Background: an optimization exercise with open tools, aiming at small area and a short achievable clock period. Do not read the settings as production practice.
At most, simulation tests tie the RTL to the original design; equivalence was not proved.
Not every run is shown, and edits may drop behaviour that the tests do not exercise.
Function not checked in runs 1, 6, 10 and 14: the RTL went through the layout flow alone.

--- flow/config.mk ---
export PLATFORM = sky130hd
export DESIGN_NAME = processor
export DESIGN_NICKNAME = processor
export VERILOG_FILES = /design/flow/design.v
export SDC_FILE = /design/flow/constraint.sdc
export NUM_CORES = 4
export LEC_CHECK = 0
export CAP_MARGIN = 20
export CORE_MARGIN = 2
export CORE_UTILIZATION = 60
export PLACE_DENSITY = 0.72
export SETUP_SLACK_MARGIN = 2.5
export SLEW_MARGIN = 20
export SYNTH_HIERARCHICAL = 1
export SYNTH_MINIMUM_KEEP_SIZE = 0
--- flow/constraint.sdc ---
create_clock -name core_clock -period 12.5 [get_ports {clk}]
set_input_delay 2.5000 -clock core_clock [delete_from_list [all_inputs] [get_ports {clk}]]
set_output_delay 2.5000 -clock core_clock [all_outputs]
set_load 0.01 [all_outputs]
--- flow/design.v ---
module booth_enc(
  input  [31:0] b,
  input         s_mul,
  input         s_shl,
  input         s_as,
  output [15:0] bone,
  output [15:0] btwo,
  output [15:0] bneg);
  wire [32:0] bx = {b, 1'b0};
  wire [31:0] dec = (32'd1 << b[4:0]) & {32{s_shl & ~(|b[31:5])}};
  genvar g;
  generate
    for (g = 0; g < 16; g = g + 1) begin : BE
      assign bone[g] = (s_mul & (bx[2*g+1] ^ bx[2*g])) | dec[2*g] | ((g == 0) & s_as);
      assign btwo[g] = (s_mul & ((bx[2*g+2] & ~bx[2*g+1] & ~bx[2*g]) | (~bx[2*g+2] & bx[2*g+1] & bx[2*g]))) | dec[2*g+1];
      assign bneg[g] = s_mul & bx[2*g+2];
    end
  endgenerate
endmodule
module csa_tree(
  input  [31:0] a,
  input  [15:0] bone,
  input  [15:0] btwo,
  input  [15:0] bneg,
  input  [31:0] X,
  input         s_sub,
  output [31:0] ms,
  output [31:0] mc);
  wire pp0_0 = ((bone[0] & a[0]) | (btwo[0] & 1'b0)) ^ bneg[0];
  wire pp0_1 = ((bone[0] & a[1]) | (btwo[0] & a[0])) ^ bneg[0];
  wire pp0_2 = ((bone[0] & a[2]) | (btwo[0] & a[1])) ^ bneg[0];
  wire pp0_3 = ((bone[0] & a[3]) | (btwo[0] & a[2])) ^ bneg[0];
  wire pp0_4 = ((bone[0] & a[4]) | (btwo[0] & a[3])) ^ bneg[0];
  wire pp0_5 = ((bone[0] & a[5]) | (btwo[0] & a[4])) ^ bneg[0];
  wire pp0_6 = ((bone[0] & a[6]) | (btwo[0] & a[5])) ^ bneg[0];
  wire pp0_7 = ((bone[0] & a[7]) | (btwo[0] & a[6])) ^ bneg[0];
  wire pp0_8 = ((bone[0] & a[8]) | (btwo[0] & a[7])) ^ bneg[0];
  wire pp0_9 = ((bone[0] & a[9]) | (btwo[0] & a[8])) ^ bneg[0];
  wire pp0_10 = ((bone[0] & a[10]) | (btwo[0] & a[9])) ^ bneg[0];
  wire pp0_11 = ((bone[0] & a[11]) | (btwo[0] & a[10])) ^ bneg[0];
  wire pp0_12 = ((bone[0] & a[12]) | (btwo[0] & a[11])) ^ bneg[0];
  wire pp0_13 = ((bone[0] & a[13]) | (btwo[0] & a[12])) ^ bneg[0];
  wire pp0_14 = ((bone[0] & a[14]) | (btwo[0] & a[13])) ^ bneg[0];
  wire pp0_15 = ((bone[0] & a[15]) | (btwo[0] & a[14])) ^ bneg[0];
  wire pp0_16 = ((bone[0] & a[16]) | (btwo[0] & a[15])) ^ bneg[0];
  wire pp0_17 = ((bone[0] & a[17]) | (btwo[0] & a[16])) ^ bneg[0];
  wire pp0_18 = ((bone[0] & a[18]) | (btwo[0] & a[17])) ^ bneg[0];
  wire pp0_19 = ((bone[0] & a[19]) | (btwo[0] & a[18])) ^ bneg[0];
  wire pp0_20 = ((bone[0] & a[20]) | (btwo[0] & a[19])) ^ bneg[0];
  wire pp0_21 = ((bone[0] & a[21]) | (btwo[0] & a[20])) ^ bneg[0];
  wire pp0_22 = ((bone[0] & a[22]) | (btwo[0] & a[21])) ^ bneg[0];
  wire pp0_23 = ((bone[0] & a[23]) | (btwo[0] & a[22])) ^ bneg[0];
  wire pp0_24 = ((bone[0] & a[24]) | (btwo[0] & a[23])) ^ bneg[0];
  wire pp0_25 = ((bone[0] & a[25]) | (btwo[0] & a[24])) ^ bneg[0];
  wire pp0_26 = ((bone[0] & a[26]) | (btwo[0] & a[25])) ^ bneg[0];
  wire pp0_27 = ((bone[0] & a[27]) | (btwo[0] & a[26])) ^ bneg[0];
  wire pp0_28 = ((bone[0] & a[28]) | (btwo[0] & a[27])) ^ bneg[0];
  wire pp0_29 = ((bone[0] & a[29]) | (btwo[0] & a[28])) ^ bneg[0];
  wire pp0_30 = ((bone[0] & a[30]) | (btwo[0] & a[29])) ^ bneg[0];
  wire pp0_31 = ((bone[0] & a[31]) | (btwo[0] & a[30])) ^ bneg[0];
  wire pp1_0 = ((bone[1] & a[0]) | (btwo[1] & 1'b0)) ^ bneg[1];
  wire pp1_1 = ((bone[1] & a[1]) | (btwo[1] & a[0])) ^ bneg[1];
  wire pp1_2 = ((bone[1] & a[2]) | (btwo[1] & a[1])) ^ bneg[1];
  wire pp1_3 = ((bone[1] & a[3]) | (btwo[1] & a[2])) ^ bneg[1];
  wire pp1_4 = ((bone[1] & a[4]) | (btwo[1] & a[3])) ^ bneg[1];
  wire pp1_5 = ((bone[1] & a[5]) | (btwo[1] & a[4])) ^ bneg[1];
  wire pp1_6 = ((bone[1] & a[6]) | (btwo[1] & a[5])) ^ bneg[1];
  wire pp1_7 = ((bone[1] & a[7]) | (btwo[1] & a[6])) ^ bneg[1];
  wire pp1_8 = ((bone[1] & a[8]) | (btwo[1] & a[7])) ^ bneg[1];
  wire pp1_9 = ((bone[1] & a[9]) | (btwo[1] & a[8])) ^ bneg[1];
  wire pp1_10 = ((bone[1] & a[10]) | (btwo[1] & a[9])) ^ bneg[1];
  wire pp1_11 = ((bone[1] & a[11]) | (btwo[1] & a[10])) ^ bneg[1];
  wire pp1_12 = ((bone[1] & a[12]) | (btwo[1] & a[11])) ^ bneg[1];
  wire pp1_13 = ((bone[1] & a[13]) | (btwo[1] & a[12])) ^ bneg[1];
  wire pp1_14 = ((bone[1] & a[14]) | (btwo[1] & a[13])) ^ bneg[1];
  wire pp1_15 = ((bone[1] & a[15]) | (btwo[1] & a[14])) ^ bneg[1];
  wire pp1_16 = ((bone[1] & a[16]) | (btwo[1] & a[15])) ^ bneg[1];
  wire pp1_17 = ((bone[1] & a[17]) | (btwo[1] & a[16])) ^ bneg[1];
  wire pp1_18 = ((bone[1] & a[18]) | (btwo[1] & a[17])) ^ bneg[1];
  wire pp1_19 = ((bone[1] & a[19]) | (btwo[1] & a[18])) ^ bneg[1];
  wire pp1_20 = ((bone[1] & a[20]) | (btwo[1] & a[19])) ^ bneg[1];
  wire pp1_21 = ((bone[1] & a[21]) | (btwo[1] & a[20])) ^ bneg[1];
  wire pp1_22 = ((bone[1] & a[22]) | (btwo[1] & a[21])) ^ bneg[1];
  wire pp1_23 = ((bone[1] & a[23]) | (btwo[1] & a[22])) ^ bneg[1];
  wire pp1_24 = ((bone[1] & a[24]) | (btwo[1] & a[23])) ^ bneg[1];
  wire pp1_25 = ((bone[1] & a[25]) | (btwo[1] & a[24])) ^ bneg[1];
  wire pp1_26 = ((bone[1] & a[26]) | (btwo[1] & a[25])) ^ bneg[1];
  wire pp1_27 = ((bone[1] & a[27]) | (btwo[1] & a[26])) ^ bneg[1];
  wire pp1_28 = ((bone[1] & a[28]) | (btwo[1] & a[27])) ^ bneg[1];
  wire pp1_29 = ((bone[1] & a[29]) | (btwo[1] & a[28])) ^ bneg[1];
  wire pp2_0 = ((bone[2] & a[0]) | (btwo[2] & 1'b0)) ^ bneg[2];
  wire pp2_1 = ((bone[2] & a[1]) | (btwo[2] & a[0])) ^ bneg[2];
  wire pp2_2 = ((bone[2] & a[2]) | (btwo[2] & a[1])) ^ bneg[2];
  wire pp2_3 = ((bone[2] & a[3]) | (btwo[2] & a[2])) ^ bneg[2];
  wire pp2_4 = ((bone[2] & a[4]) | (btwo[2] & a[3])) ^ bneg[2];
  wire pp2_5 = ((bone[2] & a[5]) | (btwo[2] & a[4])) ^ bneg[2];
  wire pp2_6 = ((bone[2] & a[6]) | (btwo[2] & a[5])) ^ bneg[2];
  wire pp2_7 = ((bone[2] & a[7]) | (btwo[2] & a[6])) ^ bneg[2];
  wire pp2_8 = ((bone[2] & a[8]) | (btwo[2] & a[7])) ^ bneg[2];
  wire pp2_9 = ((bone[2] & a[9]) | (btwo[2] & a[8])) ^ bneg[2];
  wire pp2_10 = ((bone[2] & a[10]) | (btwo[2] & a[9])) ^ bneg[2];
  wire pp2_11 = ((bone[2] & a[11]) | (btwo[2] & a[10])) ^ bneg[2];
  wire pp2_12 = ((bone[2] & a[12]) | (btwo[2] & a[11])) ^ bneg[2];
  wire pp2_13 = ((bone[2] & a[13]) | (btwo[2] & a[12])) ^ bneg[2];
  wire pp2_14 = ((bone[2] & a[14]) | (btwo[2] & a[13])) ^ bneg[2];
  wire pp2_15 = ((bone[2] & a[15]) | (btwo[2] & a[14])) ^ bneg[2];
  wire pp2_16 = ((bone[2] & a[16]) | (btwo[2] & a[15])) ^ bneg[2];
  wire pp2_17 = ((bone[2] & a[17]) | (btwo[2] & a[16])) ^ bneg[2];
  wire pp2_18 = ((bone[2] & a[18]) | (btwo[2] & a[17])) ^ bneg[2];
  wire pp2_19 = ((bone[2] & a[19]) | (btwo[2] & a[18])) ^ bneg[2];
  wire pp2_20 = ((bone[2] & a[20]) | (btwo[2] & a[19])) ^ bneg[2];
  wire pp2_21 = ((bone[2] & a[21]) | (btwo[2] & a[20])) ^ bneg[2];
  wire pp2_22 = ((bone[2] & a[22]) | (btwo[2] & a[21])) ^ bneg[2];
  wire pp2_23 = ((bone[2] & a[23]) | (btwo[2] & a[22])) ^ bneg[2];
  wire pp2_24 = ((bone[2] & a[24]) | (btwo[2] & a[23])) ^ bneg[2];
  wire pp2_25 = ((bone[2] & a[25]) | (btwo[2] & a[24])) ^ bneg[2];
  wire pp2_26 = ((bone[2] & a[26]) | (btwo[2] & a[25])) ^ bneg[2];
  wire pp2_27 = ((bone[2] & a[27]) | (btwo[2] & a[26])) ^ bneg[2];
  wire pp3_0 = ((bone[3] & a[0]) | (btwo[3] & 1'b0)) ^ bneg[3];
  wire pp3_1 = ((bone[3] & a[1]) | (btwo[3] & a[0])) ^ bneg[3];
  wire pp3_2 = ((bone[3] & a[2]) | (btwo[3] & a[1])) ^ bneg[3];
  wire pp3_3 = ((bone[3] & a[3]) | (btwo[3] & a[2])) ^ bneg[3];
  wire pp3_4 = ((bone[3] & a[4]) | (btwo[3] & a[3])) ^ bneg[3];
  wire pp3_5 = ((bone[3] & a[5]) | (btwo[3] & a[4])) ^ bneg[3];
  wire pp3_6 = ((bone[3] & a[6]) | (btwo[3] & a[5])) ^ bneg[3];
  wire pp3_7 = ((bone[3] & a[7]) | (btwo[3] & a[6])) ^ bneg[3];
  wire pp3_8 = ((bone[3] & a[8]) | (btwo[3] & a[7])) ^ bneg[3];
  wire pp3_9 = ((bone[3] & a[9]) | (btwo[3] & a[8])) ^ bneg[3];
  wire pp3_10 = ((bone[3] & a[10]) | (btwo[3] & a[9])) ^ bneg[3];
  wire pp3_11 = ((bone[3] & a[11]) | (btwo[3] & a[10])) ^ bneg[3];
  wire pp3_12 = ((bone[3] & a[12]) | (btwo[3] & a[11])) ^ bneg[3];
  wire pp3_13 = ((bone[3] & a[13]) | (btwo[3] & a[12])) ^ bneg[3];
  wire pp3_14 = ((bone[3] & a[14]) | (btwo[3] & a[13])) ^ bneg[3];
  wire pp3_15 = ((bone[3] & a[15]) | (btwo[3] & a[14])) ^ bneg[3];
  wire pp3_16 = ((bone[3] & a[16]) | (btwo[3] & a[15])) ^ bneg[3];
  wire pp3_17 = ((bone[3] & a[17]) | (btwo[3] & a[16])) ^ bneg[3];
  wire pp3_18 = ((bone[3] & a[18]) | (btwo[3] & a[17])) ^ bneg[3];
  wire pp3_19 = ((bone[3] & a[19]) | (btwo[3] & a[18])) ^ bneg[3];
  wire pp3_20 = ((bone[3] & a[20]) | (btwo[3] & a[19])) ^ bneg[3];
  wire pp3_21 = ((bone[3] & a[21]) | (btwo[3] & a[20])) ^ bneg[3];
  wire pp3_22 = ((bone[3] & a[22]) | (btwo[3] & a[21])) ^ bneg[3];
  wire pp3_23 = ((bone[3] & a[23]) | (btwo[3] & a[22])) ^ bneg[3];
  wire pp3_24 = ((bone[3] & a[24]) | (btwo[3] & a[23])) ^ bneg[3];
  wire pp3_25 = ((bone[3] & a[25]) | (btwo[3] & a[24])) ^ bneg[3];
  wire pp4_0 = ((bone[4] & a[0]) | (btwo[4] & 1'b0)) ^ bneg[4];
  wire pp4_1 = ((bone[4] & a[1]) | (btwo[4] & a[0])) ^ bneg[4];
  wire pp4_2 = ((bone[4] & a[2]) | (btwo[4] & a[1])) ^ bneg[4];
  wire pp4_3 = ((bone[4] & a[3]) | (btwo[4] & a[2])) ^ bneg[4];
  wire pp4_4 = ((bone[4] & a[4]) | (btwo[4] & a[3])) ^ bneg[4];
  wire pp4_5 = ((bone[4] & a[5]) | (btwo[4] & a[4])) ^ bneg[4];
  wire pp4_6 = ((bone[4] & a[6]) | (btwo[4] & a[5])) ^ bneg[4];
  wire pp4_7 = ((bone[4] & a[7]) | (btwo[4] & a[6])) ^ bneg[4];
  wire pp4_8 = ((bone[4] & a[8]) | (btwo[4] & a[7])) ^ bneg[4];
  wire pp4_9 = ((bone[4] & a[9]) | (btwo[4] & a[8])) ^ bneg[4];
  wire pp4_10 = ((bone[4] & a[10]) | (btwo[4] & a[9])) ^ bneg[4];
  wire pp4_11 = ((bone[4] & a[11]) | (btwo[4] & a[10])) ^ bneg[4];
  wire pp4_12 = ((bone[4] & a[12]) | (btwo[4] & a[11])) ^ bneg[4];
  wire pp4_13 = ((bone[4] & a[13]) | (btwo[4] & a[12])) ^ bneg[4];
  wire pp4_14 = ((bone[4] & a[14]) | (btwo[4] & a[13])) ^ bneg[4];
  wire pp4_15 = ((bone[4] & a[15]) | (btwo[4] & a[14])) ^ bneg[4];
  wire pp4_16 = ((bone[4] & a[16]) | (btwo[4] & a[15])) ^ bneg[4];
  wire pp4_17 = ((bone[4] & a[17]) | (btwo[4] & a[16])) ^ bneg[4];
  wire pp4_18 = ((bone[4] & a[18]) | (btwo[4] & a[17])) ^ bneg[4];
  wire pp4_19 = ((bone[4] & a[19]) | (btwo[4] & a[18])) ^ bneg[4];
  wire pp4_20 = ((bone[4] & a[20]) | (btwo[4] & a[19])) ^ bneg[4];
  wire pp4_21 = ((bone[4] & a[21]) | (btwo[4] & a[20])) ^ bneg[4];
  wire pp4_22 = ((bone[4] & a[22]) | (btwo[4] & a[21])) ^ bneg[4];
  wire pp4_23 = ((bone[4] & a[23]) | (btwo[4] & a[22])) ^ bneg[4];
  wire pp5_0 = ((bone[5] & a[0]) | (btwo[5] & 1'b0)) ^ bneg[5];
  wire pp5_1 = ((bone[5] & a[1]) | (btwo[5] & a[0])) ^ bneg[5];
  wire pp5_2 = ((bone[5] & a[2]) | (btwo[5] & a[1])) ^ bneg[5];
  wire pp5_3 = ((bone[5] & a[3]) | (btwo[5] & a[2])) ^ bneg[5];
  wire pp5_4 = ((bone[5] & a[4]) | (btwo[5] & a[3])) ^ bneg[5];
  wire pp5_5 = ((bone[5] & a[5]) | (btwo[5] & a[4])) ^ bneg[5];
  wire pp5_6 = ((bone[5] & a[6]) | (btwo[5] & a[5])) ^ bneg[5];
  wire pp5_7 = ((bone[5] & a[7]) | (btwo[5] & a[6])) ^ bneg[5];
  wire pp5_8 = ((bone[5] & a[8]) | (btwo[5] & a[7])) ^ bneg[5];
  wire pp5_9 = ((bone[5] & a[9]) | (btwo[5] & a[8])) ^ bneg[5];
  wire pp5_10 = ((bone[5] & a[10]) | (btwo[5] & a[9])) ^ bneg[5];
  wire pp5_11 = ((bone[5] & a[11]) | (btwo[5] & a[10])) ^ bneg[5];
  wire pp5_12 = ((bone[5] & a[12]) | (btwo[5] & a[11])) ^ bneg[5];
  wire pp5_13 = ((bone[5] & a[13]) | (btwo[5] & a[12])) ^ bneg[5];
  wire pp5_14 = ((bone[5] & a[14]) | (btwo[5] & a[13])) ^ bneg[5];
  wire pp5_15 = ((bone[5] & a[15]) | (btwo[5] & a[14])) ^ bneg[5];
  wire pp5_16 = ((bone[5] & a[16]) | (btwo[5] & a[15])) ^ bneg[5];
  wire pp5_17 = ((bone[5] & a[17]) | (btwo[5] & a[16])) ^ bneg[5];
  wire pp5_18 = ((bone[5] & a[18]) | (btwo[5] & a[17])) ^ bneg[5];
  wire pp5_19 = ((bone[5] & a[19]) | (btwo[5] & a[18])) ^ bneg[5];
  wire pp5_20 = ((bone[5] & a[20]) | (btwo[5] & a[19])) ^ bneg[5];
  wire pp5_21 = ((bone[5] & a[21]) | (btwo[5] & a[20])) ^ bneg[5];
  wire pp6_0 = ((bone[6] & a[0]) | (btwo[6] & 1'b0)) ^ bneg[6];
  wire pp6_1 = ((bone[6] & a[1]) | (btwo[6] & a[0])) ^ bneg[6];
  wire pp6_2 = ((bone[6] & a[2]) | (btwo[6] & a[1])) ^ bneg[6];
  wire pp6_3 = ((bone[6] & a[3]) | (btwo[6] & a[2])) ^ bneg[6];
  wire pp6_4 = ((bone[6] & a[4]) | (btwo[6] & a[3])) ^ bneg[6];
  wire pp6_5 = ((bone[6] & a[5]) | (btwo[6] & a[4])) ^ bneg[6];
  wire pp6_6 = ((bone[6] & a[6]) | (btwo[6] & a[5])) ^ bneg[6];
  wire pp6_7 = ((bone[6] & a[7]) | (btwo[6] & a[6])) ^ bneg[6];
  wire pp6_8 = ((bone[6] & a[8]) | (btwo[6] & a[7])) ^ bneg[6];
  wire pp6_9 = ((bone[6] & a[9]) | (btwo[6] & a[8])) ^ bneg[6];
  wire pp6_10 = ((bone[6] & a[10]) | (btwo[6] & a[9])) ^ bneg[6];
  wire pp6_11 = ((bone[6] & a[11]) | (btwo[6] & a[10])) ^ bneg[6];
  wire pp6_12 = ((bone[6] & a[12]) | (btwo[6] & a[11])) ^ bneg[6];
  wire pp6_13 = ((bone[6] & a[13]) | (btwo[6] & a[12])) ^ bneg[6];
  wire pp6_14 = ((bone[6] & a[14]) | (btwo[6] & a[13])) ^ bneg[6];
  wire pp6_15 = ((bone[6] & a[15]) | (btwo[6] & a[14])) ^ bneg[6];
  wire pp6_16 = ((bone[6] & a[16]) | (btwo[6] & a[15])) ^ bneg[6];
  wire pp6_17 = ((bone[6] & a[17]) | (btwo[6] & a[16])) ^ bneg[6];
  wire pp6_18 = ((bone[6] & a[18]) | (btwo[6] & a[17])) ^ bneg[6];
  wire pp6_19 = ((bone[6] & a[19]) | (btwo[6] & a[18])) ^ bneg[6];
  wire pp7_0 = ((bone[7] & a[0]) | (btwo[7] & 1'b0)) ^ bneg[7];
  wire pp7_1 = ((bone[7] & a[1]) | (btwo[7] & a[0])) ^ bneg[7];
  wire pp7_2 = ((bone[7] & a[2]) | (btwo[7] & a[1])) ^ bneg[7];
  wire pp7_3 = ((bone[7] & a[3]) | (btwo[7] & a[2])) ^ bneg[7];
  wire pp7_4 = ((bone[7] & a[4]) | (btwo[7] & a[3])) ^ bneg[7];
  wire pp7_5 = ((bone[7] & a[5]) | (btwo[7] & a[4])) ^ bneg[7];
  wire pp7_6 = ((bone[7] & a[6]) | (btwo[7] & a[5])) ^ bneg[7];
  wire pp7_7 = ((bone[7] & a[7]) | (btwo[7] & a[6])) ^ bneg[7];
  wire pp7_8 = ((bone[7] & a[8]) | (btwo[7] & a[7])) ^ bneg[7];
  wire pp7_9 = ((bone[7] & a[9]) | (btwo[7] & a[8])) ^ bneg[7];
  wire pp7_10 = ((bone[7] & a[10]) | (btwo[7] & a[9])) ^ bneg[7];
  wire pp7_11 = ((bone[7] & a[11]) | (btwo[7] & a[10])) ^ bneg[7];
  wire pp7_12 = ((bone[7] & a[12]) | (btwo[7] & a[11])) ^ bneg[7];
  wire pp7_13 = ((bone[7] & a[13]) | (btwo[7] & a[12])) ^ bneg[7];
  wire pp7_14 = ((bone[7] & a[14]) | (btwo[7] & a[13])) ^ bneg[7];
  wire pp7_15 = ((bone[7] & a[15]) | (btwo[7] & a[14])) ^ bneg[7];
  wire pp7_16 = ((bone[7] & a[16]) | (btwo[7] & a[15])) ^ bneg[7];
  wire pp7_17 = ((bone[7] & a[17]) | (btwo[7] & a[16])) ^ bneg[7];
  wire pp8_0 = ((bone[8] & a[0]) | (btwo[8] & 1'b0)) ^ bneg[8];
  wire pp8_1 = ((bone[8] & a[1]) | (btwo[8] & a[0])) ^ bneg[8];
  wire pp8_2 = ((bone[8] & a[2]) | (btwo[8] & a[1])) ^ bneg[8];
  wire pp8_3 = ((bone[8] & a[3]) | (btwo[8] & a[2])) ^ bneg[8];
  wire pp8_4 = ((bone[8] & a[4]) | (btwo[8] & a[3])) ^ bneg[8];
  wire pp8_5 = ((bone[8] & a[5]) | (btwo[8] & a[4])) ^ bneg[8];
  wire pp8_6 = ((bone[8] & a[6]) | (btwo[8] & a[5])) ^ bneg[8];
  wire pp8_7 = ((bone[8] & a[7]) | (btwo[8] & a[6])) ^ bneg[8];
  wire pp8_8 = ((bone[8] & a[8]) | (btwo[8] & a[7])) ^ bneg[8];
  wire pp8_9 = ((bone[8] & a[9]) | (btwo[8] & a[8])) ^ bneg[8];
  wire pp8_10 = ((bone[8] & a[10]) | (btwo[8] & a[9])) ^ bneg[8];
  wire pp8_11 = ((bone[8] & a[11]) | (btwo[8] & a[10])) ^ bneg[8];
  wire pp8_12 = ((bone[8] & a[12]) | (btwo[8] & a[11])) ^ bneg[8];
  wire pp8_13 = ((bone[8] & a[13]) | (btwo[8] & a[12])) ^ bneg[8];
  wire pp8_14 = ((bone[8] & a[14]) | (btwo[8] & a[13])) ^ bneg[8];
  wire pp8_15 = ((bone[8] & a[15]) | (btwo[8] & a[14])) ^ bneg[8];
  wire pp9_0 = ((bone[9] & a[0]) | (btwo[9] & 1'b0)) ^ bneg[9];
  wire pp9_1 = ((bone[9] & a[1]) | (btwo[9] & a[0])) ^ bneg[9];
  wire pp9_2 = ((bone[9] & a[2]) | (btwo[9] & a[1])) ^ bneg[9];
  wire pp9_3 = ((bone[9] & a[3]) | (btwo[9] & a[2])) ^ bneg[9];
  wire pp9_4 = ((bone[9] & a[4]) | (btwo[9] & a[3])) ^ bneg[9];
  wire pp9_5 = ((bone[9] & a[5]) | (btwo[9] & a[4])) ^ bneg[9];
  wire pp9_6 = ((bone[9] & a[6]) | (btwo[9] & a[5])) ^ bneg[9];
  wire pp9_7 = ((bone[9] & a[7]) | (btwo[9] & a[6])) ^ bneg[9];
  wire pp9_8 = ((bone[9] & a[8]) | (btwo[9] & a[7])) ^ bneg[9];
  wire pp9_9 = ((bone[9] & a[9]) | (btwo[9] & a[8])) ^ bneg[9];
  wire pp9_10 = ((bone[9] & a[10]) | (btwo[9] & a[9])) ^ bneg[9];
  wire pp9_11 = ((bone[9] & a[11]) | (btwo[9] & a[10])) ^ bneg[9];
  wire pp9_12 = ((bone[9] & a[12]) | (btwo[9] & a[11])) ^ bneg[9];
  wire pp9_13 = ((bone[9] & a[13]) | (btwo[9] & a[12])) ^ bneg[9];
  wire pp10_0 = ((bone[10] & a[0]) | (btwo[10] & 1'b0)) ^ bneg[10];
  wire pp10_1 = ((bone[10] & a[1]) | (btwo[10] & a[0])) ^ bneg[10];
  wire pp10_2 = ((bone[10] & a[2]) | (btwo[10] & a[1])) ^ bneg[10];
  wire pp10_3 = ((bone[10] & a[3]) | (btwo[10] & a[2])) ^ bneg[10];
  wire pp10_4 = ((bone[10] & a[4]) | (btwo[10] & a[3])) ^ bneg[10];
  wire pp10_5 = ((bone[10] & a[5]) | (btwo[10] & a[4])) ^ bneg[10];
  wire pp10_6 = ((bone[10] & a[6]) | (btwo[10] & a[5])) ^ bneg[10];
  wire pp10_7 = ((bone[10] & a[7]) | (btwo[10] & a[6])) ^ bneg[10];
  wire pp10_8 = ((bone[10] & a[8]) | (btwo[10] & a[7])) ^ bneg[10];
  wire pp10_9 = ((bone[10] & a[9]) | (btwo[10] & a[8])) ^ bneg[10];
  wire pp10_10 = ((bone[10] & a[10]) | (btwo[10] & a[9])) ^ bneg[10];
  wire pp10_11 = ((bone[10] & a[11]) | (btwo[10] & a[10])) ^ bneg[10];
  wire pp11_0 = ((bone[11] & a[0]) | (btwo[11] & 1'b0)) ^ bneg[11];
  wire pp11_1 = ((bone[11] & a[1]) | (btwo[11] & a[0])) ^ bneg[11];
  wire pp11_2 = ((bone[11] & a[2]) | (btwo[11] & a[1])) ^ bneg[11];
  wire pp11_3 = ((bone[11] & a[3]) | (btwo[11] & a[2])) ^ bneg[11];
  wire pp11_4 = ((bone[11] & a[4]) | (btwo[11] & a[3])) ^ bneg[11];
  wire pp11_5 = ((bone[11] & a[5]) | (btwo[11] & a[4])) ^ bneg[11];
  wire pp11_6 = ((bone[11] & a[6]) | (btwo[11] & a[5])) ^ bneg[11];
  wire pp11_7 = ((bone[11] & a[7]) | (btwo[11] & a[6])) ^ bneg[11];
  wire pp11_8 = ((bone[11] & a[8]) | (btwo[11] & a[7])) ^ bneg[11];
  wire pp11_9 = ((bone[11] & a[9]) | (btwo[11] & a[8])) ^ bneg[11];
  wire pp12_0 = ((bone[12] & a[0]) | (btwo[12] & 1'b0)) ^ bneg[12];
  wire pp12_1 = ((bone[12] & a[1]) | (btwo[12] & a[0])) ^ bneg[12];
  wire pp12_2 = ((bone[12] & a[2]) | (btwo[12] & a[1])) ^ bneg[12];
  wire pp12_3 = ((bone[12] & a[3]) | (btwo[12] & a[2])) ^ bneg[12];
  wire pp12_4 = ((bone[12] & a[4]) | (btwo[12] & a[3])) ^ bneg[12];
  wire pp12_5 = ((bone[12] & a[5]) | (btwo[12] & a[4])) ^ bneg[12];
  wire pp12_6 = ((bone[12] & a[6]) | (btwo[12] & a[5])) ^ bneg[12];
  wire pp12_7 = ((bone[12] & a[7]) | (btwo[12] & a[6])) ^ bneg[12];
  wire pp13_0 = ((bone[13] & a[0]) | (btwo[13] & 1'b0)) ^ bneg[13];
  wire pp13_1 = ((bone[13] & a[1]) | (btwo[13] & a[0])) ^ bneg[13];
  wire pp13_2 = ((bone[13] & a[2]) | (btwo[13] & a[1])) ^ bneg[13];
  wire pp13_3 = ((bone[13] & a[3]) | (btwo[13] & a[2])) ^ bneg[13];
  wire pp13_4 = ((bone[13] & a[4]) | (btwo[13] & a[3])) ^ bneg[13];
  wire pp13_5 = ((bone[13] & a[5]) | (btwo[13] & a[4])) ^ bneg[13];
  wire pp14_0 = ((bone[14] & a[0]) | (btwo[14] & 1'b0)) ^ bneg[14];
  wire pp14_1 = ((bone[14] & a[1]) | (btwo[14] & a[0])) ^ bneg[14];
  wire pp14_2 = ((bone[14] & a[2]) | (btwo[14] & a[1])) ^ bneg[14];
  wire pp14_3 = ((bone[14] & a[3]) | (btwo[14] & a[2])) ^ bneg[14];
  wire pp15_0 = ((bone[15] & a[0]) | (btwo[15] & 1'b0)) ^ bneg[15];
  wire pp15_1 = ((bone[15] & a[1]) | (btwo[15] & a[0])) ^ bneg[15];
  wire fs1 = s_sub ^ X[0] ^ bneg[0];
  wire fc1 = (s_sub & X[0]) | (bneg[0] & (s_sub ^ X[0]));
  wire hs2 = X[1] ^ fc1;
  wire hc2 = X[1] & fc1;
  wire fs3 = X[2] ^ bneg[1] ^ pp0_2;
  wire fc3 = (X[2] & bneg[1]) | (pp0_2 & (X[2] ^ bneg[1]));
  wire hs4 = pp1_0 ^ hc2;
  wire hc4 = pp1_0 & hc2;
  wire fs5 = X[3] ^ pp0_3 ^ pp1_1;
  wire fc5 = (X[3] & pp0_3) | (pp1_1 & (X[3] ^ pp0_3));
  wire hs6 = fc3 ^ hc4;
  wire hc6 = fc3 & hc4;
  wire fs7 = X[4] ^ bneg[2] ^ pp0_4;
  wire fc7 = (X[4] & bneg[2]) | (pp0_4 & (X[4] ^ bneg[2]));
  wire fs8 = pp1_2 ^ pp2_0 ^ fc5;
  wire fc8 = (pp1_2 & pp2_0) | (fc5 & (pp1_2 ^ pp2_0));
  wire hs9 = fs7 ^ hc6;
  wire hc9 = fs7 & hc6;
  wire fs10 = X[5] ^ pp0_5 ^ pp1_3;
  wire fc10 = (X[5] & pp0_5) | (pp1_3 & (X[5] ^ pp0_5));
  wire fs11 = pp2_1 ^ fc7 ^ fs10;
  wire fc11 = (pp2_1 & fc7) | (fs10 & (pp2_1 ^ fc7));
  wire hs12 = fc8 ^ hc9;
  wire hc12 = fc8 & hc9;
  wire fs13 = X[6] ^ bneg[3] ^ pp0_6;
  wire fc13 = (X[6] & bneg[3]) | (pp0_6 & (X[6] ^ bneg[3]));
  wire fs14 = pp1_4 ^ pp2_2 ^ pp3_0;
  wire fc14 = (pp1_4 & pp2_2) | (pp3_0 & (pp1_4 ^ pp2_2));
  wire fs15 = fc10 ^ fs13 ^ fs14;
  wire fc15 = (fc10 & fs13) | (fs14 & (fc10 ^ fs13));
  wire hs16 = fc11 ^ fs15;
  wire hc16 = fc11 & fs15;
  wire fs17 = X[7] ^ pp0_7 ^ pp1_5;
  wire fc17 = (X[7] & pp0_7) | (pp1_5 & (X[7] ^ pp0_7));
  wire fs18 = pp2_3 ^ pp3_1 ^ fc13;
  wire fc18 = (pp2_3 & pp3_1) | (fc13 & (pp2_3 ^ pp3_1));
  wire fs19 = fc14 ^ fs17 ^ fc15;
  wire fc19 = (fc14 & fs17) | (fc15 & (fc14 ^ fs17));
  wire hs20 = fs18 ^ hc16;
  wire hc20 = fs18 & hc16;
  wire fs21 = X[8] ^ bneg[4] ^ pp0_8;
  wire fc21 = (X[8] & bneg[4]) | (pp0_8 & (X[8] ^ bneg[4]));
  wire fs22 = pp1_6 ^ pp2_4 ^ pp3_2;
  wire fc22 = (pp1_6 & pp2_4) | (pp3_2 & (pp1_6 ^ pp2_4));
  wire fs23 = pp4_0 ^ fc17 ^ fs21;
  wire fc23 = (pp4_0 & fc17) | (fs21 & (pp4_0 ^ fc17));
  wire fs24 = fs22 ^ fc18 ^ fs23;
  wire fc24 = (fs22 & fc18) | (fs23 & (fs22 ^ fc18));
  wire hs25 = fc19 ^ hc20;
  wire hc25 = fc19 & hc20;
  wire fs26 = X[9] ^ pp0_9 ^ pp1_7;
  wire fc26 = (X[9] & pp0_9) | (pp1_7 & (X[9] ^ pp0_9));
  wire fs27 = pp2_5 ^ pp3_3 ^ pp4_1;
  wire fc27 = (pp2_5 & pp3_3) | (pp4_1 & (pp2_5 ^ pp3_3));
  wire fs28 = fc21 ^ fc22 ^ fs26;
  wire fc28 = (fc21 & fc22) | (fs26 & (fc21 ^ fc22));
  wire fs29 = fs27 ^ fc23 ^ fs28;
  wire fc29 = (fs27 & fc23) | (fs28 & (fs27 ^ fc23));
  wire hs30 = fc24 ^ fs29;
  wire hc30 = fc24 & fs29;
  wire fs31 = X[10] ^ bneg[5] ^ pp0_10;
  wire fc31 = (X[10] & bneg[5]) | (pp0_10 & (X[10] ^ bneg[5]));
  wire fs32 = pp1_8 ^ pp2_6 ^ pp3_4;
  wire fc32 = (pp1_8 & pp2_6) | (pp3_4 & (pp1_8 ^ pp2_6));
  wire fs33 = pp4_2 ^ pp5_0 ^ fc26;
  wire fc33 = (pp4_2 & pp5_0) | (fc26 & (pp4_2 ^ pp5_0));
  wire fs34 = fc27 ^ fs31 ^ fs32;
  wire fc34 = (fc27 & fs31) | (fs32 & (fc27 ^ fs31));
  wire fs35 = fc28 ^ fs33 ^ fs34;
  wire fc35 = (fc28 & fs33) | (fs34 & (fc28 ^ fs33));
  wire hs36 = fc29 ^ fs35;
  wire hc36 = fc29 & fs35;
  wire fs37 = X[11] ^ pp0_11 ^ pp1_9;
  wire fc37 = (X[11] & pp0_11) | (pp1_9 & (X[11] ^ pp0_11));
  wire fs38 = pp2_7 ^ pp3_5 ^ pp4_3;
  wire fc38 = (pp2_7 & pp3_5) | (pp4_3 & (pp2_7 ^ pp3_5));
  wire fs39 = pp5_1 ^ fc31 ^ fc32;
  wire fc39 = (pp5_1 & fc31) | (fc32 & (pp5_1 ^ fc31));
  wire fs40 = fs37 ^ fs38 ^ fc33;
  wire fc40 = (fs37 & fs38) | (fc33 & (fs37 ^ fs38));
  wire fs41 = fc34 ^ fs39 ^ fs40;
  wire fc41 = (fc34 & fs39) | (fs40 & (fc34 ^ fs39));
  wire hs42 = fc35 ^ hc36;
  wire hc42 = fc35 & hc36;
  wire fs43 = X[12] ^ bneg[6] ^ pp0_12;
  wire fc43 = (X[12] & bneg[6]) | (pp0_12 & (X[12] ^ bneg[6]));
  wire fs44 = pp1_10 ^ pp2_8 ^ pp3_6;
  wire fc44 = (pp1_10 & pp2_8) | (pp3_6 & (pp1_10 ^ pp2_8));
  wire fs45 = pp4_4 ^ pp5_2 ^ pp6_0;
  wire fc45 = (pp4_4 & pp5_2) | (pp6_0 & (pp4_4 ^ pp5_2));
  wire fs46 = fc37 ^ fc38 ^ fs43;
  wire fc46 = (fc37 & fc38) | (fs43 & (fc37 ^ fc38));
  wire fs47 = fs44 ^ fs45 ^ fc39;
  wire fc47 = (fs44 & fs45) | (fc39 & (fs44 ^ fs45));
  wire fs48 = fs46 ^ fc40 ^ fs47;
  wire fc48 = (fs46 & fc40) | (fs47 & (fs46 ^ fc40));
  wire hs49 = fc41 ^ fs48;
  wire hc49 = fc41 & fs48;
  wire fs50 = X[13] ^ pp0_13 ^ pp1_11;
  wire fc50 = (X[13] & pp0_13) | (pp1_11 & (X[13] ^ pp0_13));
  wire fs51 = pp2_9 ^ pp3_7 ^ pp4_5;
  wire fc51 = (pp2_9 & pp3_7) | (pp4_5 & (pp2_9 ^ pp3_7));
  wire fs52 = pp5_3 ^ pp6_1 ^ fc43;
  wire fc52 = (pp5_3 & pp6_1) | (fc43 & (pp5_3 ^ pp6_1));
  wire fs53 = fc44 ^ fc45 ^ fs50;
  wire fc53 = (fc44 & fc45) | (fs50 & (fc44 ^ fc45));
  wire fs54 = fs51 ^ fc46 ^ fs52;
  wire fc54 = (fs51 & fc46) | (fs52 & (fs51 ^ fc46));
  wire fs55 = fs53 ^ fc47 ^ fs54;
  wire fc55 = (fs53 & fc47) | (fs54 & (fs53 ^ fc47));
  wire hs56 = fc48 ^ fs55;
  wire hc56 = fc48 & fs55;
  wire fs57 = X[14] ^ bneg[7] ^ pp0_14;
  wire fc57 = (X[14] & bneg[7]) | (pp0_14 & (X[14] ^ bneg[7]));
  wire fs58 = pp1_12 ^ pp2_10 ^ pp3_8;
  wire fc58 = (pp1_12 & pp2_10) | (pp3_8 & (pp1_12 ^ pp2_10));
  wire fs59 = pp4_6 ^ pp5_4 ^ pp6_2;
  wire fc59 = (pp4_6 & pp5_4) | (pp6_2 & (pp4_6 ^ pp5_4));
  wire fs60 = pp7_0 ^ fc50 ^ fc51;
  wire fc60 = (pp7_0 & fc50) | (fc51 & (pp7_0 ^ fc50));
  wire fs61 = fs57 ^ fs58 ^ fs59;
  wire fc61 = (fs57 & fs58) | (fs59 & (fs57 ^ fs58));
  wire fs62 = fc52 ^ fc53 ^ fs60;
  wire fc62 = (fc52 & fc53) | (fs60 & (fc52 ^ fc53));
  wire fs63 = fs61 ^ fc54 ^ fs62;
  wire fc63 = (fs61 & fc54) | (fs62 & (fs61 ^ fc54));
  wire hs64 = fc55 ^ fs63;
  wire hc64 = fc55 & fs63;
  wire fs65 = X[15] ^ pp0_15 ^ pp1_13;
  wire fc65 = (X[15] & pp0_15) | (pp1_13 & (X[15] ^ pp0_15));
  wire fs66 = pp2_11 ^ pp3_9 ^ pp4_7;
  wire fc66 = (pp2_11 & pp3_9) | (pp4_7 & (pp2_11 ^ pp3_9));
  wire fs67 = pp5_5 ^ pp6_3 ^ pp7_1;
  wire fc67 = (pp5_5 & pp6_3) | (pp7_1 & (pp5_5 ^ pp6_3));
  wire fs68 = fc57 ^ fc58 ^ fc59;
  wire fc68 = (fc57 & fc58) | (fc59 & (fc57 ^ fc58));
  wire fs69 = fs65 ^ fs66 ^ fs67;
  wire fc69 = (fs65 & fs66) | (fs67 & (fs65 ^ fs66));
  wire fs70 = fc60 ^ fc61 ^ fs68;
  wire fc70 = (fc60 & fc61) | (fs68 & (fc60 ^ fc61));
  wire fs71 = fs69 ^ fc62 ^ fs70;
  wire fc71 = (fs69 & fc62) | (fs70 & (fs69 ^ fc62));
  wire hs72 = fc63 ^ fs71;
  wire hc72 = fc63 & fs71;
  wire fs73 = X[16] ^ bneg[8] ^ pp0_16;
  wire fc73 = (X[16] & bneg[8]) | (pp0_16 & (X[16] ^ bneg[8]));
  wire fs74 = pp1_14 ^ pp2_12 ^ pp3_10;
  wire fc74 = (pp1_14 & pp2_12) | (pp3_10 & (pp1_14 ^ pp2_12));
  wire fs75 = pp4_8 ^ pp5_6 ^ pp6_4;
  wire fc75 = (pp4_8 & pp5_6) | (pp6_4 & (pp4_8 ^ pp5_6));
  wire fs76 = pp7_2 ^ pp8_0 ^ fc65;
  wire fc76 = (pp7_2 & pp8_0) | (fc65 & (pp7_2 ^ pp8_0));
  wire fs77 = fc66 ^ fc67 ^ fs73;
  wire fc77 = (fc66 & fc67) | (fs73 & (fc66 ^ fc67));
  wire fs78 = fs74 ^ fs75 ^ fc68;
  wire fc78 = (fs74 & fs75) | (fc68 & (fs74 ^ fs75));
  wire fs79 = fc69 ^ fs76 ^ fs77;
  wire fc79 = (fc69 & fs76) | (fs77 & (fc69 ^ fs76));
  wire fs80 = fc70 ^ fs78 ^ fs79;
  wire fc80 = (fc70 & fs78) | (fs79 & (fc70 ^ fs78));
  wire hs81 = fc71 ^ fs80;
  wire hc81 = fc71 & fs80;
  wire fs82 = X[17] ^ pp0_17 ^ pp1_15;
  wire fc82 = (X[17] & pp0_17) | (pp1_15 & (X[17] ^ pp0_17));
  wire fs83 = pp2_13 ^ pp3_11 ^ pp4_9;
  wire fc83 = (pp2_13 & pp3_11) | (pp4_9 & (pp2_13 ^ pp3_11));
  wire fs84 = pp5_7 ^ pp6_5 ^ pp7_3;
  wire fc84 = (pp5_7 & pp6_5) | (pp7_3 & (pp5_7 ^ pp6_5));
  wire fs85 = pp8_1 ^ fc73 ^ fc74;
  wire fc85 = (pp8_1 & fc73) | (fc74 & (pp8_1 ^ fc73));
  wire fs86 = fc75 ^ fs82 ^ fs83;
  wire fc86 = (fc75 & fs82) | (fs83 & (fc75 ^ fs82));
  wire fs87 = fs84 ^ fc76 ^ fc77;
  wire fc87 = (fs84 & fc76) | (fc77 & (fs84 ^ fc76));
  wire fs88 = fs85 ^ fs86 ^ fc78;
  wire fc88 = (fs85 & fs86) | (fc78 & (fs85 ^ fs86));
  wire fs89 = fs87 ^ fc79 ^ fs88;
  wire fc89 = (fs87 & fc79) | (fs88 & (fs87 ^ fc79));
  wire hs90 = fc80 ^ fs89;
  wire hc90 = fc80 & fs89;
  wire fs91 = X[18] ^ bneg[9] ^ pp0_18;
  wire fc91 = (X[18] & bneg[9]) | (pp0_18 & (X[18] ^ bneg[9]));
  wire fs92 = pp1_16 ^ pp2_14 ^ pp3_12;
  wire fc92 = (pp1_16 & pp2_14) | (pp3_12 & (pp1_16 ^ pp2_14));
  wire fs93 = pp4_10 ^ pp5_8 ^ pp6_6;
  wire fc93 = (pp4_10 & pp5_8) | (pp6_6 & (pp4_10 ^ pp5_8));
  wire fs94 = pp7_4 ^ pp8_2 ^ pp9_0;
  wire fc94 = (pp7_4 & pp8_2) | (pp9_0 & (pp7_4 ^ pp8_2));
  wire fs95 = fc82 ^ fc83 ^ fc84;
  wire fc95 = (fc82 & fc83) | (fc84 & (fc82 ^ fc83));
  wire fs96 = fs91 ^ fs92 ^ fs93;
  wire fc96 = (fs91 & fs92) | (fs93 & (fs91 ^ fs92));
  wire fs97 = fs94 ^ fc85 ^ fc86;
  wire fc97 = (fs94 & fc85) | (fc86 & (fs94 ^ fc85));
  wire fs98 = fs95 ^ fs96 ^ fc87;
  wire fc98 = (fs95 & fs96) | (fc87 & (fs95 ^ fs96));
  wire fs99 = fs97 ^ fc88 ^ fs98;
  wire fc99 = (fs97 & fc88) | (fs98 & (fs97 ^ fc88));
  wire hs100 = fc89 ^ fs99;
  wire hc100 = fc89 & fs99;
  wire fs101 = X[19] ^ pp0_19 ^ pp1_17;
  wire fc101 = (X[19] & pp0_19) | (pp1_17 & (X[19] ^ pp0_19));
  wire fs102 = pp2_15 ^ pp3_13 ^ pp4_11;
  wire fc102 = (pp2_15 & pp3_13) | (pp4_11 & (pp2_15 ^ pp3_13));
  wire fs103 = pp5_9 ^ pp6_7 ^ pp7_5;
  wire fc103 = (pp5_9 & pp6_7) | (pp7_5 & (pp5_9 ^ pp6_7));
  wire fs104 = pp8_3 ^ pp9_1 ^ fc91;
  wire fc104 = (pp8_3 & pp9_1) | (fc91 & (pp8_3 ^ pp9_1));
  wire fs105 = fc92 ^ fc93 ^ fc94;
  wire fc105 = (fc92 & fc93) | (fc94 & (fc92 ^ fc93));
  wire fs106 = fs101 ^ fs102 ^ fs103;
  wire fc106 = (fs101 & fs102) | (fs103 & (fs101 ^ fs102));
  wire fs107 = fc95 ^ fc96 ^ fs104;
  wire fc107 = (fc95 & fc96) | (fs104 & (fc95 ^ fc96));
  wire fs108 = fs105 ^ fs106 ^ fc97;
  wire fc108 = (fs105 & fs106) | (fc97 & (fs105 ^ fs106));
  wire fs109 = fs107 ^ fc98 ^ fs108;
  wire fc109 = (fs107 & fc98) | (fs108 & (fs107 ^ fc98));
  wire hs110 = fc99 ^ fs109;
  wire hc110 = fc99 & fs109;
  wire fs111 = X[20] ^ bneg[10] ^ pp0_20;
  wire fc111 = (X[20] & bneg[10]) | (pp0_20 & (X[20] ^ bneg[10]));
  wire fs112 = pp10_0 ^ pp1_18 ^ pp2_16;
  wire fc112 = (pp10_0 & pp1_18) | (pp2_16 & (pp10_0 ^ pp1_18));
  wire fs113 = pp3_14 ^ pp4_12 ^ pp5_10;
  wire fc113 = (pp3_14 & pp4_12) | (pp5_10 & (pp3_14 ^ pp4_12));
  wire fs114 = pp6_8 ^ pp7_6 ^ pp8_4;
  wire fc114 = (pp6_8 & pp7_6) | (pp8_4 & (pp6_8 ^ pp7_6));
  wire fs115 = pp9_2 ^ fc101 ^ fc102;
  wire fc115 = (pp9_2 & fc101) | (fc102 & (pp9_2 ^ fc101));
  wire fs116 = fc103 ^ fs111 ^ fs112;
  wire fc116 = (fc103 & fs111) | (fs112 & (fc103 ^ fs111));
  wire fs117 = fs113 ^ fs114 ^ fc104;
  wire fc117 = (fs113 & fs114) | (fc104 & (fs113 ^ fs114));
  wire fs118 = fc105 ^ fc106 ^ fs115;
  wire fc118 = (fc105 & fc106) | (fs115 & (fc105 ^ fc106));
  wire fs119 = fs116 ^ fc107 ^ fs117;
  wire fc119 = (fs116 & fc107) | (fs117 & (fs116 ^ fc107));
  wire fs120 = fs118 ^ fc108 ^ fs119;
  wire fc120 = (fs118 & fc108) | (fs119 & (fs118 ^ fc108));
  wire hs121 = fc109 ^ fs120;
  wire hc121 = fc109 & fs120;
  wire fs122 = X[21] ^ pp0_21 ^ pp10_1;
  wire fc122 = (X[21] & pp0_21) | (pp10_1 & (X[21] ^ pp0_21));
  wire fs123 = pp1_19 ^ pp2_17 ^ pp3_15;
  wire fc123 = (pp1_19 & pp2_17) | (pp3_15 & (pp1_19 ^ pp2_17));
  wire fs124 = pp4_13 ^ pp5_11 ^ pp6_9;
  wire fc124 = (pp4_13 & pp5_11) | (pp6_9 & (pp4_13 ^ pp5_11));
  wire fs125 = pp7_7 ^ pp8_5 ^ pp9_3;
  wire fc125 = (pp7_7 & pp8_5) | (pp9_3 & (pp7_7 ^ pp8_5));
  wire fs126 = fc111 ^ fc112 ^ fc113;
  wire fc126 = (fc111 & fc112) | (fc113 & (fc111 ^ fc112));
  wire fs127 = fc114 ^ fs122 ^ fs123;
  wire fc127 = (fc114 & fs122) | (fs123 & (fc114 ^ fs122));
  wire fs128 = fs124 ^ fs125 ^ fc115;
  wire fc128 = (fs124 & fs125) | (fc115 & (fs124 ^ fs125));
  wire fs129 = fc116 ^ fs126 ^ fs127;
  wire fc129 = (fc116 & fs126) | (fs127 & (fc116 ^ fs126));
  wire fs130 = fc117 ^ fc118 ^ fs128;
  wire fc130 = (fc117 & fc118) | (fs128 & (fc117 ^ fc118));
  wire fs131 = fs129 ^ fc119 ^ fs130;
  wire fc131 = (fs129 & fc119) | (fs130 & (fs129 ^ fc119));
  wire hs132 = fc120 ^ fs131;
  wire hc132 = fc120 & fs131;
  wire fs133 = X[22] ^ bneg[11] ^ pp0_22;
  wire fc133 = (X[22] & bneg[11]) | (pp0_22 & (X[22] ^ bneg[11]));
  wire fs134 = pp10_2 ^ pp11_0 ^ pp1_20;
  wire fc134 = (pp10_2 & pp11_0) | (pp1_20 & (pp10_2 ^ pp11_0));
  wire fs135 = pp2_18 ^ pp3_16 ^ pp4_14;
  wire fc135 = (pp2_18 & pp3_16) | (pp4_14 & (pp2_18 ^ pp3_16));
  wire fs136 = pp5_12 ^ pp6_10 ^ pp7_8;
  wire fc136 = (pp5_12 & pp6_10) | (pp7_8 & (pp5_12 ^ pp6_10));
  wire fs137 = pp8_6 ^ pp9_4 ^ fc122;
  wire fc137 = (pp8_6 & pp9_4) | (fc122 & (pp8_6 ^ pp9_4));
  wire fs138 = fc123 ^ fc124 ^ fc125;
  wire fc138 = (fc123 & fc124) | (fc125 & (fc123 ^ fc124));
  wire fs139 = fs133 ^ fs134 ^ fs135;
  wire fc139 = (fs133 & fs134) | (fs135 & (fs133 ^ fs134));
  wire fs140 = fs136 ^ fc126 ^ fc127;
  wire fc140 = (fs136 & fc126) | (fc127 & (fs136 ^ fc126));
  wire fs141 = fs137 ^ fs138 ^ fs139;
  wire fc141 = (fs137 & fs138) | (fs139 & (fs137 ^ fs138));
  wire fs142 = fc128 ^ fs140 ^ fc129;
  wire fc142 = (fc128 & fs140) | (fc129 & (fc128 ^ fs140));
  wire fs143 = fs141 ^ fc130 ^ fs142;
  wire fc143 = (fs141 & fc130) | (fs142 & (fs141 ^ fc130));
  wire hs144 = fc131 ^ fs143;
  wire hc144 = fc131 & fs143;
  wire fs145 = X[23] ^ pp0_23 ^ pp10_3;
  wire fc145 = (X[23] & pp0_23) | (pp10_3 & (X[23] ^ pp0_23));
  wire fs146 = pp11_1 ^ pp1_21 ^ pp2_19;
  wire fc146 = (pp11_1 & pp1_21) | (pp2_19 & (pp11_1 ^ pp1_21));
  wire fs147 = pp3_17 ^ pp4_15 ^ pp5_13;
  wire fc147 = (pp3_17 & pp4_15) | (pp5_13 & (pp3_17 ^ pp4_15));
  wire fs148 = pp6_11 ^ pp7_9 ^ pp8_7;
  wire fc148 = (pp6_11 & pp7_9) | (pp8_7 & (pp6_11 ^ pp7_9));
  wire fs149 = pp9_5 ^ fc133 ^ fc134;
  wire fc149 = (pp9_5 & fc133) | (fc134 & (pp9_5 ^ fc133));
  wire fs150 = fc135 ^ fc136 ^ fs145;
  wire fc150 = (fc135 & fc136) | (fs145 & (fc135 ^ fc136));
  wire fs151 = fs146 ^ fs147 ^ fs148;
  wire fc151 = (fs146 & fs147) | (fs148 & (fs146 ^ fs147));
  wire fs152 = fc137 ^ fc138 ^ fc139;
  wire fc152 = (fc137 & fc138) | (fc139 & (fc137 ^ fc138));
  wire fs153 = fs149 ^ fs150 ^ fs151;
  wire fc153 = (fs149 & fs150) | (fs151 & (fs149 ^ fs150));
  wire fs154 = fc140 ^ fs152 ^ fc141;
  wire fc154 = (fc140 & fs152) | (fc141 & (fc140 ^ fs152));
  wire fs155 = fs153 ^ fc142 ^ fs154;
  wire fc155 = (fs153 & fc142) | (fs154 & (fs153 ^ fc142));
  wire hs156 = fc143 ^ fs155;
  wire hc156 = fc143 & fs155;
  wire fs157 = X[24] ^ bneg[12] ^ pp0_24;
  wire fc157 = (X[24] & bneg[12]) | (pp0_24 & (X[24] ^ bneg[12]));
  wire fs158 = pp10_4 ^ pp11_2 ^ pp12_0;
  wire fc158 = (pp10_4 & pp11_2) | (pp12_0 & (pp10_4 ^ pp11_2));
  wire fs159 = pp1_22 ^ pp2_20 ^ pp3_18;
  wire fc159 = (pp1_22 & pp2_20) | (pp3_18 & (pp1_22 ^ pp2_20));
  wire fs160 = pp4_16 ^ pp5_14 ^ pp6_12;
  wire fc160 = (pp4_16 & pp5_14) | (pp6_12 & (pp4_16 ^ pp5_14));
  wire fs161 = pp7_10 ^ pp8_8 ^ pp9_6;
  wire fc161 = (pp7_10 & pp8_8) | (pp9_6 & (pp7_10 ^ pp8_8));
  wire fs162 = fc145 ^ fc146 ^ fc147;
  wire fc162 = (fc145 & fc146) | (fc147 & (fc145 ^ fc146));
  wire fs163 = fc148 ^ fs157 ^ fs158;
  wire fc163 = (fc148 & fs157) | (fs158 & (fc148 ^ fs157));
  wire fs164 = fs159 ^ fs160 ^ fs161;
  wire fc164 = (fs159 & fs160) | (fs161 & (fs159 ^ fs160));
  wire fs165 = fc149 ^ fc150 ^ fc151;
  wire fc165 = (fc149 & fc150) | (fc151 & (fc149 ^ fc150));
  wire fs166 = fs162 ^ fs163 ^ fs164;
  wire fc166 = (fs162 & fs163) | (fs164 & (fs162 ^ fs163));
  wire fs167 = fc152 ^ fs165 ^ fc153;
  wire fc167 = (fc152 & fs165) | (fc153 & (fc152 ^ fs165));
  wire fs168 = fs166 ^ fc154 ^ fs167;
  wire fc168 = (fs166 & fc154) | (fs167 & (fs166 ^ fc154));
  wire hs169 = fc155 ^ fs168;
  wire hc169 = fc155 & fs168;
  wire fs170 = X[25] ^ pp0_25 ^ pp10_5;
  wire fc170 = (X[25] & pp0_25) | (pp10_5 & (X[25] ^ pp0_25));
  wire fs171 = pp11_3 ^ pp12_1 ^ pp1_23;
  wire fc171 = (pp11_3 & pp12_1) | (pp1_23 & (pp11_3 ^ pp12_1));
  wire fs172 = pp2_21 ^ pp3_19 ^ pp4_17;
  wire fc172 = (pp2_21 & pp3_19) | (pp4_17 & (pp2_21 ^ pp3_19));
  wire fs173 = pp5_15 ^ pp6_13 ^ pp7_11;
  wire fc173 = (pp5_15 & pp6_13) | (pp7_11 & (pp5_15 ^ pp6_13));
  wire fs174 = pp8_9 ^ pp9_7 ^ fc157;
  wire fc174 = (pp8_9 & pp9_7) | (fc157 & (pp8_9 ^ pp9_7));
  wire fs175 = fc158 ^ fc159 ^ fc160;
  wire fc175 = (fc158 & fc159) | (fc160 & (fc158 ^ fc159));
  wire fs176 = fc161 ^ fs170 ^ fs171;
  wire fc176 = (fc161 & fs170) | (fs171 & (fc161 ^ fs170));
  wire fs177 = fs172 ^ fs173 ^ fc162;
  wire fc177 = (fs172 & fs173) | (fc162 & (fs172 ^ fs173));
  wire fs178 = fc163 ^ fc164 ^ fs174;
  wire fc178 = (fc163 & fc164) | (fs174 & (fc163 ^ fc164));
  wire fs179 = fs175 ^ fs176 ^ fc165;
  wire fc179 = (fs175 & fs176) | (fc165 & (fs175 ^ fs176));
  wire fs180 = fs177 ^ fs178 ^ fc166;
  wire fc180 = (fs177 & fs178) | (fc166 & (fs177 ^ fs178));
  wire fs181 = fs179 ^ fc167 ^ fs180;
  wire fc181 = (fs179 & fc167) | (fs180 & (fs179 ^ fc167));
  wire hs182 = fc168 ^ fs181;
  wire hc182 = fc168 & fs181;
  wire fs183 = X[26] ^ bneg[13] ^ pp0_26;
  wire fc183 = (X[26] & bneg[13]) | (pp0_26 & (X[26] ^ bneg[13]));
  wire fs184 = pp10_6 ^ pp11_4 ^ pp12_2;
  wire fc184 = (pp10_6 & pp11_4) | (pp12_2 & (pp10_6 ^ pp11_4));
  wire fs185 = pp13_0 ^ pp1_24 ^ pp2_22;
  wire fc185 = (pp13_0 & pp1_24) | (pp2_22 & (pp13_0 ^ pp1_24));
  wire fs186 = pp3_20 ^ pp4_18 ^ pp5_16;
  wire fc186 = (pp3_20 & pp4_18) | (pp5_16 & (pp3_20 ^ pp4_18));
  wire fs187 = pp6_14 ^ pp7_12 ^ pp8_10;
  wire fc187 = (pp6_14 & pp7_12) | (pp8_10 & (pp6_14 ^ pp7_12));
  wire fs188 = pp9_8 ^ fc170 ^ fc171;
  wire fc188 = (pp9_8 & fc170) | (fc171 & (pp9_8 ^ fc170));
  wire fs189 = fc172 ^ fc173 ^ fs183;
  wire fc189 = (fc172 & fc173) | (fs183 & (fc172 ^ fc173));
  wire fs190 = fs184 ^ fs185 ^ fs186;
  wire fc190 = (fs184 & fs185) | (fs186 & (fs184 ^ fs185));
  wire fs191 = fs187 ^ fc174 ^ fc175;
  wire fc191 = (fs187 & fc174) | (fc175 & (fs187 ^ fc174));
  wire fs192 = fc176 ^ fs188 ^ fs189;
  wire fc192 = (fc176 & fs188) | (fs189 & (fc176 ^ fs188));
  wire fs193 = fs190 ^ fc177 ^ fc178;
  wire fc193 = (fs190 & fc177) | (fc178 & (fs190 ^ fc177));
  wire fs194 = fs191 ^ fs192 ^ fc179;
  wire fc194 = (fs191 & fs192) | (fc179 & (fs191 ^ fs192));
  wire fs195 = fs193 ^ fc180 ^ fs194;
  wire fc195 = (fs193 & fc180) | (fs194 & (fs193 ^ fc180));
  wire hs196 = fc181 ^ hc182;
  wire hc196 = fc181 & hc182;
  wire fs197 = X[27] ^ pp0_27 ^ pp10_7;
  wire fc197 = (X[27] & pp0_27) | (pp10_7 & (X[27] ^ pp0_27));
  wire fs198 = pp11_5 ^ pp12_3 ^ pp13_1;
  wire fc198 = (pp11_5 & pp12_3) | (pp13_1 & (pp11_5 ^ pp12_3));
  wire fs199 = pp1_25 ^ pp2_23 ^ pp3_21;
  wire fc199 = (pp1_25 & pp2_23) | (pp3_21 & (pp1_25 ^ pp2_23));
  wire fs200 = pp4_19 ^ pp5_17 ^ pp6_15;
  wire fc200 = (pp4_19 & pp5_17) | (pp6_15 & (pp4_19 ^ pp5_17));
  wire fs201 = pp7_13 ^ pp8_11 ^ pp9_9;
  wire fc201 = (pp7_13 & pp8_11) | (pp9_9 & (pp7_13 ^ pp8_11));
  wire fs202 = fc183 ^ fc184 ^ fc185;
  wire fc202 = (fc183 & fc184) | (fc185 & (fc183 ^ fc184));
  wire fs203 = fc186 ^ fc187 ^ fs197;
  wire fc203 = (fc186 & fc187) | (fs197 & (fc186 ^ fc187));
  wire fs204 = fs198 ^ fs199 ^ fs200;
  wire fc204 = (fs198 & fs199) | (fs200 & (fs198 ^ fs199));
  wire fs205 = fs201 ^ fc188 ^ fc189;
  wire fc205 = (fs201 & fc188) | (fc189 & (fs201 ^ fc188));
  wire fs206 = fc190 ^ fs202 ^ fs203;
  wire fc206 = (fc190 & fs202) | (fs203 & (fc190 ^ fs202));
  wire fs207 = fs204 ^ fc191 ^ fs205;
  wire fc207 = (fs204 & fc191) | (fs205 & (fs204 ^ fc191));
  wire fs208 = fc192 ^ fs206 ^ fc193;
  wire fc208 = (fc192 & fs206) | (fc193 & (fc192 ^ fs206));
  wire fs209 = fs207 ^ fc194 ^ fs208;
  wire fc209 = (fs207 & fc194) | (fs208 & (fs207 ^ fc194));
  wire hs210 = fc195 ^ fs209;
  wire hc210 = fc195 & fs209;
  wire fs211 = X[28] ^ bneg[14] ^ pp0_28;
  wire fc211 = (X[28] & bneg[14]) | (pp0_28 & (X[28] ^ bneg[14]));
  wire fs212 = pp10_8 ^ pp11_6 ^ pp12_4;
  wire fc212 = (pp10_8 & pp11_6) | (pp12_4 & (pp10_8 ^ pp11_6));
  wire fs213 = pp13_2 ^ pp14_0 ^ pp1_26;
  wire fc213 = (pp13_2 & pp14_0) | (pp1_26 & (pp13_2 ^ pp14_0));
  wire fs214 = pp2_24 ^ pp3_22 ^ pp4_20;
  wire fc214 = (pp2_24 & pp3_22) | (pp4_20 & (pp2_24 ^ pp3_22));
  wire fs215 = pp5_18 ^ pp6_16 ^ pp7_14;
  wire fc215 = (pp5_18 & pp6_16) | (pp7_14 & (pp5_18 ^ pp6_16));
  wire fs216 = pp8_12 ^ pp9_10 ^ fc197;
  wire fc216 = (pp8_12 & pp9_10) | (fc197 & (pp8_12 ^ pp9_10));
  wire fs217 = fc198 ^ fc199 ^ fc200;
  wire fc217 = (fc198 & fc199) | (fc200 & (fc198 ^ fc199));
  wire fs218 = fc201 ^ fs211 ^ fs212;
  wire fc218 = (fc201 & fs211) | (fs212 & (fc201 ^ fs211));
  wire fs219 = fs213 ^ fs214 ^ fs215;
  wire fc219 = (fs213 & fs214) | (fs215 & (fs213 ^ fs214));
  wire fs220 = fc202 ^ fc203 ^ fc204;
  wire fc220 = (fc202 & fc203) | (fc204 & (fc202 ^ fc203));
  wire fs221 = fs216 ^ fs217 ^ fs218;
  wire fc221 = (fs216 & fs217) | (fs218 & (fs216 ^ fs217));
  wire fs222 = fs219 ^ fc205 ^ fs220;
  wire fc222 = (fs219 & fc205) | (fs220 & (fs219 ^ fc205));
  wire fs223 = fc206 ^ fs221 ^ fc207;
  wire fc223 = (fc206 & fs221) | (fc207 & (fc206 ^ fs221));
  wire fs224 = fs222 ^ fc208 ^ fs223;
  wire fc224 = (fs222 & fc208) | (fs223 & (fs222 ^ fc208));
  wire hs225 = fc209 ^ fs224;
  wire hc225 = fc209 & fs224;
  wire fs226 = X[29] ^ pp0_29 ^ pp10_9;
  wire fc226 = (X[29] & pp0_29) | (pp10_9 & (X[29] ^ pp0_29));
  wire fs227 = pp11_7 ^ pp12_5 ^ pp13_3;
  wire fc227 = (pp11_7 & pp12_5) | (pp13_3 & (pp11_7 ^ pp12_5));
  wire fs228 = pp14_1 ^ pp1_27 ^ pp2_25;
  wire fc228 = (pp14_1 & pp1_27) | (pp2_25 & (pp14_1 ^ pp1_27));
  wire fs229 = pp3_23 ^ pp4_21 ^ pp5_19;
  wire fc229 = (pp3_23 & pp4_21) | (pp5_19 & (pp3_23 ^ pp4_21));
  wire fs230 = pp6_17 ^ pp7_15 ^ pp8_13;
  wire fc230 = (pp6_17 & pp7_15) | (pp8_13 & (pp6_17 ^ pp7_15));
  wire fs231 = pp9_11 ^ fc211 ^ fc212;
  wire fc231 = (pp9_11 & fc211) | (fc212 & (pp9_11 ^ fc211));
  wire fs232 = fc213 ^ fc214 ^ fc215;
  wire fc232 = (fc213 & fc214) | (fc215 & (fc213 ^ fc214));
  wire fs233 = fs226 ^ fs227 ^ fs228;
  wire fc233 = (fs226 & fs227) | (fs228 & (fs226 ^ fs227));
  wire fs234 = fs229 ^ fs230 ^ fc216;
  wire fc234 = (fs229 & fs230) | (fc216 & (fs229 ^ fs230));
  wire fs235 = fc217 ^ fc218 ^ fc219;
  wire fc235 = (fc217 & fc218) | (fc219 & (fc217 ^ fc218));
  wire fs236 = fs231 ^ fs232 ^ fs233;
  wire fc236 = (fs231 & fs232) | (fs233 & (fs231 ^ fs232));
  wire fs237 = fc220 ^ fs234 ^ fs235;
  wire fc237 = (fc220 & fs234) | (fs235 & (fc220 ^ fs234));
  wire fs238 = fc221 ^ fs236 ^ fc222;
  wire fc238 = (fc221 & fs236) | (fc222 & (fc221 ^ fs236));
  wire fs239 = fs237 ^ fc223 ^ fs238;
  wire fc239 = (fs237 & fc223) | (fs238 & (fs237 ^ fc223));
  wire hs240 = fc224 ^ fs239;
  wire hc240 = fc224 & fs239;
  wire fs241 = X[30] ^ bneg[15] ^ pp0_30;
  wire fc241 = (X[30] & bneg[15]) | (pp0_30 & (X[30] ^ bneg[15]));
  wire fs242 = pp10_10 ^ pp11_8 ^ pp12_6;
  wire fc242 = (pp10_10 & pp11_8) | (pp12_6 & (pp10_10 ^ pp11_8));
  wire fs243 = pp13_4 ^ pp14_2 ^ pp15_0;
  wire fc243 = (pp13_4 & pp14_2) | (pp15_0 & (pp13_4 ^ pp14_2));
  wire fs244 = pp1_28 ^ pp2_26 ^ pp3_24;
  wire fc244 = (pp1_28 & pp2_26) | (pp3_24 & (pp1_28 ^ pp2_26));
  wire fs245 = pp4_22 ^ pp5_20 ^ pp6_18;
  wire fc245 = (pp4_22 & pp5_20) | (pp6_18 & (pp4_22 ^ pp5_20));
  wire fs246 = pp7_16 ^ pp8_14 ^ pp9_12;
  wire fc246 = (pp7_16 & pp8_14) | (pp9_12 & (pp7_16 ^ pp8_14));
  wire fs247 = fc226 ^ fc227 ^ fc228;
  wire fc247 = (fc226 & fc227) | (fc228 & (fc226 ^ fc227));
  wire fs248 = fc229 ^ fc230 ^ fs241;
  wire fc248 = (fc229 & fc230) | (fs241 & (fc229 ^ fc230));
  wire fs249 = fs242 ^ fs243 ^ fs244;
  wire fc249 = (fs242 & fs243) | (fs244 & (fs242 ^ fs243));
  wire fs250 = fs245 ^ fs246 ^ fc231;
  wire fc250 = (fs245 & fs246) | (fc231 & (fs245 ^ fs246));
  wire fs251 = fc232 ^ fc233 ^ fs247;
  wire fc251 = (fc232 & fc233) | (fs247 & (fc232 ^ fc233));
  wire fs252 = fs248 ^ fs249 ^ fc234;
  wire fc252 = (fs248 & fs249) | (fc234 & (fs248 ^ fs249));
  wire fs253 = fc235 ^ fs250 ^ fs251;
  wire fc253 = (fc235 & fs250) | (fs251 & (fc235 ^ fs250));
  wire fs254 = fc236 ^ fs252 ^ fc237;
  wire fc254 = (fc236 & fs252) | (fc237 & (fc236 ^ fs252));
  wire fs255 = fs253 ^ fc238 ^ fs254;
  wire fc255 = (fs253 & fc238) | (fs254 & (fs253 ^ fc238));
  wire hs256 = fc239 ^ fs255;
  wire hc256 = fc239 & fs255;
  wire fs257 = X[31] ^ pp0_31 ^ pp10_11;
  wire fc257 = (X[31] & pp0_31) | (pp10_11 & (X[31] ^ pp0_31));
  wire fs258 = pp11_9 ^ pp12_7 ^ pp13_5;
  wire fc258 = (pp11_9 & pp12_7) | (pp13_5 & (pp11_9 ^ pp12_7));
  wire fs259 = pp14_3 ^ pp15_1 ^ pp1_29;
  wire fc259 = (pp14_3 & pp15_1) | (pp1_29 & (pp14_3 ^ pp15_1));
  wire fs260 = pp2_27 ^ pp3_25 ^ pp4_23;
  wire fc260 = (pp2_27 & pp3_25) | (pp4_23 & (pp2_27 ^ pp3_25));
  wire fs261 = pp5_21 ^ pp6_19 ^ pp7_17;
  wire fc261 = (pp5_21 & pp6_19) | (pp7_17 & (pp5_21 ^ pp6_19));
  wire fs262 = pp8_15 ^ pp9_13 ^ fc241;
  wire fc262 = (pp8_15 & pp9_13) | (fc241 & (pp8_15 ^ pp9_13));
  wire fs263 = fc242 ^ fc243 ^ fc244;
  wire fc263 = (fc242 & fc243) | (fc244 & (fc242 ^ fc243));
  wire fs264 = fc245 ^ fc246 ^ fs257;
  wire fc264 = (fc245 & fc246) | (fs257 & (fc245 ^ fc246));
  wire fs265 = fs258 ^ fs259 ^ fs260;
  wire fc265 = (fs258 & fs259) | (fs260 & (fs258 ^ fs259));
  wire fs266 = fs261 ^ fc247 ^ fc248;
  wire fc266 = (fs261 & fc247) | (fc248 & (fs261 ^ fc247));
  wire fs267 = fc249 ^ fs262 ^ fs263;
  wire fc267 = (fc249 & fs262) | (fs263 & (fc249 ^ fs262));
  wire fs268 = fs264 ^ fs265 ^ fc250;
  wire fc268 = (fs264 & fs265) | (fc250 & (fs264 ^ fs265));
  wire fs269 = fc251 ^ fs266 ^ fs267;
  wire fc269 = (fc251 & fs266) | (fs267 & (fc251 ^ fs266));
  wire fs270 = fc252 ^ fs268 ^ fc253;
  wire fc270 = (fc252 & fs268) | (fc253 & (fc252 ^ fs268));
  wire fs271 = fs269 ^ fc254 ^ fs270;
  wire fc271 = (fs269 & fc254) | (fs270 & (fs269 ^ fc254));
  wire hs272 = fc255 ^ fs271;
  wire hc272 = fc255 & fs271;
  assign ms = {hc256, hc240, hc225, hc210, hc196, fs195, hc169, hc156, hc144, hc132, hc121, hc110, hc100, hc90, hc81, hc72, hc64, hc56, hc49, hc42, fs41, hc30, hc25, fs24, fs19, hc12, fs11, fs8, fs5, hs4, pp0_1, pp0_0};
  assign mc = {hs272, hs256, hs240, hs225, hs210, hs196, hs182, hs169, hs156, hs144, hs132, hs121, hs110, hs100, hs90, hs81, hs72, hs64, hs56, hs49, hs42, hs36, hs30, hs25, hs20, hs16, hs12, hs9, hs6, fs3, hs2, fs1};
endmodule
module add32(
  input  [31:0] x,
  input  [31:0] y,
  input         cin,
  output [31:0] s);
  assign s = x + y + cin;
endmodule
module next_pc(
  input  [31:0] pc,
  input  [31:0] ms,
  input  [31:0] mc,
  output [31:0] pcn);
  wire [31:0] x3 = pc ^ ms ^ mc;
  wire [31:0] y3 = (pc & ms) | (mc & (pc ^ ms));
  assign pcn = x3 + {y3[30:0], 1'b0};
endmodule
module xrow(
  input  [31:0] a,
  input  [31:0] b,
  input  [4:0]  imm,
  input         s_add,
  input         s_sub,
  input         s_and,
  input         s_or,
  input         s_imm,
  output [31:0] X);
  assign X = (b & {32{s_add}}) | (~b & {32{s_sub}}) | (a & b & {32{s_and}}) |
             ((a | b) & {32{s_or}}) | ({27'd0, imm} & {32{s_imm}});
endmodule
module processor(
  input clk,
  input rst,
  input [31:0] instruction,
  output [31:0] instruction_addr);
  wire [4:0] op   = instruction[31:27];
  wire       br   = instruction[26];
  wire       w    = instruction[25];
  wire       i    = instruction[24];
  wire [4:0] dst  = instruction[23:19];
  wire [4:0] src1 = instruction[18:14];
  wire [4:0] src2 = instruction[13:9];
  wire [4:0] imm  = instruction[8:4];
  reg [31:0] pc;
  assign instruction_addr = pc;
  wire [31:0] t;
  reg [31:0] rf [0:31];
  always @(posedge clk)
    if (w) rf[dst] <= t;
  wire [31:0] a = rf[src1];
  wire [31:0] b = rf[src2];
  genvar g;
  wire op_add = (op == 5'd0);
  wire op_sub = (op == 5'd1);
  wire op_mul = (op == 5'd2);
  wire op_shl = (op == 5'd3);
  wire op_and = (op == 5'd4);
  wire op_or  = (op == 5'd5);
  wire s_mul = i & op_mul;
  wire s_as  = i & (op_add | op_sub);
  wire s_add = i & op_add;
  wire s_sub = i & op_sub;
  wire [31:0] X;
  xrow XR(.a(a), .b(b), .imm(imm), .s_add(s_add), .s_sub(s_sub),
          .s_and(i & op_and), .s_or(i & op_or), .s_imm(~i), .X(X));
  wire [15:0] bone, btwo, bneg;
  booth_enc BE(.b(b), .s_mul(s_mul), .s_shl(i & op_shl), .s_as(s_as), .bone(bone), .btwo(btwo), .bneg(bneg));
  wire [31:0] ms, mc;
  csa_tree T(.a(a), .bone(bone), .btwo(btwo), .bneg(bneg), .X(X),
             .s_sub(s_sub), .ms(ms), .mc(mc));
  add32 AT(.x(ms), .y(mc), .cin(1'b0), .s(t));
  wire [31:0] pct;
  next_pc NP(.pc(pc), .ms(ms), .mc(mc), .pcn(pct));
  wire [31:0] pc1 = pc + 32'd1;
  always @(posedge clk) begin
    if (rst)
      pc <= 32'd0;
    else if (br)
      pc <= pct;
    else
      pc <= pc1;
  end
endmodule
--- flow/run.sh ---
#!/bin/bash
# synth_recipe.tcl (not shown) runs the flow's synth.tcl, then flattens the netlist and writes it again
# the make line also repeats each setting of config.mk as NAME=value (left out here)
make -C /OpenROAD-flow-scripts/flow DESIGN_CONFIG=/design/flow/config.mk WORK_HOME=/design/flow/orfs CLKGATE_MAP_FILE= SYNTH_SCRIPT=/design/flow/synth_recipe.tcl finish
**Run 1: wiring by layer**

Bar = 100 um. Two of the layers only.
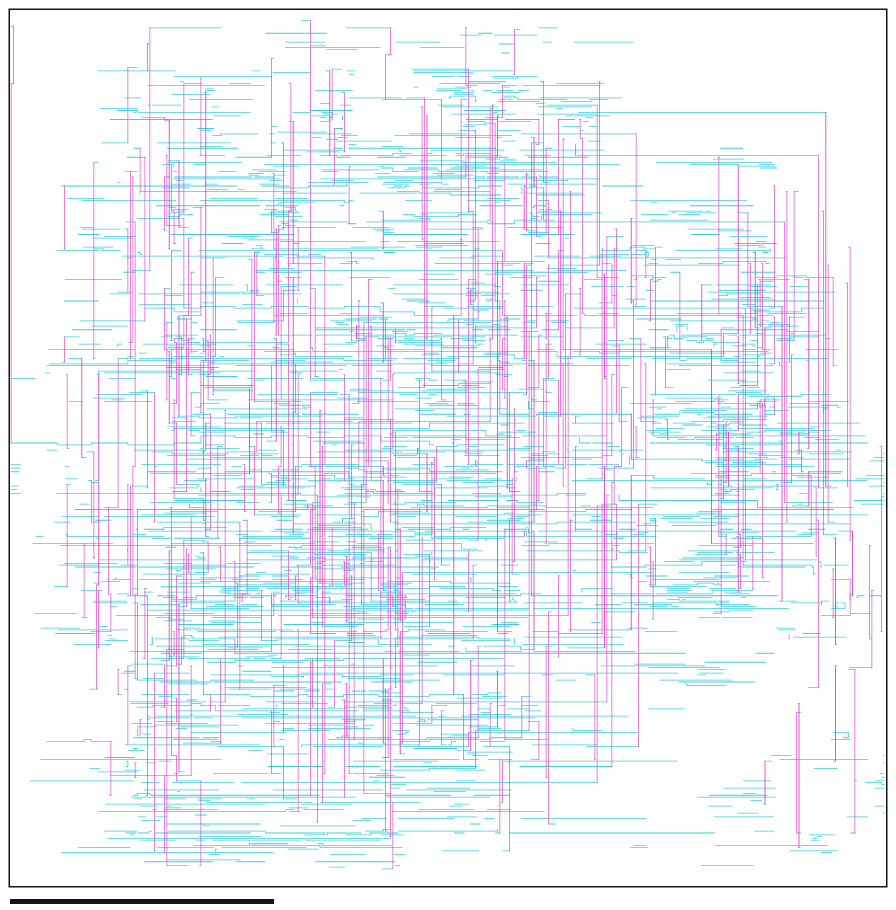
color	layer	wire length
cyan	met3	30.5 mm
magenta	met4	17100 um

**Run 1: the metal 3 layer**

Bar = 100 um.
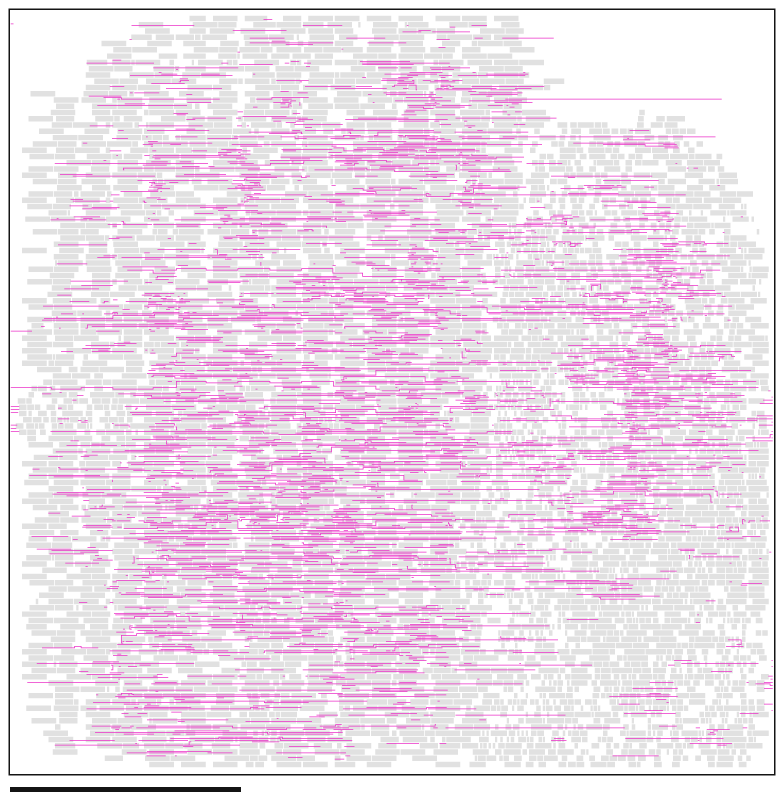
longest straight run	170 um
share of all routed wire	13%
wire length on this layer	30.5 mm
nets with wire on the layer	922

==> flow_summary.json, run 1 <==
{
  "outcome": "finished clean",
  "die_w_um": 331,
  "place_congestion": 0.932,
  "slowest_stage": "fa_2",
  "slowest_delay_ns": 0.64,
  "yosys.area.top_type": "edfxtp_1",
  "wire_per_inst_um": 37.4,
  "yosysWarnings": 7,
  "crit_cells": 35,
  "initial_core_util_pct": 60.3,
  "finalSetupViolations": 0,
  "final_nets": 4959,
  "hold_path.class": "reg2reg",
  "synth_edf_count": 1024,
  "critPathMaxFanout": 16,
  "final-hold-violation-count": 0,
  "first_global_vias": 45700,
  "yosysUniqueCellTypes": 94,
  "tightest_slew_ns": 1.11,
  "crit_buf_inv": 10,
  "dieArea_sq_um": 110000,
  "crit_arrival_ns": 11.26,
  "clock_latency_ns": 0.73,
  "cap_violations": 0,
  "vias_per_cell": 7.63,
  "antenna_left": 0,
  "clk_pin_slew_ns": 0.06,
  "post-dp-hpwl_um": 129000,
  "drc": 0,
  "synthMostInstantiatedCell": "edfxtp_1",
  "numClockSinks": 1056,
  "path_class": "in2reg",
  "placed_cells": 5645,
  "portBuffers": 61,
  "grt_use_total_pct": 39.6,
  "maxSlewViolCount": 0,
  "rsz0062_at_grt": "yes",
  "synth_cells": 4271,
  "seqCellArea_sq_um": 31400,
  "synth_ff_type": "edfxtp_1",
  "wl_um": 226000,
  "syn-cell-area_sq_um": 64300,
  "die_h_um": 331,
  "synthTopCellsByCount": "edfxtp_1, mux4_2, xnor2_1",
  "num_vias": 46100,
  "drive_gt1_share_pct": 37.6,
  "period_minus_slack_ns": 10.63,
  "cts_tree": "built",
  "crit_family": "adder cells",
  "grt_max_degree": 87,
  "synth_seq_cells": 1056,
  "drtIter0Drc": 7331,
  "crit_path_frequent_cell": "fa_1",
  "skew_ns": 0.0393,
  "htree_levels": 3,
  "max_freq_ghz": 0.0941,
  "r2r_cells": 33,
  "dr.pass1.iters": 6,
  "rows": 120,
  "whs_ns": 0.599,
  "fp.coreArea_sq_um": 107000,
  "multi_input_area_sq_um": 34200,
  "cts_buffers": 105,
  "cts_root_buf": "clkbuf_16",
  "end_kind": "register",
  "syn_area_per_cell_sq_um": 15.1,
  "slew_headroom_pct": 25.9,
  "syn_to_final_growth_pct": 21.1,
  "gr-total-overflow": 0,
  "required_ns": 13.14,
  "antenna_found_initial": 6,
  "syn_nets": 4669,
  "ys_seq_area_share_pct": 48.8,
  "synth_async_sr_flop_share_pct": 0,
  "period_share_pct": 85.0,
  "critPathLaunchType": "primary input",
  "synth_area_leaders": "edfxtp_1, mux4_2, fa_1, xnor2_1, a22oi_1",
  "setup_tns_ns": 0,
  "synth_top_area_share_pct": 47.8,
  "cts_buffer_depth": 3,
  "num-fill-cells": 6328,
  "ioPinCount": 66,
  "min_path_cells": 2,
  "grt_pass1_wl_um": 312000
}
**Run 1: critical path on the layout**

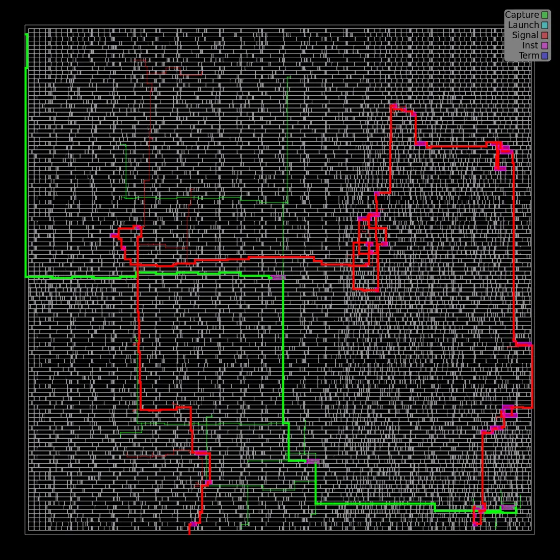
non-filler cells in the finished layout: 6051
worst setup margin: 1.87 ns

**Run 1: cells by drive strength**

Bar = 100 um.
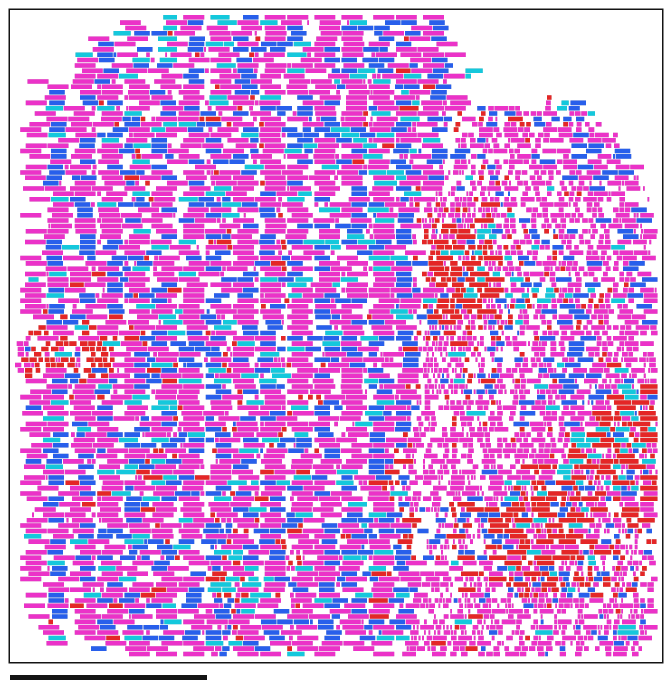
color	size	cells
cyan	drive 6 and up	295
red	drive 3 to 4	594
magenta	drive 1 or less	2899
blue	drive 2	857

==> run 1: kinds of logic after synthesis <==
group                      count (synthesis)  share of synthesized area, %
DFF                                     1056                          48.8
xor gates and xnor gates                 373                          5.11
muxes                                    514                          18.0
AOI/OAI and AO/OA                        878                          9.64
adders and majority gates                364                          10.1
buffers and inverters                    593                          4.17
and+or+nand+nor                          492                          4.21
other                                      1                       0.00583
==> run 1: final timing paths <==
kind | startpoint | end | slack [ns]
worst min-delay path | pc[21] | pc[21] | 0.60
worst min register to register | pc[21] | pc[21] | 0.60
worst max-delay path | instruction[9] | pc[31] | 1.87
worst max register to register | rf[6][6] | pc[31] | 3.66
==> run 1: Yosys stat by module (local to each module, per instance) <==
module	cells	times used	flops+latches	cell area, sq um
booth_enc	168	1	0	1190
csa_tree	1142	1	0	11100
next_pc	259	1	0	2260
xrow	124	1	0	807
processor	2320	1	1056	47200
add32	258	1	0	1820
==> run 1: final cells by class <==
cell class                 count  area share, %
tap                         1403           2.25
timing repair buffer         578           8.27
multi-input combinational   2631           43.9
sequential                  1056           40.3
clock inverter                65          0.779
clock buffer                 126           3.55
antenna                        3        0.00963
inverter                     189          0.929
==> run 1: per-stage QoR <==
stage                     instance area, sq um  util [%]  worst slack [ns]
after floorplan                          65900         -              1.76
after global placement                   69300      64.9             0.340
after detailed placement                 69300      64.9             0.247
after CTS                                75900      71.1              2.06
after global routing                     77900      73.0              1.68
final                                    77900      73.0              1.87
==> run 1: cell usage in the layout (no fill, tap or decap), types with 42 or more instances in the layout <==
cell type / n
a21oi_1: 42
a22oi_1: 234
nor4_2: 43
edfxtp_1: 1024
inv_1: 165
o22ai_2: 46
ha_1: 45
a211oi_1: 44
mux4_2: 512
o22ai_1: 208
nor2_1: 60
fa_2: 60
ha_4: 47
nand2_1: 106
xnor2_1: 288
clkbuf_16: 116
xor2_1: 43
buf_6: 49
clkdlybuf4s50_1: 53
fa_1: 200
buf_4: 351
buf_12: 66
==> run 1: metal layers <==
layer  routed length (um)  track usage (%)
met3                30500             11.9
met4                17100             23.1
met1                72600             49.1
met2               106000             62.1
met5                  152                0
==> run 1: repair_timing <==
item                                    CTS  global route
endpoints found under the setup margin  660           595
hold buffers                              0             0
gates cloned                             28            14
gates resized for setup                 296           203
buffers inserted                         89            81
pin swaps                                81           110
==> run 1: registers in the layout (all words and copies together) (netlist names) <==
signal	flops
rf	1024
pc	32
==> run 1: worst reg2reg max path: cells and delay by family (launching register included) <==
family	cells	cell delay, ns
xor+xnor	2	0.54
buf+inv	8	1.12
mux	1	0.52
flops	1	0.42
simple gates	6	1.00
fa+ha+maj	9	3.84
compound gates	7	1.33
==> run 2, diff against run 1 <==
--- a/flow/design.v
+++ b/flow/design.v
@@ -1,3 +1,5 @@
 module booth_enc(
+  input  [31:0] a,
+  output [31:0] am,
   input  [31:0] b,
   input         s_mul,
@@ -8,5 +10,6 @@
   output [15:0] bneg);
   wire [32:0] bx = {b, 1'b0};
-  wire [31:0] dec = (32'd1 << b[4:0]) & {32{s_shl & ~(|b[31:5])}};
+  wire [31:0] dec = (32'd1 << b[4:0]) & {32{s_shl}};
+  assign am = a & {32{~(s_shl & (|b[31:5]))}};
   genvar g;
   generate
@@ -911,7 +914,8 @@
           .s_and(i & op_and), .s_or(i & op_or), .s_imm(~i), .X(X));
   wire [15:0] bone, btwo, bneg;
-  booth_enc BE(.b(b), .s_mul(s_mul), .s_shl(i & op_shl), .s_as(s_as), .bone(bone), .btwo(btwo), .bneg(bneg));
+  wire [31:0] am;
+  booth_enc BE(.a(a), .am(am), .b(b), .s_mul(s_mul), .s_shl(i & op_shl), .s_as(s_as), .bone(bone), .btwo(btwo), .bneg(bneg));
   wire [31:0] ms, mc;
-  csa_tree T(.a(a), .bone(bone), .btwo(btwo), .bneg(bneg), .X(X),
+  csa_tree T(.a(am), .bone(bone), .btwo(btwo), .bneg(bneg), .X(X),
              .s_sub(s_sub), .ms(ms), .mc(mc));
   add32 AT(.x(ms), .y(mc), .cin(1'b0), .s(t));
**Run 2: cells by drive strength**

Bar = 100 um.
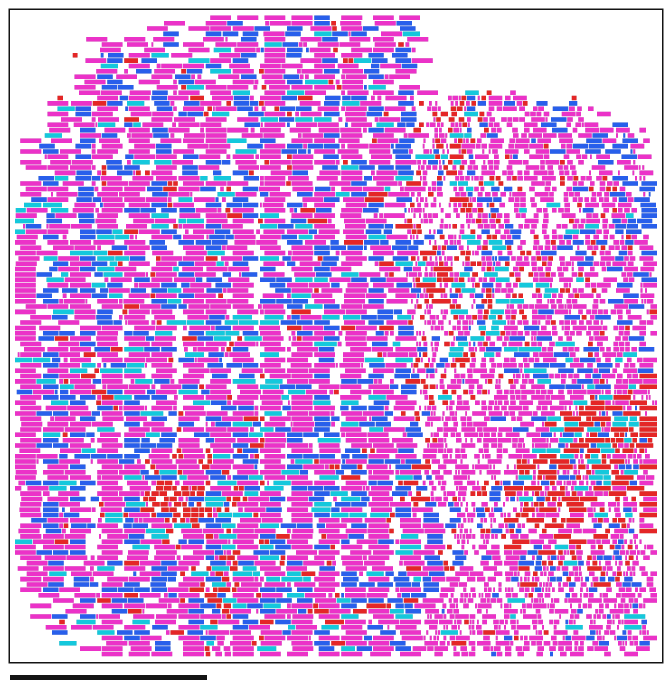
color	size	cells
magenta	drive 1 or less	2948
cyan	drive 6 and up	308
red	drive 3 to 4	619
blue	drive 2	879

**Run 2: the metal 3 layer**

Bar = 100 um.
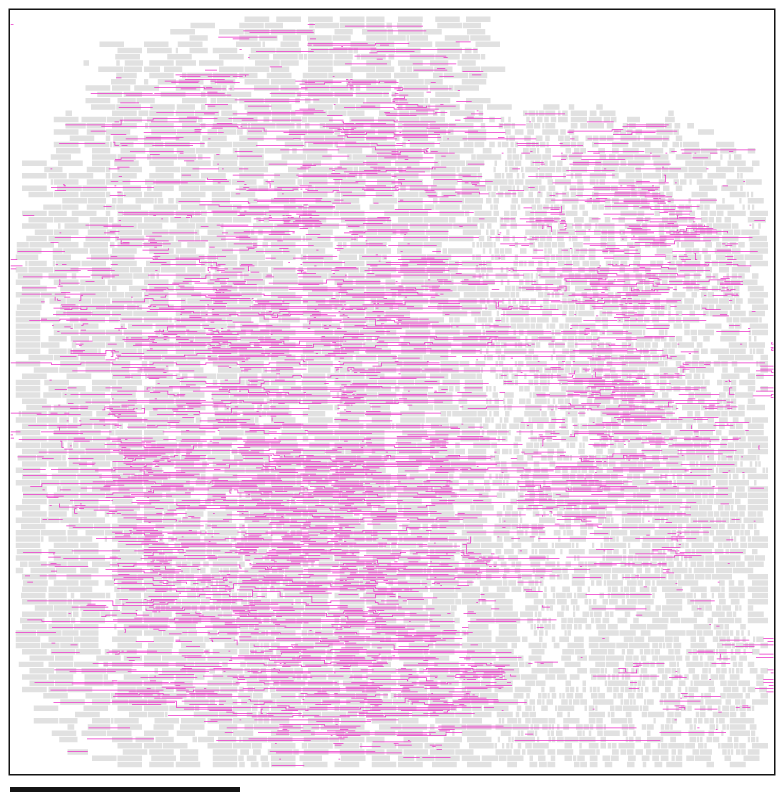
wire length on this layer	37.0 mm
longest straight run	245 um
nets with wire on the layer	1108
share of all routed wire	15%
main direction	horizontal

==> run 2 against run 1 <==
  * Design area grew 0.85%
  * Critical path depth decreased by 1
  * Global-route usage rose by 3.0 points
==> flow_summary.json, run 2 <==
{
  "outcome": "finished clean",
  "synth_async_sr_flop_share_pct": 0,
  "reg_top3": "rf: 1024 flops, pc: 32 flops",
  "vias_per_cell": 7.70,
  "antenna_found_initial": 8,
  "htree_levels": 3,
  "final_nets": 5068,
  "required_ns": 12.94,
  "slowest_delay_ns": 0.66,
  "cts_buffer_depth": 3,
  "dieArea_sq_um": 110000,
  "largest_reg_flops": 1024,
  "initial_core_util_pct": 60.4,
  "cts_tree": "built",
  "crit_arrival_ns": 10.75,
  "grt_pass1_wl_um": 331000,
  "yosys.area.top_type": "edfxtp_1",
  "setup_ws_ns": 2.18,
  "antenna_left": 0,
  "syn-cell-area_sq_um": 64500,
  "die_h_um": 332,
  "numClockSinks": 1056,
  "tightest_slew_ns": 1.16,
  "place_congestion": 0.993,
  "critPathMaxFanout": 46,
  "period_share_pct": 82.5,
  "synth_area_leaders": "edfxtp_1, mux4_2, fa_1, xnor2_1, a22oi_1",
  "maxSlewViolCount": 0,
  "skew_ns": 0.0361,
  "top_register": "rf",
  "yosysUniqueCellTypes": 82,
  "drc": 0,
  "synth_ff_type": "edfxtp_1",
  "clk_pin_slew_ns": 0.06,
  "syn_to_final_growth_pct": 22.0,
  "grt_max_degree": 79,
  "cap_violations": 0,
  "rsz0062_at_grt": "yes",
  "antenna_cells": 0,
  "max_freq_ghz": 0.0969,
  "synthMostInstantiatedCell": "edfxtp_1",
  "hold_path.class": "reg2reg",
  "syn_area_per_cell_sq_um": 14.9,
  "finalSetupViolations": 0,
  "cts_root_buf": "clkbuf_16",
  "path_class": "in2reg",
  "portBuffers": 61,
  "slowest_stage": "fa_2",
  "dr.pass1.iters": 8,
  "first_global_vias": 46800,
  "synth_cells": 4325,
  "synthTopCellsByCount": "edfxtp_1, mux4_2, xnor2_1",
  "pre_cts_ws_ns": 0.295,
  "synth_edf_count": 1024,
  "synth_top_area_share_pct": 47.7,
  "slew_headroom_pct": 22.5,
  "yosysWarnings": 7,
  "ys_seq_area_share_pct": 48.7,
  "post-dp-hpwl_um": 136000,
  "die_w_um": 332,
  "final_cell_mix": "edfxtp_1, mux4_2, buf_4"
}
**Run 2: wiring by layer**

Bar = 100 um. Two of the layers only.
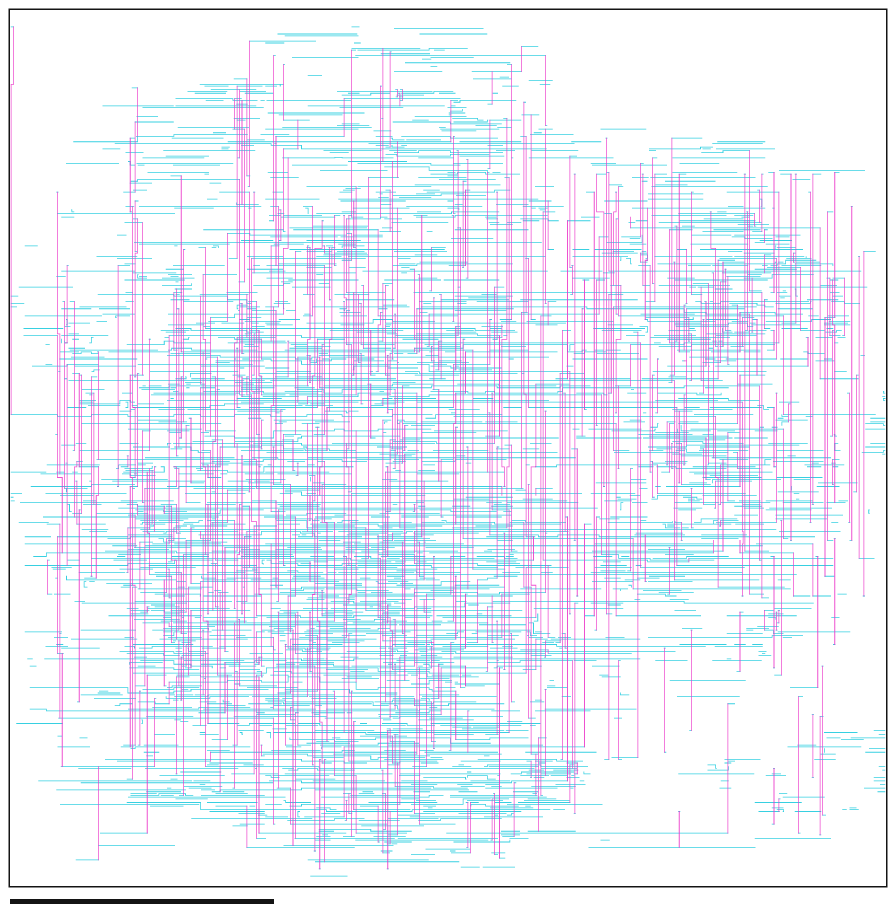
color	layer	wire length
magenta	met4	23.6 mm
cyan	met3	37.0 mm
Tot GR Track Use: 42.6%
post-DR wirelength/cell: 39.0 um
DR vias: 47400
Routed WL: 240000 um

**Run 2: critical path on the layout**

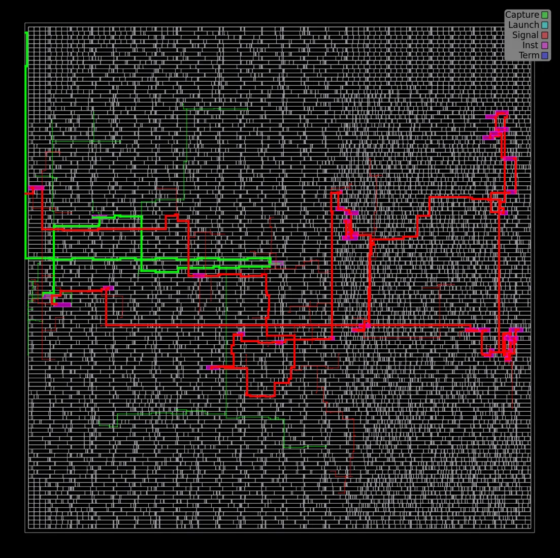
post-route setup TNS: 0 ns
non-filler cells in the finished layout: 6157
fin util: 73.6%

==> run 2: metrics by stage <==
step / cell area, sq um / utilization [%] / hold slack, ns / instances
floorplan: 66200 / - / 0.561 / 4325
global placement: 69300 / 65.0 / 0.577 / 5713
detailed placement: 69400 / 65.0 / 0.583 / 5713
CTS: 76500 / 71.6 / 0.598 / 6061
global route: 78600 / 73.6 / 0.635 / 6157
finish: 78600 / 73.6 / 0.589 / 6157
==> run 2: what timing repair did <==
item | 4_1_cts | 5_1_grt
pin swaps | 62 | 113
setup buffers | 116 | 89
resized for setup | 318 | 199
setup endpoints to repair | 690 | 466
cloned | 41 | 7
==> run 2: cells by family (layout without fill, tap and decap cells) <==
family	count (synthesis)	after routing	share of synthesized area, %
simple gates	525	527	4.34
mux	514	514	17.9
xor+xnor	372	380	5.09
compound gates	884	889	9.57
buf+inv	609	1023	4.27
other cells	1	1	0.00582
fa+ha+maj	364	364	10.1
flops	1056	1056	48.7
==> run 2: path summary, 6_finish.rpt <==
path	start	end	slack, ns	depth (start not counted)
max reg2reg	rf[1][21]	rf[30][31]	3.92	32
min	pc[0]	pc[0]	0.59	3
max	instruction[11]	rf[30][31]	2.18	34
min reg2reg	pc[0]	pc[0]	0.59	3
==> run 2: metal layers <==
metal / share of wire [%] / vias up / global-route usage, %
met5: 0.031 / - / 0
met4: 9.8 / 12 / 32.4
met3: 15 / 1295 / 15.5
met2: 44 / 4622 / 63.9
met1: 30 / 23500 / 50.4
li1: - / 18000 / -
==> run 2: modules after synthesis, one instance, submodules excluded <==
module,times used,cells inside,cell area (sq um)
add32,1,258,1820
booth_enc,1,211,1310
csa_tree,1,1142,11100
next_pc,1,270,2260
processor,1,2320,47200
xrow,1,124,807
==> run 2: area by class of cell <==
class	count	area, sq um
clock inverters	64	541
multi-input cells	2675	34100
well taps	1403	1760
clock buffers	127	2750
repair buffers	636	7300
inverters	196	736
fillers	6192	28100
flip-flops and latches	1056	31400
==> run 2: critical path: cells and delay by family <==
kind                       cells  cell delay (ns)
adders and majority gates      9             3.51
AOI/OAI and AO/OA              8             1.83
muxes                          1             0.40
xor gates and xnor gates       1             0.18
and+or+nand+nor                3             0.44
buffers and inverters         12             1.81
==> run 3, diff against run 2 <==
--- a/flow/config.mk
+++ b/flow/config.mk
@@ -14,2 +14,3 @@
 export SYNTH_HIERARCHICAL = 1
 export SYNTH_MINIMUM_KEEP_SIZE = 0
+export TNS_END_PERCENT = 5
**Run 3: cells by drive strength**

Bar = 100 um.
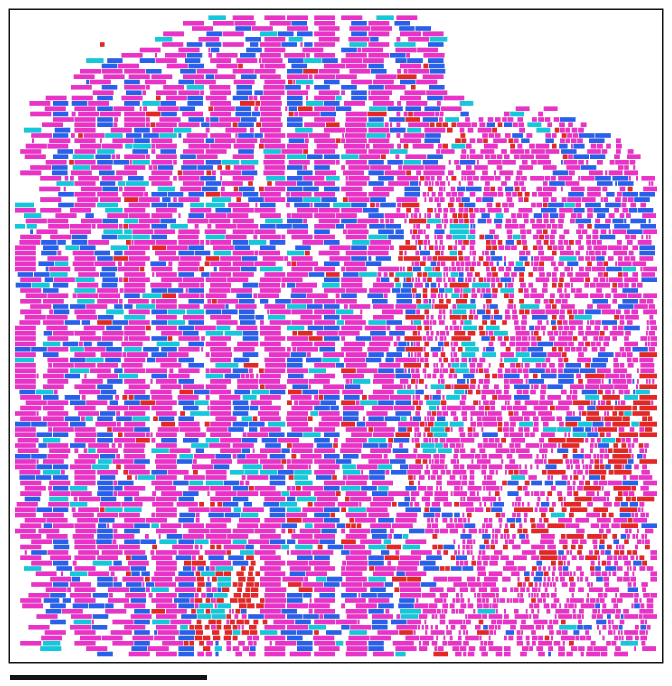
color	size	cells
red	drive 3 to 4	574
magenta	drive 1 or less	3029
blue	drive 2	834
cyan	drive 6 and up	278

**Run 3: critical path on the layout**

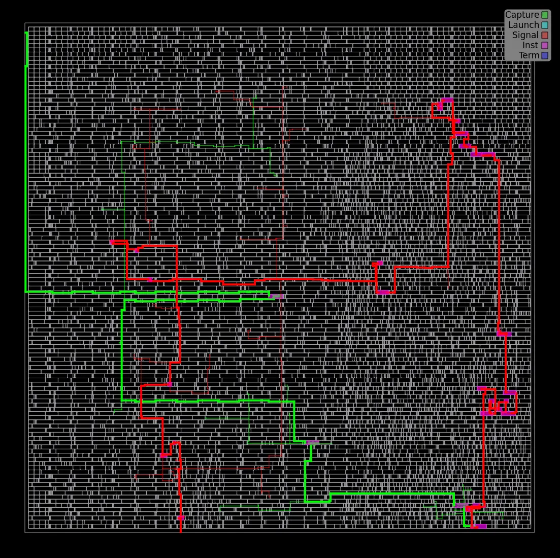
non-filler cells in the finished layout: 6118
worst setup margin: 2.09 ns
minimum clock period: 10.41 ns
fin util: 72.1%

==> run 3 against run 2 <==
  * Sequential share of layout area up 0.82 points
  * Critical path depth fell by 4
  * Clock-buffer cell count decreased by 2
  * Design area shrank 2.0%
  * Clock skew increased by 0.0078 ns
  * Worst setup slack got worse by 0.091 ns
  * First-iteration DRC count is 20% lower
  * Worst hold slack improved by 0.014 ns
  * Largest cell class unchanged
==> flow_summary.json, run 3 <==
{
  "grt_max_degree": 83,
  "first_global_vias": 45500,
  "yosys.area.top_type": "edfxtp_1",
  "dieArea_sq_um": 110000,
  "drc": 0,
  "synth_ff_type": "edfxtp_1",
  "crit_buf_inv": 7,
  "synth_top_area_share_pct": 47.7,
  "largest_reg_flops": 1024,
  "yosysWarnings": 7,
  "tightest_slew_ns": 0.978,
  "die_w_um": 332,
  "syn_to_final_growth_pct": 19.5,
  "postPlaceCellArea_sq_um": 69700,
  "fin_area_sq_um": 77000,
  "maxSlewViolCount": 0,
  "reg2reg_to": "pc[31]",
  "vias_per_cell": 7.54,
  "slew_headroom_pct": 34.8,
  "finalSetupViolations": 0,
  "skew_ns": 0.0440,
  "cts_buffers": 102,
  "reg_top3": "rf: 1024 flops, pc: 32 flops",
  "rsz0062_at_grt": "yes",
  "holdPathEnd": "pc[0]",
  "required_ns": 13.14,
  "syn_area_per_cell_sq_um": 14.9,
  "cap_violations": 0,
  "r2r_cells": 34,
  "synth_area_leaders": "edfxtp_1, mux4_2, fa_1, xnor2_1, a22oi_1",
  "num_vias": 46100,
  "wire_per_inst_um": 36.8,
  "crit_arrival_ns": 11.04,
  "place_congestion": 0.988,
  "path_class": "in2reg",
  "hold_path.class": "reg2reg",
  "whs_ns": 0.603,
  "antenna_cells": 0,
  "min_path_cells": 3,
  "synth_cells": 4325,
  "wl_um": 225000,
  "grt_pass1_wl_um": 313000,
  "outcome": "finished clean",
  "antenna_left": 0,
  "cts_root_buf": "clkbuf_16",
  "final_cell_mix": "edfxtp_1, mux4_2, buf_4",
  "critPathLaunchType": "primary input",
  "cts_buffer_depth": 3,
  "drive_gt1_share_pct": 35.8,
  "fp.coreArea_sq_um": 107000,
  "numClockSinks": 1056,
  "max_freq_ghz": 0.0961,
  "post-dp-hpwl_um": 130000,
  "synth_seq_cells": 1056,
  "gr-total-overflow": 0,
  "synthMostInstantiatedCell": "edfxtp_1",
  "ys_seq_area_share_pct": 48.7,
  "drtIter0Drc": 6740,
  "critPathMaxFanout": 21,
  "top_register": "rf",
  "portBuffers": 61,
  "slowest_delay_ns": 0.68,
  "layout_commonest_cell": "edfxtp_1",
  "setup_tns_ns": 0,
  "final_nets": 5031,
  "cts_tree": "built",
  "slowest_stage": "clkdlybuf4s50_1",
  "end_kind": "register",
  "die_h_um": 332,
  "hp-start": "pc[0]"
}
**Run 3: wiring by layer**

Bar = 100 um. Two of the layers only.
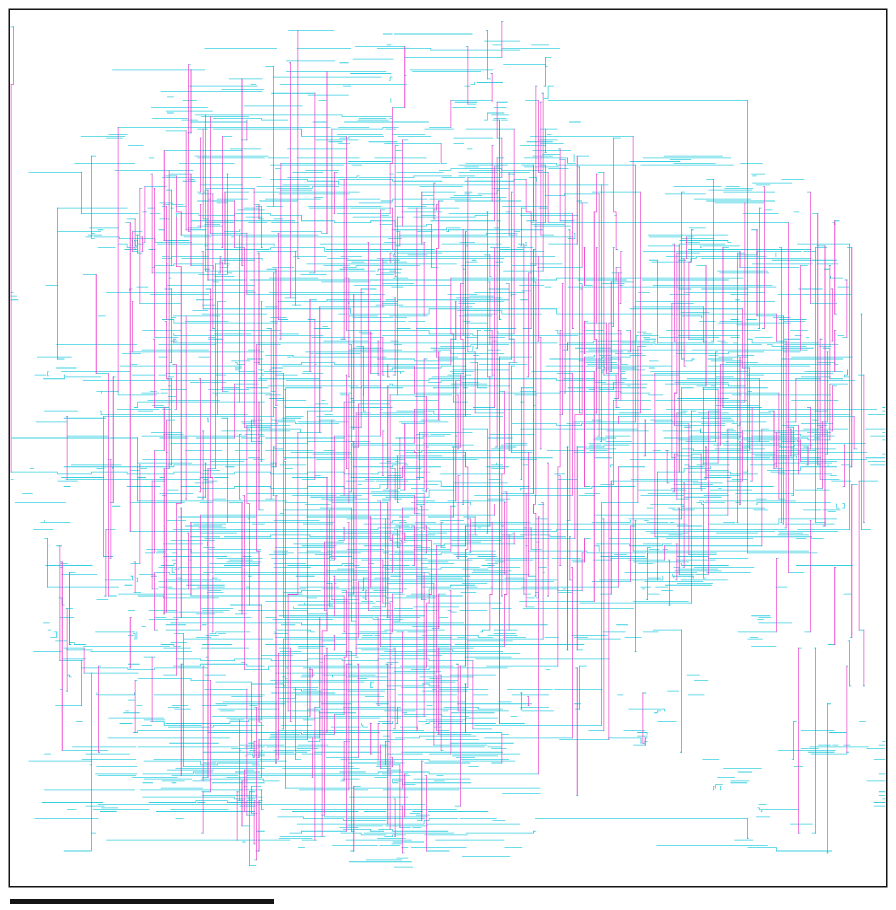
color	layer	wire length
magenta	met4	21.0 mm
cyan	met3	30.9 mm

**Run 3: the metal 3 layer**

Bar = 100 um.
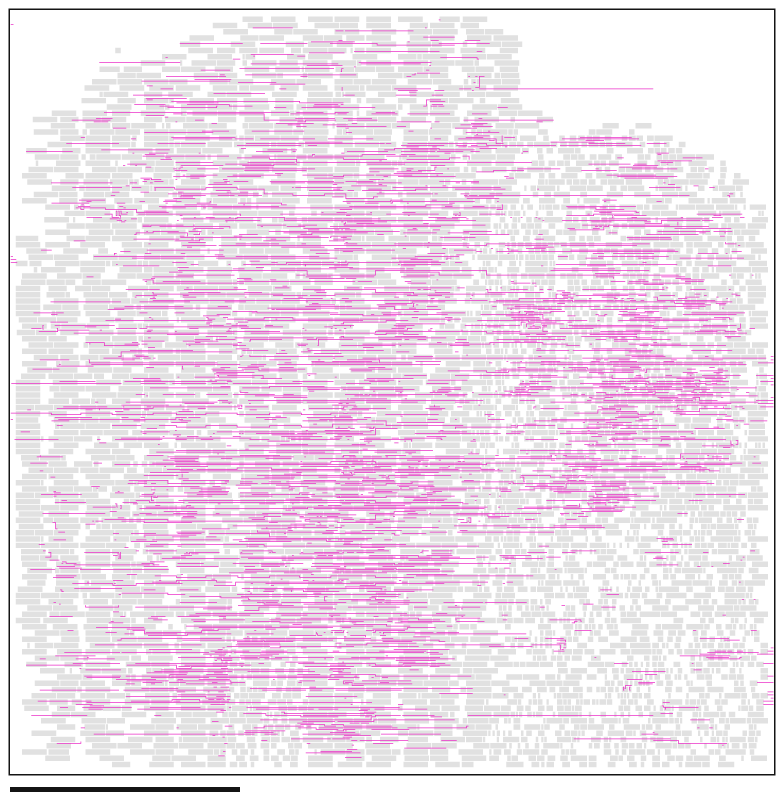
wire length on this layer	30.9 mm
nets with wire on the layer	942
share of all routed wire	14%
longest straight run	162 um

==> run 3: cell counts after synthesis <==
No cell type changed its count.
==> run 3: layer usage <==
layer  track usage [%]  vias to the layer above  share of wire (%)
met5                 0                        -              0.023
met4              27.8                        6                9.3
met2              62.9                     4082                 46
met1              47.5                    23000                 31
li1                  -                    17800                  -
met3              10.6                     1198                 14
==> run 3: cell type report <==
class                      count  area, sq um
multi-input combinational   2665        33300
sequential                  1056        31400
fill                        6507        29700
timing repair buffer         612         6700
clock buffer                 125         2660
tap                         1403         1760
inverter                     196          738
clock inverter                61          495
==> run 3: logic make-up (layout without fill, tap and decap cells) <==
kind of cell	Yosys count	count (layout)	synth area share [%]
compound gates	884	884	9.57
xor+xnor	372	375	5.09
mux	514	514	17.9
fa+ha+maj	364	364	10.1
flops	1056	1056	48.7
simple gates	525	527	4.34
other cells	1	1	0.00582
buf+inv	609	994	4.27
==> run 3: timing repair <==
action	CTS	global route
gates cloned	24	13
gates resized for setup	237	154
buffers inserted	90	40
pin swaps	85	79
setup endpoints to repair	662	593
hold buffers	0	0
==> run 3: worst max-delay path by stage <==
stage	from	end	slack (ns)	depth (start not counted)
2_1_floorplan	instruction[10]	pc[30]	2.18	36
3_3_place_gp	instruction[9]	rf[13][30]	0.38	25
3_5_place_dp	instruction[9]	rf[12][30]	0.31	25
4_1_cts	instruction[10]	pc[31]	2.22	37
5_1_grt	instruction[13]	pc[27]	1.95	37
6_report	instruction[18]	pc[31]	2.09	30
==> run 3: stage by stage <==
step           setup WS [ns]
6_report                2.09
4_1_cts                 2.22
3_5_place_dp           0.314
2_1_floorplan           2.18
5_1_grt                 1.95
3_3_place_gp           0.380
==> run 3: modules after synthesis (local to each module, per instance) <==
module,flops+latches,cells inside,times used,area (sq um)
processor,1056,2320,1,47200
csa_tree,0,1142,1,11100
next_pc,0,270,1,2260
add32,0,258,1,1820
booth_enc,0,211,1,1310
xrow,0,124,1,807
==> run 3: tightest hold or removal path: stages, from the launching register on <==
cell and delay (ns):
dfxtp_1 0.35, nor2_1 0.10, a21oi_1 0.04, nor2_1 0.07
==> run 4, diff against run 3 <==
--- a/flow/config.mk
+++ b/flow/config.mk
@@ -10,5 +10,5 @@
 export CORE_UTILIZATION = 60
 export PLACE_DENSITY = 0.72
-export SETUP_SLACK_MARGIN = 2.5
+export SETUP_SLACK_MARGIN = 4
 export SLEW_MARGIN = 20
 export SYNTH_HIERARCHICAL = 1
**Run 4: critical path on the layout**

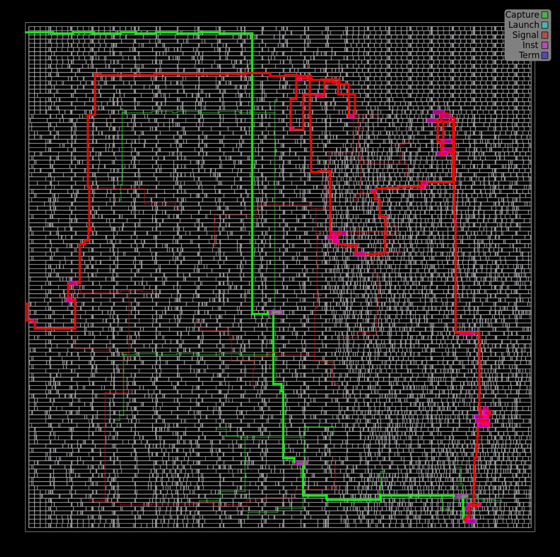
non-filler cells in the finished layout: 6049
fin util: 70.8%
worst setup margin: 2.05 ns
minimum clock period: 10.45 ns

**Run 4: cells by drive strength**

Bar = 100 um.
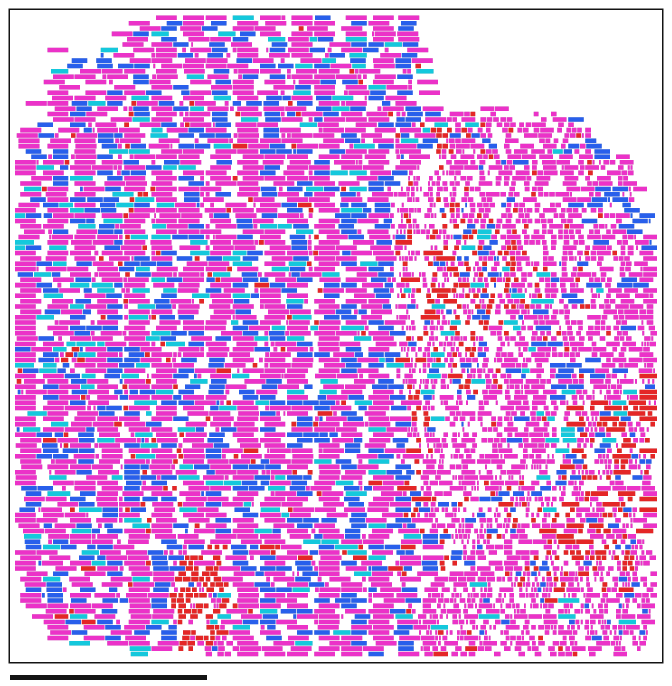
color	size	cells
cyan	drive 6 and up	231
red	drive 3 to 4	519
magenta	drive 1 or less	3098
blue	drive 2	791
nonclk buf count: 530
Finished Cell Area: 75500 sq um

==> run 4 against run 3 <==
  * Register-to-register slack worse by 0.03 ns
  * Clock-buffer cell count down 4
  * Die area unchanged
==> flow_summary.json, run 4 <==
{
  "final_cell_mix": "edfxtp_1, mux4_2, buf_4",
  "final-hold-violation-count": 0,
  "outcome": "finished clean",
  "initial_core_util_pct": 60.4,
  "max_freq_ghz": 0.0957,
  "clock_latency_ns": 0.72,
  "fp.coreArea_sq_um": 107000,
  "post-dp-hpwl_um": 130000,
  "rsz0062_at_grt": "yes",
  "required_ns": 13.14,
  "final_nets": 4954,
  "top_register": "rf",
  "maxSlewViolCount": 0,
  "synth_cells": 4325,
  "syn_to_final_growth_pct": 17.2,
  "placed_cells": 5762,
  "critPathMaxFanout": 25,
  "skew_ns": 0.0578,
  "dr.pass1.iters": 9,
  "synth_top_area_share_pct": 47.7,
  "finalSetupViolations": 0,
  "rows": 120,
  "gr-total-overflow": 0,
  "tightest_slew_ns": 1.05,
  "reg_top3": "rf: 1024 flops, pc: 32 flops",
  "antenna_found_initial": 7,
  "setup_tns_ns": 0,
  "cts_root_buf": "clkbuf_16",
  "cts_buffers": 105,
  "die_w_um": 332,
  "grt_pass1_wl_um": 316000,
  "slowest_delay_ns": 0.59,
  "hold_path.class": "reg2reg",
  "ys_seq_area_share_pct": 48.7,
  "num-fill-cells": 6684,
  "critPathLaunchType": "primary input",
  "end_kind": "register",
  "synthMostInstantiatedCell": "edfxtp_1",
  "dieArea_sq_um": 110000,
  "cap_violations": 0,
  "vias_per_cell": 7.51
}
**Run 4: wiring by layer**

Bar = 100 um. Two of the layers only.
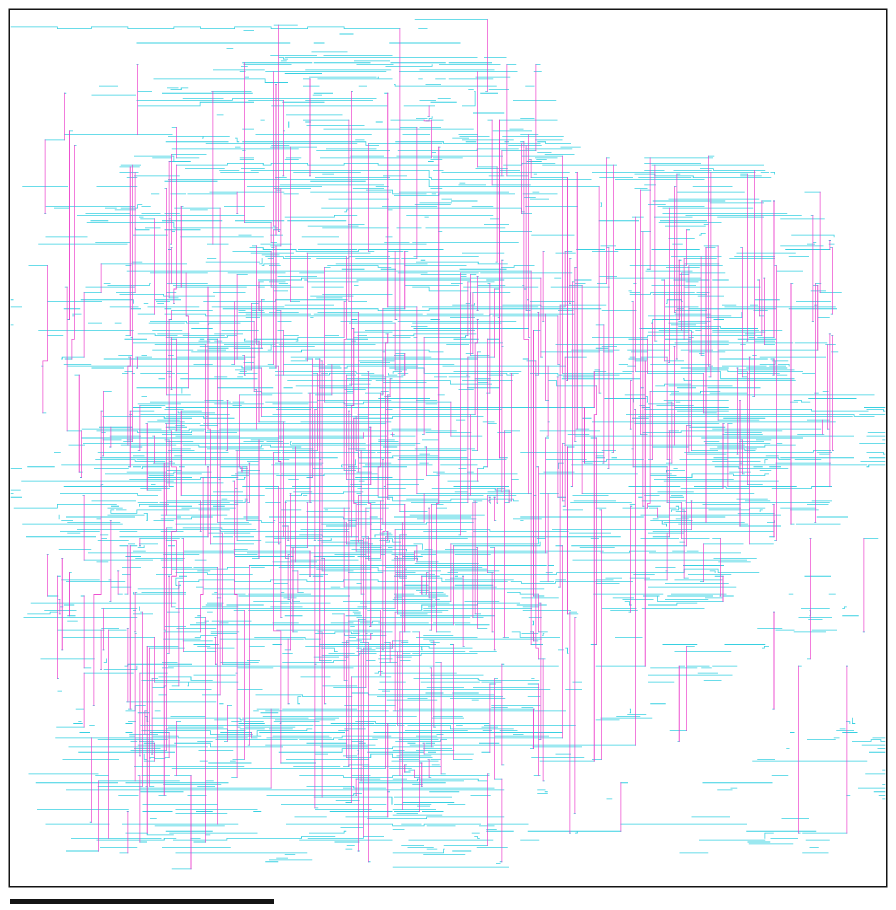
color	layer	wire length
magenta	met4	17200 um
cyan	met3	31.2 mm
post-DR wirelength/cell: 36.6 um
DR vias: 45400
Routed WL: 222000 um
Tot GR Track Use: 40.1%

**Run 4: the metal 3 layer**

Bar = 100 um.
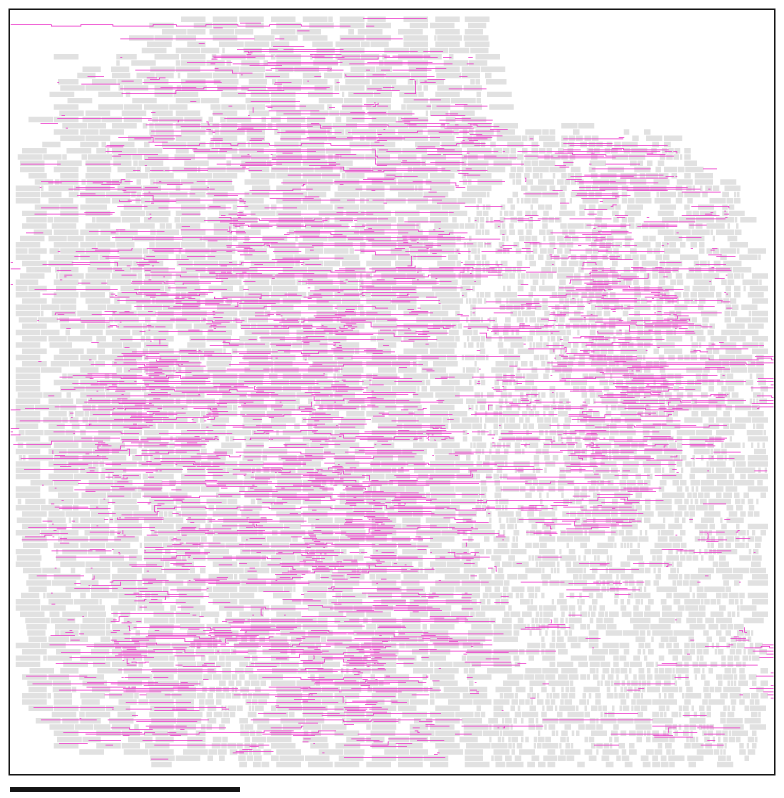
main direction	horizontal
wire length on this layer	31.2 mm

-- run 4: path summary, 6_finish.rpt --
| kind | from | endpoint | slack (ns) | cells past startpoint |
|---|---|---|---|---|
| setup / recovery | instruction[13] | pc[31] | 2.05 | 36 |
| hold / removal | pc[21] | pc[21] | 0.60 | 2 |
| setup reg to reg | rf[28][14] | pc[31] | 3.84 | 35 |
| hold reg to reg | pc[21] | pc[21] | 0.60 | 2 |
-- run 4: cell type report --
cell class / count / area, sq um / share of cell area (%)
Antenna cell: 7 / 17.5 / 0.0232
Clock buffer: 121 / 2690 / 3.56
Clock inverter: 69 / 737 / 0.976
Inverter: 196 / 736 / 0.974
Multi-Input combinational cell: 2667 / 32700 / 43.3
Sequential cell: 1056 / 31400 / 41.6
Tap cell: 1403 / 1760 / 2.32
Timing Repair Buffer: 530 / 5530 / 7.32
-- run 4: kinds of logic (layout without fill, tap and decap cells) --
| kind of cell | count (synthesis) | count (layout) | share of synthesized area [%] |
|---|---|---|---|
| AO/OA/AOI/OAI | 884 | 884 | 9.57 |
| XOR/XNOR | 372 | 372 | 5.09 |
| adder cells (fa/ha/maj) | 364 | 364 | 10.1 |
| buffers and inverters | 609 | 916 | 4.27 |
| flip-flops | 1056 | 1056 | 48.7 |
| multiplexers | 514 | 514 | 17.9 |
| other | 1 | 8 | 0.00582 |
| AND/OR/NAND/NOR | 525 | 532 | 4.34 |
-- run 4: layer usage --
| layer | vias to the layer above | GRT usage [%] | routed length [um] |
|---|---|---|---|
| met4 | 2 | 26.3 | 17200 |
| met2 | 4028 | 62.0 | 103000 |
| met3 | 963 | 12.2 | 31200 |
| li1 | 17700 | - | - |
| met1 | 22700 | 49.5 | 70600 |
| met5 | - | 0 | 11 |
-- run 4: timing repair --
item / 4_1_cts / 5_1_grt
pin swaps: 32 / 23
cloned: 22 / 2
endpoints found under the setup margin: 957 / 890
gates resized for setup: 192 / 67
buffers inserted: 60 / 6
-- run 4: critical path: cells and delay by family --
kind                     cells  cell delay, ns
adder cells (fa/ha/maj)     10            4.02
buffers and inverters       11            1.79
XOR/XNOR                     2            0.51
AND/OR/NAND/NOR              5            0.97
AO/OA/AOI/OAI                8            1.27
-- run 4: per-module statistics from Yosys (local to each module, per instance) --
| module | cells | flip-flops and latches |
|---|---|---|
| xrow | 124 | 0 |
| csa_tree | 1142 | 0 |
| next_pc | 270 | 0 |
| booth_enc | 211 | 0 |
| add32 | 258 | 0 |
| processor | 2320 | 1056 |
==> run 5, diff against run 4 <==
--- a/flow/config.mk
+++ b/flow/config.mk
@@ -10,5 +10,5 @@
 export CORE_UTILIZATION = 60
 export PLACE_DENSITY = 0.72
-export SETUP_SLACK_MARGIN = 4
+export SETUP_SLACK_MARGIN = 1.5
 export SLEW_MARGIN = 20
 export SYNTH_HIERARCHICAL = 1
**Run 5: critical path on the layout**

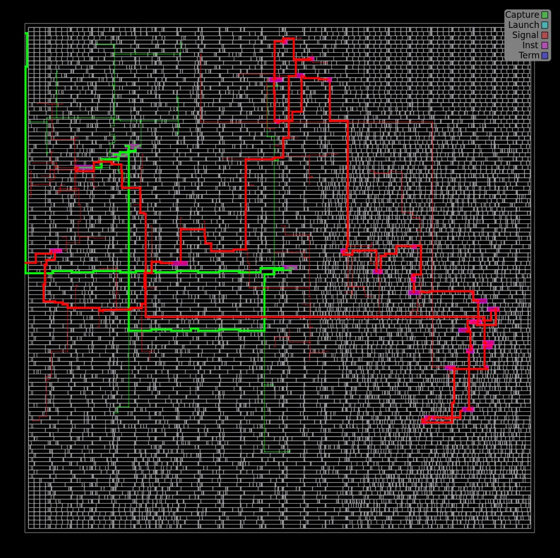
non-filler cells in the finished layout: 5972
minimum clock period: 10.87 ns
fin util: 68.6%

**Run 5: cells by drive strength**

Bar = 100 um.
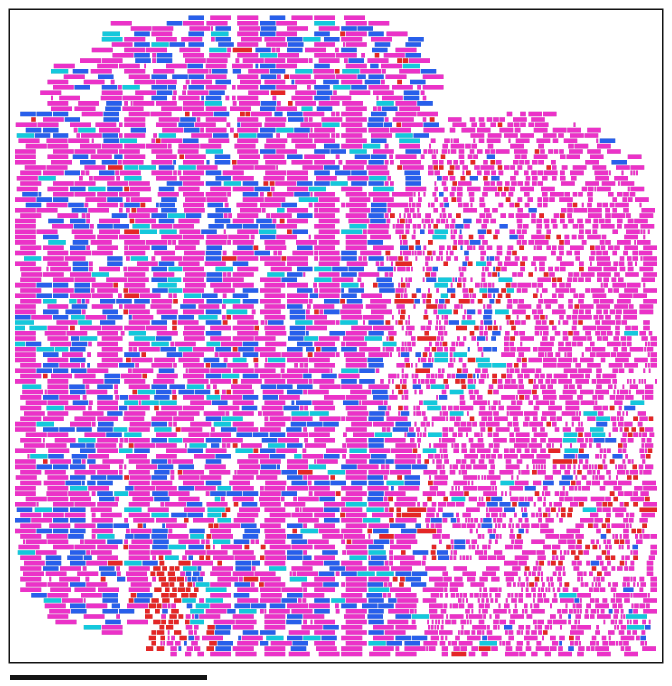
color	size	cells
blue	drive 2	675
cyan	drive 6 and up	206
magenta	drive 1 or less	3298
red	drive 3 to 4	386

==> run 5 against run 4 <==
  * Highest routed layer unchanged
  * Global-route usage fell by 2.8 points
  * Synthesized cell count did not move
  * Die area did not move
  * Critical endpoint is now rf[8][28]
  * Clock-buffer cell count rose by 7
  * Still clean
==> flow_summary.json, run 5 <==
{
  "pre_cts_ws_ns": 0.215,
  "hp-start": "pc[0]",
  "synth_top_area_share_pct": 47.7,
  "numClockSinks": 1056,
  "ioPinCount": 66,
  "drive_gt1_share_pct": 27.8,
  "synth_cells": 4325,
  "largest_reg_flops": 1024,
  "min_path_cells": 3,
  "rsz0062_at_grt": "yes",
  "htree_levels": 3,
  "rows": 120,
  "synth_async_sr_flop_share_pct": 0,
  "hold_path.class": "reg2reg",
  "synth_ff_type": "edfxtp_1",
  "drc": 0,
  "reg2reg_from": "rf[16][16]",
  "slowest_delay_ns": 0.65,
  "ys_seq_area_share_pct": 48.7,
  "place_congestion": 0.945,
  "fp.coreArea_sq_um": 107000,
  "cts_buffer_depth": 3,
  "setup_ws_ns": 1.63,
  "num-fill-cells": 6984,
  "synth_edf_count": 1024,
  "postPlaceCellArea_sq_um": 69300,
  "grt_max_degree": 69,
  "critPathMaxFanout": 41,
  "grt_pass1_wl_um": 297000,
  "clock_latency_ns": 0.71,
  "final_nets": 4880,
  "finalSetupViolations": 0,
  "max_freq_ghz": 0.0920,
  "synth_area_leaders": "edfxtp_1, mux4_2, fa_1, xnor2_1, a22oi_1",
  "first_global_vias": 44100,
  "outcome": "finished clean",
  "cts_tree": "built",
  "r2r_cells": 30,
  "setup_tns_ns": 0,
  "crit_family": "adder cells",
  "reg2reg_to": "rf[8][28]",
  "slowest_stage": "or3b_2",
  "clk_pin_slew_ns": 0.06,
  "seqCellArea_sq_um": 31400,
  "ff2ff_setup_slack_ns": 3.68,
  "syn_to_final_growth_pct": 13.7,
  "portBuffers": 61,
  "skew_ns": 0.0587,
  "whs_ns": 0.584,
  "slew_headroom_pct": 25.7,
  "die_w_um": 332
}
**Run 5: wiring by layer**

Bar = 100 um. Two of the layers only.
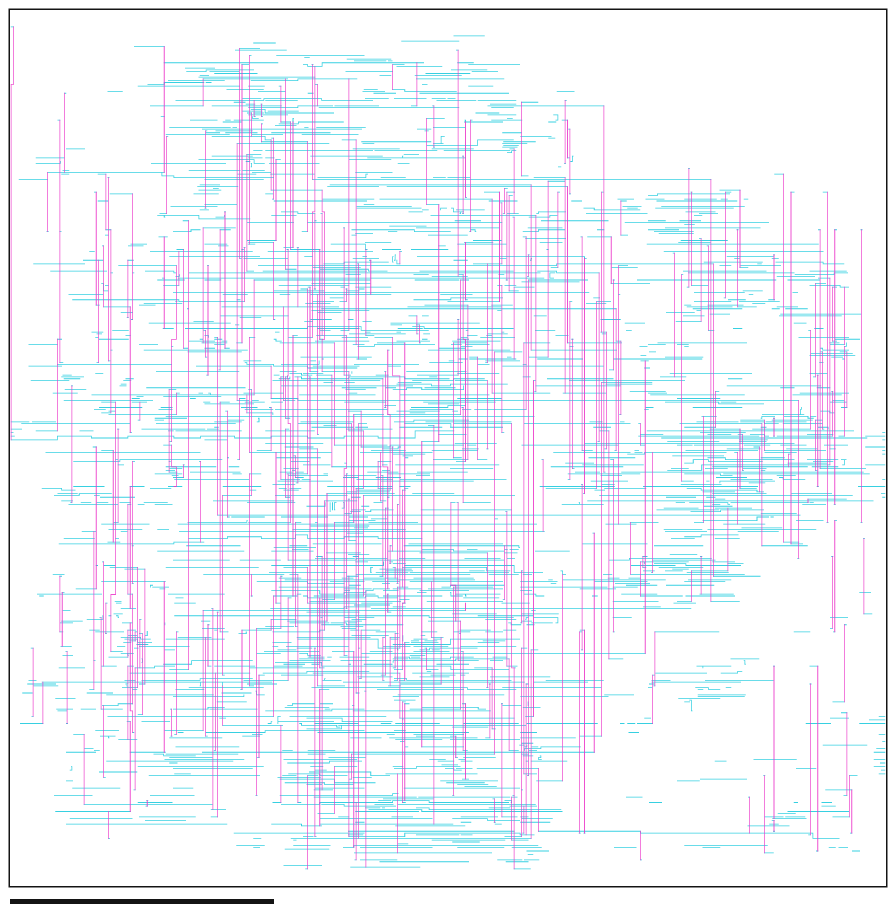
color	layer	wire length
magenta	met4	16200 um
cyan	met3	25.6 mm
Routed WL: 209000 um
post-DR wirelength/cell: 35.0 um
DR vias: 44400
Tot GR Track Use: 37.4%

**Run 5: the metal 3 layer**

Bar = 100 um.
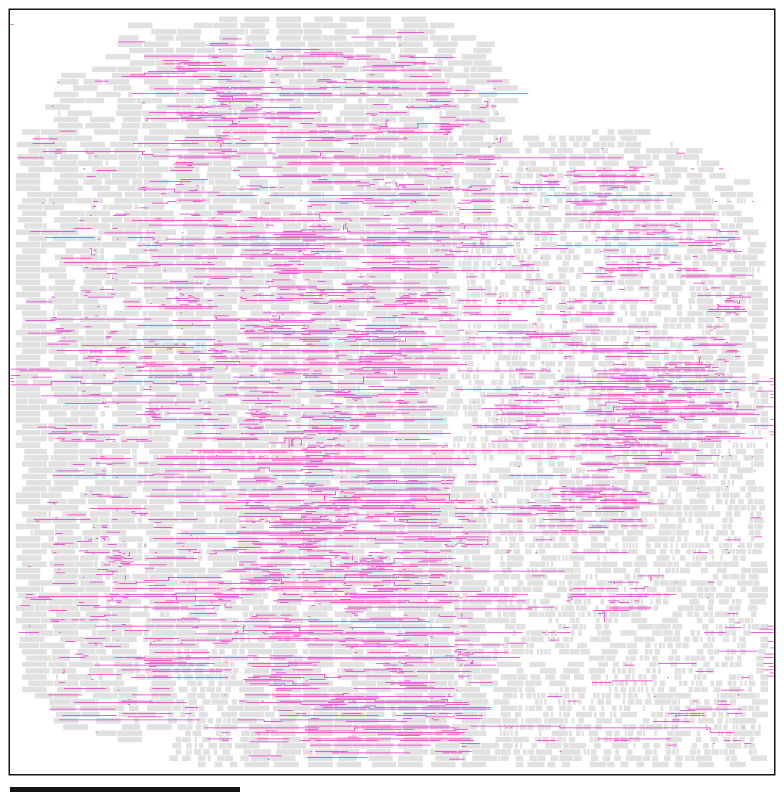
wire length on this layer	25.6 mm
main direction	horizontal
GR Util met3: 8.96%

## run 5: cell counts after synthesis
Identical to the previous run, type by type.
## run 5: modules after synthesis (local to each module, per instance)
module | times used | flip-flops and latches | area, sq um
xrow | 1 | 0 | 807
processor | 1 | 1056 | 47200
booth_enc | 1 | 0 | 1310
next_pc | 1 | 0 | 2260
csa_tree | 1 | 0 | 11100
add32 | 1 | 0 | 1820
## run 5: layout make-up
type	instances	area share [%]
multi-input combinational	2661	42.8
clock buffer	128	3.76
tap	1403	2.40
antenna	4	0.0137
inverter	196	1.00
sequential	1056	42.8
clock inverter	60	0.822
timing repair buffer	464	6.37
## run 5: worst register-to-register path, delay by kind of cell (launching register included)
kind,cells,cell delay [ns]
adders and majority gates,8,3.19
and+or+nand+nor,5,1.07
xor gates and xnor gates,2,0.33
buffers and inverters,8,1.30
AOI/OAI and AO/OA,6,1.73
muxes,1,0.53
DFF,1,0.45
## run 5: what timing repair did
action	4_1_cts	5_1_grt
hold buffers	0	0
endpoints found under the setup margin	394	436
setup buffers	4	2
gates resized for setup	31	47
pin swaps	4	3
cloned	1	5
## run 5: cell families (layout without fill, tap and decap cells)
logic type | count (synthesis) | after routing | share of synthesized area (%)
flops | 1056 | 1056 | 48.7
compound gates | 884 | 884 | 9.57
buf+inv | 609 | 848 | 4.27
simple gates | 525 | 525 | 4.34
mux | 514 | 514 | 17.9
xor+xnor | 372 | 373 | 5.09
fa+ha+maj | 364 | 364 | 10.1
other cells | 1 | 5 | 0.00582
## run 5: how the worst max path moves through the flow
| stage | endpoint | cells after the start | slack [ns] | startpoint |
|---|---|---|---|---|
| finish | rf[8][28] | 30 | 1.63 | instruction[11] |
| global route | pc[30] | 35 | 1.41 | instruction[13] |
| CTS | pc[30] | 29 | 1.55 | instruction[11] |
| detailed placement | pc[30] | 33 | 0.22 | instruction[13] |
| global placement | pc[30] | 33 | 0.21 | instruction[12] |
| floorplan | rf[0][28] | 32 | 1.26 | instruction[10] |
## run 5: through the flow
step                util, %  instances
floorplan                 -       4325
global placement       64.9       5768
detailed placement     64.9       5768
CTS                    68.3       5961
global route           68.6       5968
finish                 68.6       5972
## run 5: metal layers
metal | track usage (%) | vias up | part of all wire [%]
li1 | - | 17500 | -
met1 | 45.8 | 22400 | 33
met2 | 60.4 | 3545 | 47
met3 | 8.96 | 875 | 12
met4 | 23.1 | 4 | 7.8
met5 | 0.304 | - | 0.028
==> run 6, diff against run 5 <==
--- a/flow/design.v
+++ b/flow/design.v
@@ -1,6 +1,5 @@
 module booth_enc(
-  input  [31:0] a,
-  output [31:0] am,
   input  [31:0] b,
+  input         big,
   input         s_mul,
   input         s_shl,
@@ -10,6 +9,5 @@
   output [15:0] bneg);
   wire [32:0] bx = {b, 1'b0};
-  wire [31:0] dec = (32'd1 << b[4:0]) & {32{s_shl}};
-  assign am = a & {32{~(s_shl & (|b[31:5]))}};
+  wire [31:0] dec = (32'd1 << b[4:0]) & {32{s_shl & ~big}};
   genvar g;
   generate
@@ -899,5 +897,12 @@
   wire [31:0] a = rf[src1];
   wire [31:0] b = rf[src2];
+  wire [31:0] bigv;
   genvar g;
+  generate
+    for (g = 0; g < 32; g = g + 1) begin : BG
+      assign bigv[g] = |rf[g][31:5];
+    end
+  endgenerate
+  wire big = bigv[src2];
   wire op_add = (op == 5'd0);
   wire op_sub = (op == 5'd1);
@@ -914,8 +919,7 @@
           .s_and(i & op_and), .s_or(i & op_or), .s_imm(~i), .X(X));
   wire [15:0] bone, btwo, bneg;
-  wire [31:0] am;
-  booth_enc BE(.a(a), .am(am), .b(b), .s_mul(s_mul), .s_shl(i & op_shl), .s_as(s_as), .bone(bone), .btwo(btwo), .bneg(bneg));
+  booth_enc BE(.b(b), .big(big), .s_mul(s_mul), .s_shl(i & op_shl), .s_as(s_as), .bone(bone), .btwo(btwo), .bneg(bneg));
   wire [31:0] ms, mc;
-  csa_tree T(.a(am), .bone(bone), .btwo(btwo), .bneg(bneg), .X(X),
+  csa_tree T(.a(a), .bone(bone), .btwo(btwo), .bneg(bneg), .X(X),
              .s_sub(s_sub), .ms(ms), .mc(mc));
   add32 AT(.x(ms), .y(mc), .cin(1'b0), .s(t));
--- a/flow/config.mk
+++ b/flow/config.mk
@@ -10,5 +10,5 @@
 export CORE_UTILIZATION = 60
 export PLACE_DENSITY = 0.72
-export SETUP_SLACK_MARGIN = 1.5
+export SETUP_SLACK_MARGIN = 2.5
 export SLEW_MARGIN = 20
 export SYNTH_HIERARCHICAL = 1
**Run 6: wiring by layer**

Bar = 100 um. Two of the layers only.
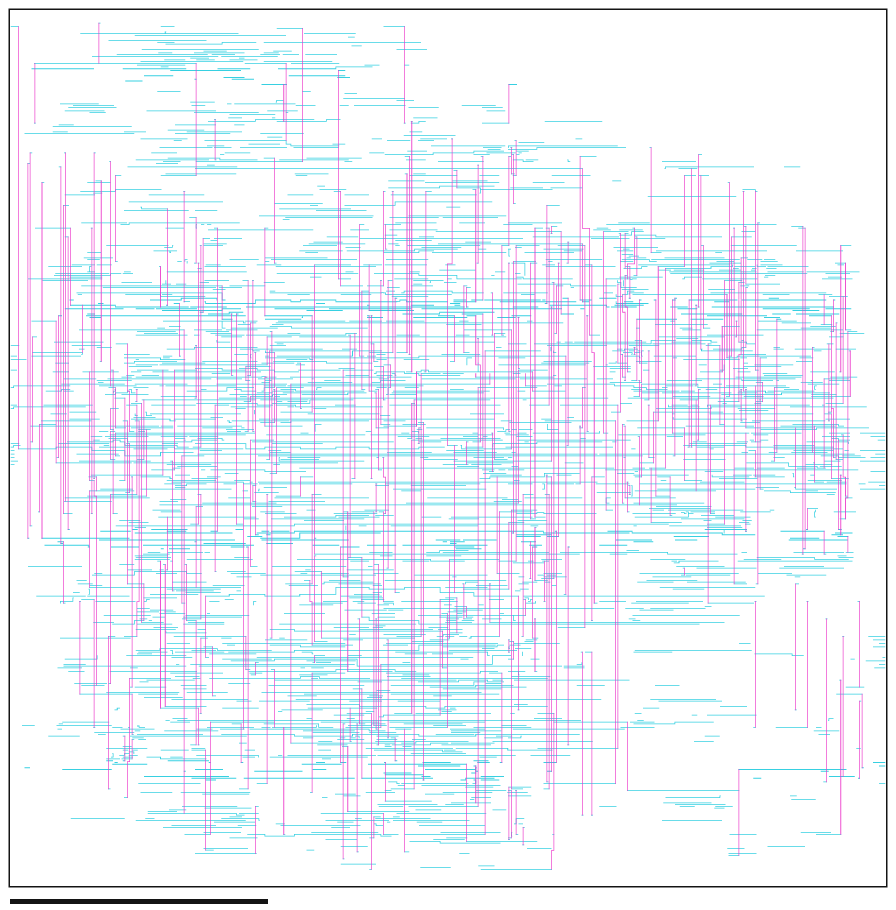
color	layer	wire length
magenta	met4	17500 um
cyan	met3	30.0 mm

**Run 6: the metal 3 layer**

Bar = 100 um.
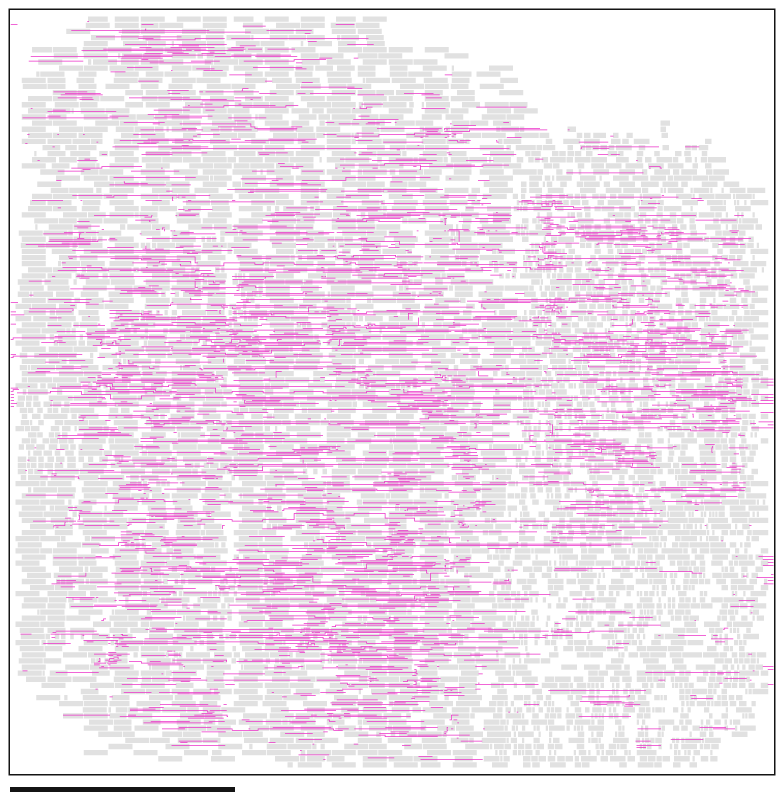
longest straight run	201 um
nets with wire on the layer	1141
share of all routed wire	13%

==> run 6 against run 5 <==
  * Die area rose by 5.0%
  * Register-to-register slack got worse by 0.50 ns
  * Maximum frequency rose by 5.7%
  * Design area rose by 4.4%
  * Synthesized area rose by 5.1%
  * Sequential cell count did not move
  * Cell count rose by 1.8%
  * Critical endpoint is now pc[31]
  * Global-route usage rose by 1.9 points
  * Worst setup slack improved by 0.59 ns
  * Synthesized cell count rose by 2.2%
==> flow_summary.json, run 6 <==
{
  "min_path_cells": 3,
  "r2r_cells": 32,
  "syn_nets": 4807,
  "first_global_vias": 45800,
  "period_minus_slack_ns": 10.28,
  "syn_to_final_growth_pct": 12.9,
  "vias_per_cell": 7.66,
  "synthTopCellsByCount": "edfxtp_1, mux4_2, xnor2_1",
  "cts_root_buf": "clkbuf_16",
  "dieArea_sq_um": 116000,
  "gr-total-overflow": 0,
  "tightest_slew_ns": 1.18,
  "synth_ff_type": "edfxtp_1",
  "drc": 0,
  "synth_top_area_share_pct": 45.4,
  "reg2reg_from": "rf[22][28]",
  "yosysWarnings": 7,
  "slew_headroom_pct": 21.3,
  "drive_gt1_share_pct": 32.2,
  "top_register": "rf",
  "reg_top3": "rf: 1024 flops, pc: 32 flops",
  "largest_reg_flops": 1024,
  "final_nets": 4877,
  "num_vias": 46600,
  "grt_pass1_wl_um": 324000,
  "synthMostInstantiatedCell": "edfxtp_1",
  "final-hold-violation-count": 0,
  "critPathLaunchType": "primary input",
  "crit_path_frequent_cell": "fa_1",
  "cap_violations": 0,
  "antenna_left": 0,
  "skew_ns": 0.0649,
  "setup_tns_ns": 0,
  "synth_area_leaders": "edfxtp_1, mux4_2, fa_1, xnor2_1, a22oi_1",
  "period_share_pct": 82.3,
  "cts_buffer_depth": 3,
  "crit_arrival_ns": 10.87,
  "num-fill-cells": 7442,
  "post-dp-hpwl_um": 152000,
  "grt_max_degree": 78,
  "die_h_um": 340,
  "wire_per_inst_um": 37.3,
  "cts_hold_buf": 0,
  "dr.pass1.iters": 7,
  "end_kind": "register",
  "ys_seq_area_share_pct": 46.3,
  "maxSlewViolCount": 0,
  "slowest_stage": "fa_1",
  "path_class": "in2reg",
  "syn-cell-area_sq_um": 67700,
  "outcome": "finished clean",
  "die_w_um": 340,
  "yosys.area.top_type": "edfxtp_1",
  "hold_path.class": "reg2reg",
  "grt_use_total_pct": 39.2,
  "synth_seq_cells": 1056,
  "place_congestion": 1.00,
  "reg2reg_to": "pc[31]",
  "htree_levels": 3,
  "final_cell_mix": "edfxtp_1, mux4_2, xnor2_1",
  "numClockSinks": 1056,
  "portBuffers": 61,
  "yosysUniqueCellTypes": 101,
  "layout_commonest_cell": "edfxtp_1",
  "cts_tree": "built",
  "syn_area_per_cell_sq_um": 15.3,
  "antenna_found_initial": 5,
  "clock_latency_ns": 0.73,
  "rows": 123,
  "synth_async_sr_flop_share_pct": 0,
  "synth_cells": 4422,
  "max_freq_ghz": 0.0972,
  "critPathMaxFanout": 19,
  "fp.coreArea_sq_um": 112000,
  "ioPinCount": 66,
  "initial_core_util_pct": 60.4,
  "hp-start": "pc[0]",
  "cts_buffers": 106,
  "finalSetupViolations": 0,
  "ff2ff_setup_slack_ns": 3.18,
  "wl_um": 227000,
  "synth_edf_count": 1024,
  "holdPathEnd": "pc[0]",
  "clk_pin_slew_ns": 0.08,
  "slowest_delay_ns": 0.51,
  "drtIter0Drc": 7578,
  "rsz0062_at_grt": "yes",
  "required_ns": 13.09
}
**Run 6: cells by drive strength**

Bar = 100 um.
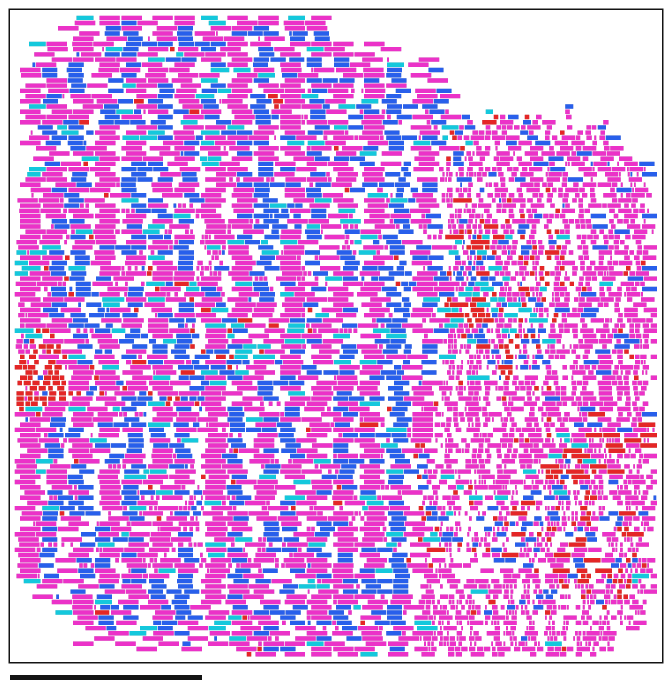
color	size	cells
blue	drive 2	924
cyan	drive 6 and up	220
red	drive 3 to 4	329
magenta	drive 1 or less	3107

**Run 6: critical path on the layout**

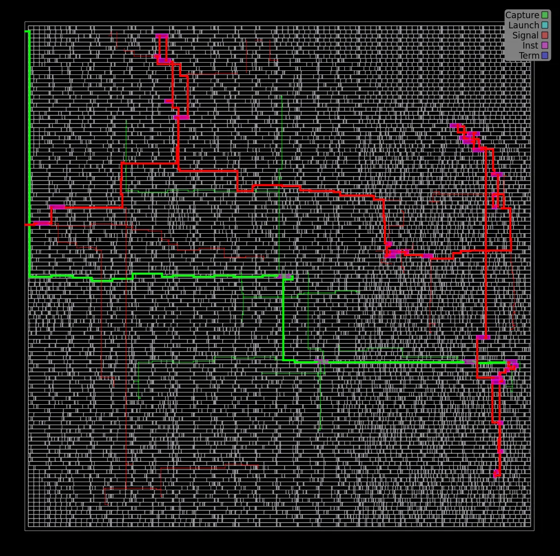
non-filler cells in the finished layout: 6082
fin util: 68.2%

==> run 6: cell count changes after synthesis, moves of 32 or more <==
cell | previous run | this run
o22ai_1 | 274 | 14
nor4_1 | 79 | 212
mux4_2 | 512 | 640
mux2_2 | 0 | 64
clkbuf_1 | 200 | 144
inv_1 | 184 | 145
nand4_1 | 19 | 57
buf_4 | 70 | 103
and2_1 | 52 | 20
==> run 6: worst max-delay path by stage <==
stage / start / to / slack (ns) / cells after the start
2_1_floorplan: instruction[9] / pc[29] / 2.09 / 34
3_3_place_gp: instruction[9] / rf[10][27] / 0.49 / 28
3_5_place_dp: instruction[9] / rf[0][27] / 0.40 / 25
4_1_cts: instruction[9] / pc[31] / 2.28 / 32
5_1_grt: instruction[9] / pc[26] / 1.99 / 34
6_report: instruction[9] / pc[31] / 2.22 / 32
==> run 6: modules after synthesis, one instance, submodules excluded <==
module | cells inside | copies in the design | flip-flops and latches | area, sq um
add32 | 258 | 1 | 0 | 1820
xrow | 124 | 1 | 0 | 807
booth_enc | 147 | 1 | 0 | 1060
next_pc | 265 | 1 | 0 | 2280
csa_tree | 1142 | 1 | 0 | 11100
processor | 2486 | 1 | 1056 | 50600
==> run 6: timing repair <==
action / 4_1_cts / 5_1_grt
setup buffers: 42 / 30
cloned: 11 / 5
pin swaps: 66 / 63
endpoints found under the setup margin: 644 / 559
resized for setup: 147 / 116
endpoints found under the hold margin: 0 / 0
==> run 6: routing by layer <==
layer / global-route usage [%] / up-vias / wire (um)
met1: 51.6 / 23500 / 75100
met4: 23.2 / 8 / 17500
met5: 0 / - / 52
li1: - / 18000 / -
met3: 9.11 / 834 / 30000
met2: 60.4 / 4229 / 104000
==> run 6: logic make-up after synthesis <==
group | after synthesis | synth area share (%)
adder cells (fa/ha/maj) | 351 | 9.36
AND/OR/NAND/NOR | 714 | 5.87
XOR/XNOR | 403 | 5.23
AO/OA/AOI/OAI | 623 | 6.65
multiplexers | 715 | 22.5
other | 1 | 0.00554
buffers and inverters | 559 | 4.03
flip-flops | 1056 | 46.3
==> run 6: metrics by stage <==
| stage | setup slack [ns] | cells | cell area, sq um | hold slack (ns) |
|---|---|---|---|---|
| after CTS | 2.28 | 6045 | 75600 | 0.671 |
| after floorplan | 2.09 | 4422 | 68300 | 0.599 |
| final | 2.22 | 6082 | 76500 | 0.667 |
| after detailed placement | 0.398 | 5796 | 70700 | 0.651 |
| after global placement | 0.492 | 5796 | 70700 | 0.640 |
| after global routing | 1.99 | 6080 | 76500 | 0.707 |
==> run 6: worst max-delay path: cells and delay by family <==
kind	cells	cell delay (ns)
adder cells (fa/ha/maj)	9	3.74
multiplexers	4	1.49
buffers and inverters	8	1.25
AO/OA/AOI/OAI	4	0.84
AND/OR/NAND/NOR	5	0.62
XOR/XNOR	2	0.37
==> run 6: cell type report <==
class | instances | area, sq um | share of cell area (%)
well taps | 1500 | 1880 | 2.45
diodes | 2 | 5.00 | 0.00654
clock buffers | 125 | 2770 | 3.62
repair buffers | 362 | 3880 | 5.07
inverters | 158 | 601 | 0.785
clock inverters | 71 | 638 | 0.834
flip-flops and latches | 1056 | 31400 | 41.0
multi-input cells | 2808 | 35300 | 46.2
==> run 7, diff against run 6 <==
--- a/flow/design.v
+++ b/flow/design.v
@@ -1,5 +1,4 @@
 module booth_enc(
   input  [31:0] b,
-  input         big,
   input         s_mul,
   input         s_shl,
@@ -7,7 +6,9 @@
   output [15:0] bone,
   output [15:0] btwo,
-  output [15:0] bneg);
+  output [15:0] bneg,
+  output        kill);
   wire [32:0] bx = {b, 1'b0};
-  wire [31:0] dec = (32'd1 << b[4:0]) & {32{s_shl & ~big}};
+  assign kill = s_shl & (|b[31:5]);
+  wire [31:0] dec = (32'd1 << b[4:0]) & {32{s_shl}};
   genvar g;
   generate
@@ -850,7 +851,7 @@
   input  [31:0] x,
   input  [31:0] y,
-  input         cin,
+  input         kill,
   output [31:0] s);
-  assign s = x + y + cin;
+  assign s = (x + y) & {32{~kill}};
 endmodule
 module next_pc(
@@ -897,12 +898,5 @@
   wire [31:0] a = rf[src1];
   wire [31:0] b = rf[src2];
-  wire [31:0] bigv;
   genvar g;
-  generate
-    for (g = 0; g < 32; g = g + 1) begin : BG
-      assign bigv[g] = |rf[g][31:5];
-    end
-  endgenerate
-  wire big = bigv[src2];
   wire op_add = (op == 5'd0);
   wire op_sub = (op == 5'd1);
@@ -919,9 +913,10 @@
           .s_and(i & op_and), .s_or(i & op_or), .s_imm(~i), .X(X));
   wire [15:0] bone, btwo, bneg;
-  booth_enc BE(.b(b), .big(big), .s_mul(s_mul), .s_shl(i & op_shl), .s_as(s_as), .bone(bone), .btwo(btwo), .bneg(bneg));
+  wire kill;
+  booth_enc BE(.b(b), .s_mul(s_mul), .s_shl(i & op_shl), .s_as(s_as), .bone(bone), .btwo(btwo), .bneg(bneg), .kill(kill));
   wire [31:0] ms, mc;
   csa_tree T(.a(a), .bone(bone), .btwo(btwo), .bneg(bneg), .X(X),
              .s_sub(s_sub), .ms(ms), .mc(mc));
-  add32 AT(.x(ms), .y(mc), .cin(1'b0), .s(t));
+    add32 AT(.x(ms), .y(mc), .kill(kill), .s(t));
   wire [31:0] pct;
   next_pc NP(.pc(pc), .ms(ms), .mc(mc), .pcn(pct));
@@ -931,5 +926,5 @@
       pc <= 32'd0;
     else if (br)
-      pc <= pct;
+      pc <= kill ? pc : pct;
     else
       pc <= pc1;
--- a/flow/config.mk
+++ b/flow/config.mk
@@ -10,5 +10,5 @@
 export CORE_UTILIZATION = 60
 export PLACE_DENSITY = 0.72
-export SETUP_SLACK_MARGIN = 2.5
+export SETUP_SLACK_MARGIN = 1.5
 export SLEW_MARGIN = 20
 export SYNTH_HIERARCHICAL = 1
**Run 7: the metal 3 layer**

Bar = 100 um.
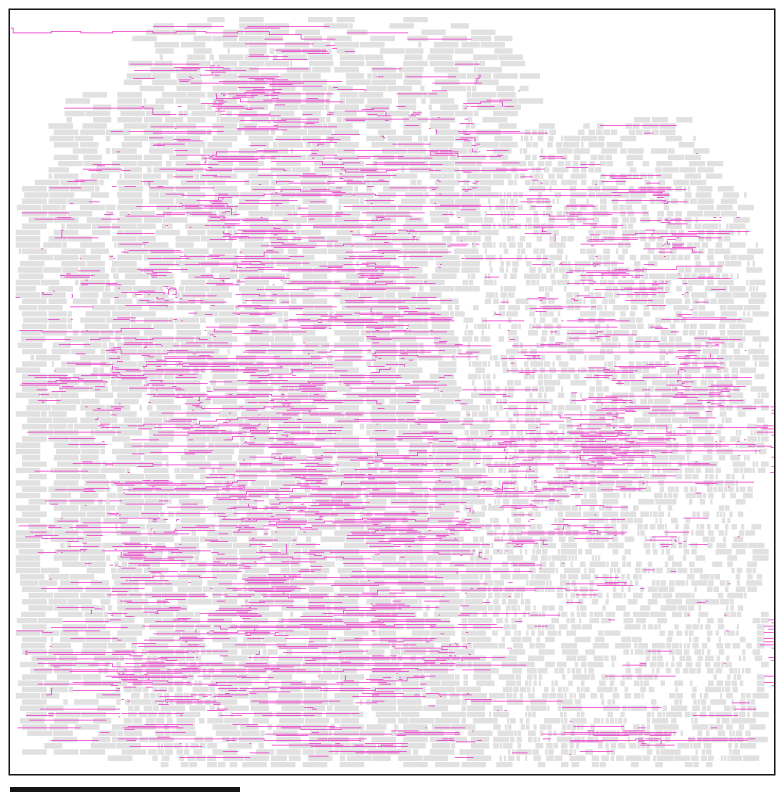
main direction	horizontal
wire length on this layer	25.6 mm
GR Util met3: 8.41%
Routed WL: 205000 um
DR vias: 43900

**Run 7: wiring by layer**

Bar = 100 um. Two of the layers only.
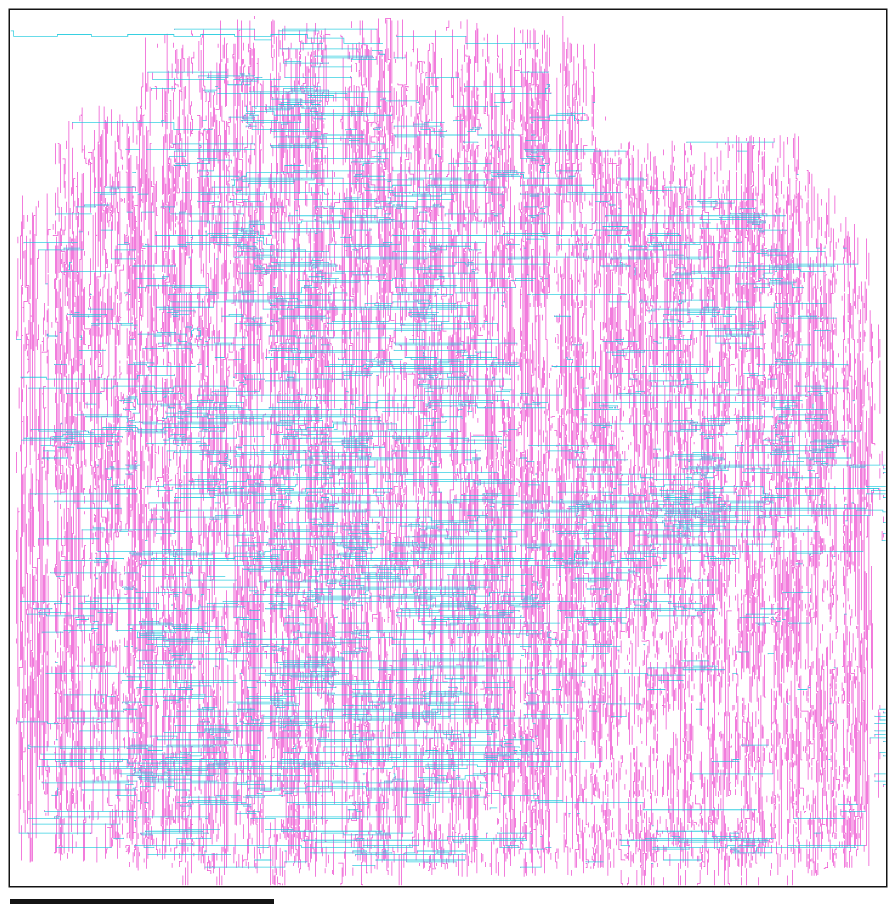
color	layer	wire length
magenta	met2	97.0 mm
cyan	met3	25.6 mm
Tot GR Track Use: 37.0%
post-DR wirelength/cell: 34.6 um

==> run 7 against run 6 <==
  * First-iteration DRC count decreased by 15%
  * Clock skew is 0.021 ns lower
  * Cell count shrank 2.5%
  * Worst hold slack worse by 0.060 ns
  * Design area shrank 5.5%
  * Register-to-register slack better by 0.60 ns
  * Critical path type unchanged
==> flow_summary.json, run 7 <==
{
  "slew_headroom_pct": 30.0,
  "antenna_left": 0,
  "synth_edf_count": 1024,
  "tightest_slew_ns": 1.04,
  "die_w_um": 332,
  "finalSetupViolations": 0,
  "htree_levels": 3,
  "clock_latency_ns": 0.72,
  "yosysUniqueCellTypes": 95,
  "critPathMaxFanout": 14,
  "syn_to_final_growth_pct": 12.0,
  "syn_area_per_cell_sq_um": 14.8,
  "cts_buffer_depth": 3,
  "outcome": "finished clean",
  "largest_reg_flops": 1024,
  "synth_top_area_share_pct": 47.7,
  "grt_pass1_wl_um": 295000,
  "cts_buffers": 105,
  "path_class": "in2reg",
  "rows": 120,
  "hold_path.class": "reg2reg",
  "crit_arrival_ns": 11.25,
  "drtIter0Drc": 6433,
  "yosys.area.top_type": "edfxtp_1",
  "synth_async_sr_flop_share_pct": 0,
  "maxSlewViolCount": 0,
  "numClockSinks": 1056,
  "clk_pin_slew_ns": 0.07,
  "final-hold-violation-count": 0,
  "antenna_found_initial": 2,
  "synth_ff_type": "edfxtp_1",
  "initial_core_util_pct": 60.4,
  "synth_area_leaders": "edfxtp_1, mux4_2, fa_1, xnor2_1, a22oi_1",
  "wl_met2_um": 97000,
  "syn-cell-area_sq_um": 64500,
  "cts_root_buf": "clkbuf_16",
  "drc": 0,
  "dieArea_sq_um": 110000,
  "cp-startpoint": "instruction[14]",
  "pre_cts_ws_ns": 0.757,
  "slowest_delay_ns": 0.86,
  "yosysWarnings": 7,
  "highest_layer": "met4",
  "synthMostInstantiatedCell": "edfxtp_1",
  "setup_tns_ns": 0,
  "dr.pass1.iters": 6,
  "end_kind": "register",
  "die_h_um": 332,
  "num-fill-cells": 7150,
  "first_global_vias": 43800,
  "portBuffers": 61,
  "grt_max_degree": 78,
  "rsz0062_at_grt": "no"
}
**Run 7: cells by drive strength**

Bar = 100 um.
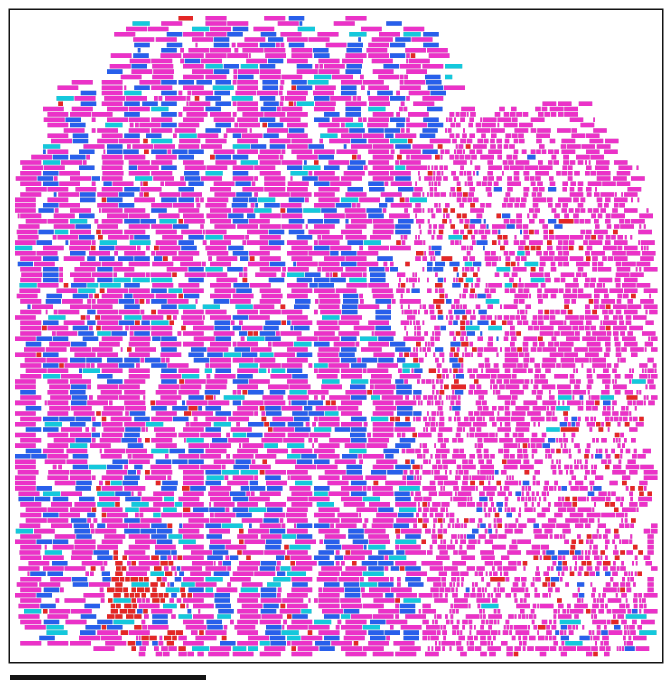
color	size	cells
cyan	drive 6 and up	183
magenta	drive 1 or less	3319
red	drive 3 to 4	338
blue	drive 2	685

**Run 7: critical path on the layout**

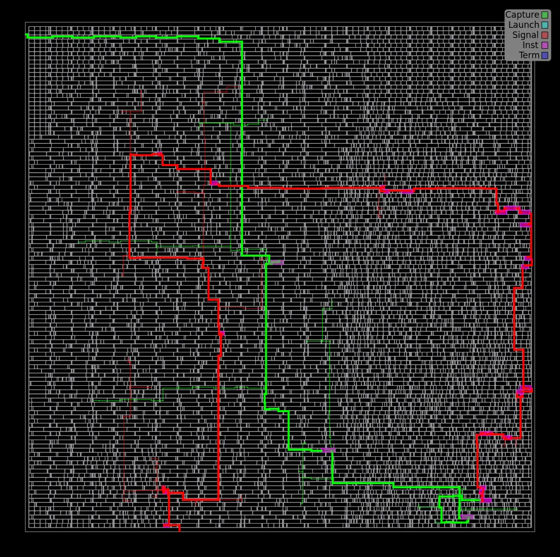
non-filler cells in the finished layout: 5929
minimum clock period: 10.61 ns
worst setup margin: 1.89 ns
fin util: 67.6%

[run 7: routing by layer]
| metal | vias to the layer above | track usage, % |
|---|---|---|
| met3 | 752 | 8.41 |
| met1 | 22100 | 48.0 |
| met4 | 0 | 19.9 |
| li1 | 17500 | - |
| met5 | - | 0 |
| met2 | 3488 | 58.8 |
[run 7: final timing paths]
kind / end / slack (ns) / cells past startpoint
setup / recovery: pc[31] / 1.89 / 27
hold / removal: pc[8] / 0.61 / 2
setup reg to reg: rf[0][31] / 3.78 / 28
hold reg to reg: pc[8] / 0.61 / 2
[run 7: layout make-up]
type                       count  area [sq um]  share of cell area, %
sequential                  1056         31400                   43.5
multi-input combinational   2708         31200                   43.2
timing repair buffer         389          3650                   5.05
clock buffer                 124          2720                   3.76
tap                         1403          1760                   2.43
clock inverter                69           813                   1.13
inverter                     179           672                  0.930
antenna                        1          2.50                0.00346
[run 7: timing repair]
item | CTS | global route
endpoints found under the setup margin | 34 | 216
setup buffers | 1 | 2
resized for setup | 1 | 28
pin swaps | 0 | 0
gates cloned | 0 | 2
[run 7: stage by stage]
| stage | cell area (sq um) | util, % | cells |
|---|---|---|---|
| 6_report | 72200 | 67.6 | 5929 |
| 5_1_grt | 72200 | 67.6 | 5928 |
| 4_1_cts | 72000 | 67.4 | 5923 |
| 3_5_place_dp | 68500 | 64.0 | 5729 |
| 3_3_place_gp | 68500 | 64.0 | 5729 |
| 2_1_floorplan | 64500 | - | 4350 |
[run 7: critical path, delay by kind of cell]
kind | cells | cell delay, ns
AND/OR/NAND/NOR | 3 | 1.30
adder cells (fa/ha/maj) | 9 | 3.85
AO/OA/AOI/OAI | 9 | 1.91
buffers and inverters | 3 | 1.11
multiplexers | 1 | 0.11
XOR/XNOR | 2 | 0.46
[run 7: Yosys stat by module (local to each module, per instance)]
module / cell area, sq um / cells / times used / flops+latches
add32: 1980 / 302 / 1 / 0
booth_enc: 1100 / 176 / 1 / 0
csa_tree: 11100 / 1142 / 1 / 0
next_pc: 2260 / 259 / 1 / 0
processor: 47300 / 2347 / 1 / 1056
xrow: 807 / 124 / 1 / 0
[run 7: cells by family (layout without fill, tap and decap cells)]
kind of cell               count (synthesis)  count (layout)  synth area share [%]
AOI/OAI and AO/OA                        894             894                  9.62
xor gates and xnor gates                 359             359                  4.92
adders and majority gates                364             364                  10.1
buffers and inverters                    586             761                  4.11
DFF                                     1056            1056                  48.6
muxes                                    523             523                  18.1
other                                      0               1                     0
and+or+nand+nor                          568             568                  4.59
==> run 8, diff against run 7 <==
--- a/flow/config.mk
+++ b/flow/config.mk
@@ -10,5 +10,5 @@
 export CORE_UTILIZATION = 60
 export PLACE_DENSITY = 0.72
-export SETUP_SLACK_MARGIN = 1.5
+export SETUP_SLACK_MARGIN = 4
 export SLEW_MARGIN = 20
 export SYNTH_HIERARCHICAL = 1
**Run 8: the metal 3 layer**

Bar = 100 um.
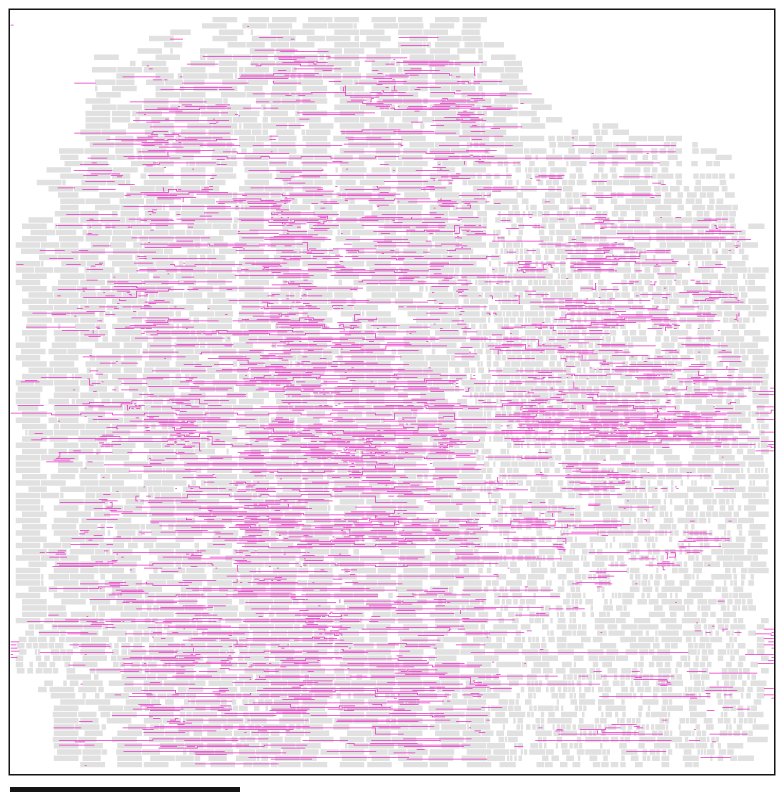
main direction	horizontal
nets with wire on the layer	955
share of all routed wire	13%
DR vias: 46100
Routed WL: 223000 um
GR Util met3: 11.4%

**Run 8: wiring by layer**

Bar = 100 um. Two of the layers only.
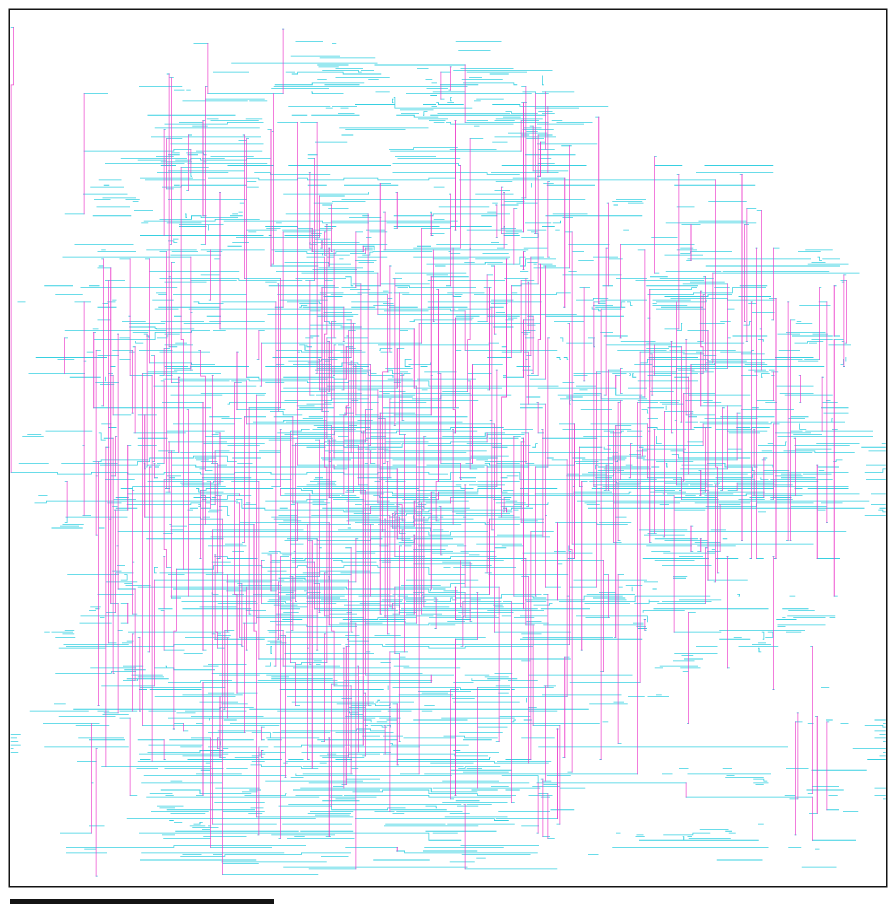
color	layer	wire length
cyan	met3	30.0 mm
magenta	met4	18200 um

==> run 8 against run 7 <==
  * Maximum frequency grew 8.9%
  * First-iteration DRC count grew 11%
  * Cell count grew 2.5%
  * Clock skew grew 0.0084 ns
==> flow_summary.json, run 8 <==
{
  "first_global_vias": 45900,
  "vias_per_cell": 7.59,
  "antenna_left": 0,
  "required_ns": 13.12,
  "end_kind": "register",
  "min_path_cells": 2,
  "grt_use_total_pct": 39.9,
  "reg_top3": "rf: 1024 flops, pc: 32 flops",
  "htree_levels": 3,
  "die_w_um": 332,
  "max_freq_ghz": 0.103,
  "reg2reg_from": "rf[14][1]",
  "clk_pin_slew_ns": 0.06,
  "drtIter0Drc": 7164,
  "ff2ff_setup_slack_ns": 4.39,
  "dr.pass1.iters": 8,
  "critPathLaunchType": "primary input",
  "num-fill-cells": 6650,
  "finalSetupViolations": 0,
  "syn_area_per_cell_sq_um": 14.8,
  "slew_headroom_pct": 28.9,
  "synth_cells": 4350,
  "reg2reg_to": "pc[29]",
  "yosysUniqueCellTypes": 95,
  "final-hold-violation-count": 0,
  "cap_violations": 0,
  "hp-start": "pc[10]",
  "postPlaceCellArea_sq_um": 68400,
  "ys_seq_area_share_pct": 48.6,
  "synth_top_area_share_pct": 47.7,
  "drive_gt1_share_pct": 34.4,
  "holdPathEnd": "pc[10]",
  "rows": 120,
  "slowest_delay_ns": 0.62,
  "synthMostInstantiatedCell": "edfxtp_1",
  "hold_path.class": "reg2reg",
  "gr-total-overflow": 0,
  "synth_async_sr_flop_share_pct": 0,
  "pre_cts_ws_ns": 0.367,
  "cts_root_buf": "clkbuf_16",
  "setup_tns_ns": 0,
  "antenna_found_initial": 7,
  "drc": 0,
  "grt_max_degree": 69,
  "top_register": "rf",
  "yosysWarnings": 7,
  "cp-startpoint": "instruction[13]",
  "path_class": "in2reg",
  "clock_latency_ns": 0.73,
  "slowest_stage": "fa_2",
  "fp.coreArea_sq_um": 107000,
  "synth_edf_count": 1024,
  "synth_area_leaders": "edfxtp_1, mux4_2, fa_1, xnor2_1, a22oi_1",
  "initial_core_util_pct": 60.4,
  "multi_input_area_sq_um": 33200,
  "cts_tree": "built",
  "rsz0062_at_grt": "yes",
  "period_share_pct": 77.9,
  "cts_hold_buf": 0,
  "critPathMaxFanout": 8,
  "whs_ns": 0.613,
  "final_cell_mix": "edfxtp_1, mux4_2, buf_4",
  "outcome": "finished clean",
  "maxSlewViolCount": 0,
  "crit_path_frequent_cell": "fa_1",
  "final_nets": 4982,
  "largest_reg_flops": 1024,
  "dieArea_sq_um": 110000,
  "portBuffers": 61,
  "die_h_um": 332,
  "synth_ff_type": "edfxtp_1",
  "syn_to_final_growth_pct": 18.2,
  "cts_buffers": 105,
  "r2r_cells": 31,
  "grt_pass1_wl_um": 315000,
  "numClockSinks": 1056,
  "cts_buffer_depth": 3,
  "layout_commonest_cell": "edfxtp_1",
  "skew_ns": 0.0522,
  "syn-cell-area_sq_um": 64500,
  "ioPinCount": 66,
  "yosys.area.top_type": "edfxtp_1",
  "wire_per_inst_um": 36.7,
  "tightest_slew_ns": 1.06,
  "post-dp-hpwl_um": 130000,
  "syn_nets": 4748,
  "synth_seq_cells": 1056,
  "synthTopCellsByCount": "edfxtp_1, mux4_2, xnor2_1",
  "crit_arrival_ns": 10.36,
  "place_congestion": 0.964,
  "seqCellArea_sq_um": 31400
}
**Run 8: cells by drive strength**

Bar = 100 um.
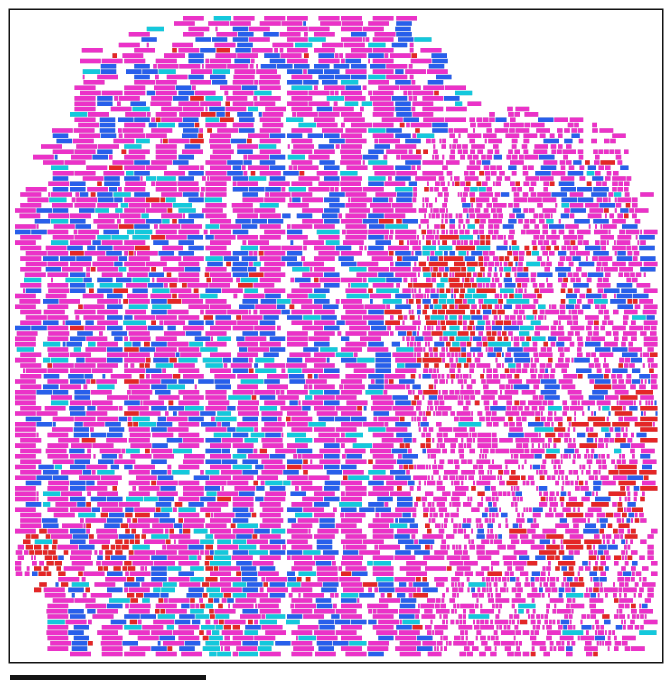
color	size	cells
red	drive 3 to 4	484
magenta	drive 1 or less	3062
cyan	drive 6 and up	292
blue	drive 2	833
Finished Cell Area: 76300 sq um
worst setup margin: 2.76 ns

**Run 8: critical path on the layout**

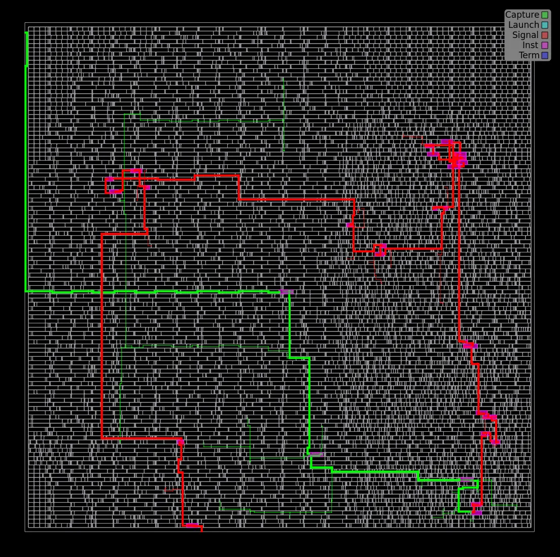
minimum clock period: 9.74 ns
fin util: 71.3%
non-filler cells in the finished layout: 6075

run 8: final cells by class:
class | count | share of cell area (%)
multi-input combinational | 2712 | 43.5
antenna | 1 | 0.00328
timing repair buffer | 530 | 7.78
sequential | 1056 | 41.2
inverter | 179 | 0.896
clock buffer | 128 | 3.59
clock inverter | 66 | 0.814
tap | 1403 | 2.30
run 8: what timing repair did:
action	in CTS	in global routing
gates resized for setup	331	111
buffers inserted	137	47
pin swaps	146	95
endpoints found under the setup margin	922	791
gates cloned	23	8
run 8: cell families after synthesis:
family	Yosys count	share of synthesized area, %
XOR/XNOR	359	4.92
multiplexers	523	18.1
buffers and inverters	586	4.11
AO/OA/AOI/OAI	894	9.62
AND/OR/NAND/NOR	568	4.59
adder cells (fa/ha/maj)	364	10.1
flip-flops	1056	48.6
run 8: modules after synthesis (local to each module, per instance):
module | flip-flops and latches | cells inside | copies in the design
add32 | 0 | 302 | 1
booth_enc | 0 | 176 | 1
xrow | 0 | 124 | 1
csa_tree | 0 | 1142 | 1
processor | 1056 | 2347 | 1
next_pc | 0 | 259 | 1
run 8: metrics by stage:
stage / cells
finish: 6075
floorplan: 4350
detailed placement: 5665
global route: 6074
global placement: 5665
CTS: 6019
run 8: metal layers:
metal / GRT usage, % / wire length, um
met5: 0 / 75
met4: 26.1 / 18200
met3: 11.4 / 30000
met2: 62.7 / 103000
met1: 48.8 / 71500
run 8: worst max-delay path, delay by kind of cell:
family	cells	cell delay, ns
compound gates	6	1.13
xor+xnor	2	0.42
fa+ha+maj	9	3.90
buf+inv	7	1.04
simple gates	5	1.35
run 8: worst max-delay path by stage:
stage | to | slack [ns]
3_3_place_gp | pc[31] | 0.41
3_5_place_dp | pc[31] | 0.37
2_1_floorplan | rf[0][29] | 2.30
5_1_grt | pc[31] | 2.60
6_report | pc[30] | 2.76
4_1_cts | pc[31] | 2.86
==> run 9, diff against run 8 <==
--- a/flow/config.mk
+++ b/flow/config.mk
@@ -10,5 +10,5 @@
 export CORE_UTILIZATION = 60
 export PLACE_DENSITY = 0.72
-export SETUP_SLACK_MARGIN = 4
+export SETUP_SLACK_MARGIN = 2.5
 export SLEW_MARGIN = 20
 export SYNTH_HIERARCHICAL = 1
**Run 9: cells by drive strength**

Bar = 100 um.
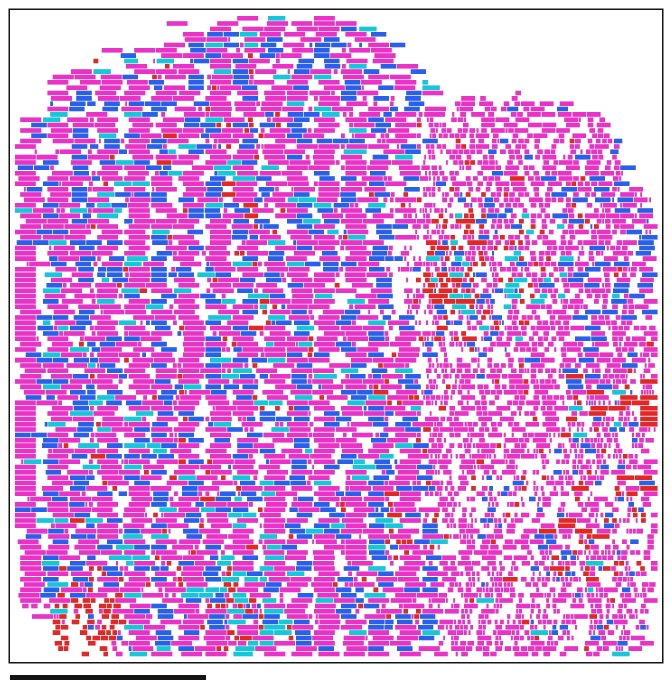
color	size	cells
cyan	drive 6 and up	226
magenta	drive 1 or less	3159
red	drive 3 to 4	403
blue	drive 2	785
worst setup margin: 2.52 ns
area grow syn2layout: 14.8%
nonclk buf count: 436

**Run 9: the metal 3 layer**

Bar = 100 um.
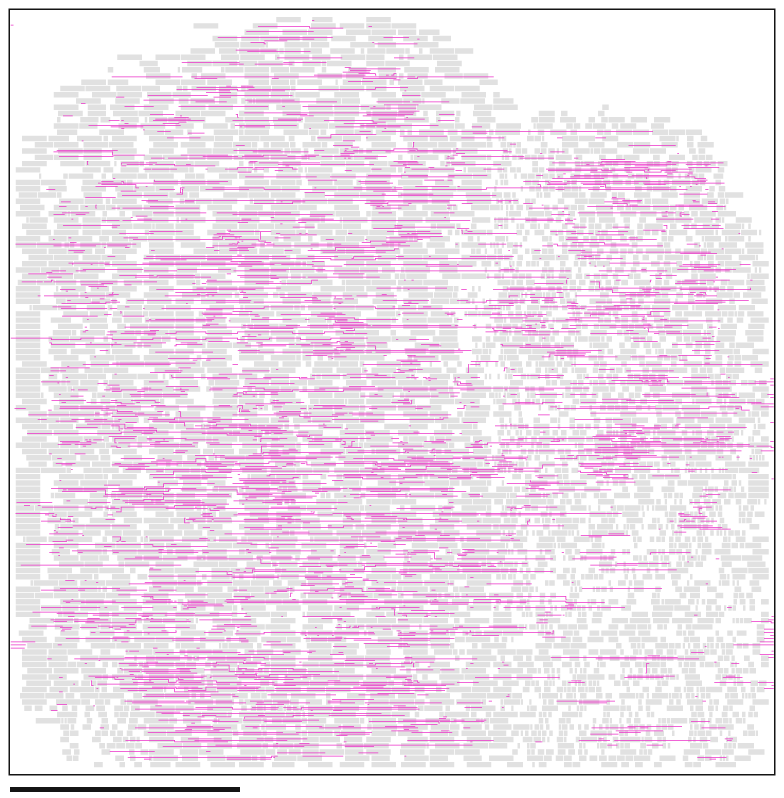
longest straight run	173 um
nets with wire on the layer	843
share of all routed wire	13%
wire length on this layer	27.6 mm
main direction	horizontal
Routed WL: 216000 um
DR vias: 44900
GR Util met3: 9.55%

==> run 9 against run 8 <==
  * Still clean on timing, DRC and antenna
  * Critical path depth up 4
  * Design area down 2.8%
  * Synthesized area unchanged
  * Critical path type unchanged
==> flow_summary.json, run 9 <==
{
  "final_nets": 4886,
  "rsz0062_at_grt": "yes",
  "cp-startpoint": "instruction[9]",
  "multi_input_area_sq_um": 32300,
  "portBuffers": 61,
  "vias_per_cell": 7.50,
  "seqCellArea_sq_um": 31400,
  "slowest_stage": "fa_2",
  "pre_cts_ws_ns": 0.500,
  "layout_commonest_cell": "edfxtp_1",
  "critPathLaunchType": "primary input",
  "yosysUniqueCellTypes": 95,
  "end_kind": "register",
  "skew_ns": 0.0695,
  "dr.pass1.iters": 8,
  "synth_ff_type": "edfxtp_1",
  "yosysWarnings": 7,
  "grt_max_degree": 73,
  "die_h_um": 332,
  "synth_edf_count": 1024,
  "synthTopCellsByCount": "edfxtp_1, mux4_2, xnor2_1",
  "syn_nets": 4748,
  "drtIter0Drc": 6800,
  "antenna_left": 0,
  "synth_seq_cells": 1056,
  "tightest_slew_ns": 1.32,
  "fin_area_sq_um": 74100,
  "outcome": "finished clean",
  "crit_arrival_ns": 10.61,
  "syn-cell-area_sq_um": 64500,
  "grt_pass1_wl_um": 307000,
  "place_congestion": 0.946,
  "drc": 0,
  "ys_seq_area_share_pct": 48.6,
  "placed_cells": 5681,
  "cts_root_buf": "clkbuf_16",
  "whs_ns": 0.615,
  "cts_tree": "built",
  "hp-start": "pc[10]",
  "finalSetupViolations": 0,
  "htree_levels": 3,
  "slowest_delay_ns": 0.63,
  "path_class": "in2reg",
  "num-fill-cells": 6981,
  "cts_buffers": 105,
  "cap_violations": 0,
  "antenna_found_initial": 5,
  "slew_headroom_pct": 11.7,
  "clk_pin_slew_ns": 0.07,
  "max_freq_ghz": 0.100,
  "ioPinCount": 66,
  "required_ns": 13.13,
  "syn_area_per_cell_sq_um": 14.8,
  "postPlaceCellArea_sq_um": 68300,
  "synth_cells": 4350,
  "synth_area_leaders": "edfxtp_1, mux4_2, fa_1, xnor2_1, a22oi_1",
  "synthMostInstantiatedCell": "edfxtp_1",
  "top_register": "rf",
  "final_cell_mix": "edfxtp_1, mux4_2, xnor2_1",
  "drive_gt1_share_pct": 30.9,
  "cts_buffer_depth": 3,
  "largest_reg_flops": 1024,
  "clock_latency_ns": 0.72,
  "numClockSinks": 1056,
  "maxSlewViolCount": 0,
  "final-hold-violation-count": 0,
  "fp.coreArea_sq_um": 107000,
  "synth_top_area_share_pct": 47.7
}
**Run 9: wiring by layer**

Bar = 100 um. Two of the layers only.
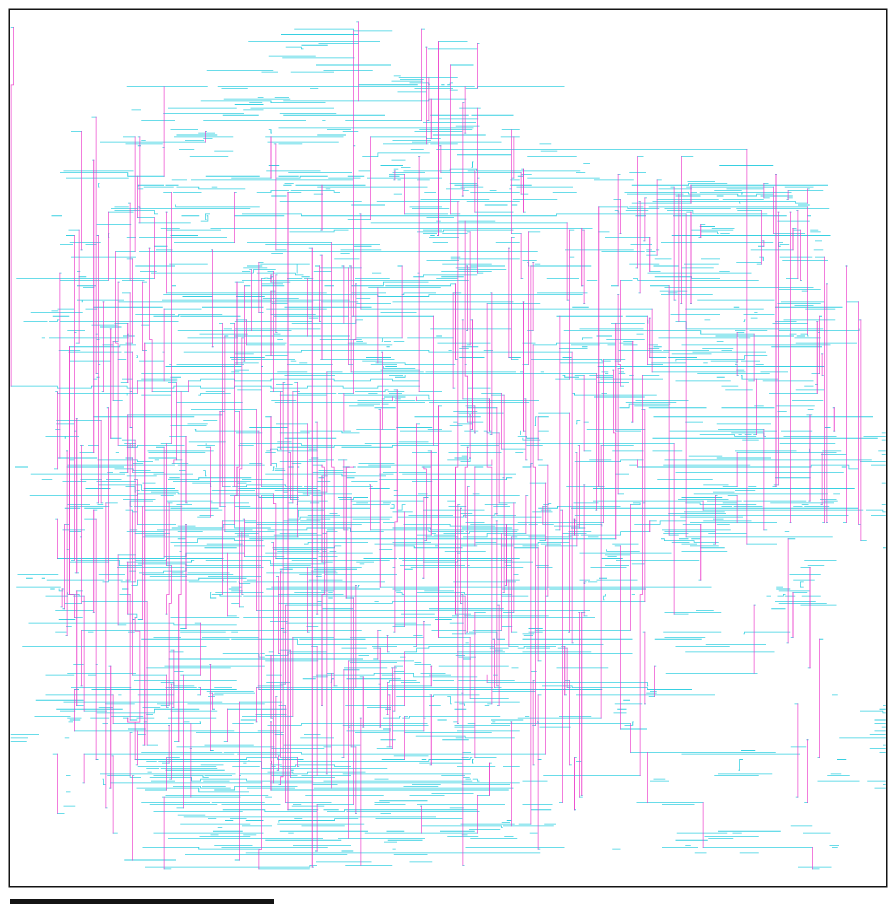
color	layer	wire length
cyan	met3	27.6 mm
magenta	met4	16200 um
post-DR wirelength/cell: 36.2 um
Tot GR Track Use: 38.9%

**Run 9: critical path on the layout**

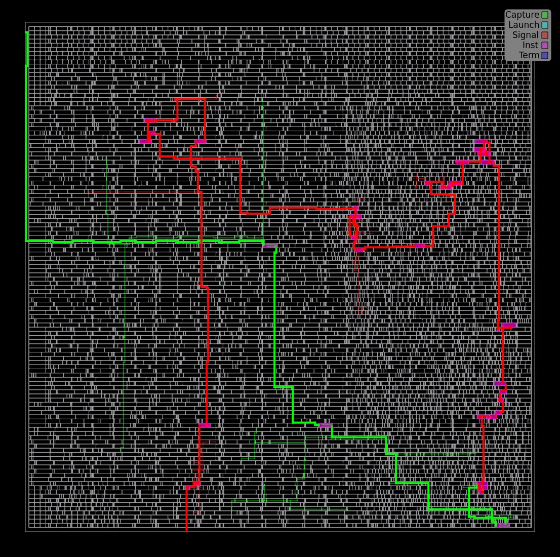
fin util: 69.3%
minimum clock period: 9.98 ns
non-filler cells in the finished layout: 5980

==> run 9: cell counts after synthesis <==
Identical to the previous run, type by type.
==> run 9: worst paths after layout <==
| kind | to | slack (ns) | cells after the start |
|---|---|---|---|
| worst max-delay path | pc[31] | 2.52 | 33 |
| worst min-delay path | pc[10] | 0.61 | 2 |
| worst min register to register | pc[10] | 0.61 | 2 |
| worst max register to register | pc[31] | 4.30 | 30 |
==> run 9: cells by family (layout without fill, tap and decap cells) <==
| family | after synthesis | count (layout) | synth area share (%) |
|---|---|---|---|
| muxes | 523 | 523 | 18.1 |
| AOI/OAI and AO/OA | 894 | 894 | 9.62 |
| xor gates and xnor gates | 359 | 359 | 4.92 |
| buffers and inverters | 586 | 807 | 4.11 |
| and+or+nand+nor | 568 | 570 | 4.59 |
| adders and majority gates | 364 | 364 | 10.1 |
| DFF | 1056 | 1056 | 48.6 |
| other | 0 | 4 | 0 |
==> run 9: layer usage <==
| layer | routed length, um | up-vias | part of all wire [%] | track usage (%) |
|---|---|---|---|---|
| li1 | - | 17600 | - | - |
| met1 | 70200 | 22700 | 32 | 48.2 |
| met2 | 102000 | 3655 | 47 | 61.8 |
| met3 | 27600 | 871 | 13 | 9.55 |
| met4 | 16200 | 8 | 7.5 | 25.1 |
| met5 | 50 | - | 0.023 | 0 |
==> run 9: timing repair <==
item	4_1_cts	5_1_grt
resized for setup	155	128
buffers inserted	53	34
pin swaps	57	83
gates cloned	10	5
hold buffers	0	0
endpoints found under the setup margin	626	362
==> run 9: Yosys stat by module (local to each module, per instance) <==
module | area, sq um | flip-flops and latches
next_pc | 2260 | 0
add32 | 1980 | 0
xrow | 807 | 0
csa_tree | 11100 | 0
processor | 47300 | 1056
booth_enc | 1100 | 0
==> run 9: area by class of cell <==
class	instances	area share (%)
inverter	179	0.918
sequential	1056	42.4
multi-input combinational	2710	43.6
clock buffer	126	3.71
antenna	4	0.0135
clock inverter	66	0.768
timing repair buffer	436	6.23
tap	1403	2.37
==> run 9: worst max-delay path, delay by kind of cell <==
| kind | cells | cell delay [ns] |
|---|---|---|
| buffers and inverters | 9 | 1.30 |
| XOR/XNOR | 2 | 0.43 |
| AND/OR/NAND/NOR | 4 | 1.09 |
| adder cells (fa/ha/maj) | 9 | 3.71 |
| AO/OA/AOI/OAI | 8 | 1.44 |
| multiplexers | 1 | 0.11 |
==> run 10, diff against run 9 <==
--- a/flow/design.v
+++ b/flow/design.v
@@ -922,11 +922,7 @@
   next_pc NP(.pc(pc), .ms(ms), .mc(mc), .pcn(pct));
   wire [31:0] pc1 = pc + 32'd1;
-  always @(posedge clk) begin
-    if (rst)
-      pc <= 32'd0;
-    else if (br)
-      pc <= kill ? pc : pct;
-    else
-      pc <= pc1;
-  end
+  wire sel_t = ~rst & br & ~kill;
+  wire [31:0] other = rst ? 32'd0 : (br ? pc : pc1);
+  always @(posedge clk)
+    pc <= (pct & {32{sel_t}}) | (other & {32{~sel_t}});
 endmodule
**Run 10: cells by drive strength**

Bar = 100 um.
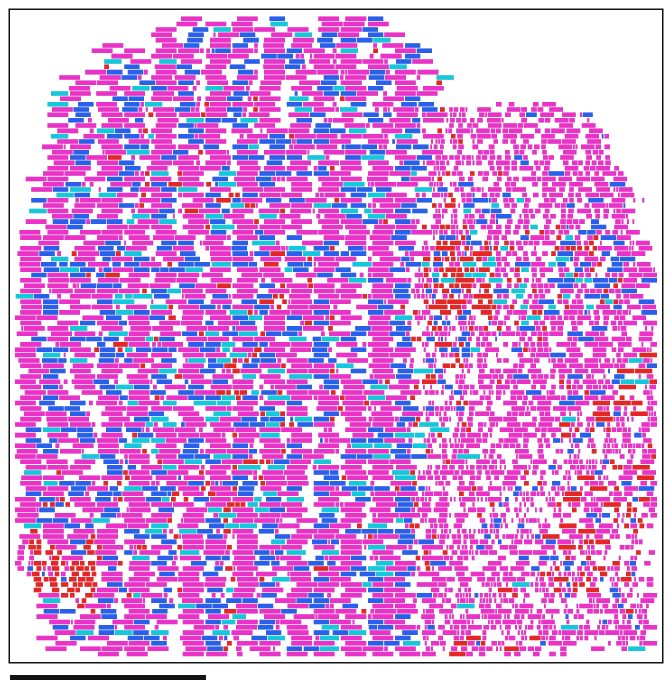
color	size	cells
blue	drive 2	769
magenta	drive 1 or less	3132
cyan	drive 6 and up	229
red	drive 3 to 4	447
nonclk buf count: 481
area grow syn2layout: 14.9%

**Run 10: wiring by layer**

Bar = 100 um. Two of the layers only.
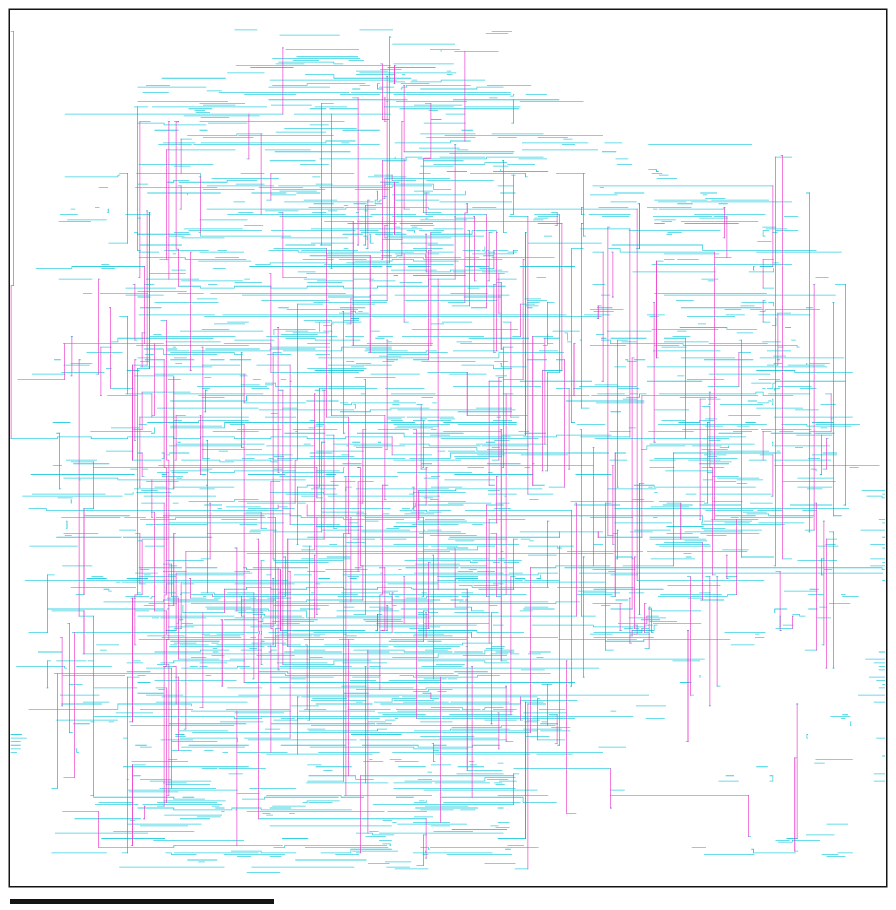
color	layer	wire length
cyan	met3	30.5 mm
magenta	met4	12500 um

==> run 10 against run 9 <==
  * Critical path depth down 3
  * Non-clock buffer count grew 45
  * Cell count stayed put
  * Die area up 0.17%
  * Synthesized area increased by 0.17%
  * Worst hold slack better by 0.033 ns
  * First-iteration DRC count rose by 11%
  * Synthesized cell count fell by 0.99%
  * Maximum frequency decreased by 0.33%
  * Wire length down 1.6%
  * Critical endpoint is now pc[31]
==> flow_summary.json, run 10 <==
{
  "critPathMaxFanout": 23,
  "syn_nets": 4705,
  "yosysUniqueCellTypes": 91,
  "r2r_cells": 29,
  "htree_levels": 3,
  "reg2reg_from": "rf[2][0]",
  "vias_per_cell": 7.50,
  "syn_area_per_cell_sq_um": 15.0,
  "top_register": "rf",
  "ff2ff_setup_slack_ns": 4.18,
  "min_path_cells": 3,
  "crit_path_frequent_cell": "fa_1",
  "outcome": "finished clean",
  "synth_ff_type": "edfxtp_1",
  "antenna_cells": 0,
  "dr.pass1.iters": 6,
  "path_class": "in2reg",
  "portBuffers": 61,
  "drive_gt1_share_pct": 31.6,
  "cts_buffer_depth": 3,
  "crit_buf_inv": 7,
  "final_nets": 4891,
  "slowest_stage": "fa_2",
  "antenna_found_initial": 2,
  "antenna_left": 0,
  "cap_violations": 0,
  "yosysWarnings": 7,
  "slew_headroom_pct": 28.7,
  "synthTopCellsByCount": "edfxtp_1, mux4_2, xnor2_1",
  "synth_async_sr_flop_share_pct": 0,
  "clock_latency_ns": 0.72,
  "place_congestion": 0.969,
  "synth_top_area_share_pct": 47.6,
  "die_w_um": 332,
  "crit_cells": 30,
  "ys_seq_area_share_pct": 48.6,
  "synth_seq_cells": 1056,
  "rows": 120,
  "cts_root_buf": "clkbuf_16",
  "period_share_pct": 80.1,
  "drtIter0Drc": 7547,
  "cts_buffers": 105,
  "final-hold-violation-count": 0,
  "first_global_vias": 44000,
  "die_h_um": 332,
  "grt_pass1_wl_um": 303000,
  "crit_arrival_ns": 10.60,
  "gr-total-overflow": 0,
  "layout_commonest_cell": "edfxtp_1",
  "grt_max_degree": 77,
  "crit_family": "adder cells",
  "maxSlewViolCount": 0,
  "synth_edf_count": 1024,
  "tightest_slew_ns": 1.07,
  "yosys.area.top_type": "edfxtp_1",
  "cts_hold_buf": 0,
  "synthMostInstantiatedCell": "edfxtp_1",
  "rsz0062_at_grt": "yes",
  "max_freq_ghz": 0.0999,
  "pre_cts_ws_ns": 0.377,
  "required_ns": 13.09,
  "dieArea_sq_um": 110000,
  "largest_reg_flops": 1024,
  "wire_per_inst_um": 35.6,
  "holdPathEnd": "pc[0]",
  "finalSetupViolations": 0,
  "skew_ns": 0.0378,
  "ioPinCount": 66,
  "initial_core_util_pct": 60.5,
  "slowest_delay_ns": 0.52,
  "wl_um": 213000,
  "clk_pin_slew_ns": 0.06,
  "final_cell_mix": "edfxtp_1, mux4_2, buf_4",
  "drc": 0,
  "reg_top3": "rf: 1024 flops, pc: 32 flops",
  "synth_area_leaders": "edfxtp_1, mux4_2, fa_1, xnor2_1, a22oi_1",
  "hold_path.class": "reg2reg",
  "setup_tns_ns": 0,
  "post-dp-hpwl_um": 129000,
  "hp-start": "pc[0]",
  "syn-cell-area_sq_um": 64600,
  "fp.coreArea_sq_um": 107000,
  "synth_cells": 4307,
  "grt_use_total_pct": 38.1,
  "cts_tree": "built",
  "reg2reg_to": "pc[31]",
  "end_kind": "register"
}
**Run 10: the metal 3 layer**

Bar = 100 um.
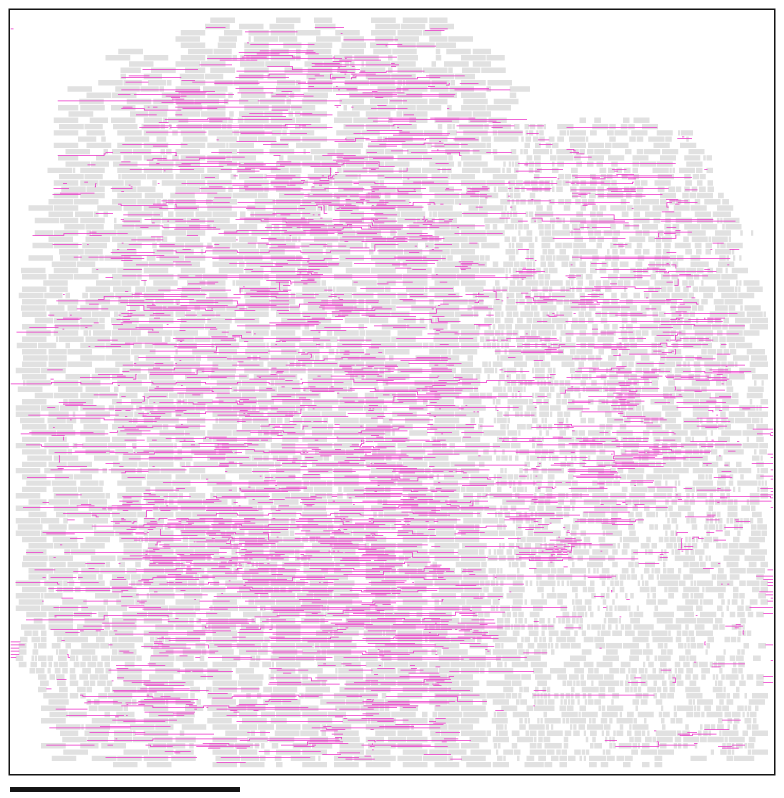
wire length on this layer	30.5 mm
longest straight run	180 um
nets with wire on the layer	923
GR Util met3: 10.7%
DR vias: 44800

**Run 10: critical path on the layout**

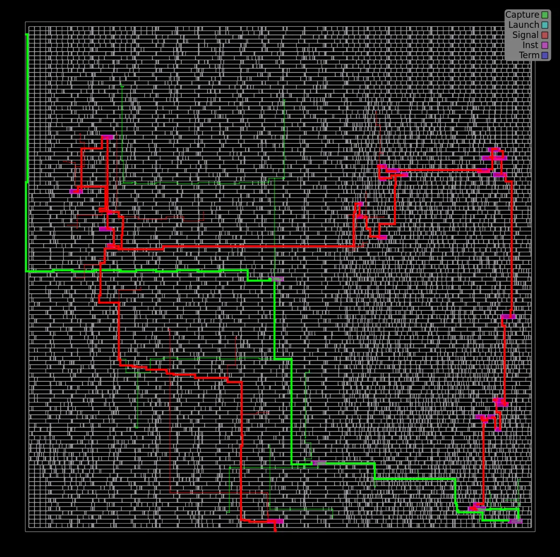
worst setup margin: 2.49 ns
fin util: 69.5%
minimum clock period: 10.01 ns

-- run 10: per-module statistics from Yosys (local to each module, per instance) --
module | cells inside | flip-flops and latches | cell area (sq um) | copies in the design
processor | 2304 | 1056 | 47400 | 1
csa_tree | 1142 | 0 | 11100 | 1
next_pc | 259 | 0 | 2260 | 1
add32 | 302 | 0 | 1980 | 1
booth_enc | 176 | 0 | 1100 | 1
xrow | 124 | 0 | 807 | 1
-- run 10: cell families after synthesis --
group | after synthesis | synth area share, %
flip-flops | 1056 | 48.6
AO/OA/AOI/OAI | 853 | 9.11
buffers and inverters | 580 | 4.59
AND/OR/NAND/NOR | 550 | 4.48
multiplexers | 520 | 18.0
XOR/XNOR | 384 | 5.24
adder cells (fa/ha/maj) | 364 | 10.1
-- run 10: timing repair --
action	CTS	global route
pin swaps	31	84
endpoints found under the hold margin	0	0
cloned	15	2
setup endpoints to repair	658	279
gates resized for setup	170	141
setup buffers	58	37
-- run 10: stage by stage --
step	hold slack (ns)	instances	cell area, sq um
finish	0.648	5980	74300
global route	0.697	5980	74300
CTS	0.651	5941	73200
detailed placement	0.631	5677	68200
global placement	0.615	5677	68200
floorplan	0.608	4307	64900
-- run 10: layout make-up --
type / count / area [sq um]
clock inverter: 56 / 448
clock buffer: 135 / 2790
multi-input combinational: 2671 / 32200
tap: 1403 / 1760
fill: 6885 / 32600
inverter: 178 / 674
sequential: 1056 / 31400
timing repair buffer: 481 / 5000
-- run 10: layer usage --
metal | wire [um] | global-route usage, % | vias up
met4 | 12500 | 19.5 | 4
li1 | - | - | 17400
met1 | 70800 | 49.6 | 22600
met2 | 99000 | 59.1 | 4020
met3 | 30500 | 10.7 | 737
met5 | 25 | 0 | -
-- run 10: how the worst max path moves through the flow --
| stage | start | endpoint | slack [ns] |
|---|---|---|---|
| finish | instruction[11] | pc[31] | 2.49 |
| global route | instruction[10] | pc[31] | 2.37 |
| CTS | instruction[10] | pc[31] | 2.50 |
| detailed placement | instruction[13] | pc[31] | 0.38 |
| global placement | instruction[13] | pc[31] | 0.45 |
| floorplan | instruction[10] | pc[31] | 1.93 |
-- run 10: worst register-to-register path: cells and delay by family, from the launching register on --
family	cells	cell delay (ns)
and+or+nand+nor	3	0.85
AOI/OAI and AO/OA	9	1.68
adders and majority gates	9	3.61
xor gates and xnor gates	2	0.41
buffers and inverters	5	0.69
DFF	1	0.44
muxes	1	0.53
--- run 11: outline of the changes from run 10 ---
flow/design.v: 928 -> 872 lines; modules unchanged: 4
  csa_tree: edited, 828 -> 768 lines
  processor: edited, 50 -> 54 lines
==> module processor as of run 11 <==
module processor(
  input clk,
  input rst,
  input [31:0] instruction,
  output [31:0] instruction_addr);
  wire [4:0] op   = instruction[31:27];
  wire       br   = instruction[26];
  wire       w    = instruction[25];
  wire       i    = instruction[24];
  wire [4:0] dst  = instruction[23:19];
  wire [4:0] src1 = instruction[18:14];
  wire [4:0] src2 = instruction[13:9];
  wire [4:0] imm  = instruction[8:4];
  reg [31:0] pc;
  assign instruction_addr = pc;
  wire [31:0] t;
  reg [31:0] rf [0:31];
  always @(posedge clk)
    if (w) rf[dst] <= t;
  wire [31:0] a = rf[src1];
  wire [31:0] b = rf[src2];
  genvar g;
  wire op_add = (op == 5'd0);
  wire op_sub = (op == 5'd1);
  wire op_mul = (op == 5'd2);
  wire op_shl = (op == 5'd3);
  wire op_and = (op == 5'd4);
  wire op_or  = (op == 5'd5);
  wire s_mul = i & op_mul;
  wire s_as  = i & (op_add | op_sub);
  wire s_add = i & op_add;
  wire s_sub = i & op_sub;
  wire [31:0] X;
  xrow XR(.a(a), .b(b), .imm(imm), .s_add(s_add), .s_sub(s_sub),
          .s_and(i & op_and), .s_or(i & op_or), .s_imm(~i), .X(X));
  wire [15:0] bone, btwo, bneg;
  wire kill;
  booth_enc BE(.b(b), .s_mul(s_mul), .s_shl(i & op_shl), .s_as(s_as), .bone(bone), .btwo(btwo), .bneg(bneg), .kill(kill));
  wire [31:0] ms, mc;
  csa_tree T(.a(a), .bone(bone), .btwo(btwo), .bneg(bneg), .X(X),
             .s_sub(s_sub), .ms(ms), .mc(mc));
    add32 AT(.x(ms), .y(mc), .kill(kill), .s(t));
  wire [31:0] pct;
  next_pc NP(.pc(pc), .ms(ms), .mc(mc), .pcn(pct));
  wire [31:0] pc1 = pc + 32'd1;
  always @(posedge clk) begin
    if (rst)
      pc <= 32'd0;
    else if (br)
      pc <= kill ? pc : pct;
    else
      pc <= pc1;
  end
endmodule
--- a/flow/config.mk
+++ b/flow/config.mk
@@ -10,5 +10,5 @@
 export CORE_UTILIZATION = 60
 export PLACE_DENSITY = 0.72
-export SETUP_SLACK_MARGIN = 2.5
+export SETUP_SLACK_MARGIN = 3.5
 export SLEW_MARGIN = 20
 export SYNTH_HIERARCHICAL = 1
**Run 11: critical path on the layout**

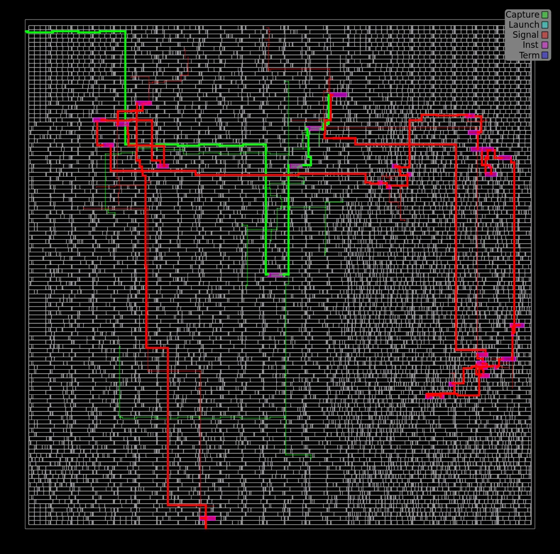
minimum clock period: 9.86 ns
non-filler cells in the finished layout: 6046
fin util: 71.9%

**Run 11: cells by drive strength**

Bar = 100 um.
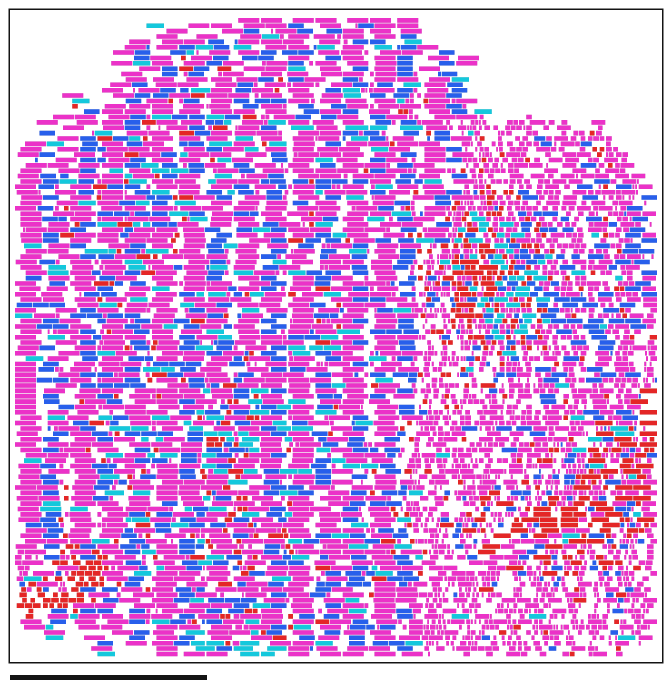
color	size	cells
red	drive 3 to 4	532
cyan	drive 6 and up	280
magenta	drive 1 or less	3020
blue	drive 2	821

==> run 11 against run 10 <==
  * Worst setup slack better by 0.15 ns
  * Sequential share of layout area shrank 0.84 points
  * Register-to-register slack improved by 0.23 ns
  * Design area rose by 2.0%
  * Still clean
  * Global-route usage increased by 1.8 points
  * Synthesized cell count up 0.39%
  * Via count up 2.7%
==> flow_summary.json, run 11 <==
{
  "initial_core_util_pct": 60.6,
  "crit_arrival_ns": 10.29,
  "cts_tree": "built",
  "synth_area_leaders": "edfxtp_1, mux4_2, fa_1, a22oi_1, xor2_1",
  "maxSlewViolCount": 0,
  "skew_ns": 0.0485,
  "syn-cell-area_sq_um": 63900,
  "syn_nets": 4692,
  "die_h_um": 330,
  "critPathMaxFanout": 8,
  "layout_commonest_cell": "edfxtp_1",
  "cp-startpoint": "instruction[10]",
  "end_kind": "register",
  "largest_reg_flops": 1024,
  "die_w_um": 330,
  "clock_latency_ns": 0.73,
  "gr-total-overflow": 0,
  "reg2reg_from": "rf[14][2]",
  "placed_cells": 5627,
  "rows": 119,
  "htree_levels": 3,
  "dieArea_sq_um": 109000,
  "slew_headroom_pct": 30.7,
  "required_ns": 12.93,
  "wire_per_inst_um": 36.5,
  "cts_buffers": 106,
  "critPathLaunchType": "primary input",
  "yosys.area.top_type": "edfxtp_1",
  "final_cell_mix": "edfxtp_1, mux4_2, buf_4",
  "numClockSinks": 1056,
  "rsz0062_at_grt": "yes",
  "grt_max_degree": 75,
  "synth_cells": 4324,
  "vias_per_cell": 7.62,
  "grt_pass1_wl_um": 309000,
  "slowest_delay_ns": 0.64,
  "synth_seq_cells": 1056,
  "crit_end": "rf[21][31]",
  "synth_async_sr_flop_share_pct": 0,
  "yosysUniqueCellTypes": 90,
  "antenna_left": 0,
  "seqCellArea_sq_um": 31400,
  "setup_ws_ns": 2.64,
  "synth_ff_type": "edfxtp_1",
  "pre_cts_ws_ns": 0.373,
  "syn_to_final_growth_pct": 18.7,
  "place_congestion": 0.954,
  "final-hold-violation-count": 0,
  "tightest_slew_ns": 1.04,
  "synth_edf_count": 1024,
  "drc": 0,
  "ff2ff_setup_slack_ns": 4.41,
  "path_class": "in2reg",
  "first_global_vias": 45600,
  "r2r_cells": 28,
  "whs_ns": 0.604,
  "cts_buffer_depth": 3,
  "period_share_pct": 78.9,
  "multi_input_area_sq_um": 32900,
  "portBuffers": 61,
  "grt_use_total_pct": 39.9,
  "ioPinCount": 66,
  "hold_path.class": "reg2reg",
  "top_register": "rf",
  "clk_pin_slew_ns": 0.06,
  "antenna_found_initial": 4,
  "crit_path_frequent_cell": "fa_1",
  "synthMostInstantiatedCell": "edfxtp_1",
  "dr.pass1.iters": 19,
  "slowest_stage": "fa_2",
  "cts_root_buf": "clkbuf_16",
  "num-fill-cells": 6430,
  "reg2reg_to": "rf[21][31]",
  "drive_gt1_share_pct": 35.1,
  "max_freq_ghz": 0.101,
  "synthTopCellsByCount": "edfxtp_1, mux4_2, o22ai_1",
  "final_nets": 4937,
  "finalSetupViolations": 0,
  "ys_seq_area_share_pct": 49.1,
  "post-dp-hpwl_um": 128000,
  "fp.coreArea_sq_um": 105000,
  "synth_top_area_share_pct": 48.1,
  "outcome": "finished clean",
  "cap_violations": 0,
  "reg_top3": "rf: 1024 flops, pc: 32 flops"
}
**Run 11: wiring by layer**

Bar = 100 um. Two of the layers only.
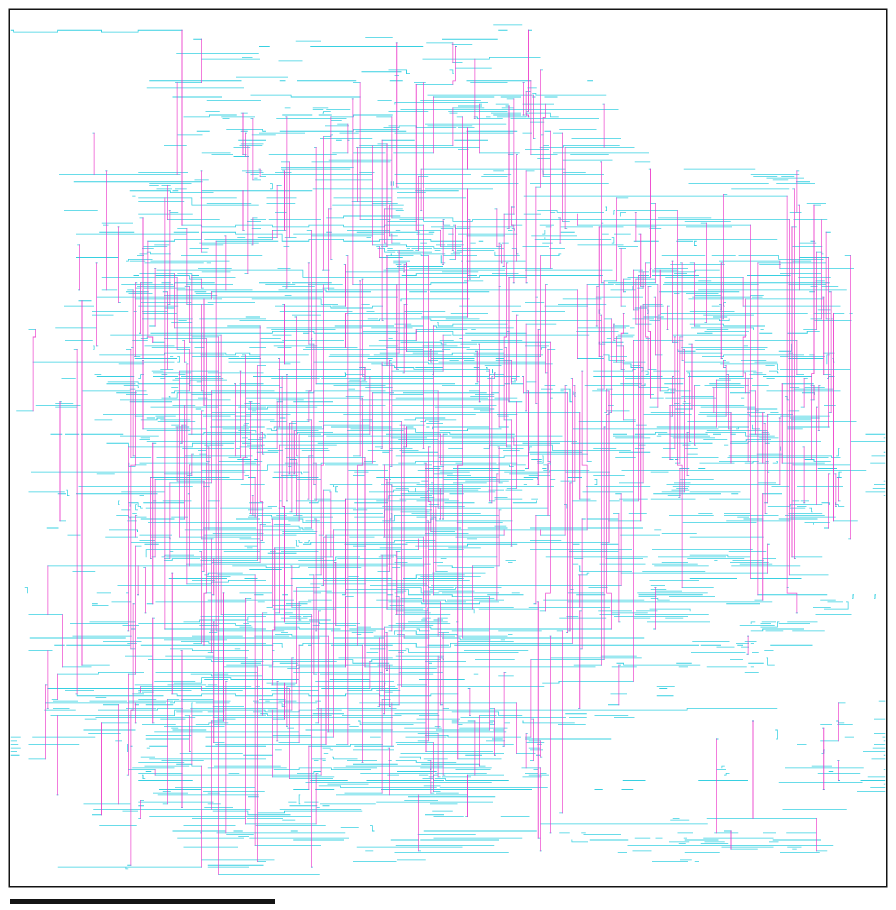
color	layer	wire length
magenta	met4	16900 um
cyan	met3	30.5 mm

**Run 11: the metal 3 layer**

Bar = 100 um.
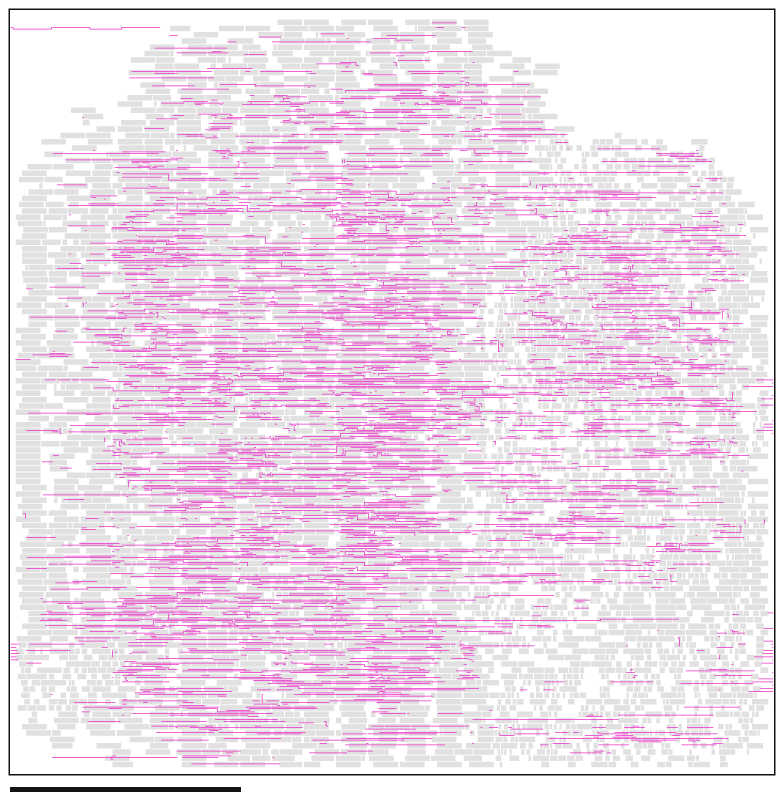
wire length on this layer	30.5 mm
longest straight run	162 um
share of all routed wire	14%
main direction	horizontal
nets with wire on the layer	984
GR Util met3: 9.59%
Routed WL: 221000 um
DR vias: 46000

## run 11: cell count changes after synthesis, moves of 27 or more
| cell | before | now |
|---|---|---|
| clkbuf_1 | 145 | 211 |
| xnor2_1 | 305 | 151 |
| xor2_1 | 76 | 200 |
| fa_1 | 259 | 230 |
| buf_6 | 44 | 9 |
| nor2_1 | 106 | 133 |
## run 11: logic make-up (layout without fill, tap and decap cells)
kind of cell | after synthesis | in the layout | share of synthesized area [%]
flops | 1056 | 1056 | 49.1
compound gates | 895 | 895 | 9.63
simple gates | 594 | 598 | 4.77
buf+inv | 562 | 887 | 3.97
mux | 528 | 528 | 18.3
xor+xnor | 355 | 355 | 4.92
fa+ha+maj | 334 | 334 | 9.24
other cells | 0 | 2 | 0
## run 11: layout make-up
| class | instances | area share [%] |
|---|---|---|
| Multi-Input combinational cell | 2710 | 43.4 |
| Sequential cell | 1056 | 41.4 |
| Timing Repair Buffer | 550 | 7.88 |
| Clock buffer | 129 | 3.61 |
| Tap cell | 1391 | 2.30 |
| Inverter | 145 | 0.721 |
| Clock inverter | 63 | 0.657 |
| Antenna cell | 2 | 0.00660 |
## run 11: worst min path at each step
| stage | start | to | slack [ns] | cells after the start |
|---|---|---|---|---|
| 3_3_place_gp | pc[8] | pc[8] | 0.59 | 2 |
| 4_1_cts | pc[8] | pc[8] | 0.61 | 2 |
| 6_report | pc[8] | pc[8] | 0.60 | 2 |
| 3_5_place_dp | pc[8] | pc[8] | 0.60 | 2 |
| 5_1_grt | pc[8] | pc[8] | 0.62 | 2 |
| 2_1_floorplan | pc[8] | pc[8] | 0.56 | 2 |
## run 11: worst max-delay path: cells and delay by family
kind            cells  cell delay [ns]
xor+xnor            1             0.21
simple gates        6             1.09
mux                 1             0.56
compound gates      5             1.32
fa+ha+maj           7             3.15
buf+inv            10             1.43
## run 11: through the flow
step                      utilization, %  instance area, sq um
after detailed placement            64.2                 67700
after global placement              64.2                 67700
after floorplan                        -                 65000
after CTS                           70.6                 74500
after global routing                71.9                 75800
final                               71.9                 75800
## run 11: repair_timing
item / in CTS / in global routing
gates resized for setup: 330 / 159
pin swaps: 140 / 93
hold buffers: 0 / 0
gates cloned: 18 / 7
setup endpoints to repair: 857 / 692
setup buffers: 160 / 39
## run 11: routing by layer
| layer | wire [um] | GRT usage [%] | part of all wire, % | up-vias |
|---|---|---|---|---|
| met5 | 46 | 0 | 0.021 | - |
| met4 | 16900 | 25.4 | 7.7 | 6 |
| met3 | 30500 | 9.59 | 14 | 1036 |
| met2 | 103000 | 62.9 | 47 | 4198 |
| met1 | 70100 | 50.2 | 32 | 23000 |
| li1 | - | - | - | 17800 |
## run 11: Yosys stat by module (local to each module, per instance)
module | flip-flops and latches | copies in the design | cells inside | cell area, sq um
xrow | 0 | 1 | 124 | 807
processor | 1056 | 1 | 2349 | 47300
next_pc | 0 | 1 | 259 | 2260
booth_enc | 0 | 1 | 176 | 1100
add32 | 0 | 1 | 302 | 1980
csa_tree | 0 | 1 | 1114 | 10500
==> run 12, diff against run 11 <==
--- a/flow/config.mk
+++ b/flow/config.mk
@@ -10,5 +10,5 @@
 export CORE_UTILIZATION = 60
 export PLACE_DENSITY = 0.72
-export SETUP_SLACK_MARGIN = 3.5
+export SETUP_SLACK_MARGIN = 2.5
 export SLEW_MARGIN = 20
 export SYNTH_HIERARCHICAL = 1
**Run 12: critical path on the layout**

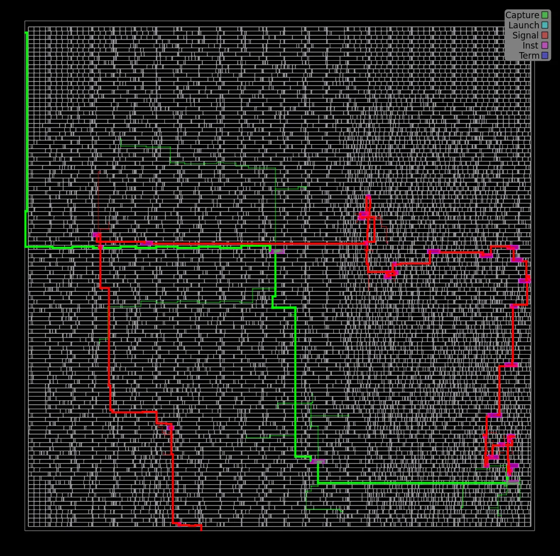
fin util: 69.4%
minimum clock period: 9.94 ns
worst setup margin: 2.56 ns
non-filler cells in the finished layout: 5912

**Run 12: the metal 3 layer**

Bar = 100 um.
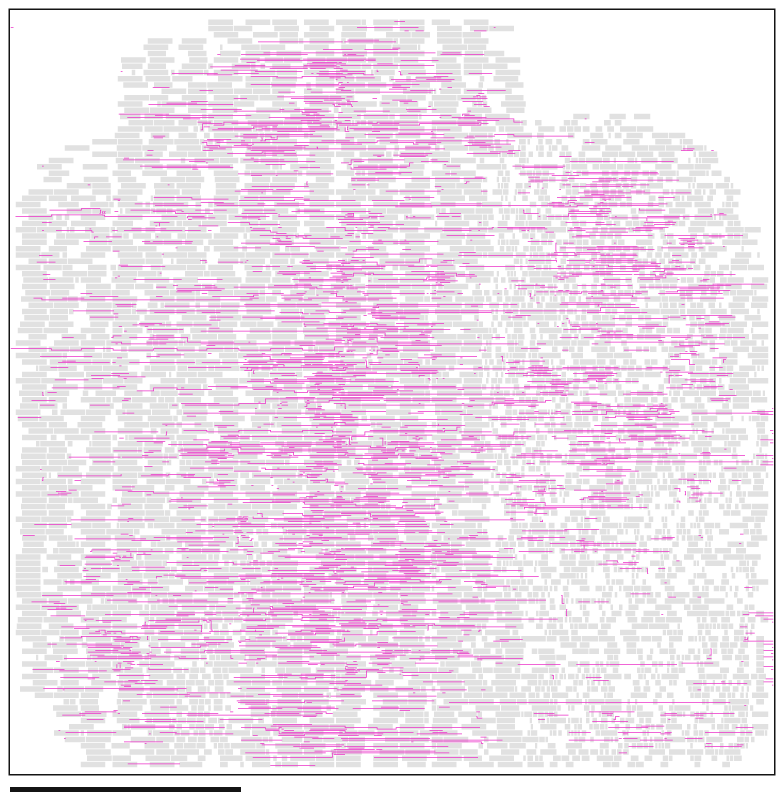
nets with wire on the layer	858
share of all routed wire	13%
longest straight run	157 um
GR Util met3: 10.7%
DR vias: 44600
Routed WL: 212000 um

==> run 12 against run 11 <==
  * Synthesized cell count unchanged
  * Non-clock buffer count fell by 131
  * Register-to-register slack got worse by 0.22 ns
  * Maximum frequency shrank 0.84%
  * Worst setup slack worse by 0.084 ns
  * Die area did not move
  * Clock skew increased by 0.054 ns
  * Clock-buffer cell count decreased by 10
  * Critical path depth unchanged
  * Critical path type unchanged
==> flow_summary.json, run 12 <==
{
  "outcome": "finished clean",
  "clock_latency_ns": 0.74,
  "initial_core_util_pct": 60.6,
  "ioPinCount": 66,
  "finalSetupViolations": 0,
  "grt_max_degree": 83,
  "period_share_pct": 79.6,
  "path_class": "in2reg",
  "grt_pass1_wl_um": 304000,
  "end_kind": "register",
  "final_cell_mix": "edfxtp_1, mux4_2, buf_4",
  "crit_arrival_ns": 10.55,
  "hp-start": "pc[8]",
  "yosys.area.top_type": "edfxtp_1",
  "num-fill-cells": 6808,
  "slew_headroom_pct": 24.6,
  "placed_cells": 5599,
  "drtIter0Drc": 6890,
  "synth_async_sr_flop_share_pct": 0,
  "setup_tns_ns": 0,
  "top_register": "rf",
  "cts_tree": "built",
  "yosysWarnings": 7,
  "reg_top3": "rf: 1024 flops, pc: 32 flops",
  "antenna_left": 0,
  "dr.pass1.iters": 19,
  "synth_edf_count": 1024,
  "synthTopCellsByCount": "edfxtp_1, mux4_2, o22ai_1",
  "clk_pin_slew_ns": 0.06,
  "final_nets": 4803,
  "synth_cells": 4324,
  "cp-startpoint": "instruction[12]",
  "whs_ns": 0.601,
  "drive_gt1_share_pct": 29.7,
  "reg2reg_from": "rf[31][3]",
  "fp.coreArea_sq_um": 105000,
  "cts_root_buf": "clkbuf_16",
  "synth_seq_cells": 1056,
  "gr-total-overflow": 0,
  "ys_seq_area_share_pct": 49.1,
  "maxSlewViolCount": 0,
  "ff2ff_setup_slack_ns": 4.19,
  "cts_buffers": 105,
  "synth_top_area_share_pct": 48.1,
  "slowest_stage": "fa_2",
  "cap_violations": 0,
  "yosysUniqueCellTypes": 90,
  "die_h_um": 330,
  "hold_path.class": "reg2reg",
  "numClockSinks": 1056,
  "dieArea_sq_um": 109000
}
**Run 12: wiring by layer**

Bar = 100 um. Two of the layers only.
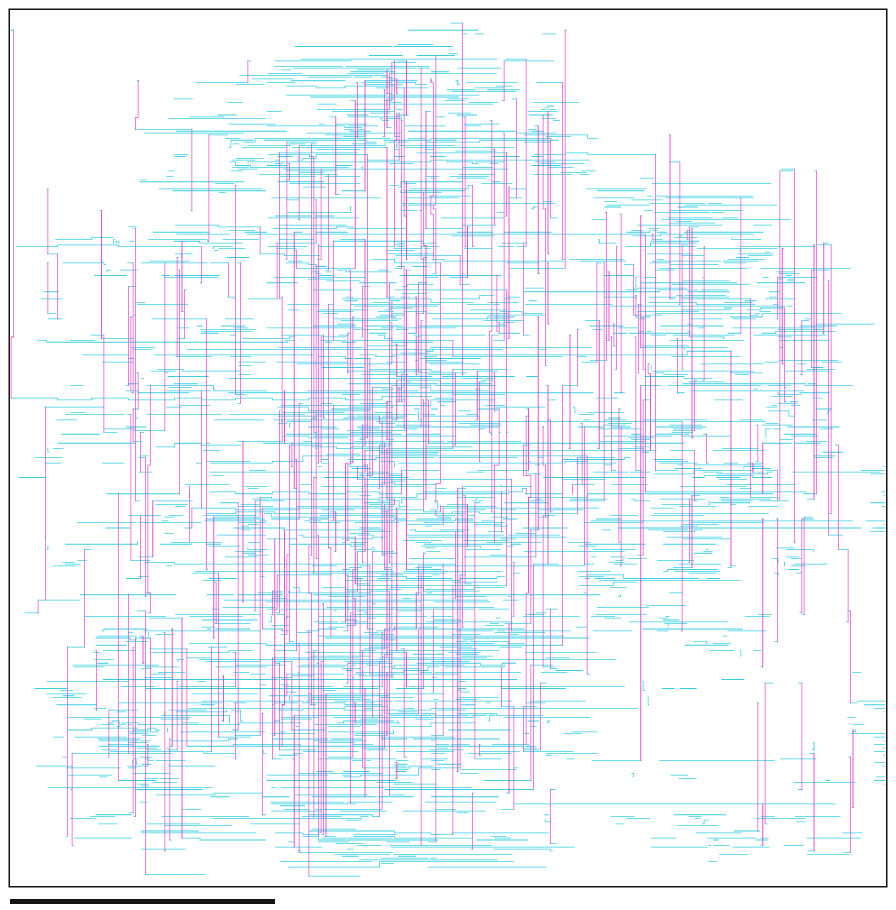
color	layer	wire length
magenta	met4	15900 um
cyan	met3	27.2 mm

**Run 12: cells by drive strength**

Bar = 100 um.
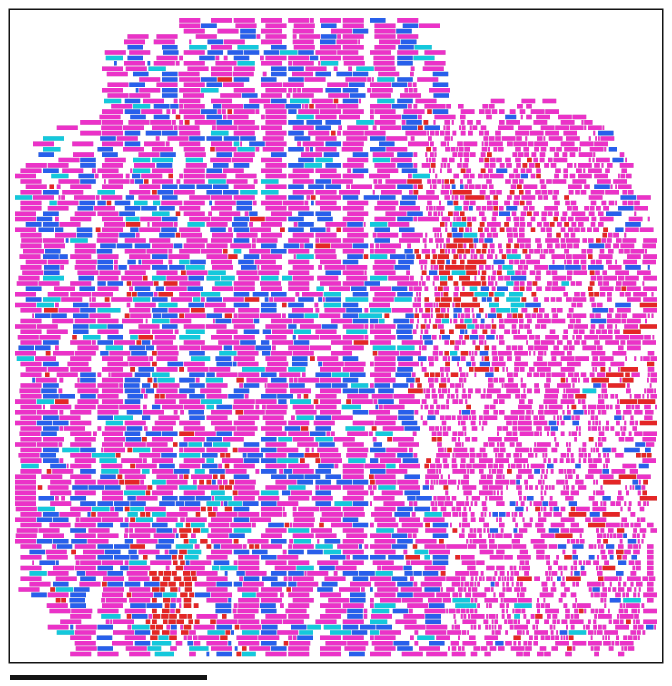
color	size	cells
red	drive 3 to 4	404
magenta	drive 1 or less	3176
cyan	drive 6 and up	216
blue	drive 2	724

-- run 12: worst paths after layout --
kind | to | cells past startpoint
max | pc[29] | 30
min | pc[8] | 2
max reg2reg | pc[29] | 29
min reg2reg | pc[8] | 2
-- run 12: routing by layer --
metal	GRT usage (%)	wire length, um
met4	23.9	15900
met2	62.1	100000
met5	0	46
met3	10.7	27200
met1	47.9	68900
-- run 12: logic make-up after synthesis --
family | Yosys count | synth area share [%]
adders and majority gates | 334 | 9.24
xor gates and xnor gates | 355 | 4.92
AOI/OAI and AO/OA | 895 | 9.63
buffers and inverters | 562 | 3.97
and+or+nand+nor | 594 | 4.77
DFF | 1056 | 49.1
muxes | 528 | 18.3
-- run 12: per-module statistics from Yosys (local to each module, per instance) --
module | area [sq um] | times used | cells inside | flip-flops and latches
add32 | 1980 | 1 | 302 | 0
booth_enc | 1100 | 1 | 176 | 0
csa_tree | 10500 | 1 | 1114 | 0
next_pc | 2260 | 1 | 259 | 0
processor | 47300 | 1 | 2349 | 1056
xrow | 807 | 1 | 124 | 0
-- run 12: cell type report --
| type | count | area [sq um] | share of cell area [%] |
|---|---|---|---|
| multi-input cells | 2708 | 31700 | 43.3 |
| flip-flops and latches | 1056 | 31400 | 42.9 |
| repair buffers | 419 | 4300 | 5.88 |
| clock buffers | 119 | 2700 | 3.69 |
| well taps | 1391 | 1740 | 2.38 |
| clock inverters | 73 | 803 | 1.10 |
| inverters | 145 | 544 | 0.743 |
| diodes | 1 | 2.50 | 0.00342 |
-- run 12: repair_timing --
item | 4_1_cts | 5_1_grt
pin swaps | 40 | 41
buffers inserted | 75 | 26
gates resized for setup | 142 | 106
gates cloned | 13 | 4
endpoints found under the setup margin | 627 | 362
-- run 12: worst reg2reg max path: cells and delay by family (launching register included) --
kind,cells,cell delay (ns)
AOI/OAI and AO/OA,8,1.46
xor gates and xnor gates,1,0.16
adders and majority gates,8,3.48
buffers and inverters,5,0.66
DFF,1,0.41
muxes,1,0.49
and+or+nand+nor,6,1.53
-- run 12: stage by stage --
step	area (sq um)	utilization, %
5_1_grt	73200	69.4
4_1_cts	72400	68.7
6_report	73200	69.4
3_3_place_gp	67100	63.7
3_5_place_dp	67100	63.7
2_1_floorplan	64500	-
==> run 13, diff against run 12 <==
--- a/flow/config.mk
+++ b/flow/config.mk
@@ -8,6 +8,6 @@
 export CAP_MARGIN = 20
 export CORE_MARGIN = 2
-export CORE_UTILIZATION = 60
-export PLACE_DENSITY = 0.72
+export CORE_UTILIZATION = 55
+export PLACE_DENSITY = 0.68
 export SETUP_SLACK_MARGIN = 2.5
 export SLEW_MARGIN = 20
**Run 13: critical path on the layout**

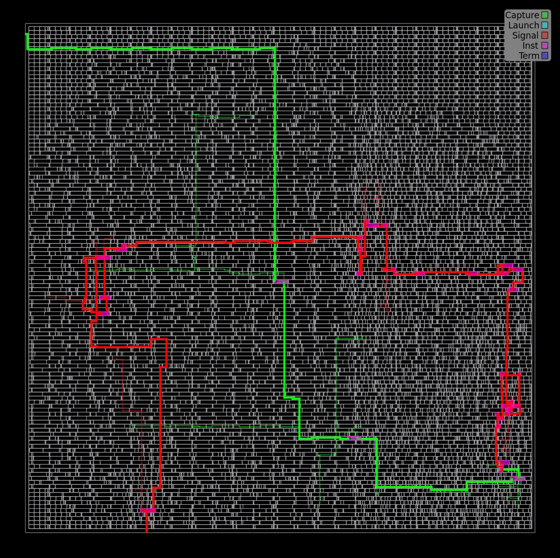
worst setup margin: 2.47 ns
fin util: 63.5%
minimum clock period: 10.03 ns
non-filler cells in the finished layout: 6071

**Run 13: wiring by layer**

Bar = 100 um. Two of the layers only.
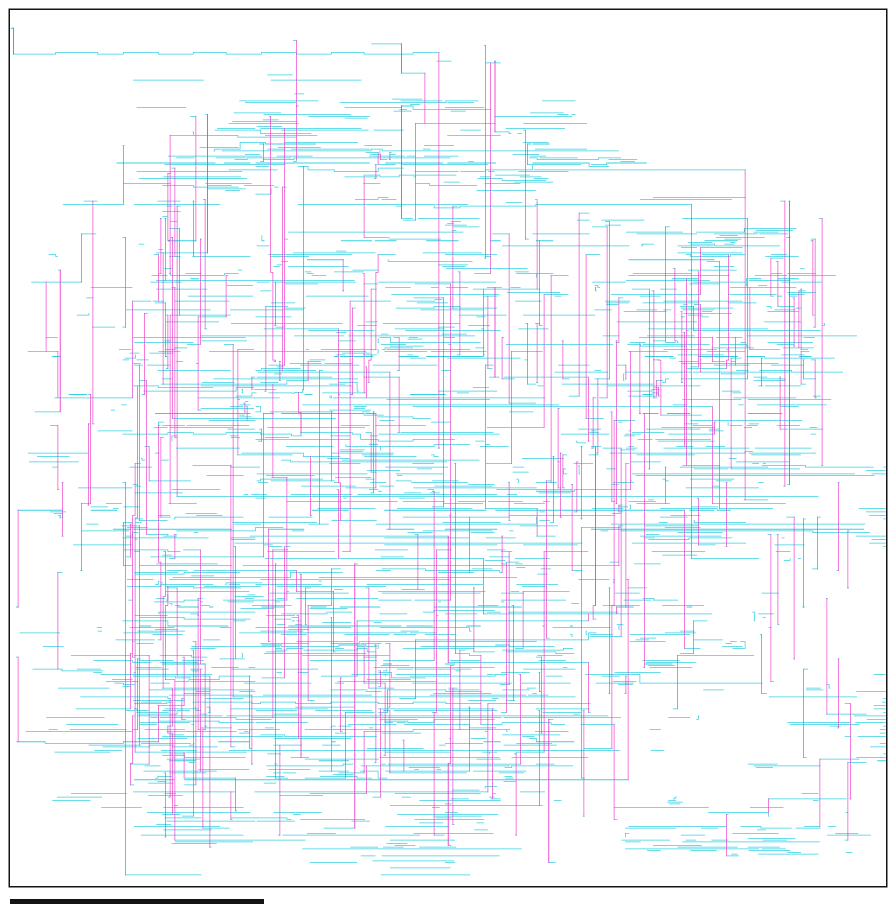
color	layer	wire length
cyan	met3	25.6 mm
magenta	met4	12200 um
DR vias: 44100
post-DR wirelength/cell: 34.6 um
Routed WL: 210000 um
Tot GR Track Use: 35.3%

==> run 13 against run 12 <==
  * Still clean on timing, DRC and antenna
  * Worst hold slack better by 0.0064 ns
  * Non-clock buffer count up 19
  * Global-route usage down 3.7 points
  * First-iteration DRC count down 3.3%
  * Critical path type unchanged
==> flow_summary.json, run 13 <==
{
  "synth_top_area_share_pct": 48.1,
  "post-dp-hpwl_um": 129000,
  "yosys.area.top_type": "edfxtp_1",
  "final_cell_mix": "edfxtp_1, mux4_2, buf_4",
  "synthTopCellsByCount": "edfxtp_1, mux4_2, o22ai_1",
  "ioPinCount": 66,
  "synthMostInstantiatedCell": "edfxtp_1",
  "slew_headroom_pct": 21.5,
  "critPathMaxFanout": 8,
  "drc": 0,
  "cts_buffer_depth": 3,
  "syn_area_per_cell_sq_um": 14.8,
  "synth_area_leaders": "edfxtp_1, mux4_2, fa_1, a22oi_1, xor2_1",
  "grt_pass1_wl_um": 299000,
  "crit_path_frequent_cell": "fa_1",
  "fin_area_sq_um": 73500,
  "path_class": "in2reg",
  "rows": 125,
  "slowest_stage": "mux4_2",
  "fp.coreArea_sq_um": 116000,
  "synth_async_sr_flop_share_pct": 0,
  "dr.pass1.iters": 7,
  "die_w_um": 345,
  "syn_to_final_growth_pct": 15.1,
  "end_kind": "register",
  "cts_tree": "built",
  "rsz0062_at_grt": "yes",
  "drive_gt1_share_pct": 30.0,
  "gr-total-overflow": 0,
  "synth_ff_type": "edfxtp_1",
  "maxSlewViolCount": 0,
  "cts_hold_buf": 0,
  "cts_buffers": 107,
  "die_h_um": 345,
  "cap_violations": 0,
  "setup_tns_ns": 0,
  "syn_nets": 4692,
  "first_global_vias": 43600,
  "reg2reg_from": "rf[22][1]",
  "yosysUniqueCellTypes": 90,
  "seqCellArea_sq_um": 31400,
  "syn-cell-area_sq_um": 63900,
  "slowest_delay_ns": 0.53,
  "period_share_pct": 80.2,
  "layout_commonest_cell": "edfxtp_1",
  "antenna_left": 0,
  "vias_per_cell": 7.26,
  "grt_max_degree": 82,
  "reg_top3": "rf: 1024 flops, pc: 32 flops",
  "yosysWarnings": 7,
  "final_nets": 4824,
  "outcome": "finished clean",
  "max_freq_ghz": 0.0997,
  "antenna_found_initial": 5,
  "hold_path.class": "reg2reg",
  "top_register": "rf",
  "crit_arrival_ns": 10.63,
  "final-hold-violation-count": 0,
  "num-fill-cells": 8305,
  "drtIter0Drc": 6666,
  "htree_levels": 3,
  "portBuffers": 61,
  "initial_core_util_pct": 55.2,
  "cts_root_buf": "clkbuf_16",
  "cp-startpoint": "instruction[10]",
  "synth_seq_cells": 1056,
  "required_ns": 13.11
}
**Run 13: cells by drive strength**

Bar = 100 um.
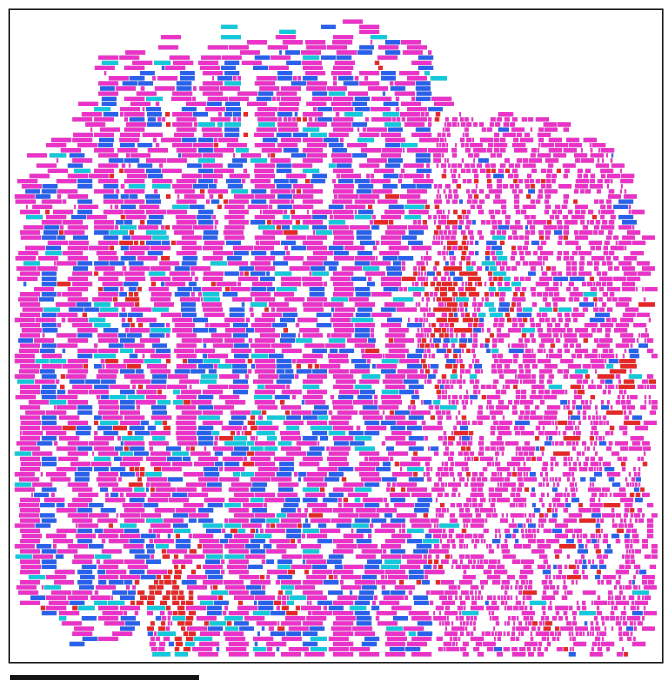
color	size	cells
magenta	drive 1 or less	3183
cyan	drive 6 and up	221
blue	drive 2	746
red	drive 3 to 4	397

**Run 13: the metal 3 layer**

Bar = 100 um.
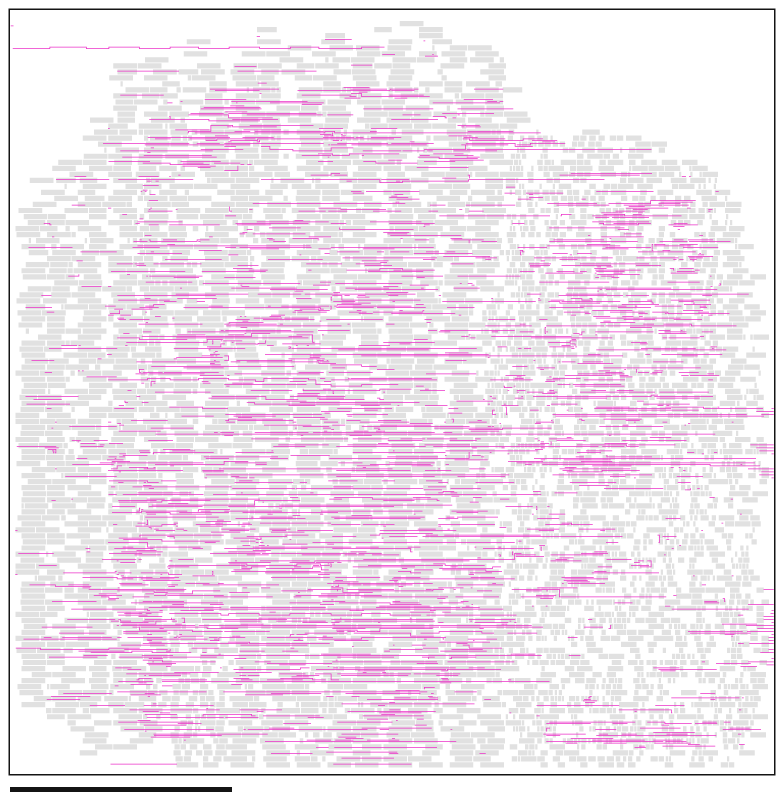
wire length on this layer	25.6 mm
main direction	horizontal
GR Util met3: 7.98%

[run 13: worst max-delay path, delay by kind of cell]
| family | cells | cell delay [ns] |
|---|---|---|
| fa+ha+maj | 8 | 3.41 |
| xor+xnor | 2 | 0.39 |
| mux | 1 | 0.53 |
| compound gates | 11 | 1.90 |
| simple gates | 4 | 0.74 |
| buf+inv | 8 | 1.13 |
[run 13: area by class of cell]
cell class	instances	share of cell area, %
Multi-Input combinational cell	2708	43.1
Sequential cell	1056	42.7
Tap cell	1524	2.59
Clock inverter	74	0.836
Inverter	145	0.740
Clock buffer	126	3.77
Timing Repair Buffer	438	6.23
[run 13: kinds of logic (layout without fill, tap and decap cells)]
| kind of cell | Yosys count | in the layout | share of synthesized area [%] |
|---|---|---|---|
| flops | 1056 | 1056 | 49.1 |
| compound gates | 895 | 895 | 9.63 |
| simple gates | 594 | 596 | 4.77 |
| buf+inv | 562 | 783 | 3.97 |
| mux | 528 | 528 | 18.3 |
| xor+xnor | 355 | 355 | 4.92 |
| fa+ha+maj | 334 | 334 | 9.24 |
[run 13: per-module statistics from Yosys (local to each module, per instance)]
module / times used / flip-flops and latches / cells / cell area (sq um)
booth_enc: 1 / 0 / 176 / 1100
xrow: 1 / 0 / 124 / 807
processor: 1 / 1056 / 2349 / 47300
add32: 1 / 0 / 302 / 1980
csa_tree: 1 / 0 / 1114 / 10500
next_pc: 1 / 0 / 259 / 2260
[run 13: final timing paths]
check             slack [ns]  cells after the start  endpoint
hold / removal          0.61                      2     pc[8]
setup reg to reg        4.21                     32    pc[30]
setup / recovery        2.47                     34    pc[30]
hold reg to reg         0.61                      2     pc[8]
[run 13: metrics by stage]
stage | instances | hold slack, ns | worst slack [ns]
final | 6071 | 0.608 | 2.47
after global routing | 6071 | 0.643 | 2.28
after CTS | 6048 | 0.611 | 2.50
after detailed placement | 5756 | 0.600 | 0.344
after global placement | 5755 | 0.593 | 0.465
after floorplan | 4324 | 0.561 | 2.17
[run 13: metal layers]
| metal | global-route usage, % | up-vias | wire (um) |
|---|---|---|---|
| li1 | - | 17500 | - |
| met1 | 45.2 | 22600 | 71200 |
| met2 | 57.6 | 3287 | 101000 |
| met3 | 7.98 | 720 | 25600 |
| met4 | 16.8 | 4 | 12200 |
| met5 | 0 | - | 29 |
[run 13: repair_timing]
item | 4_1_cts | 5_1_grt
resized for setup | 167 | 88
cloned | 14 | 6
buffers inserted | 78 | 17
pin swaps | 35 | 35
endpoints found under the setup margin | 659 | 266
==> run 14: too many edits to list; what changed since run 13 <==
flow/design.v: 872 -> 876 lines; modules unchanged: 4
  csa_tree: edited, 768 -> 771 lines
  processor: edited, 54 -> 55 lines
==> module processor as of run 14 <==
module processor(
  input clk,
  input rst,
  input [31:0] instruction,
  output [31:0] instruction_addr);
  wire [4:0] op   = instruction[31:27];
  wire       br   = instruction[26];
  wire       w    = instruction[25];
  wire       i    = instruction[24];
  wire [4:0] dst  = instruction[23:19];
  wire [4:0] src1 = instruction[18:14];
  wire [4:0] src2 = instruction[13:9];
  wire [4:0] imm  = instruction[8:4];
  reg [31:0] pc;
  assign instruction_addr = pc;
  wire [31:0] t;
  reg [31:0] rf [0:31];
  always @(posedge clk)
    if (w) rf[dst] <= t;
  wire [31:0] a = rf[src1];
  wire [31:0] b = rf[src2];
  genvar g;
  wire op_add = (op == 5'd0);
  wire op_sub = (op == 5'd1);
  wire op_mul = (op == 5'd2);
  wire op_shl = (op == 5'd3);
  wire op_and = (op == 5'd4);
  wire op_or  = (op == 5'd5);
  wire s_mul = i & op_mul;
  wire s_as  = i & (op_add | op_sub);
  wire s_add = i & op_add;
  wire s_sub = i & op_sub;
  wire [31:0] X;
  xrow XR(.a(a), .b(b), .imm(imm), .s_add(s_add), .s_sub(s_sub),
          .s_and(i & op_and), .s_or(i & op_or), .s_imm(~i), .X(X));
  wire [15:0] bonel, btwol, bnegl, boneh, btwoh, bnegh;
  wire kill, killh;
  booth_enc BE(.b(b), .s_mul(s_mul), .s_shl(i & op_shl), .s_as(s_as), .bone(bonel), .btwo(btwol), .bneg(bnegl), .kill(kill));
  booth_enc BH(.b(b), .s_mul(s_mul), .s_shl(i & op_shl), .s_as(s_as), .bone(boneh), .btwo(btwoh), .bneg(bnegh), .kill(killh));
  wire [31:0] ms, mc;
  csa_tree T(.a(a), .bonel(bonel), .btwol(btwol), .bnegl(bnegl), .boneh(boneh), .btwoh(btwoh), .bnegh(bnegh), .X(X),
             .s_sub(s_sub), .ms(ms), .mc(mc));
    add32 AT(.x(ms), .y(mc), .kill(kill), .s(t));
  wire [31:0] pct;
  next_pc NP(.pc(pc), .ms(ms), .mc(mc), .pcn(pct));
  wire [31:0] pc1 = pc + 32'd1;
  always @(posedge clk) begin
    if (rst)
      pc <= 32'd0;
    else if (br)
      pc <= kill ? pc : pct;
    else
      pc <= pc1;
  end
endmodule
--- a/flow/config.mk
+++ b/flow/config.mk
@@ -8,6 +8,6 @@
 export CAP_MARGIN = 20
 export CORE_MARGIN = 2
-export CORE_UTILIZATION = 55
-export PLACE_DENSITY = 0.68
+export CORE_UTILIZATION = 60
+export PLACE_DENSITY = 0.72
 export SETUP_SLACK_MARGIN = 2.5
 export SLEW_MARGIN = 20
**Run 14: cells by drive strength**

Bar = 100 um.
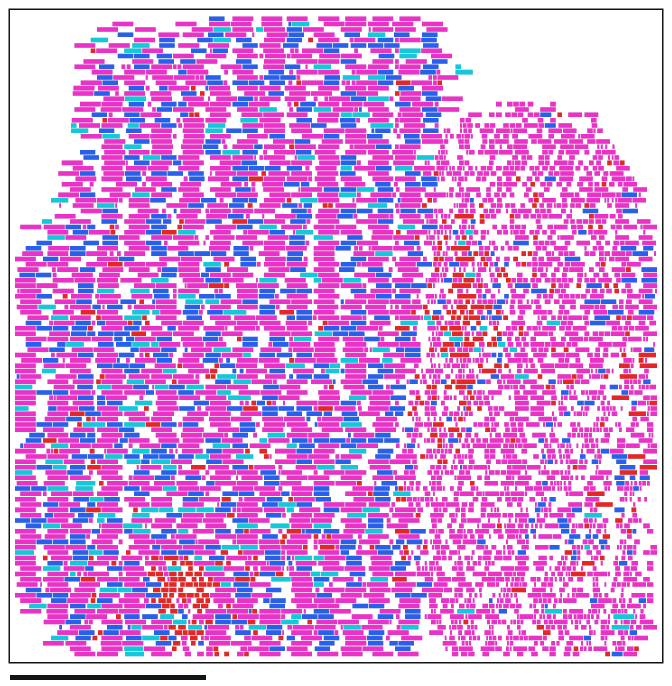
color	size	cells
blue	drive 2	724
red	drive 3 to 4	376
cyan	drive 6 and up	198
magenta	drive 1 or less	3287

**Run 14: wiring by layer**

Bar = 100 um. Two of the layers only.
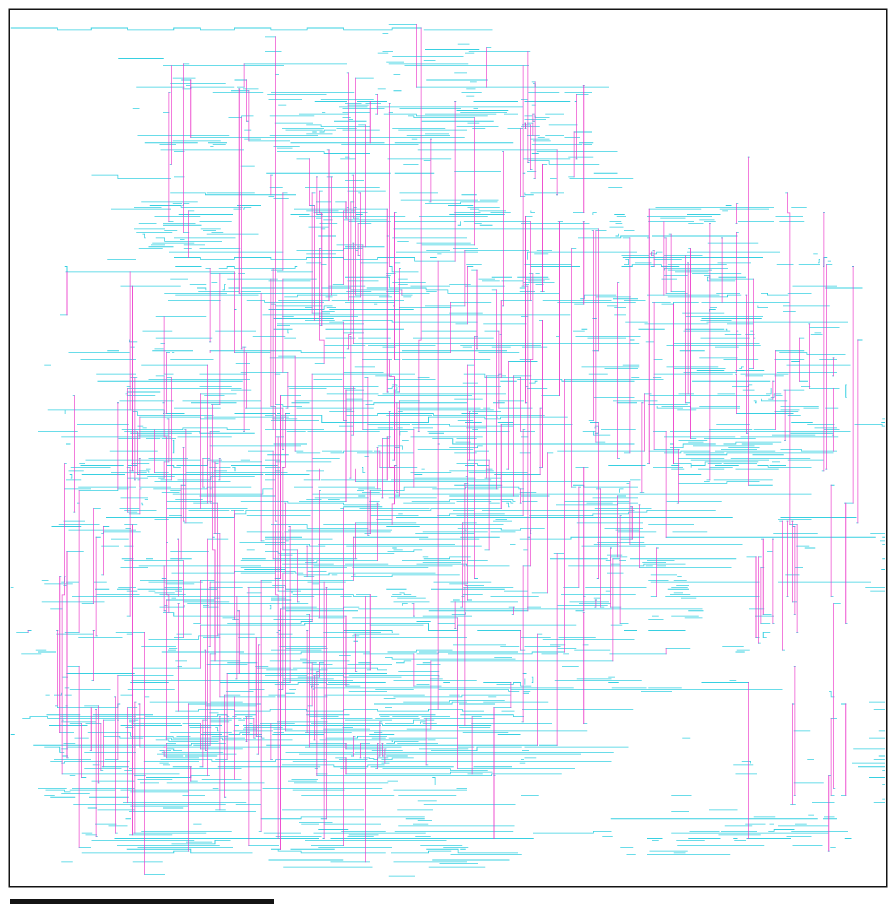
color	layer	wire length
magenta	met4	13300 um
cyan	met3	26.3 mm

==> run 14 against run 13 <==
  * Worst setup slack worse by 0.055 ns
  * Worst hold slack got worse by 0.0066 ns
  * Still clean
  * First-iteration DRC count fell by 0.24%
  * Synthesized area is 1.2% higher
  * Largest cell class unchanged
  * Critical endpoint is now pc[29]
==> flow_summary.json, run 14 <==
{
  "outcome": "finished clean",
  "cts_buffers": 105,
  "syn-cell-area_sq_um": 64600,
  "hp-start": "pc[30]",
  "slowest_delay_ns": 0.71,
  "reg2reg_to": "pc[29]",
  "clk_pin_slew_ns": 0.06,
  "initial_core_util_pct": 60.5,
  "ff2ff_setup_slack_ns": 4.18,
  "place_congestion": 0.942,
  "gr-total-overflow": 0,
  "final-hold-violation-count": 0,
  "hold_path.class": "reg2reg",
  "htree_levels": 3,
  "holdPathEnd": "pc[30]",
  "synth_cells": 4439,
  "drtIter0Drc": 6650,
  "finalSetupViolations": 0,
  "syn_area_per_cell_sq_um": 14.6,
  "cap_violations": 0,
  "drc": 0,
  "min_path_cells": 2,
  "slew_headroom_pct": 28.4,
  "skew_ns": 0.0827,
  "syn_to_final_growth_pct": 13.3,
  "maxSlewViolCount": 0,
  "ioPinCount": 66,
  "post-dp-hpwl_um": 125000,
  "end_kind": "register",
  "slowest_stage": "clkdlybuf4s50_1",
  "num-fill-cells": 7053,
  "final_nets": 4879,
  "wire_per_inst_um": 34.8,
  "setup_tns_ns": 0,
  "layout_commonest_cell": "edfxtp_1",
  "final_cell_mix": "edfxtp_1, mux4_2, a22oi_1",
  "critPathMaxFanout": 16,
  "first_global_vias": 44500,
  "fp.coreArea_sq_um": 107000,
  "rows": 120,
  "critPathLaunchType": "primary input",
  "cts_tree": "built",
  "r2r_cells": 28,
  "drive_gt1_share_pct": 28.3,
  "syn_nets": 4820,
  "rsz0062_at_grt": "yes",
  "dr.pass1.iters": 8,
  "crit_family": "adder cells",
  "grt_max_degree": 76,
  "crit_path_frequent_cell": "fa_1",
  "numClockSinks": 1056,
  "reg2reg_from": "rf[23][1]",
  "path_class": "in2reg",
  "max_freq_ghz": 0.0992,
  "top_register": "rf",
  "tightest_slew_ns": 1.07,
  "grt_pass1_wl_um": 301000,
  "portBuffers": 61,
  "required_ns": 13.14,
  "die_w_um": 332,
  "clock_latency_ns": 0.74,
  "cts_root_buf": "clkbuf_16",
  "dieArea_sq_um": 110000,
  "antenna_found_initial": 7,
  "yosysWarnings": 7,
  "reg_top3": "rf: 1024 flops, pc: 32 flops",
  "setup_ws_ns": 2.42,
  "antenna_left": 0,
  "grt_use_total_pct": 37.7,
  "pre_cts_ws_ns": 0.295,
  "period_share_pct": 80.6,
  "vias_per_cell": 7.45,
  "largest_reg_flops": 1024,
  "crit_buf_inv": 5,
  "cts_buffer_depth": 3,
  "crit_arrival_ns": 10.72,
  "die_h_um": 332
}
**Run 14: critical path on the layout**

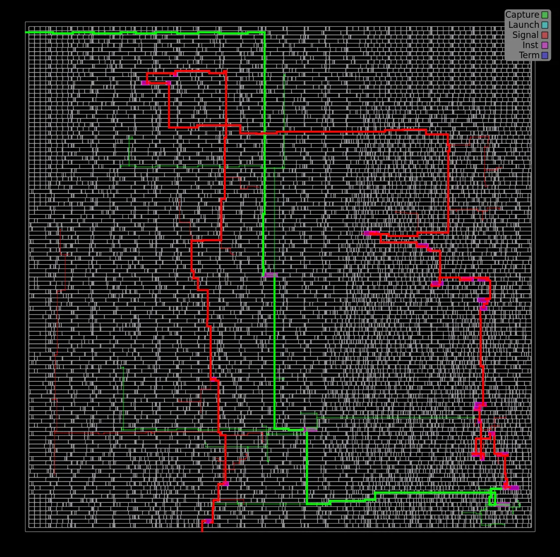
non-filler cells in the finished layout: 5991
minimum clock period: 10.08 ns

**Run 14: the metal 3 layer**

Bar = 100 um.
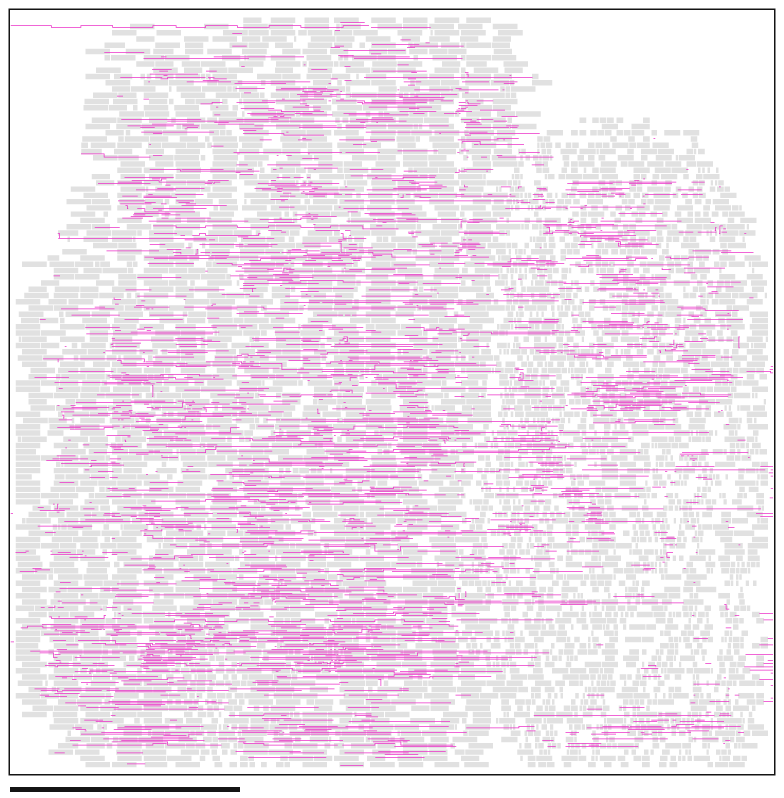
longest straight run	189 um
wire length on this layer	26.3 mm
DR vias: 44700
Routed WL: 209000 um
GR Util met3: 8.71%

==> run 14: metal layers <==
| metal | GRT usage, % | part of all wire [%] | vias to the layer above |
|---|---|---|---|
| li1 | - | - | 17700 |
| met2 | 60.1 | 47 | 3634 |
| met3 | 8.71 | 13 | 793 |
| met4 | 20.7 | 6.4 | 4 |
| met5 | 0 | 0.013 | - |
| met1 | 48.3 | 34 | 22500 |
==> run 14: worst max path at each step <==
stage                     from         to  slack, ns  cells past startpoint
6_report       instruction[14]     pc[29]       2.42                     27
5_1_grt        instruction[13]     pc[31]       2.30                     32
3_3_place_gp    instruction[9]     pc[31]       0.30                     28
3_5_place_dp   instruction[13]     pc[31]       0.29                     29
2_1_floorplan  instruction[10]  rf[0][26]       2.15                     30
4_1_cts        instruction[13]     pc[31]       2.49                     31
==> run 14: repair_timing <==
| item | 4_1_cts | 5_1_grt |
|---|---|---|
| gates cloned | 11 | 1 |
| setup buffers | 50 | 17 |
| resized for setup | 165 | 61 |
| hold buffers | 0 | 0 |
| pin swaps | 40 | 27 |
| endpoints found under the setup margin | 659 | 270 |
==> run 14: worst min-delay path, cell delays in order, from the launching register on <==
cell,delay (ns)
dfxtp_1,0.36
a21oi_1,0.13
a211oi_1,0.06
==> run 14: through the flow <==
stage / util, % / hold slack, ns / cells / instance area (sq um)
finish: 68.5 / 0.601 / 5991 / 73200
global route: 68.5 / 0.640 / 5988 / 73200
CTS: 68.0 / 0.604 / 5970 / 72700
detailed placement: 63.5 / 0.598 / 5715 / 67900
global placement: 63.5 / 0.596 / 5715 / 67900
floorplan: - / 0.561 / 4439 / 65300
==> run 14: area by class of cell <==
type	count	area, sq um	area share [%]
Multi-Input combinational cell	2783	32200	44.0
Clock buffer	127	2750	3.76
Timing Repair Buffer	380	3880	5.30
Sequential cell	1056	31400	42.9
Inverter	172	649	0.887
Clock inverter	67	562	0.767
Antenna cell	3	7.51	0.0103
Tap cell	1403	1760	2.40

==> re-timing with driven ports <==
Ports are ideal in the flow. The routed layouts listed here were re-timed in OpenROAD. Step 1 assumes that a clkbuf_16 drives the clock port and a buf_2 every other input. Step 2 moves the port delays by t, midway between the first and last clock arrival at a register: inputs arrive t later, outputs are due t later. That takes back most of the time a late clock gives input paths. Three values: no drivers, after step 1, after step 2; two values: the first two.
run	shift t [ns]	slack for setup (ns)	worst setup path after step 2
run 1	0.776	1.875 / 1.693 / 0.917	input to register
run 2	0.781	2.184 / 1.846 / 1.065	input to register
run 3	0.777	2.093 / 1.889 / 1.112	input to register
run 4	0.767	2.050 / 1.918 / 1.151	input to register
run 5	0.756	1.627 / 1.622 / 0.867	input to register
run 6	0.783	2.216 / 2.061 / 1.277	input to register
run 7	0.779	1.887 / 1.933 / 1.154	input to register
run 8	0.778	2.757 / 2.306 / 1.528	input to register
run 9	0.756	2.523 / 2.258 / 1.502	input to register
run 10	0.770	2.490 / 2.186 / 1.416	input to register
run 11	0.784	2.639 / 2.344 / 1.559	input to register
run 12	0.757	2.556 / 2.278 / 1.521	input to register
run 13	0.764	2.475 / 2.350 / 1.587	input to register
run 14	0.778	2.420 / 2.342 / 1.564	input to register
After both steps setup and hold are still met in every run listed. For run 8, which loses most, drivers alone change the setup slack by -0.451 ns; drivers and shift together by -1.229 ns.
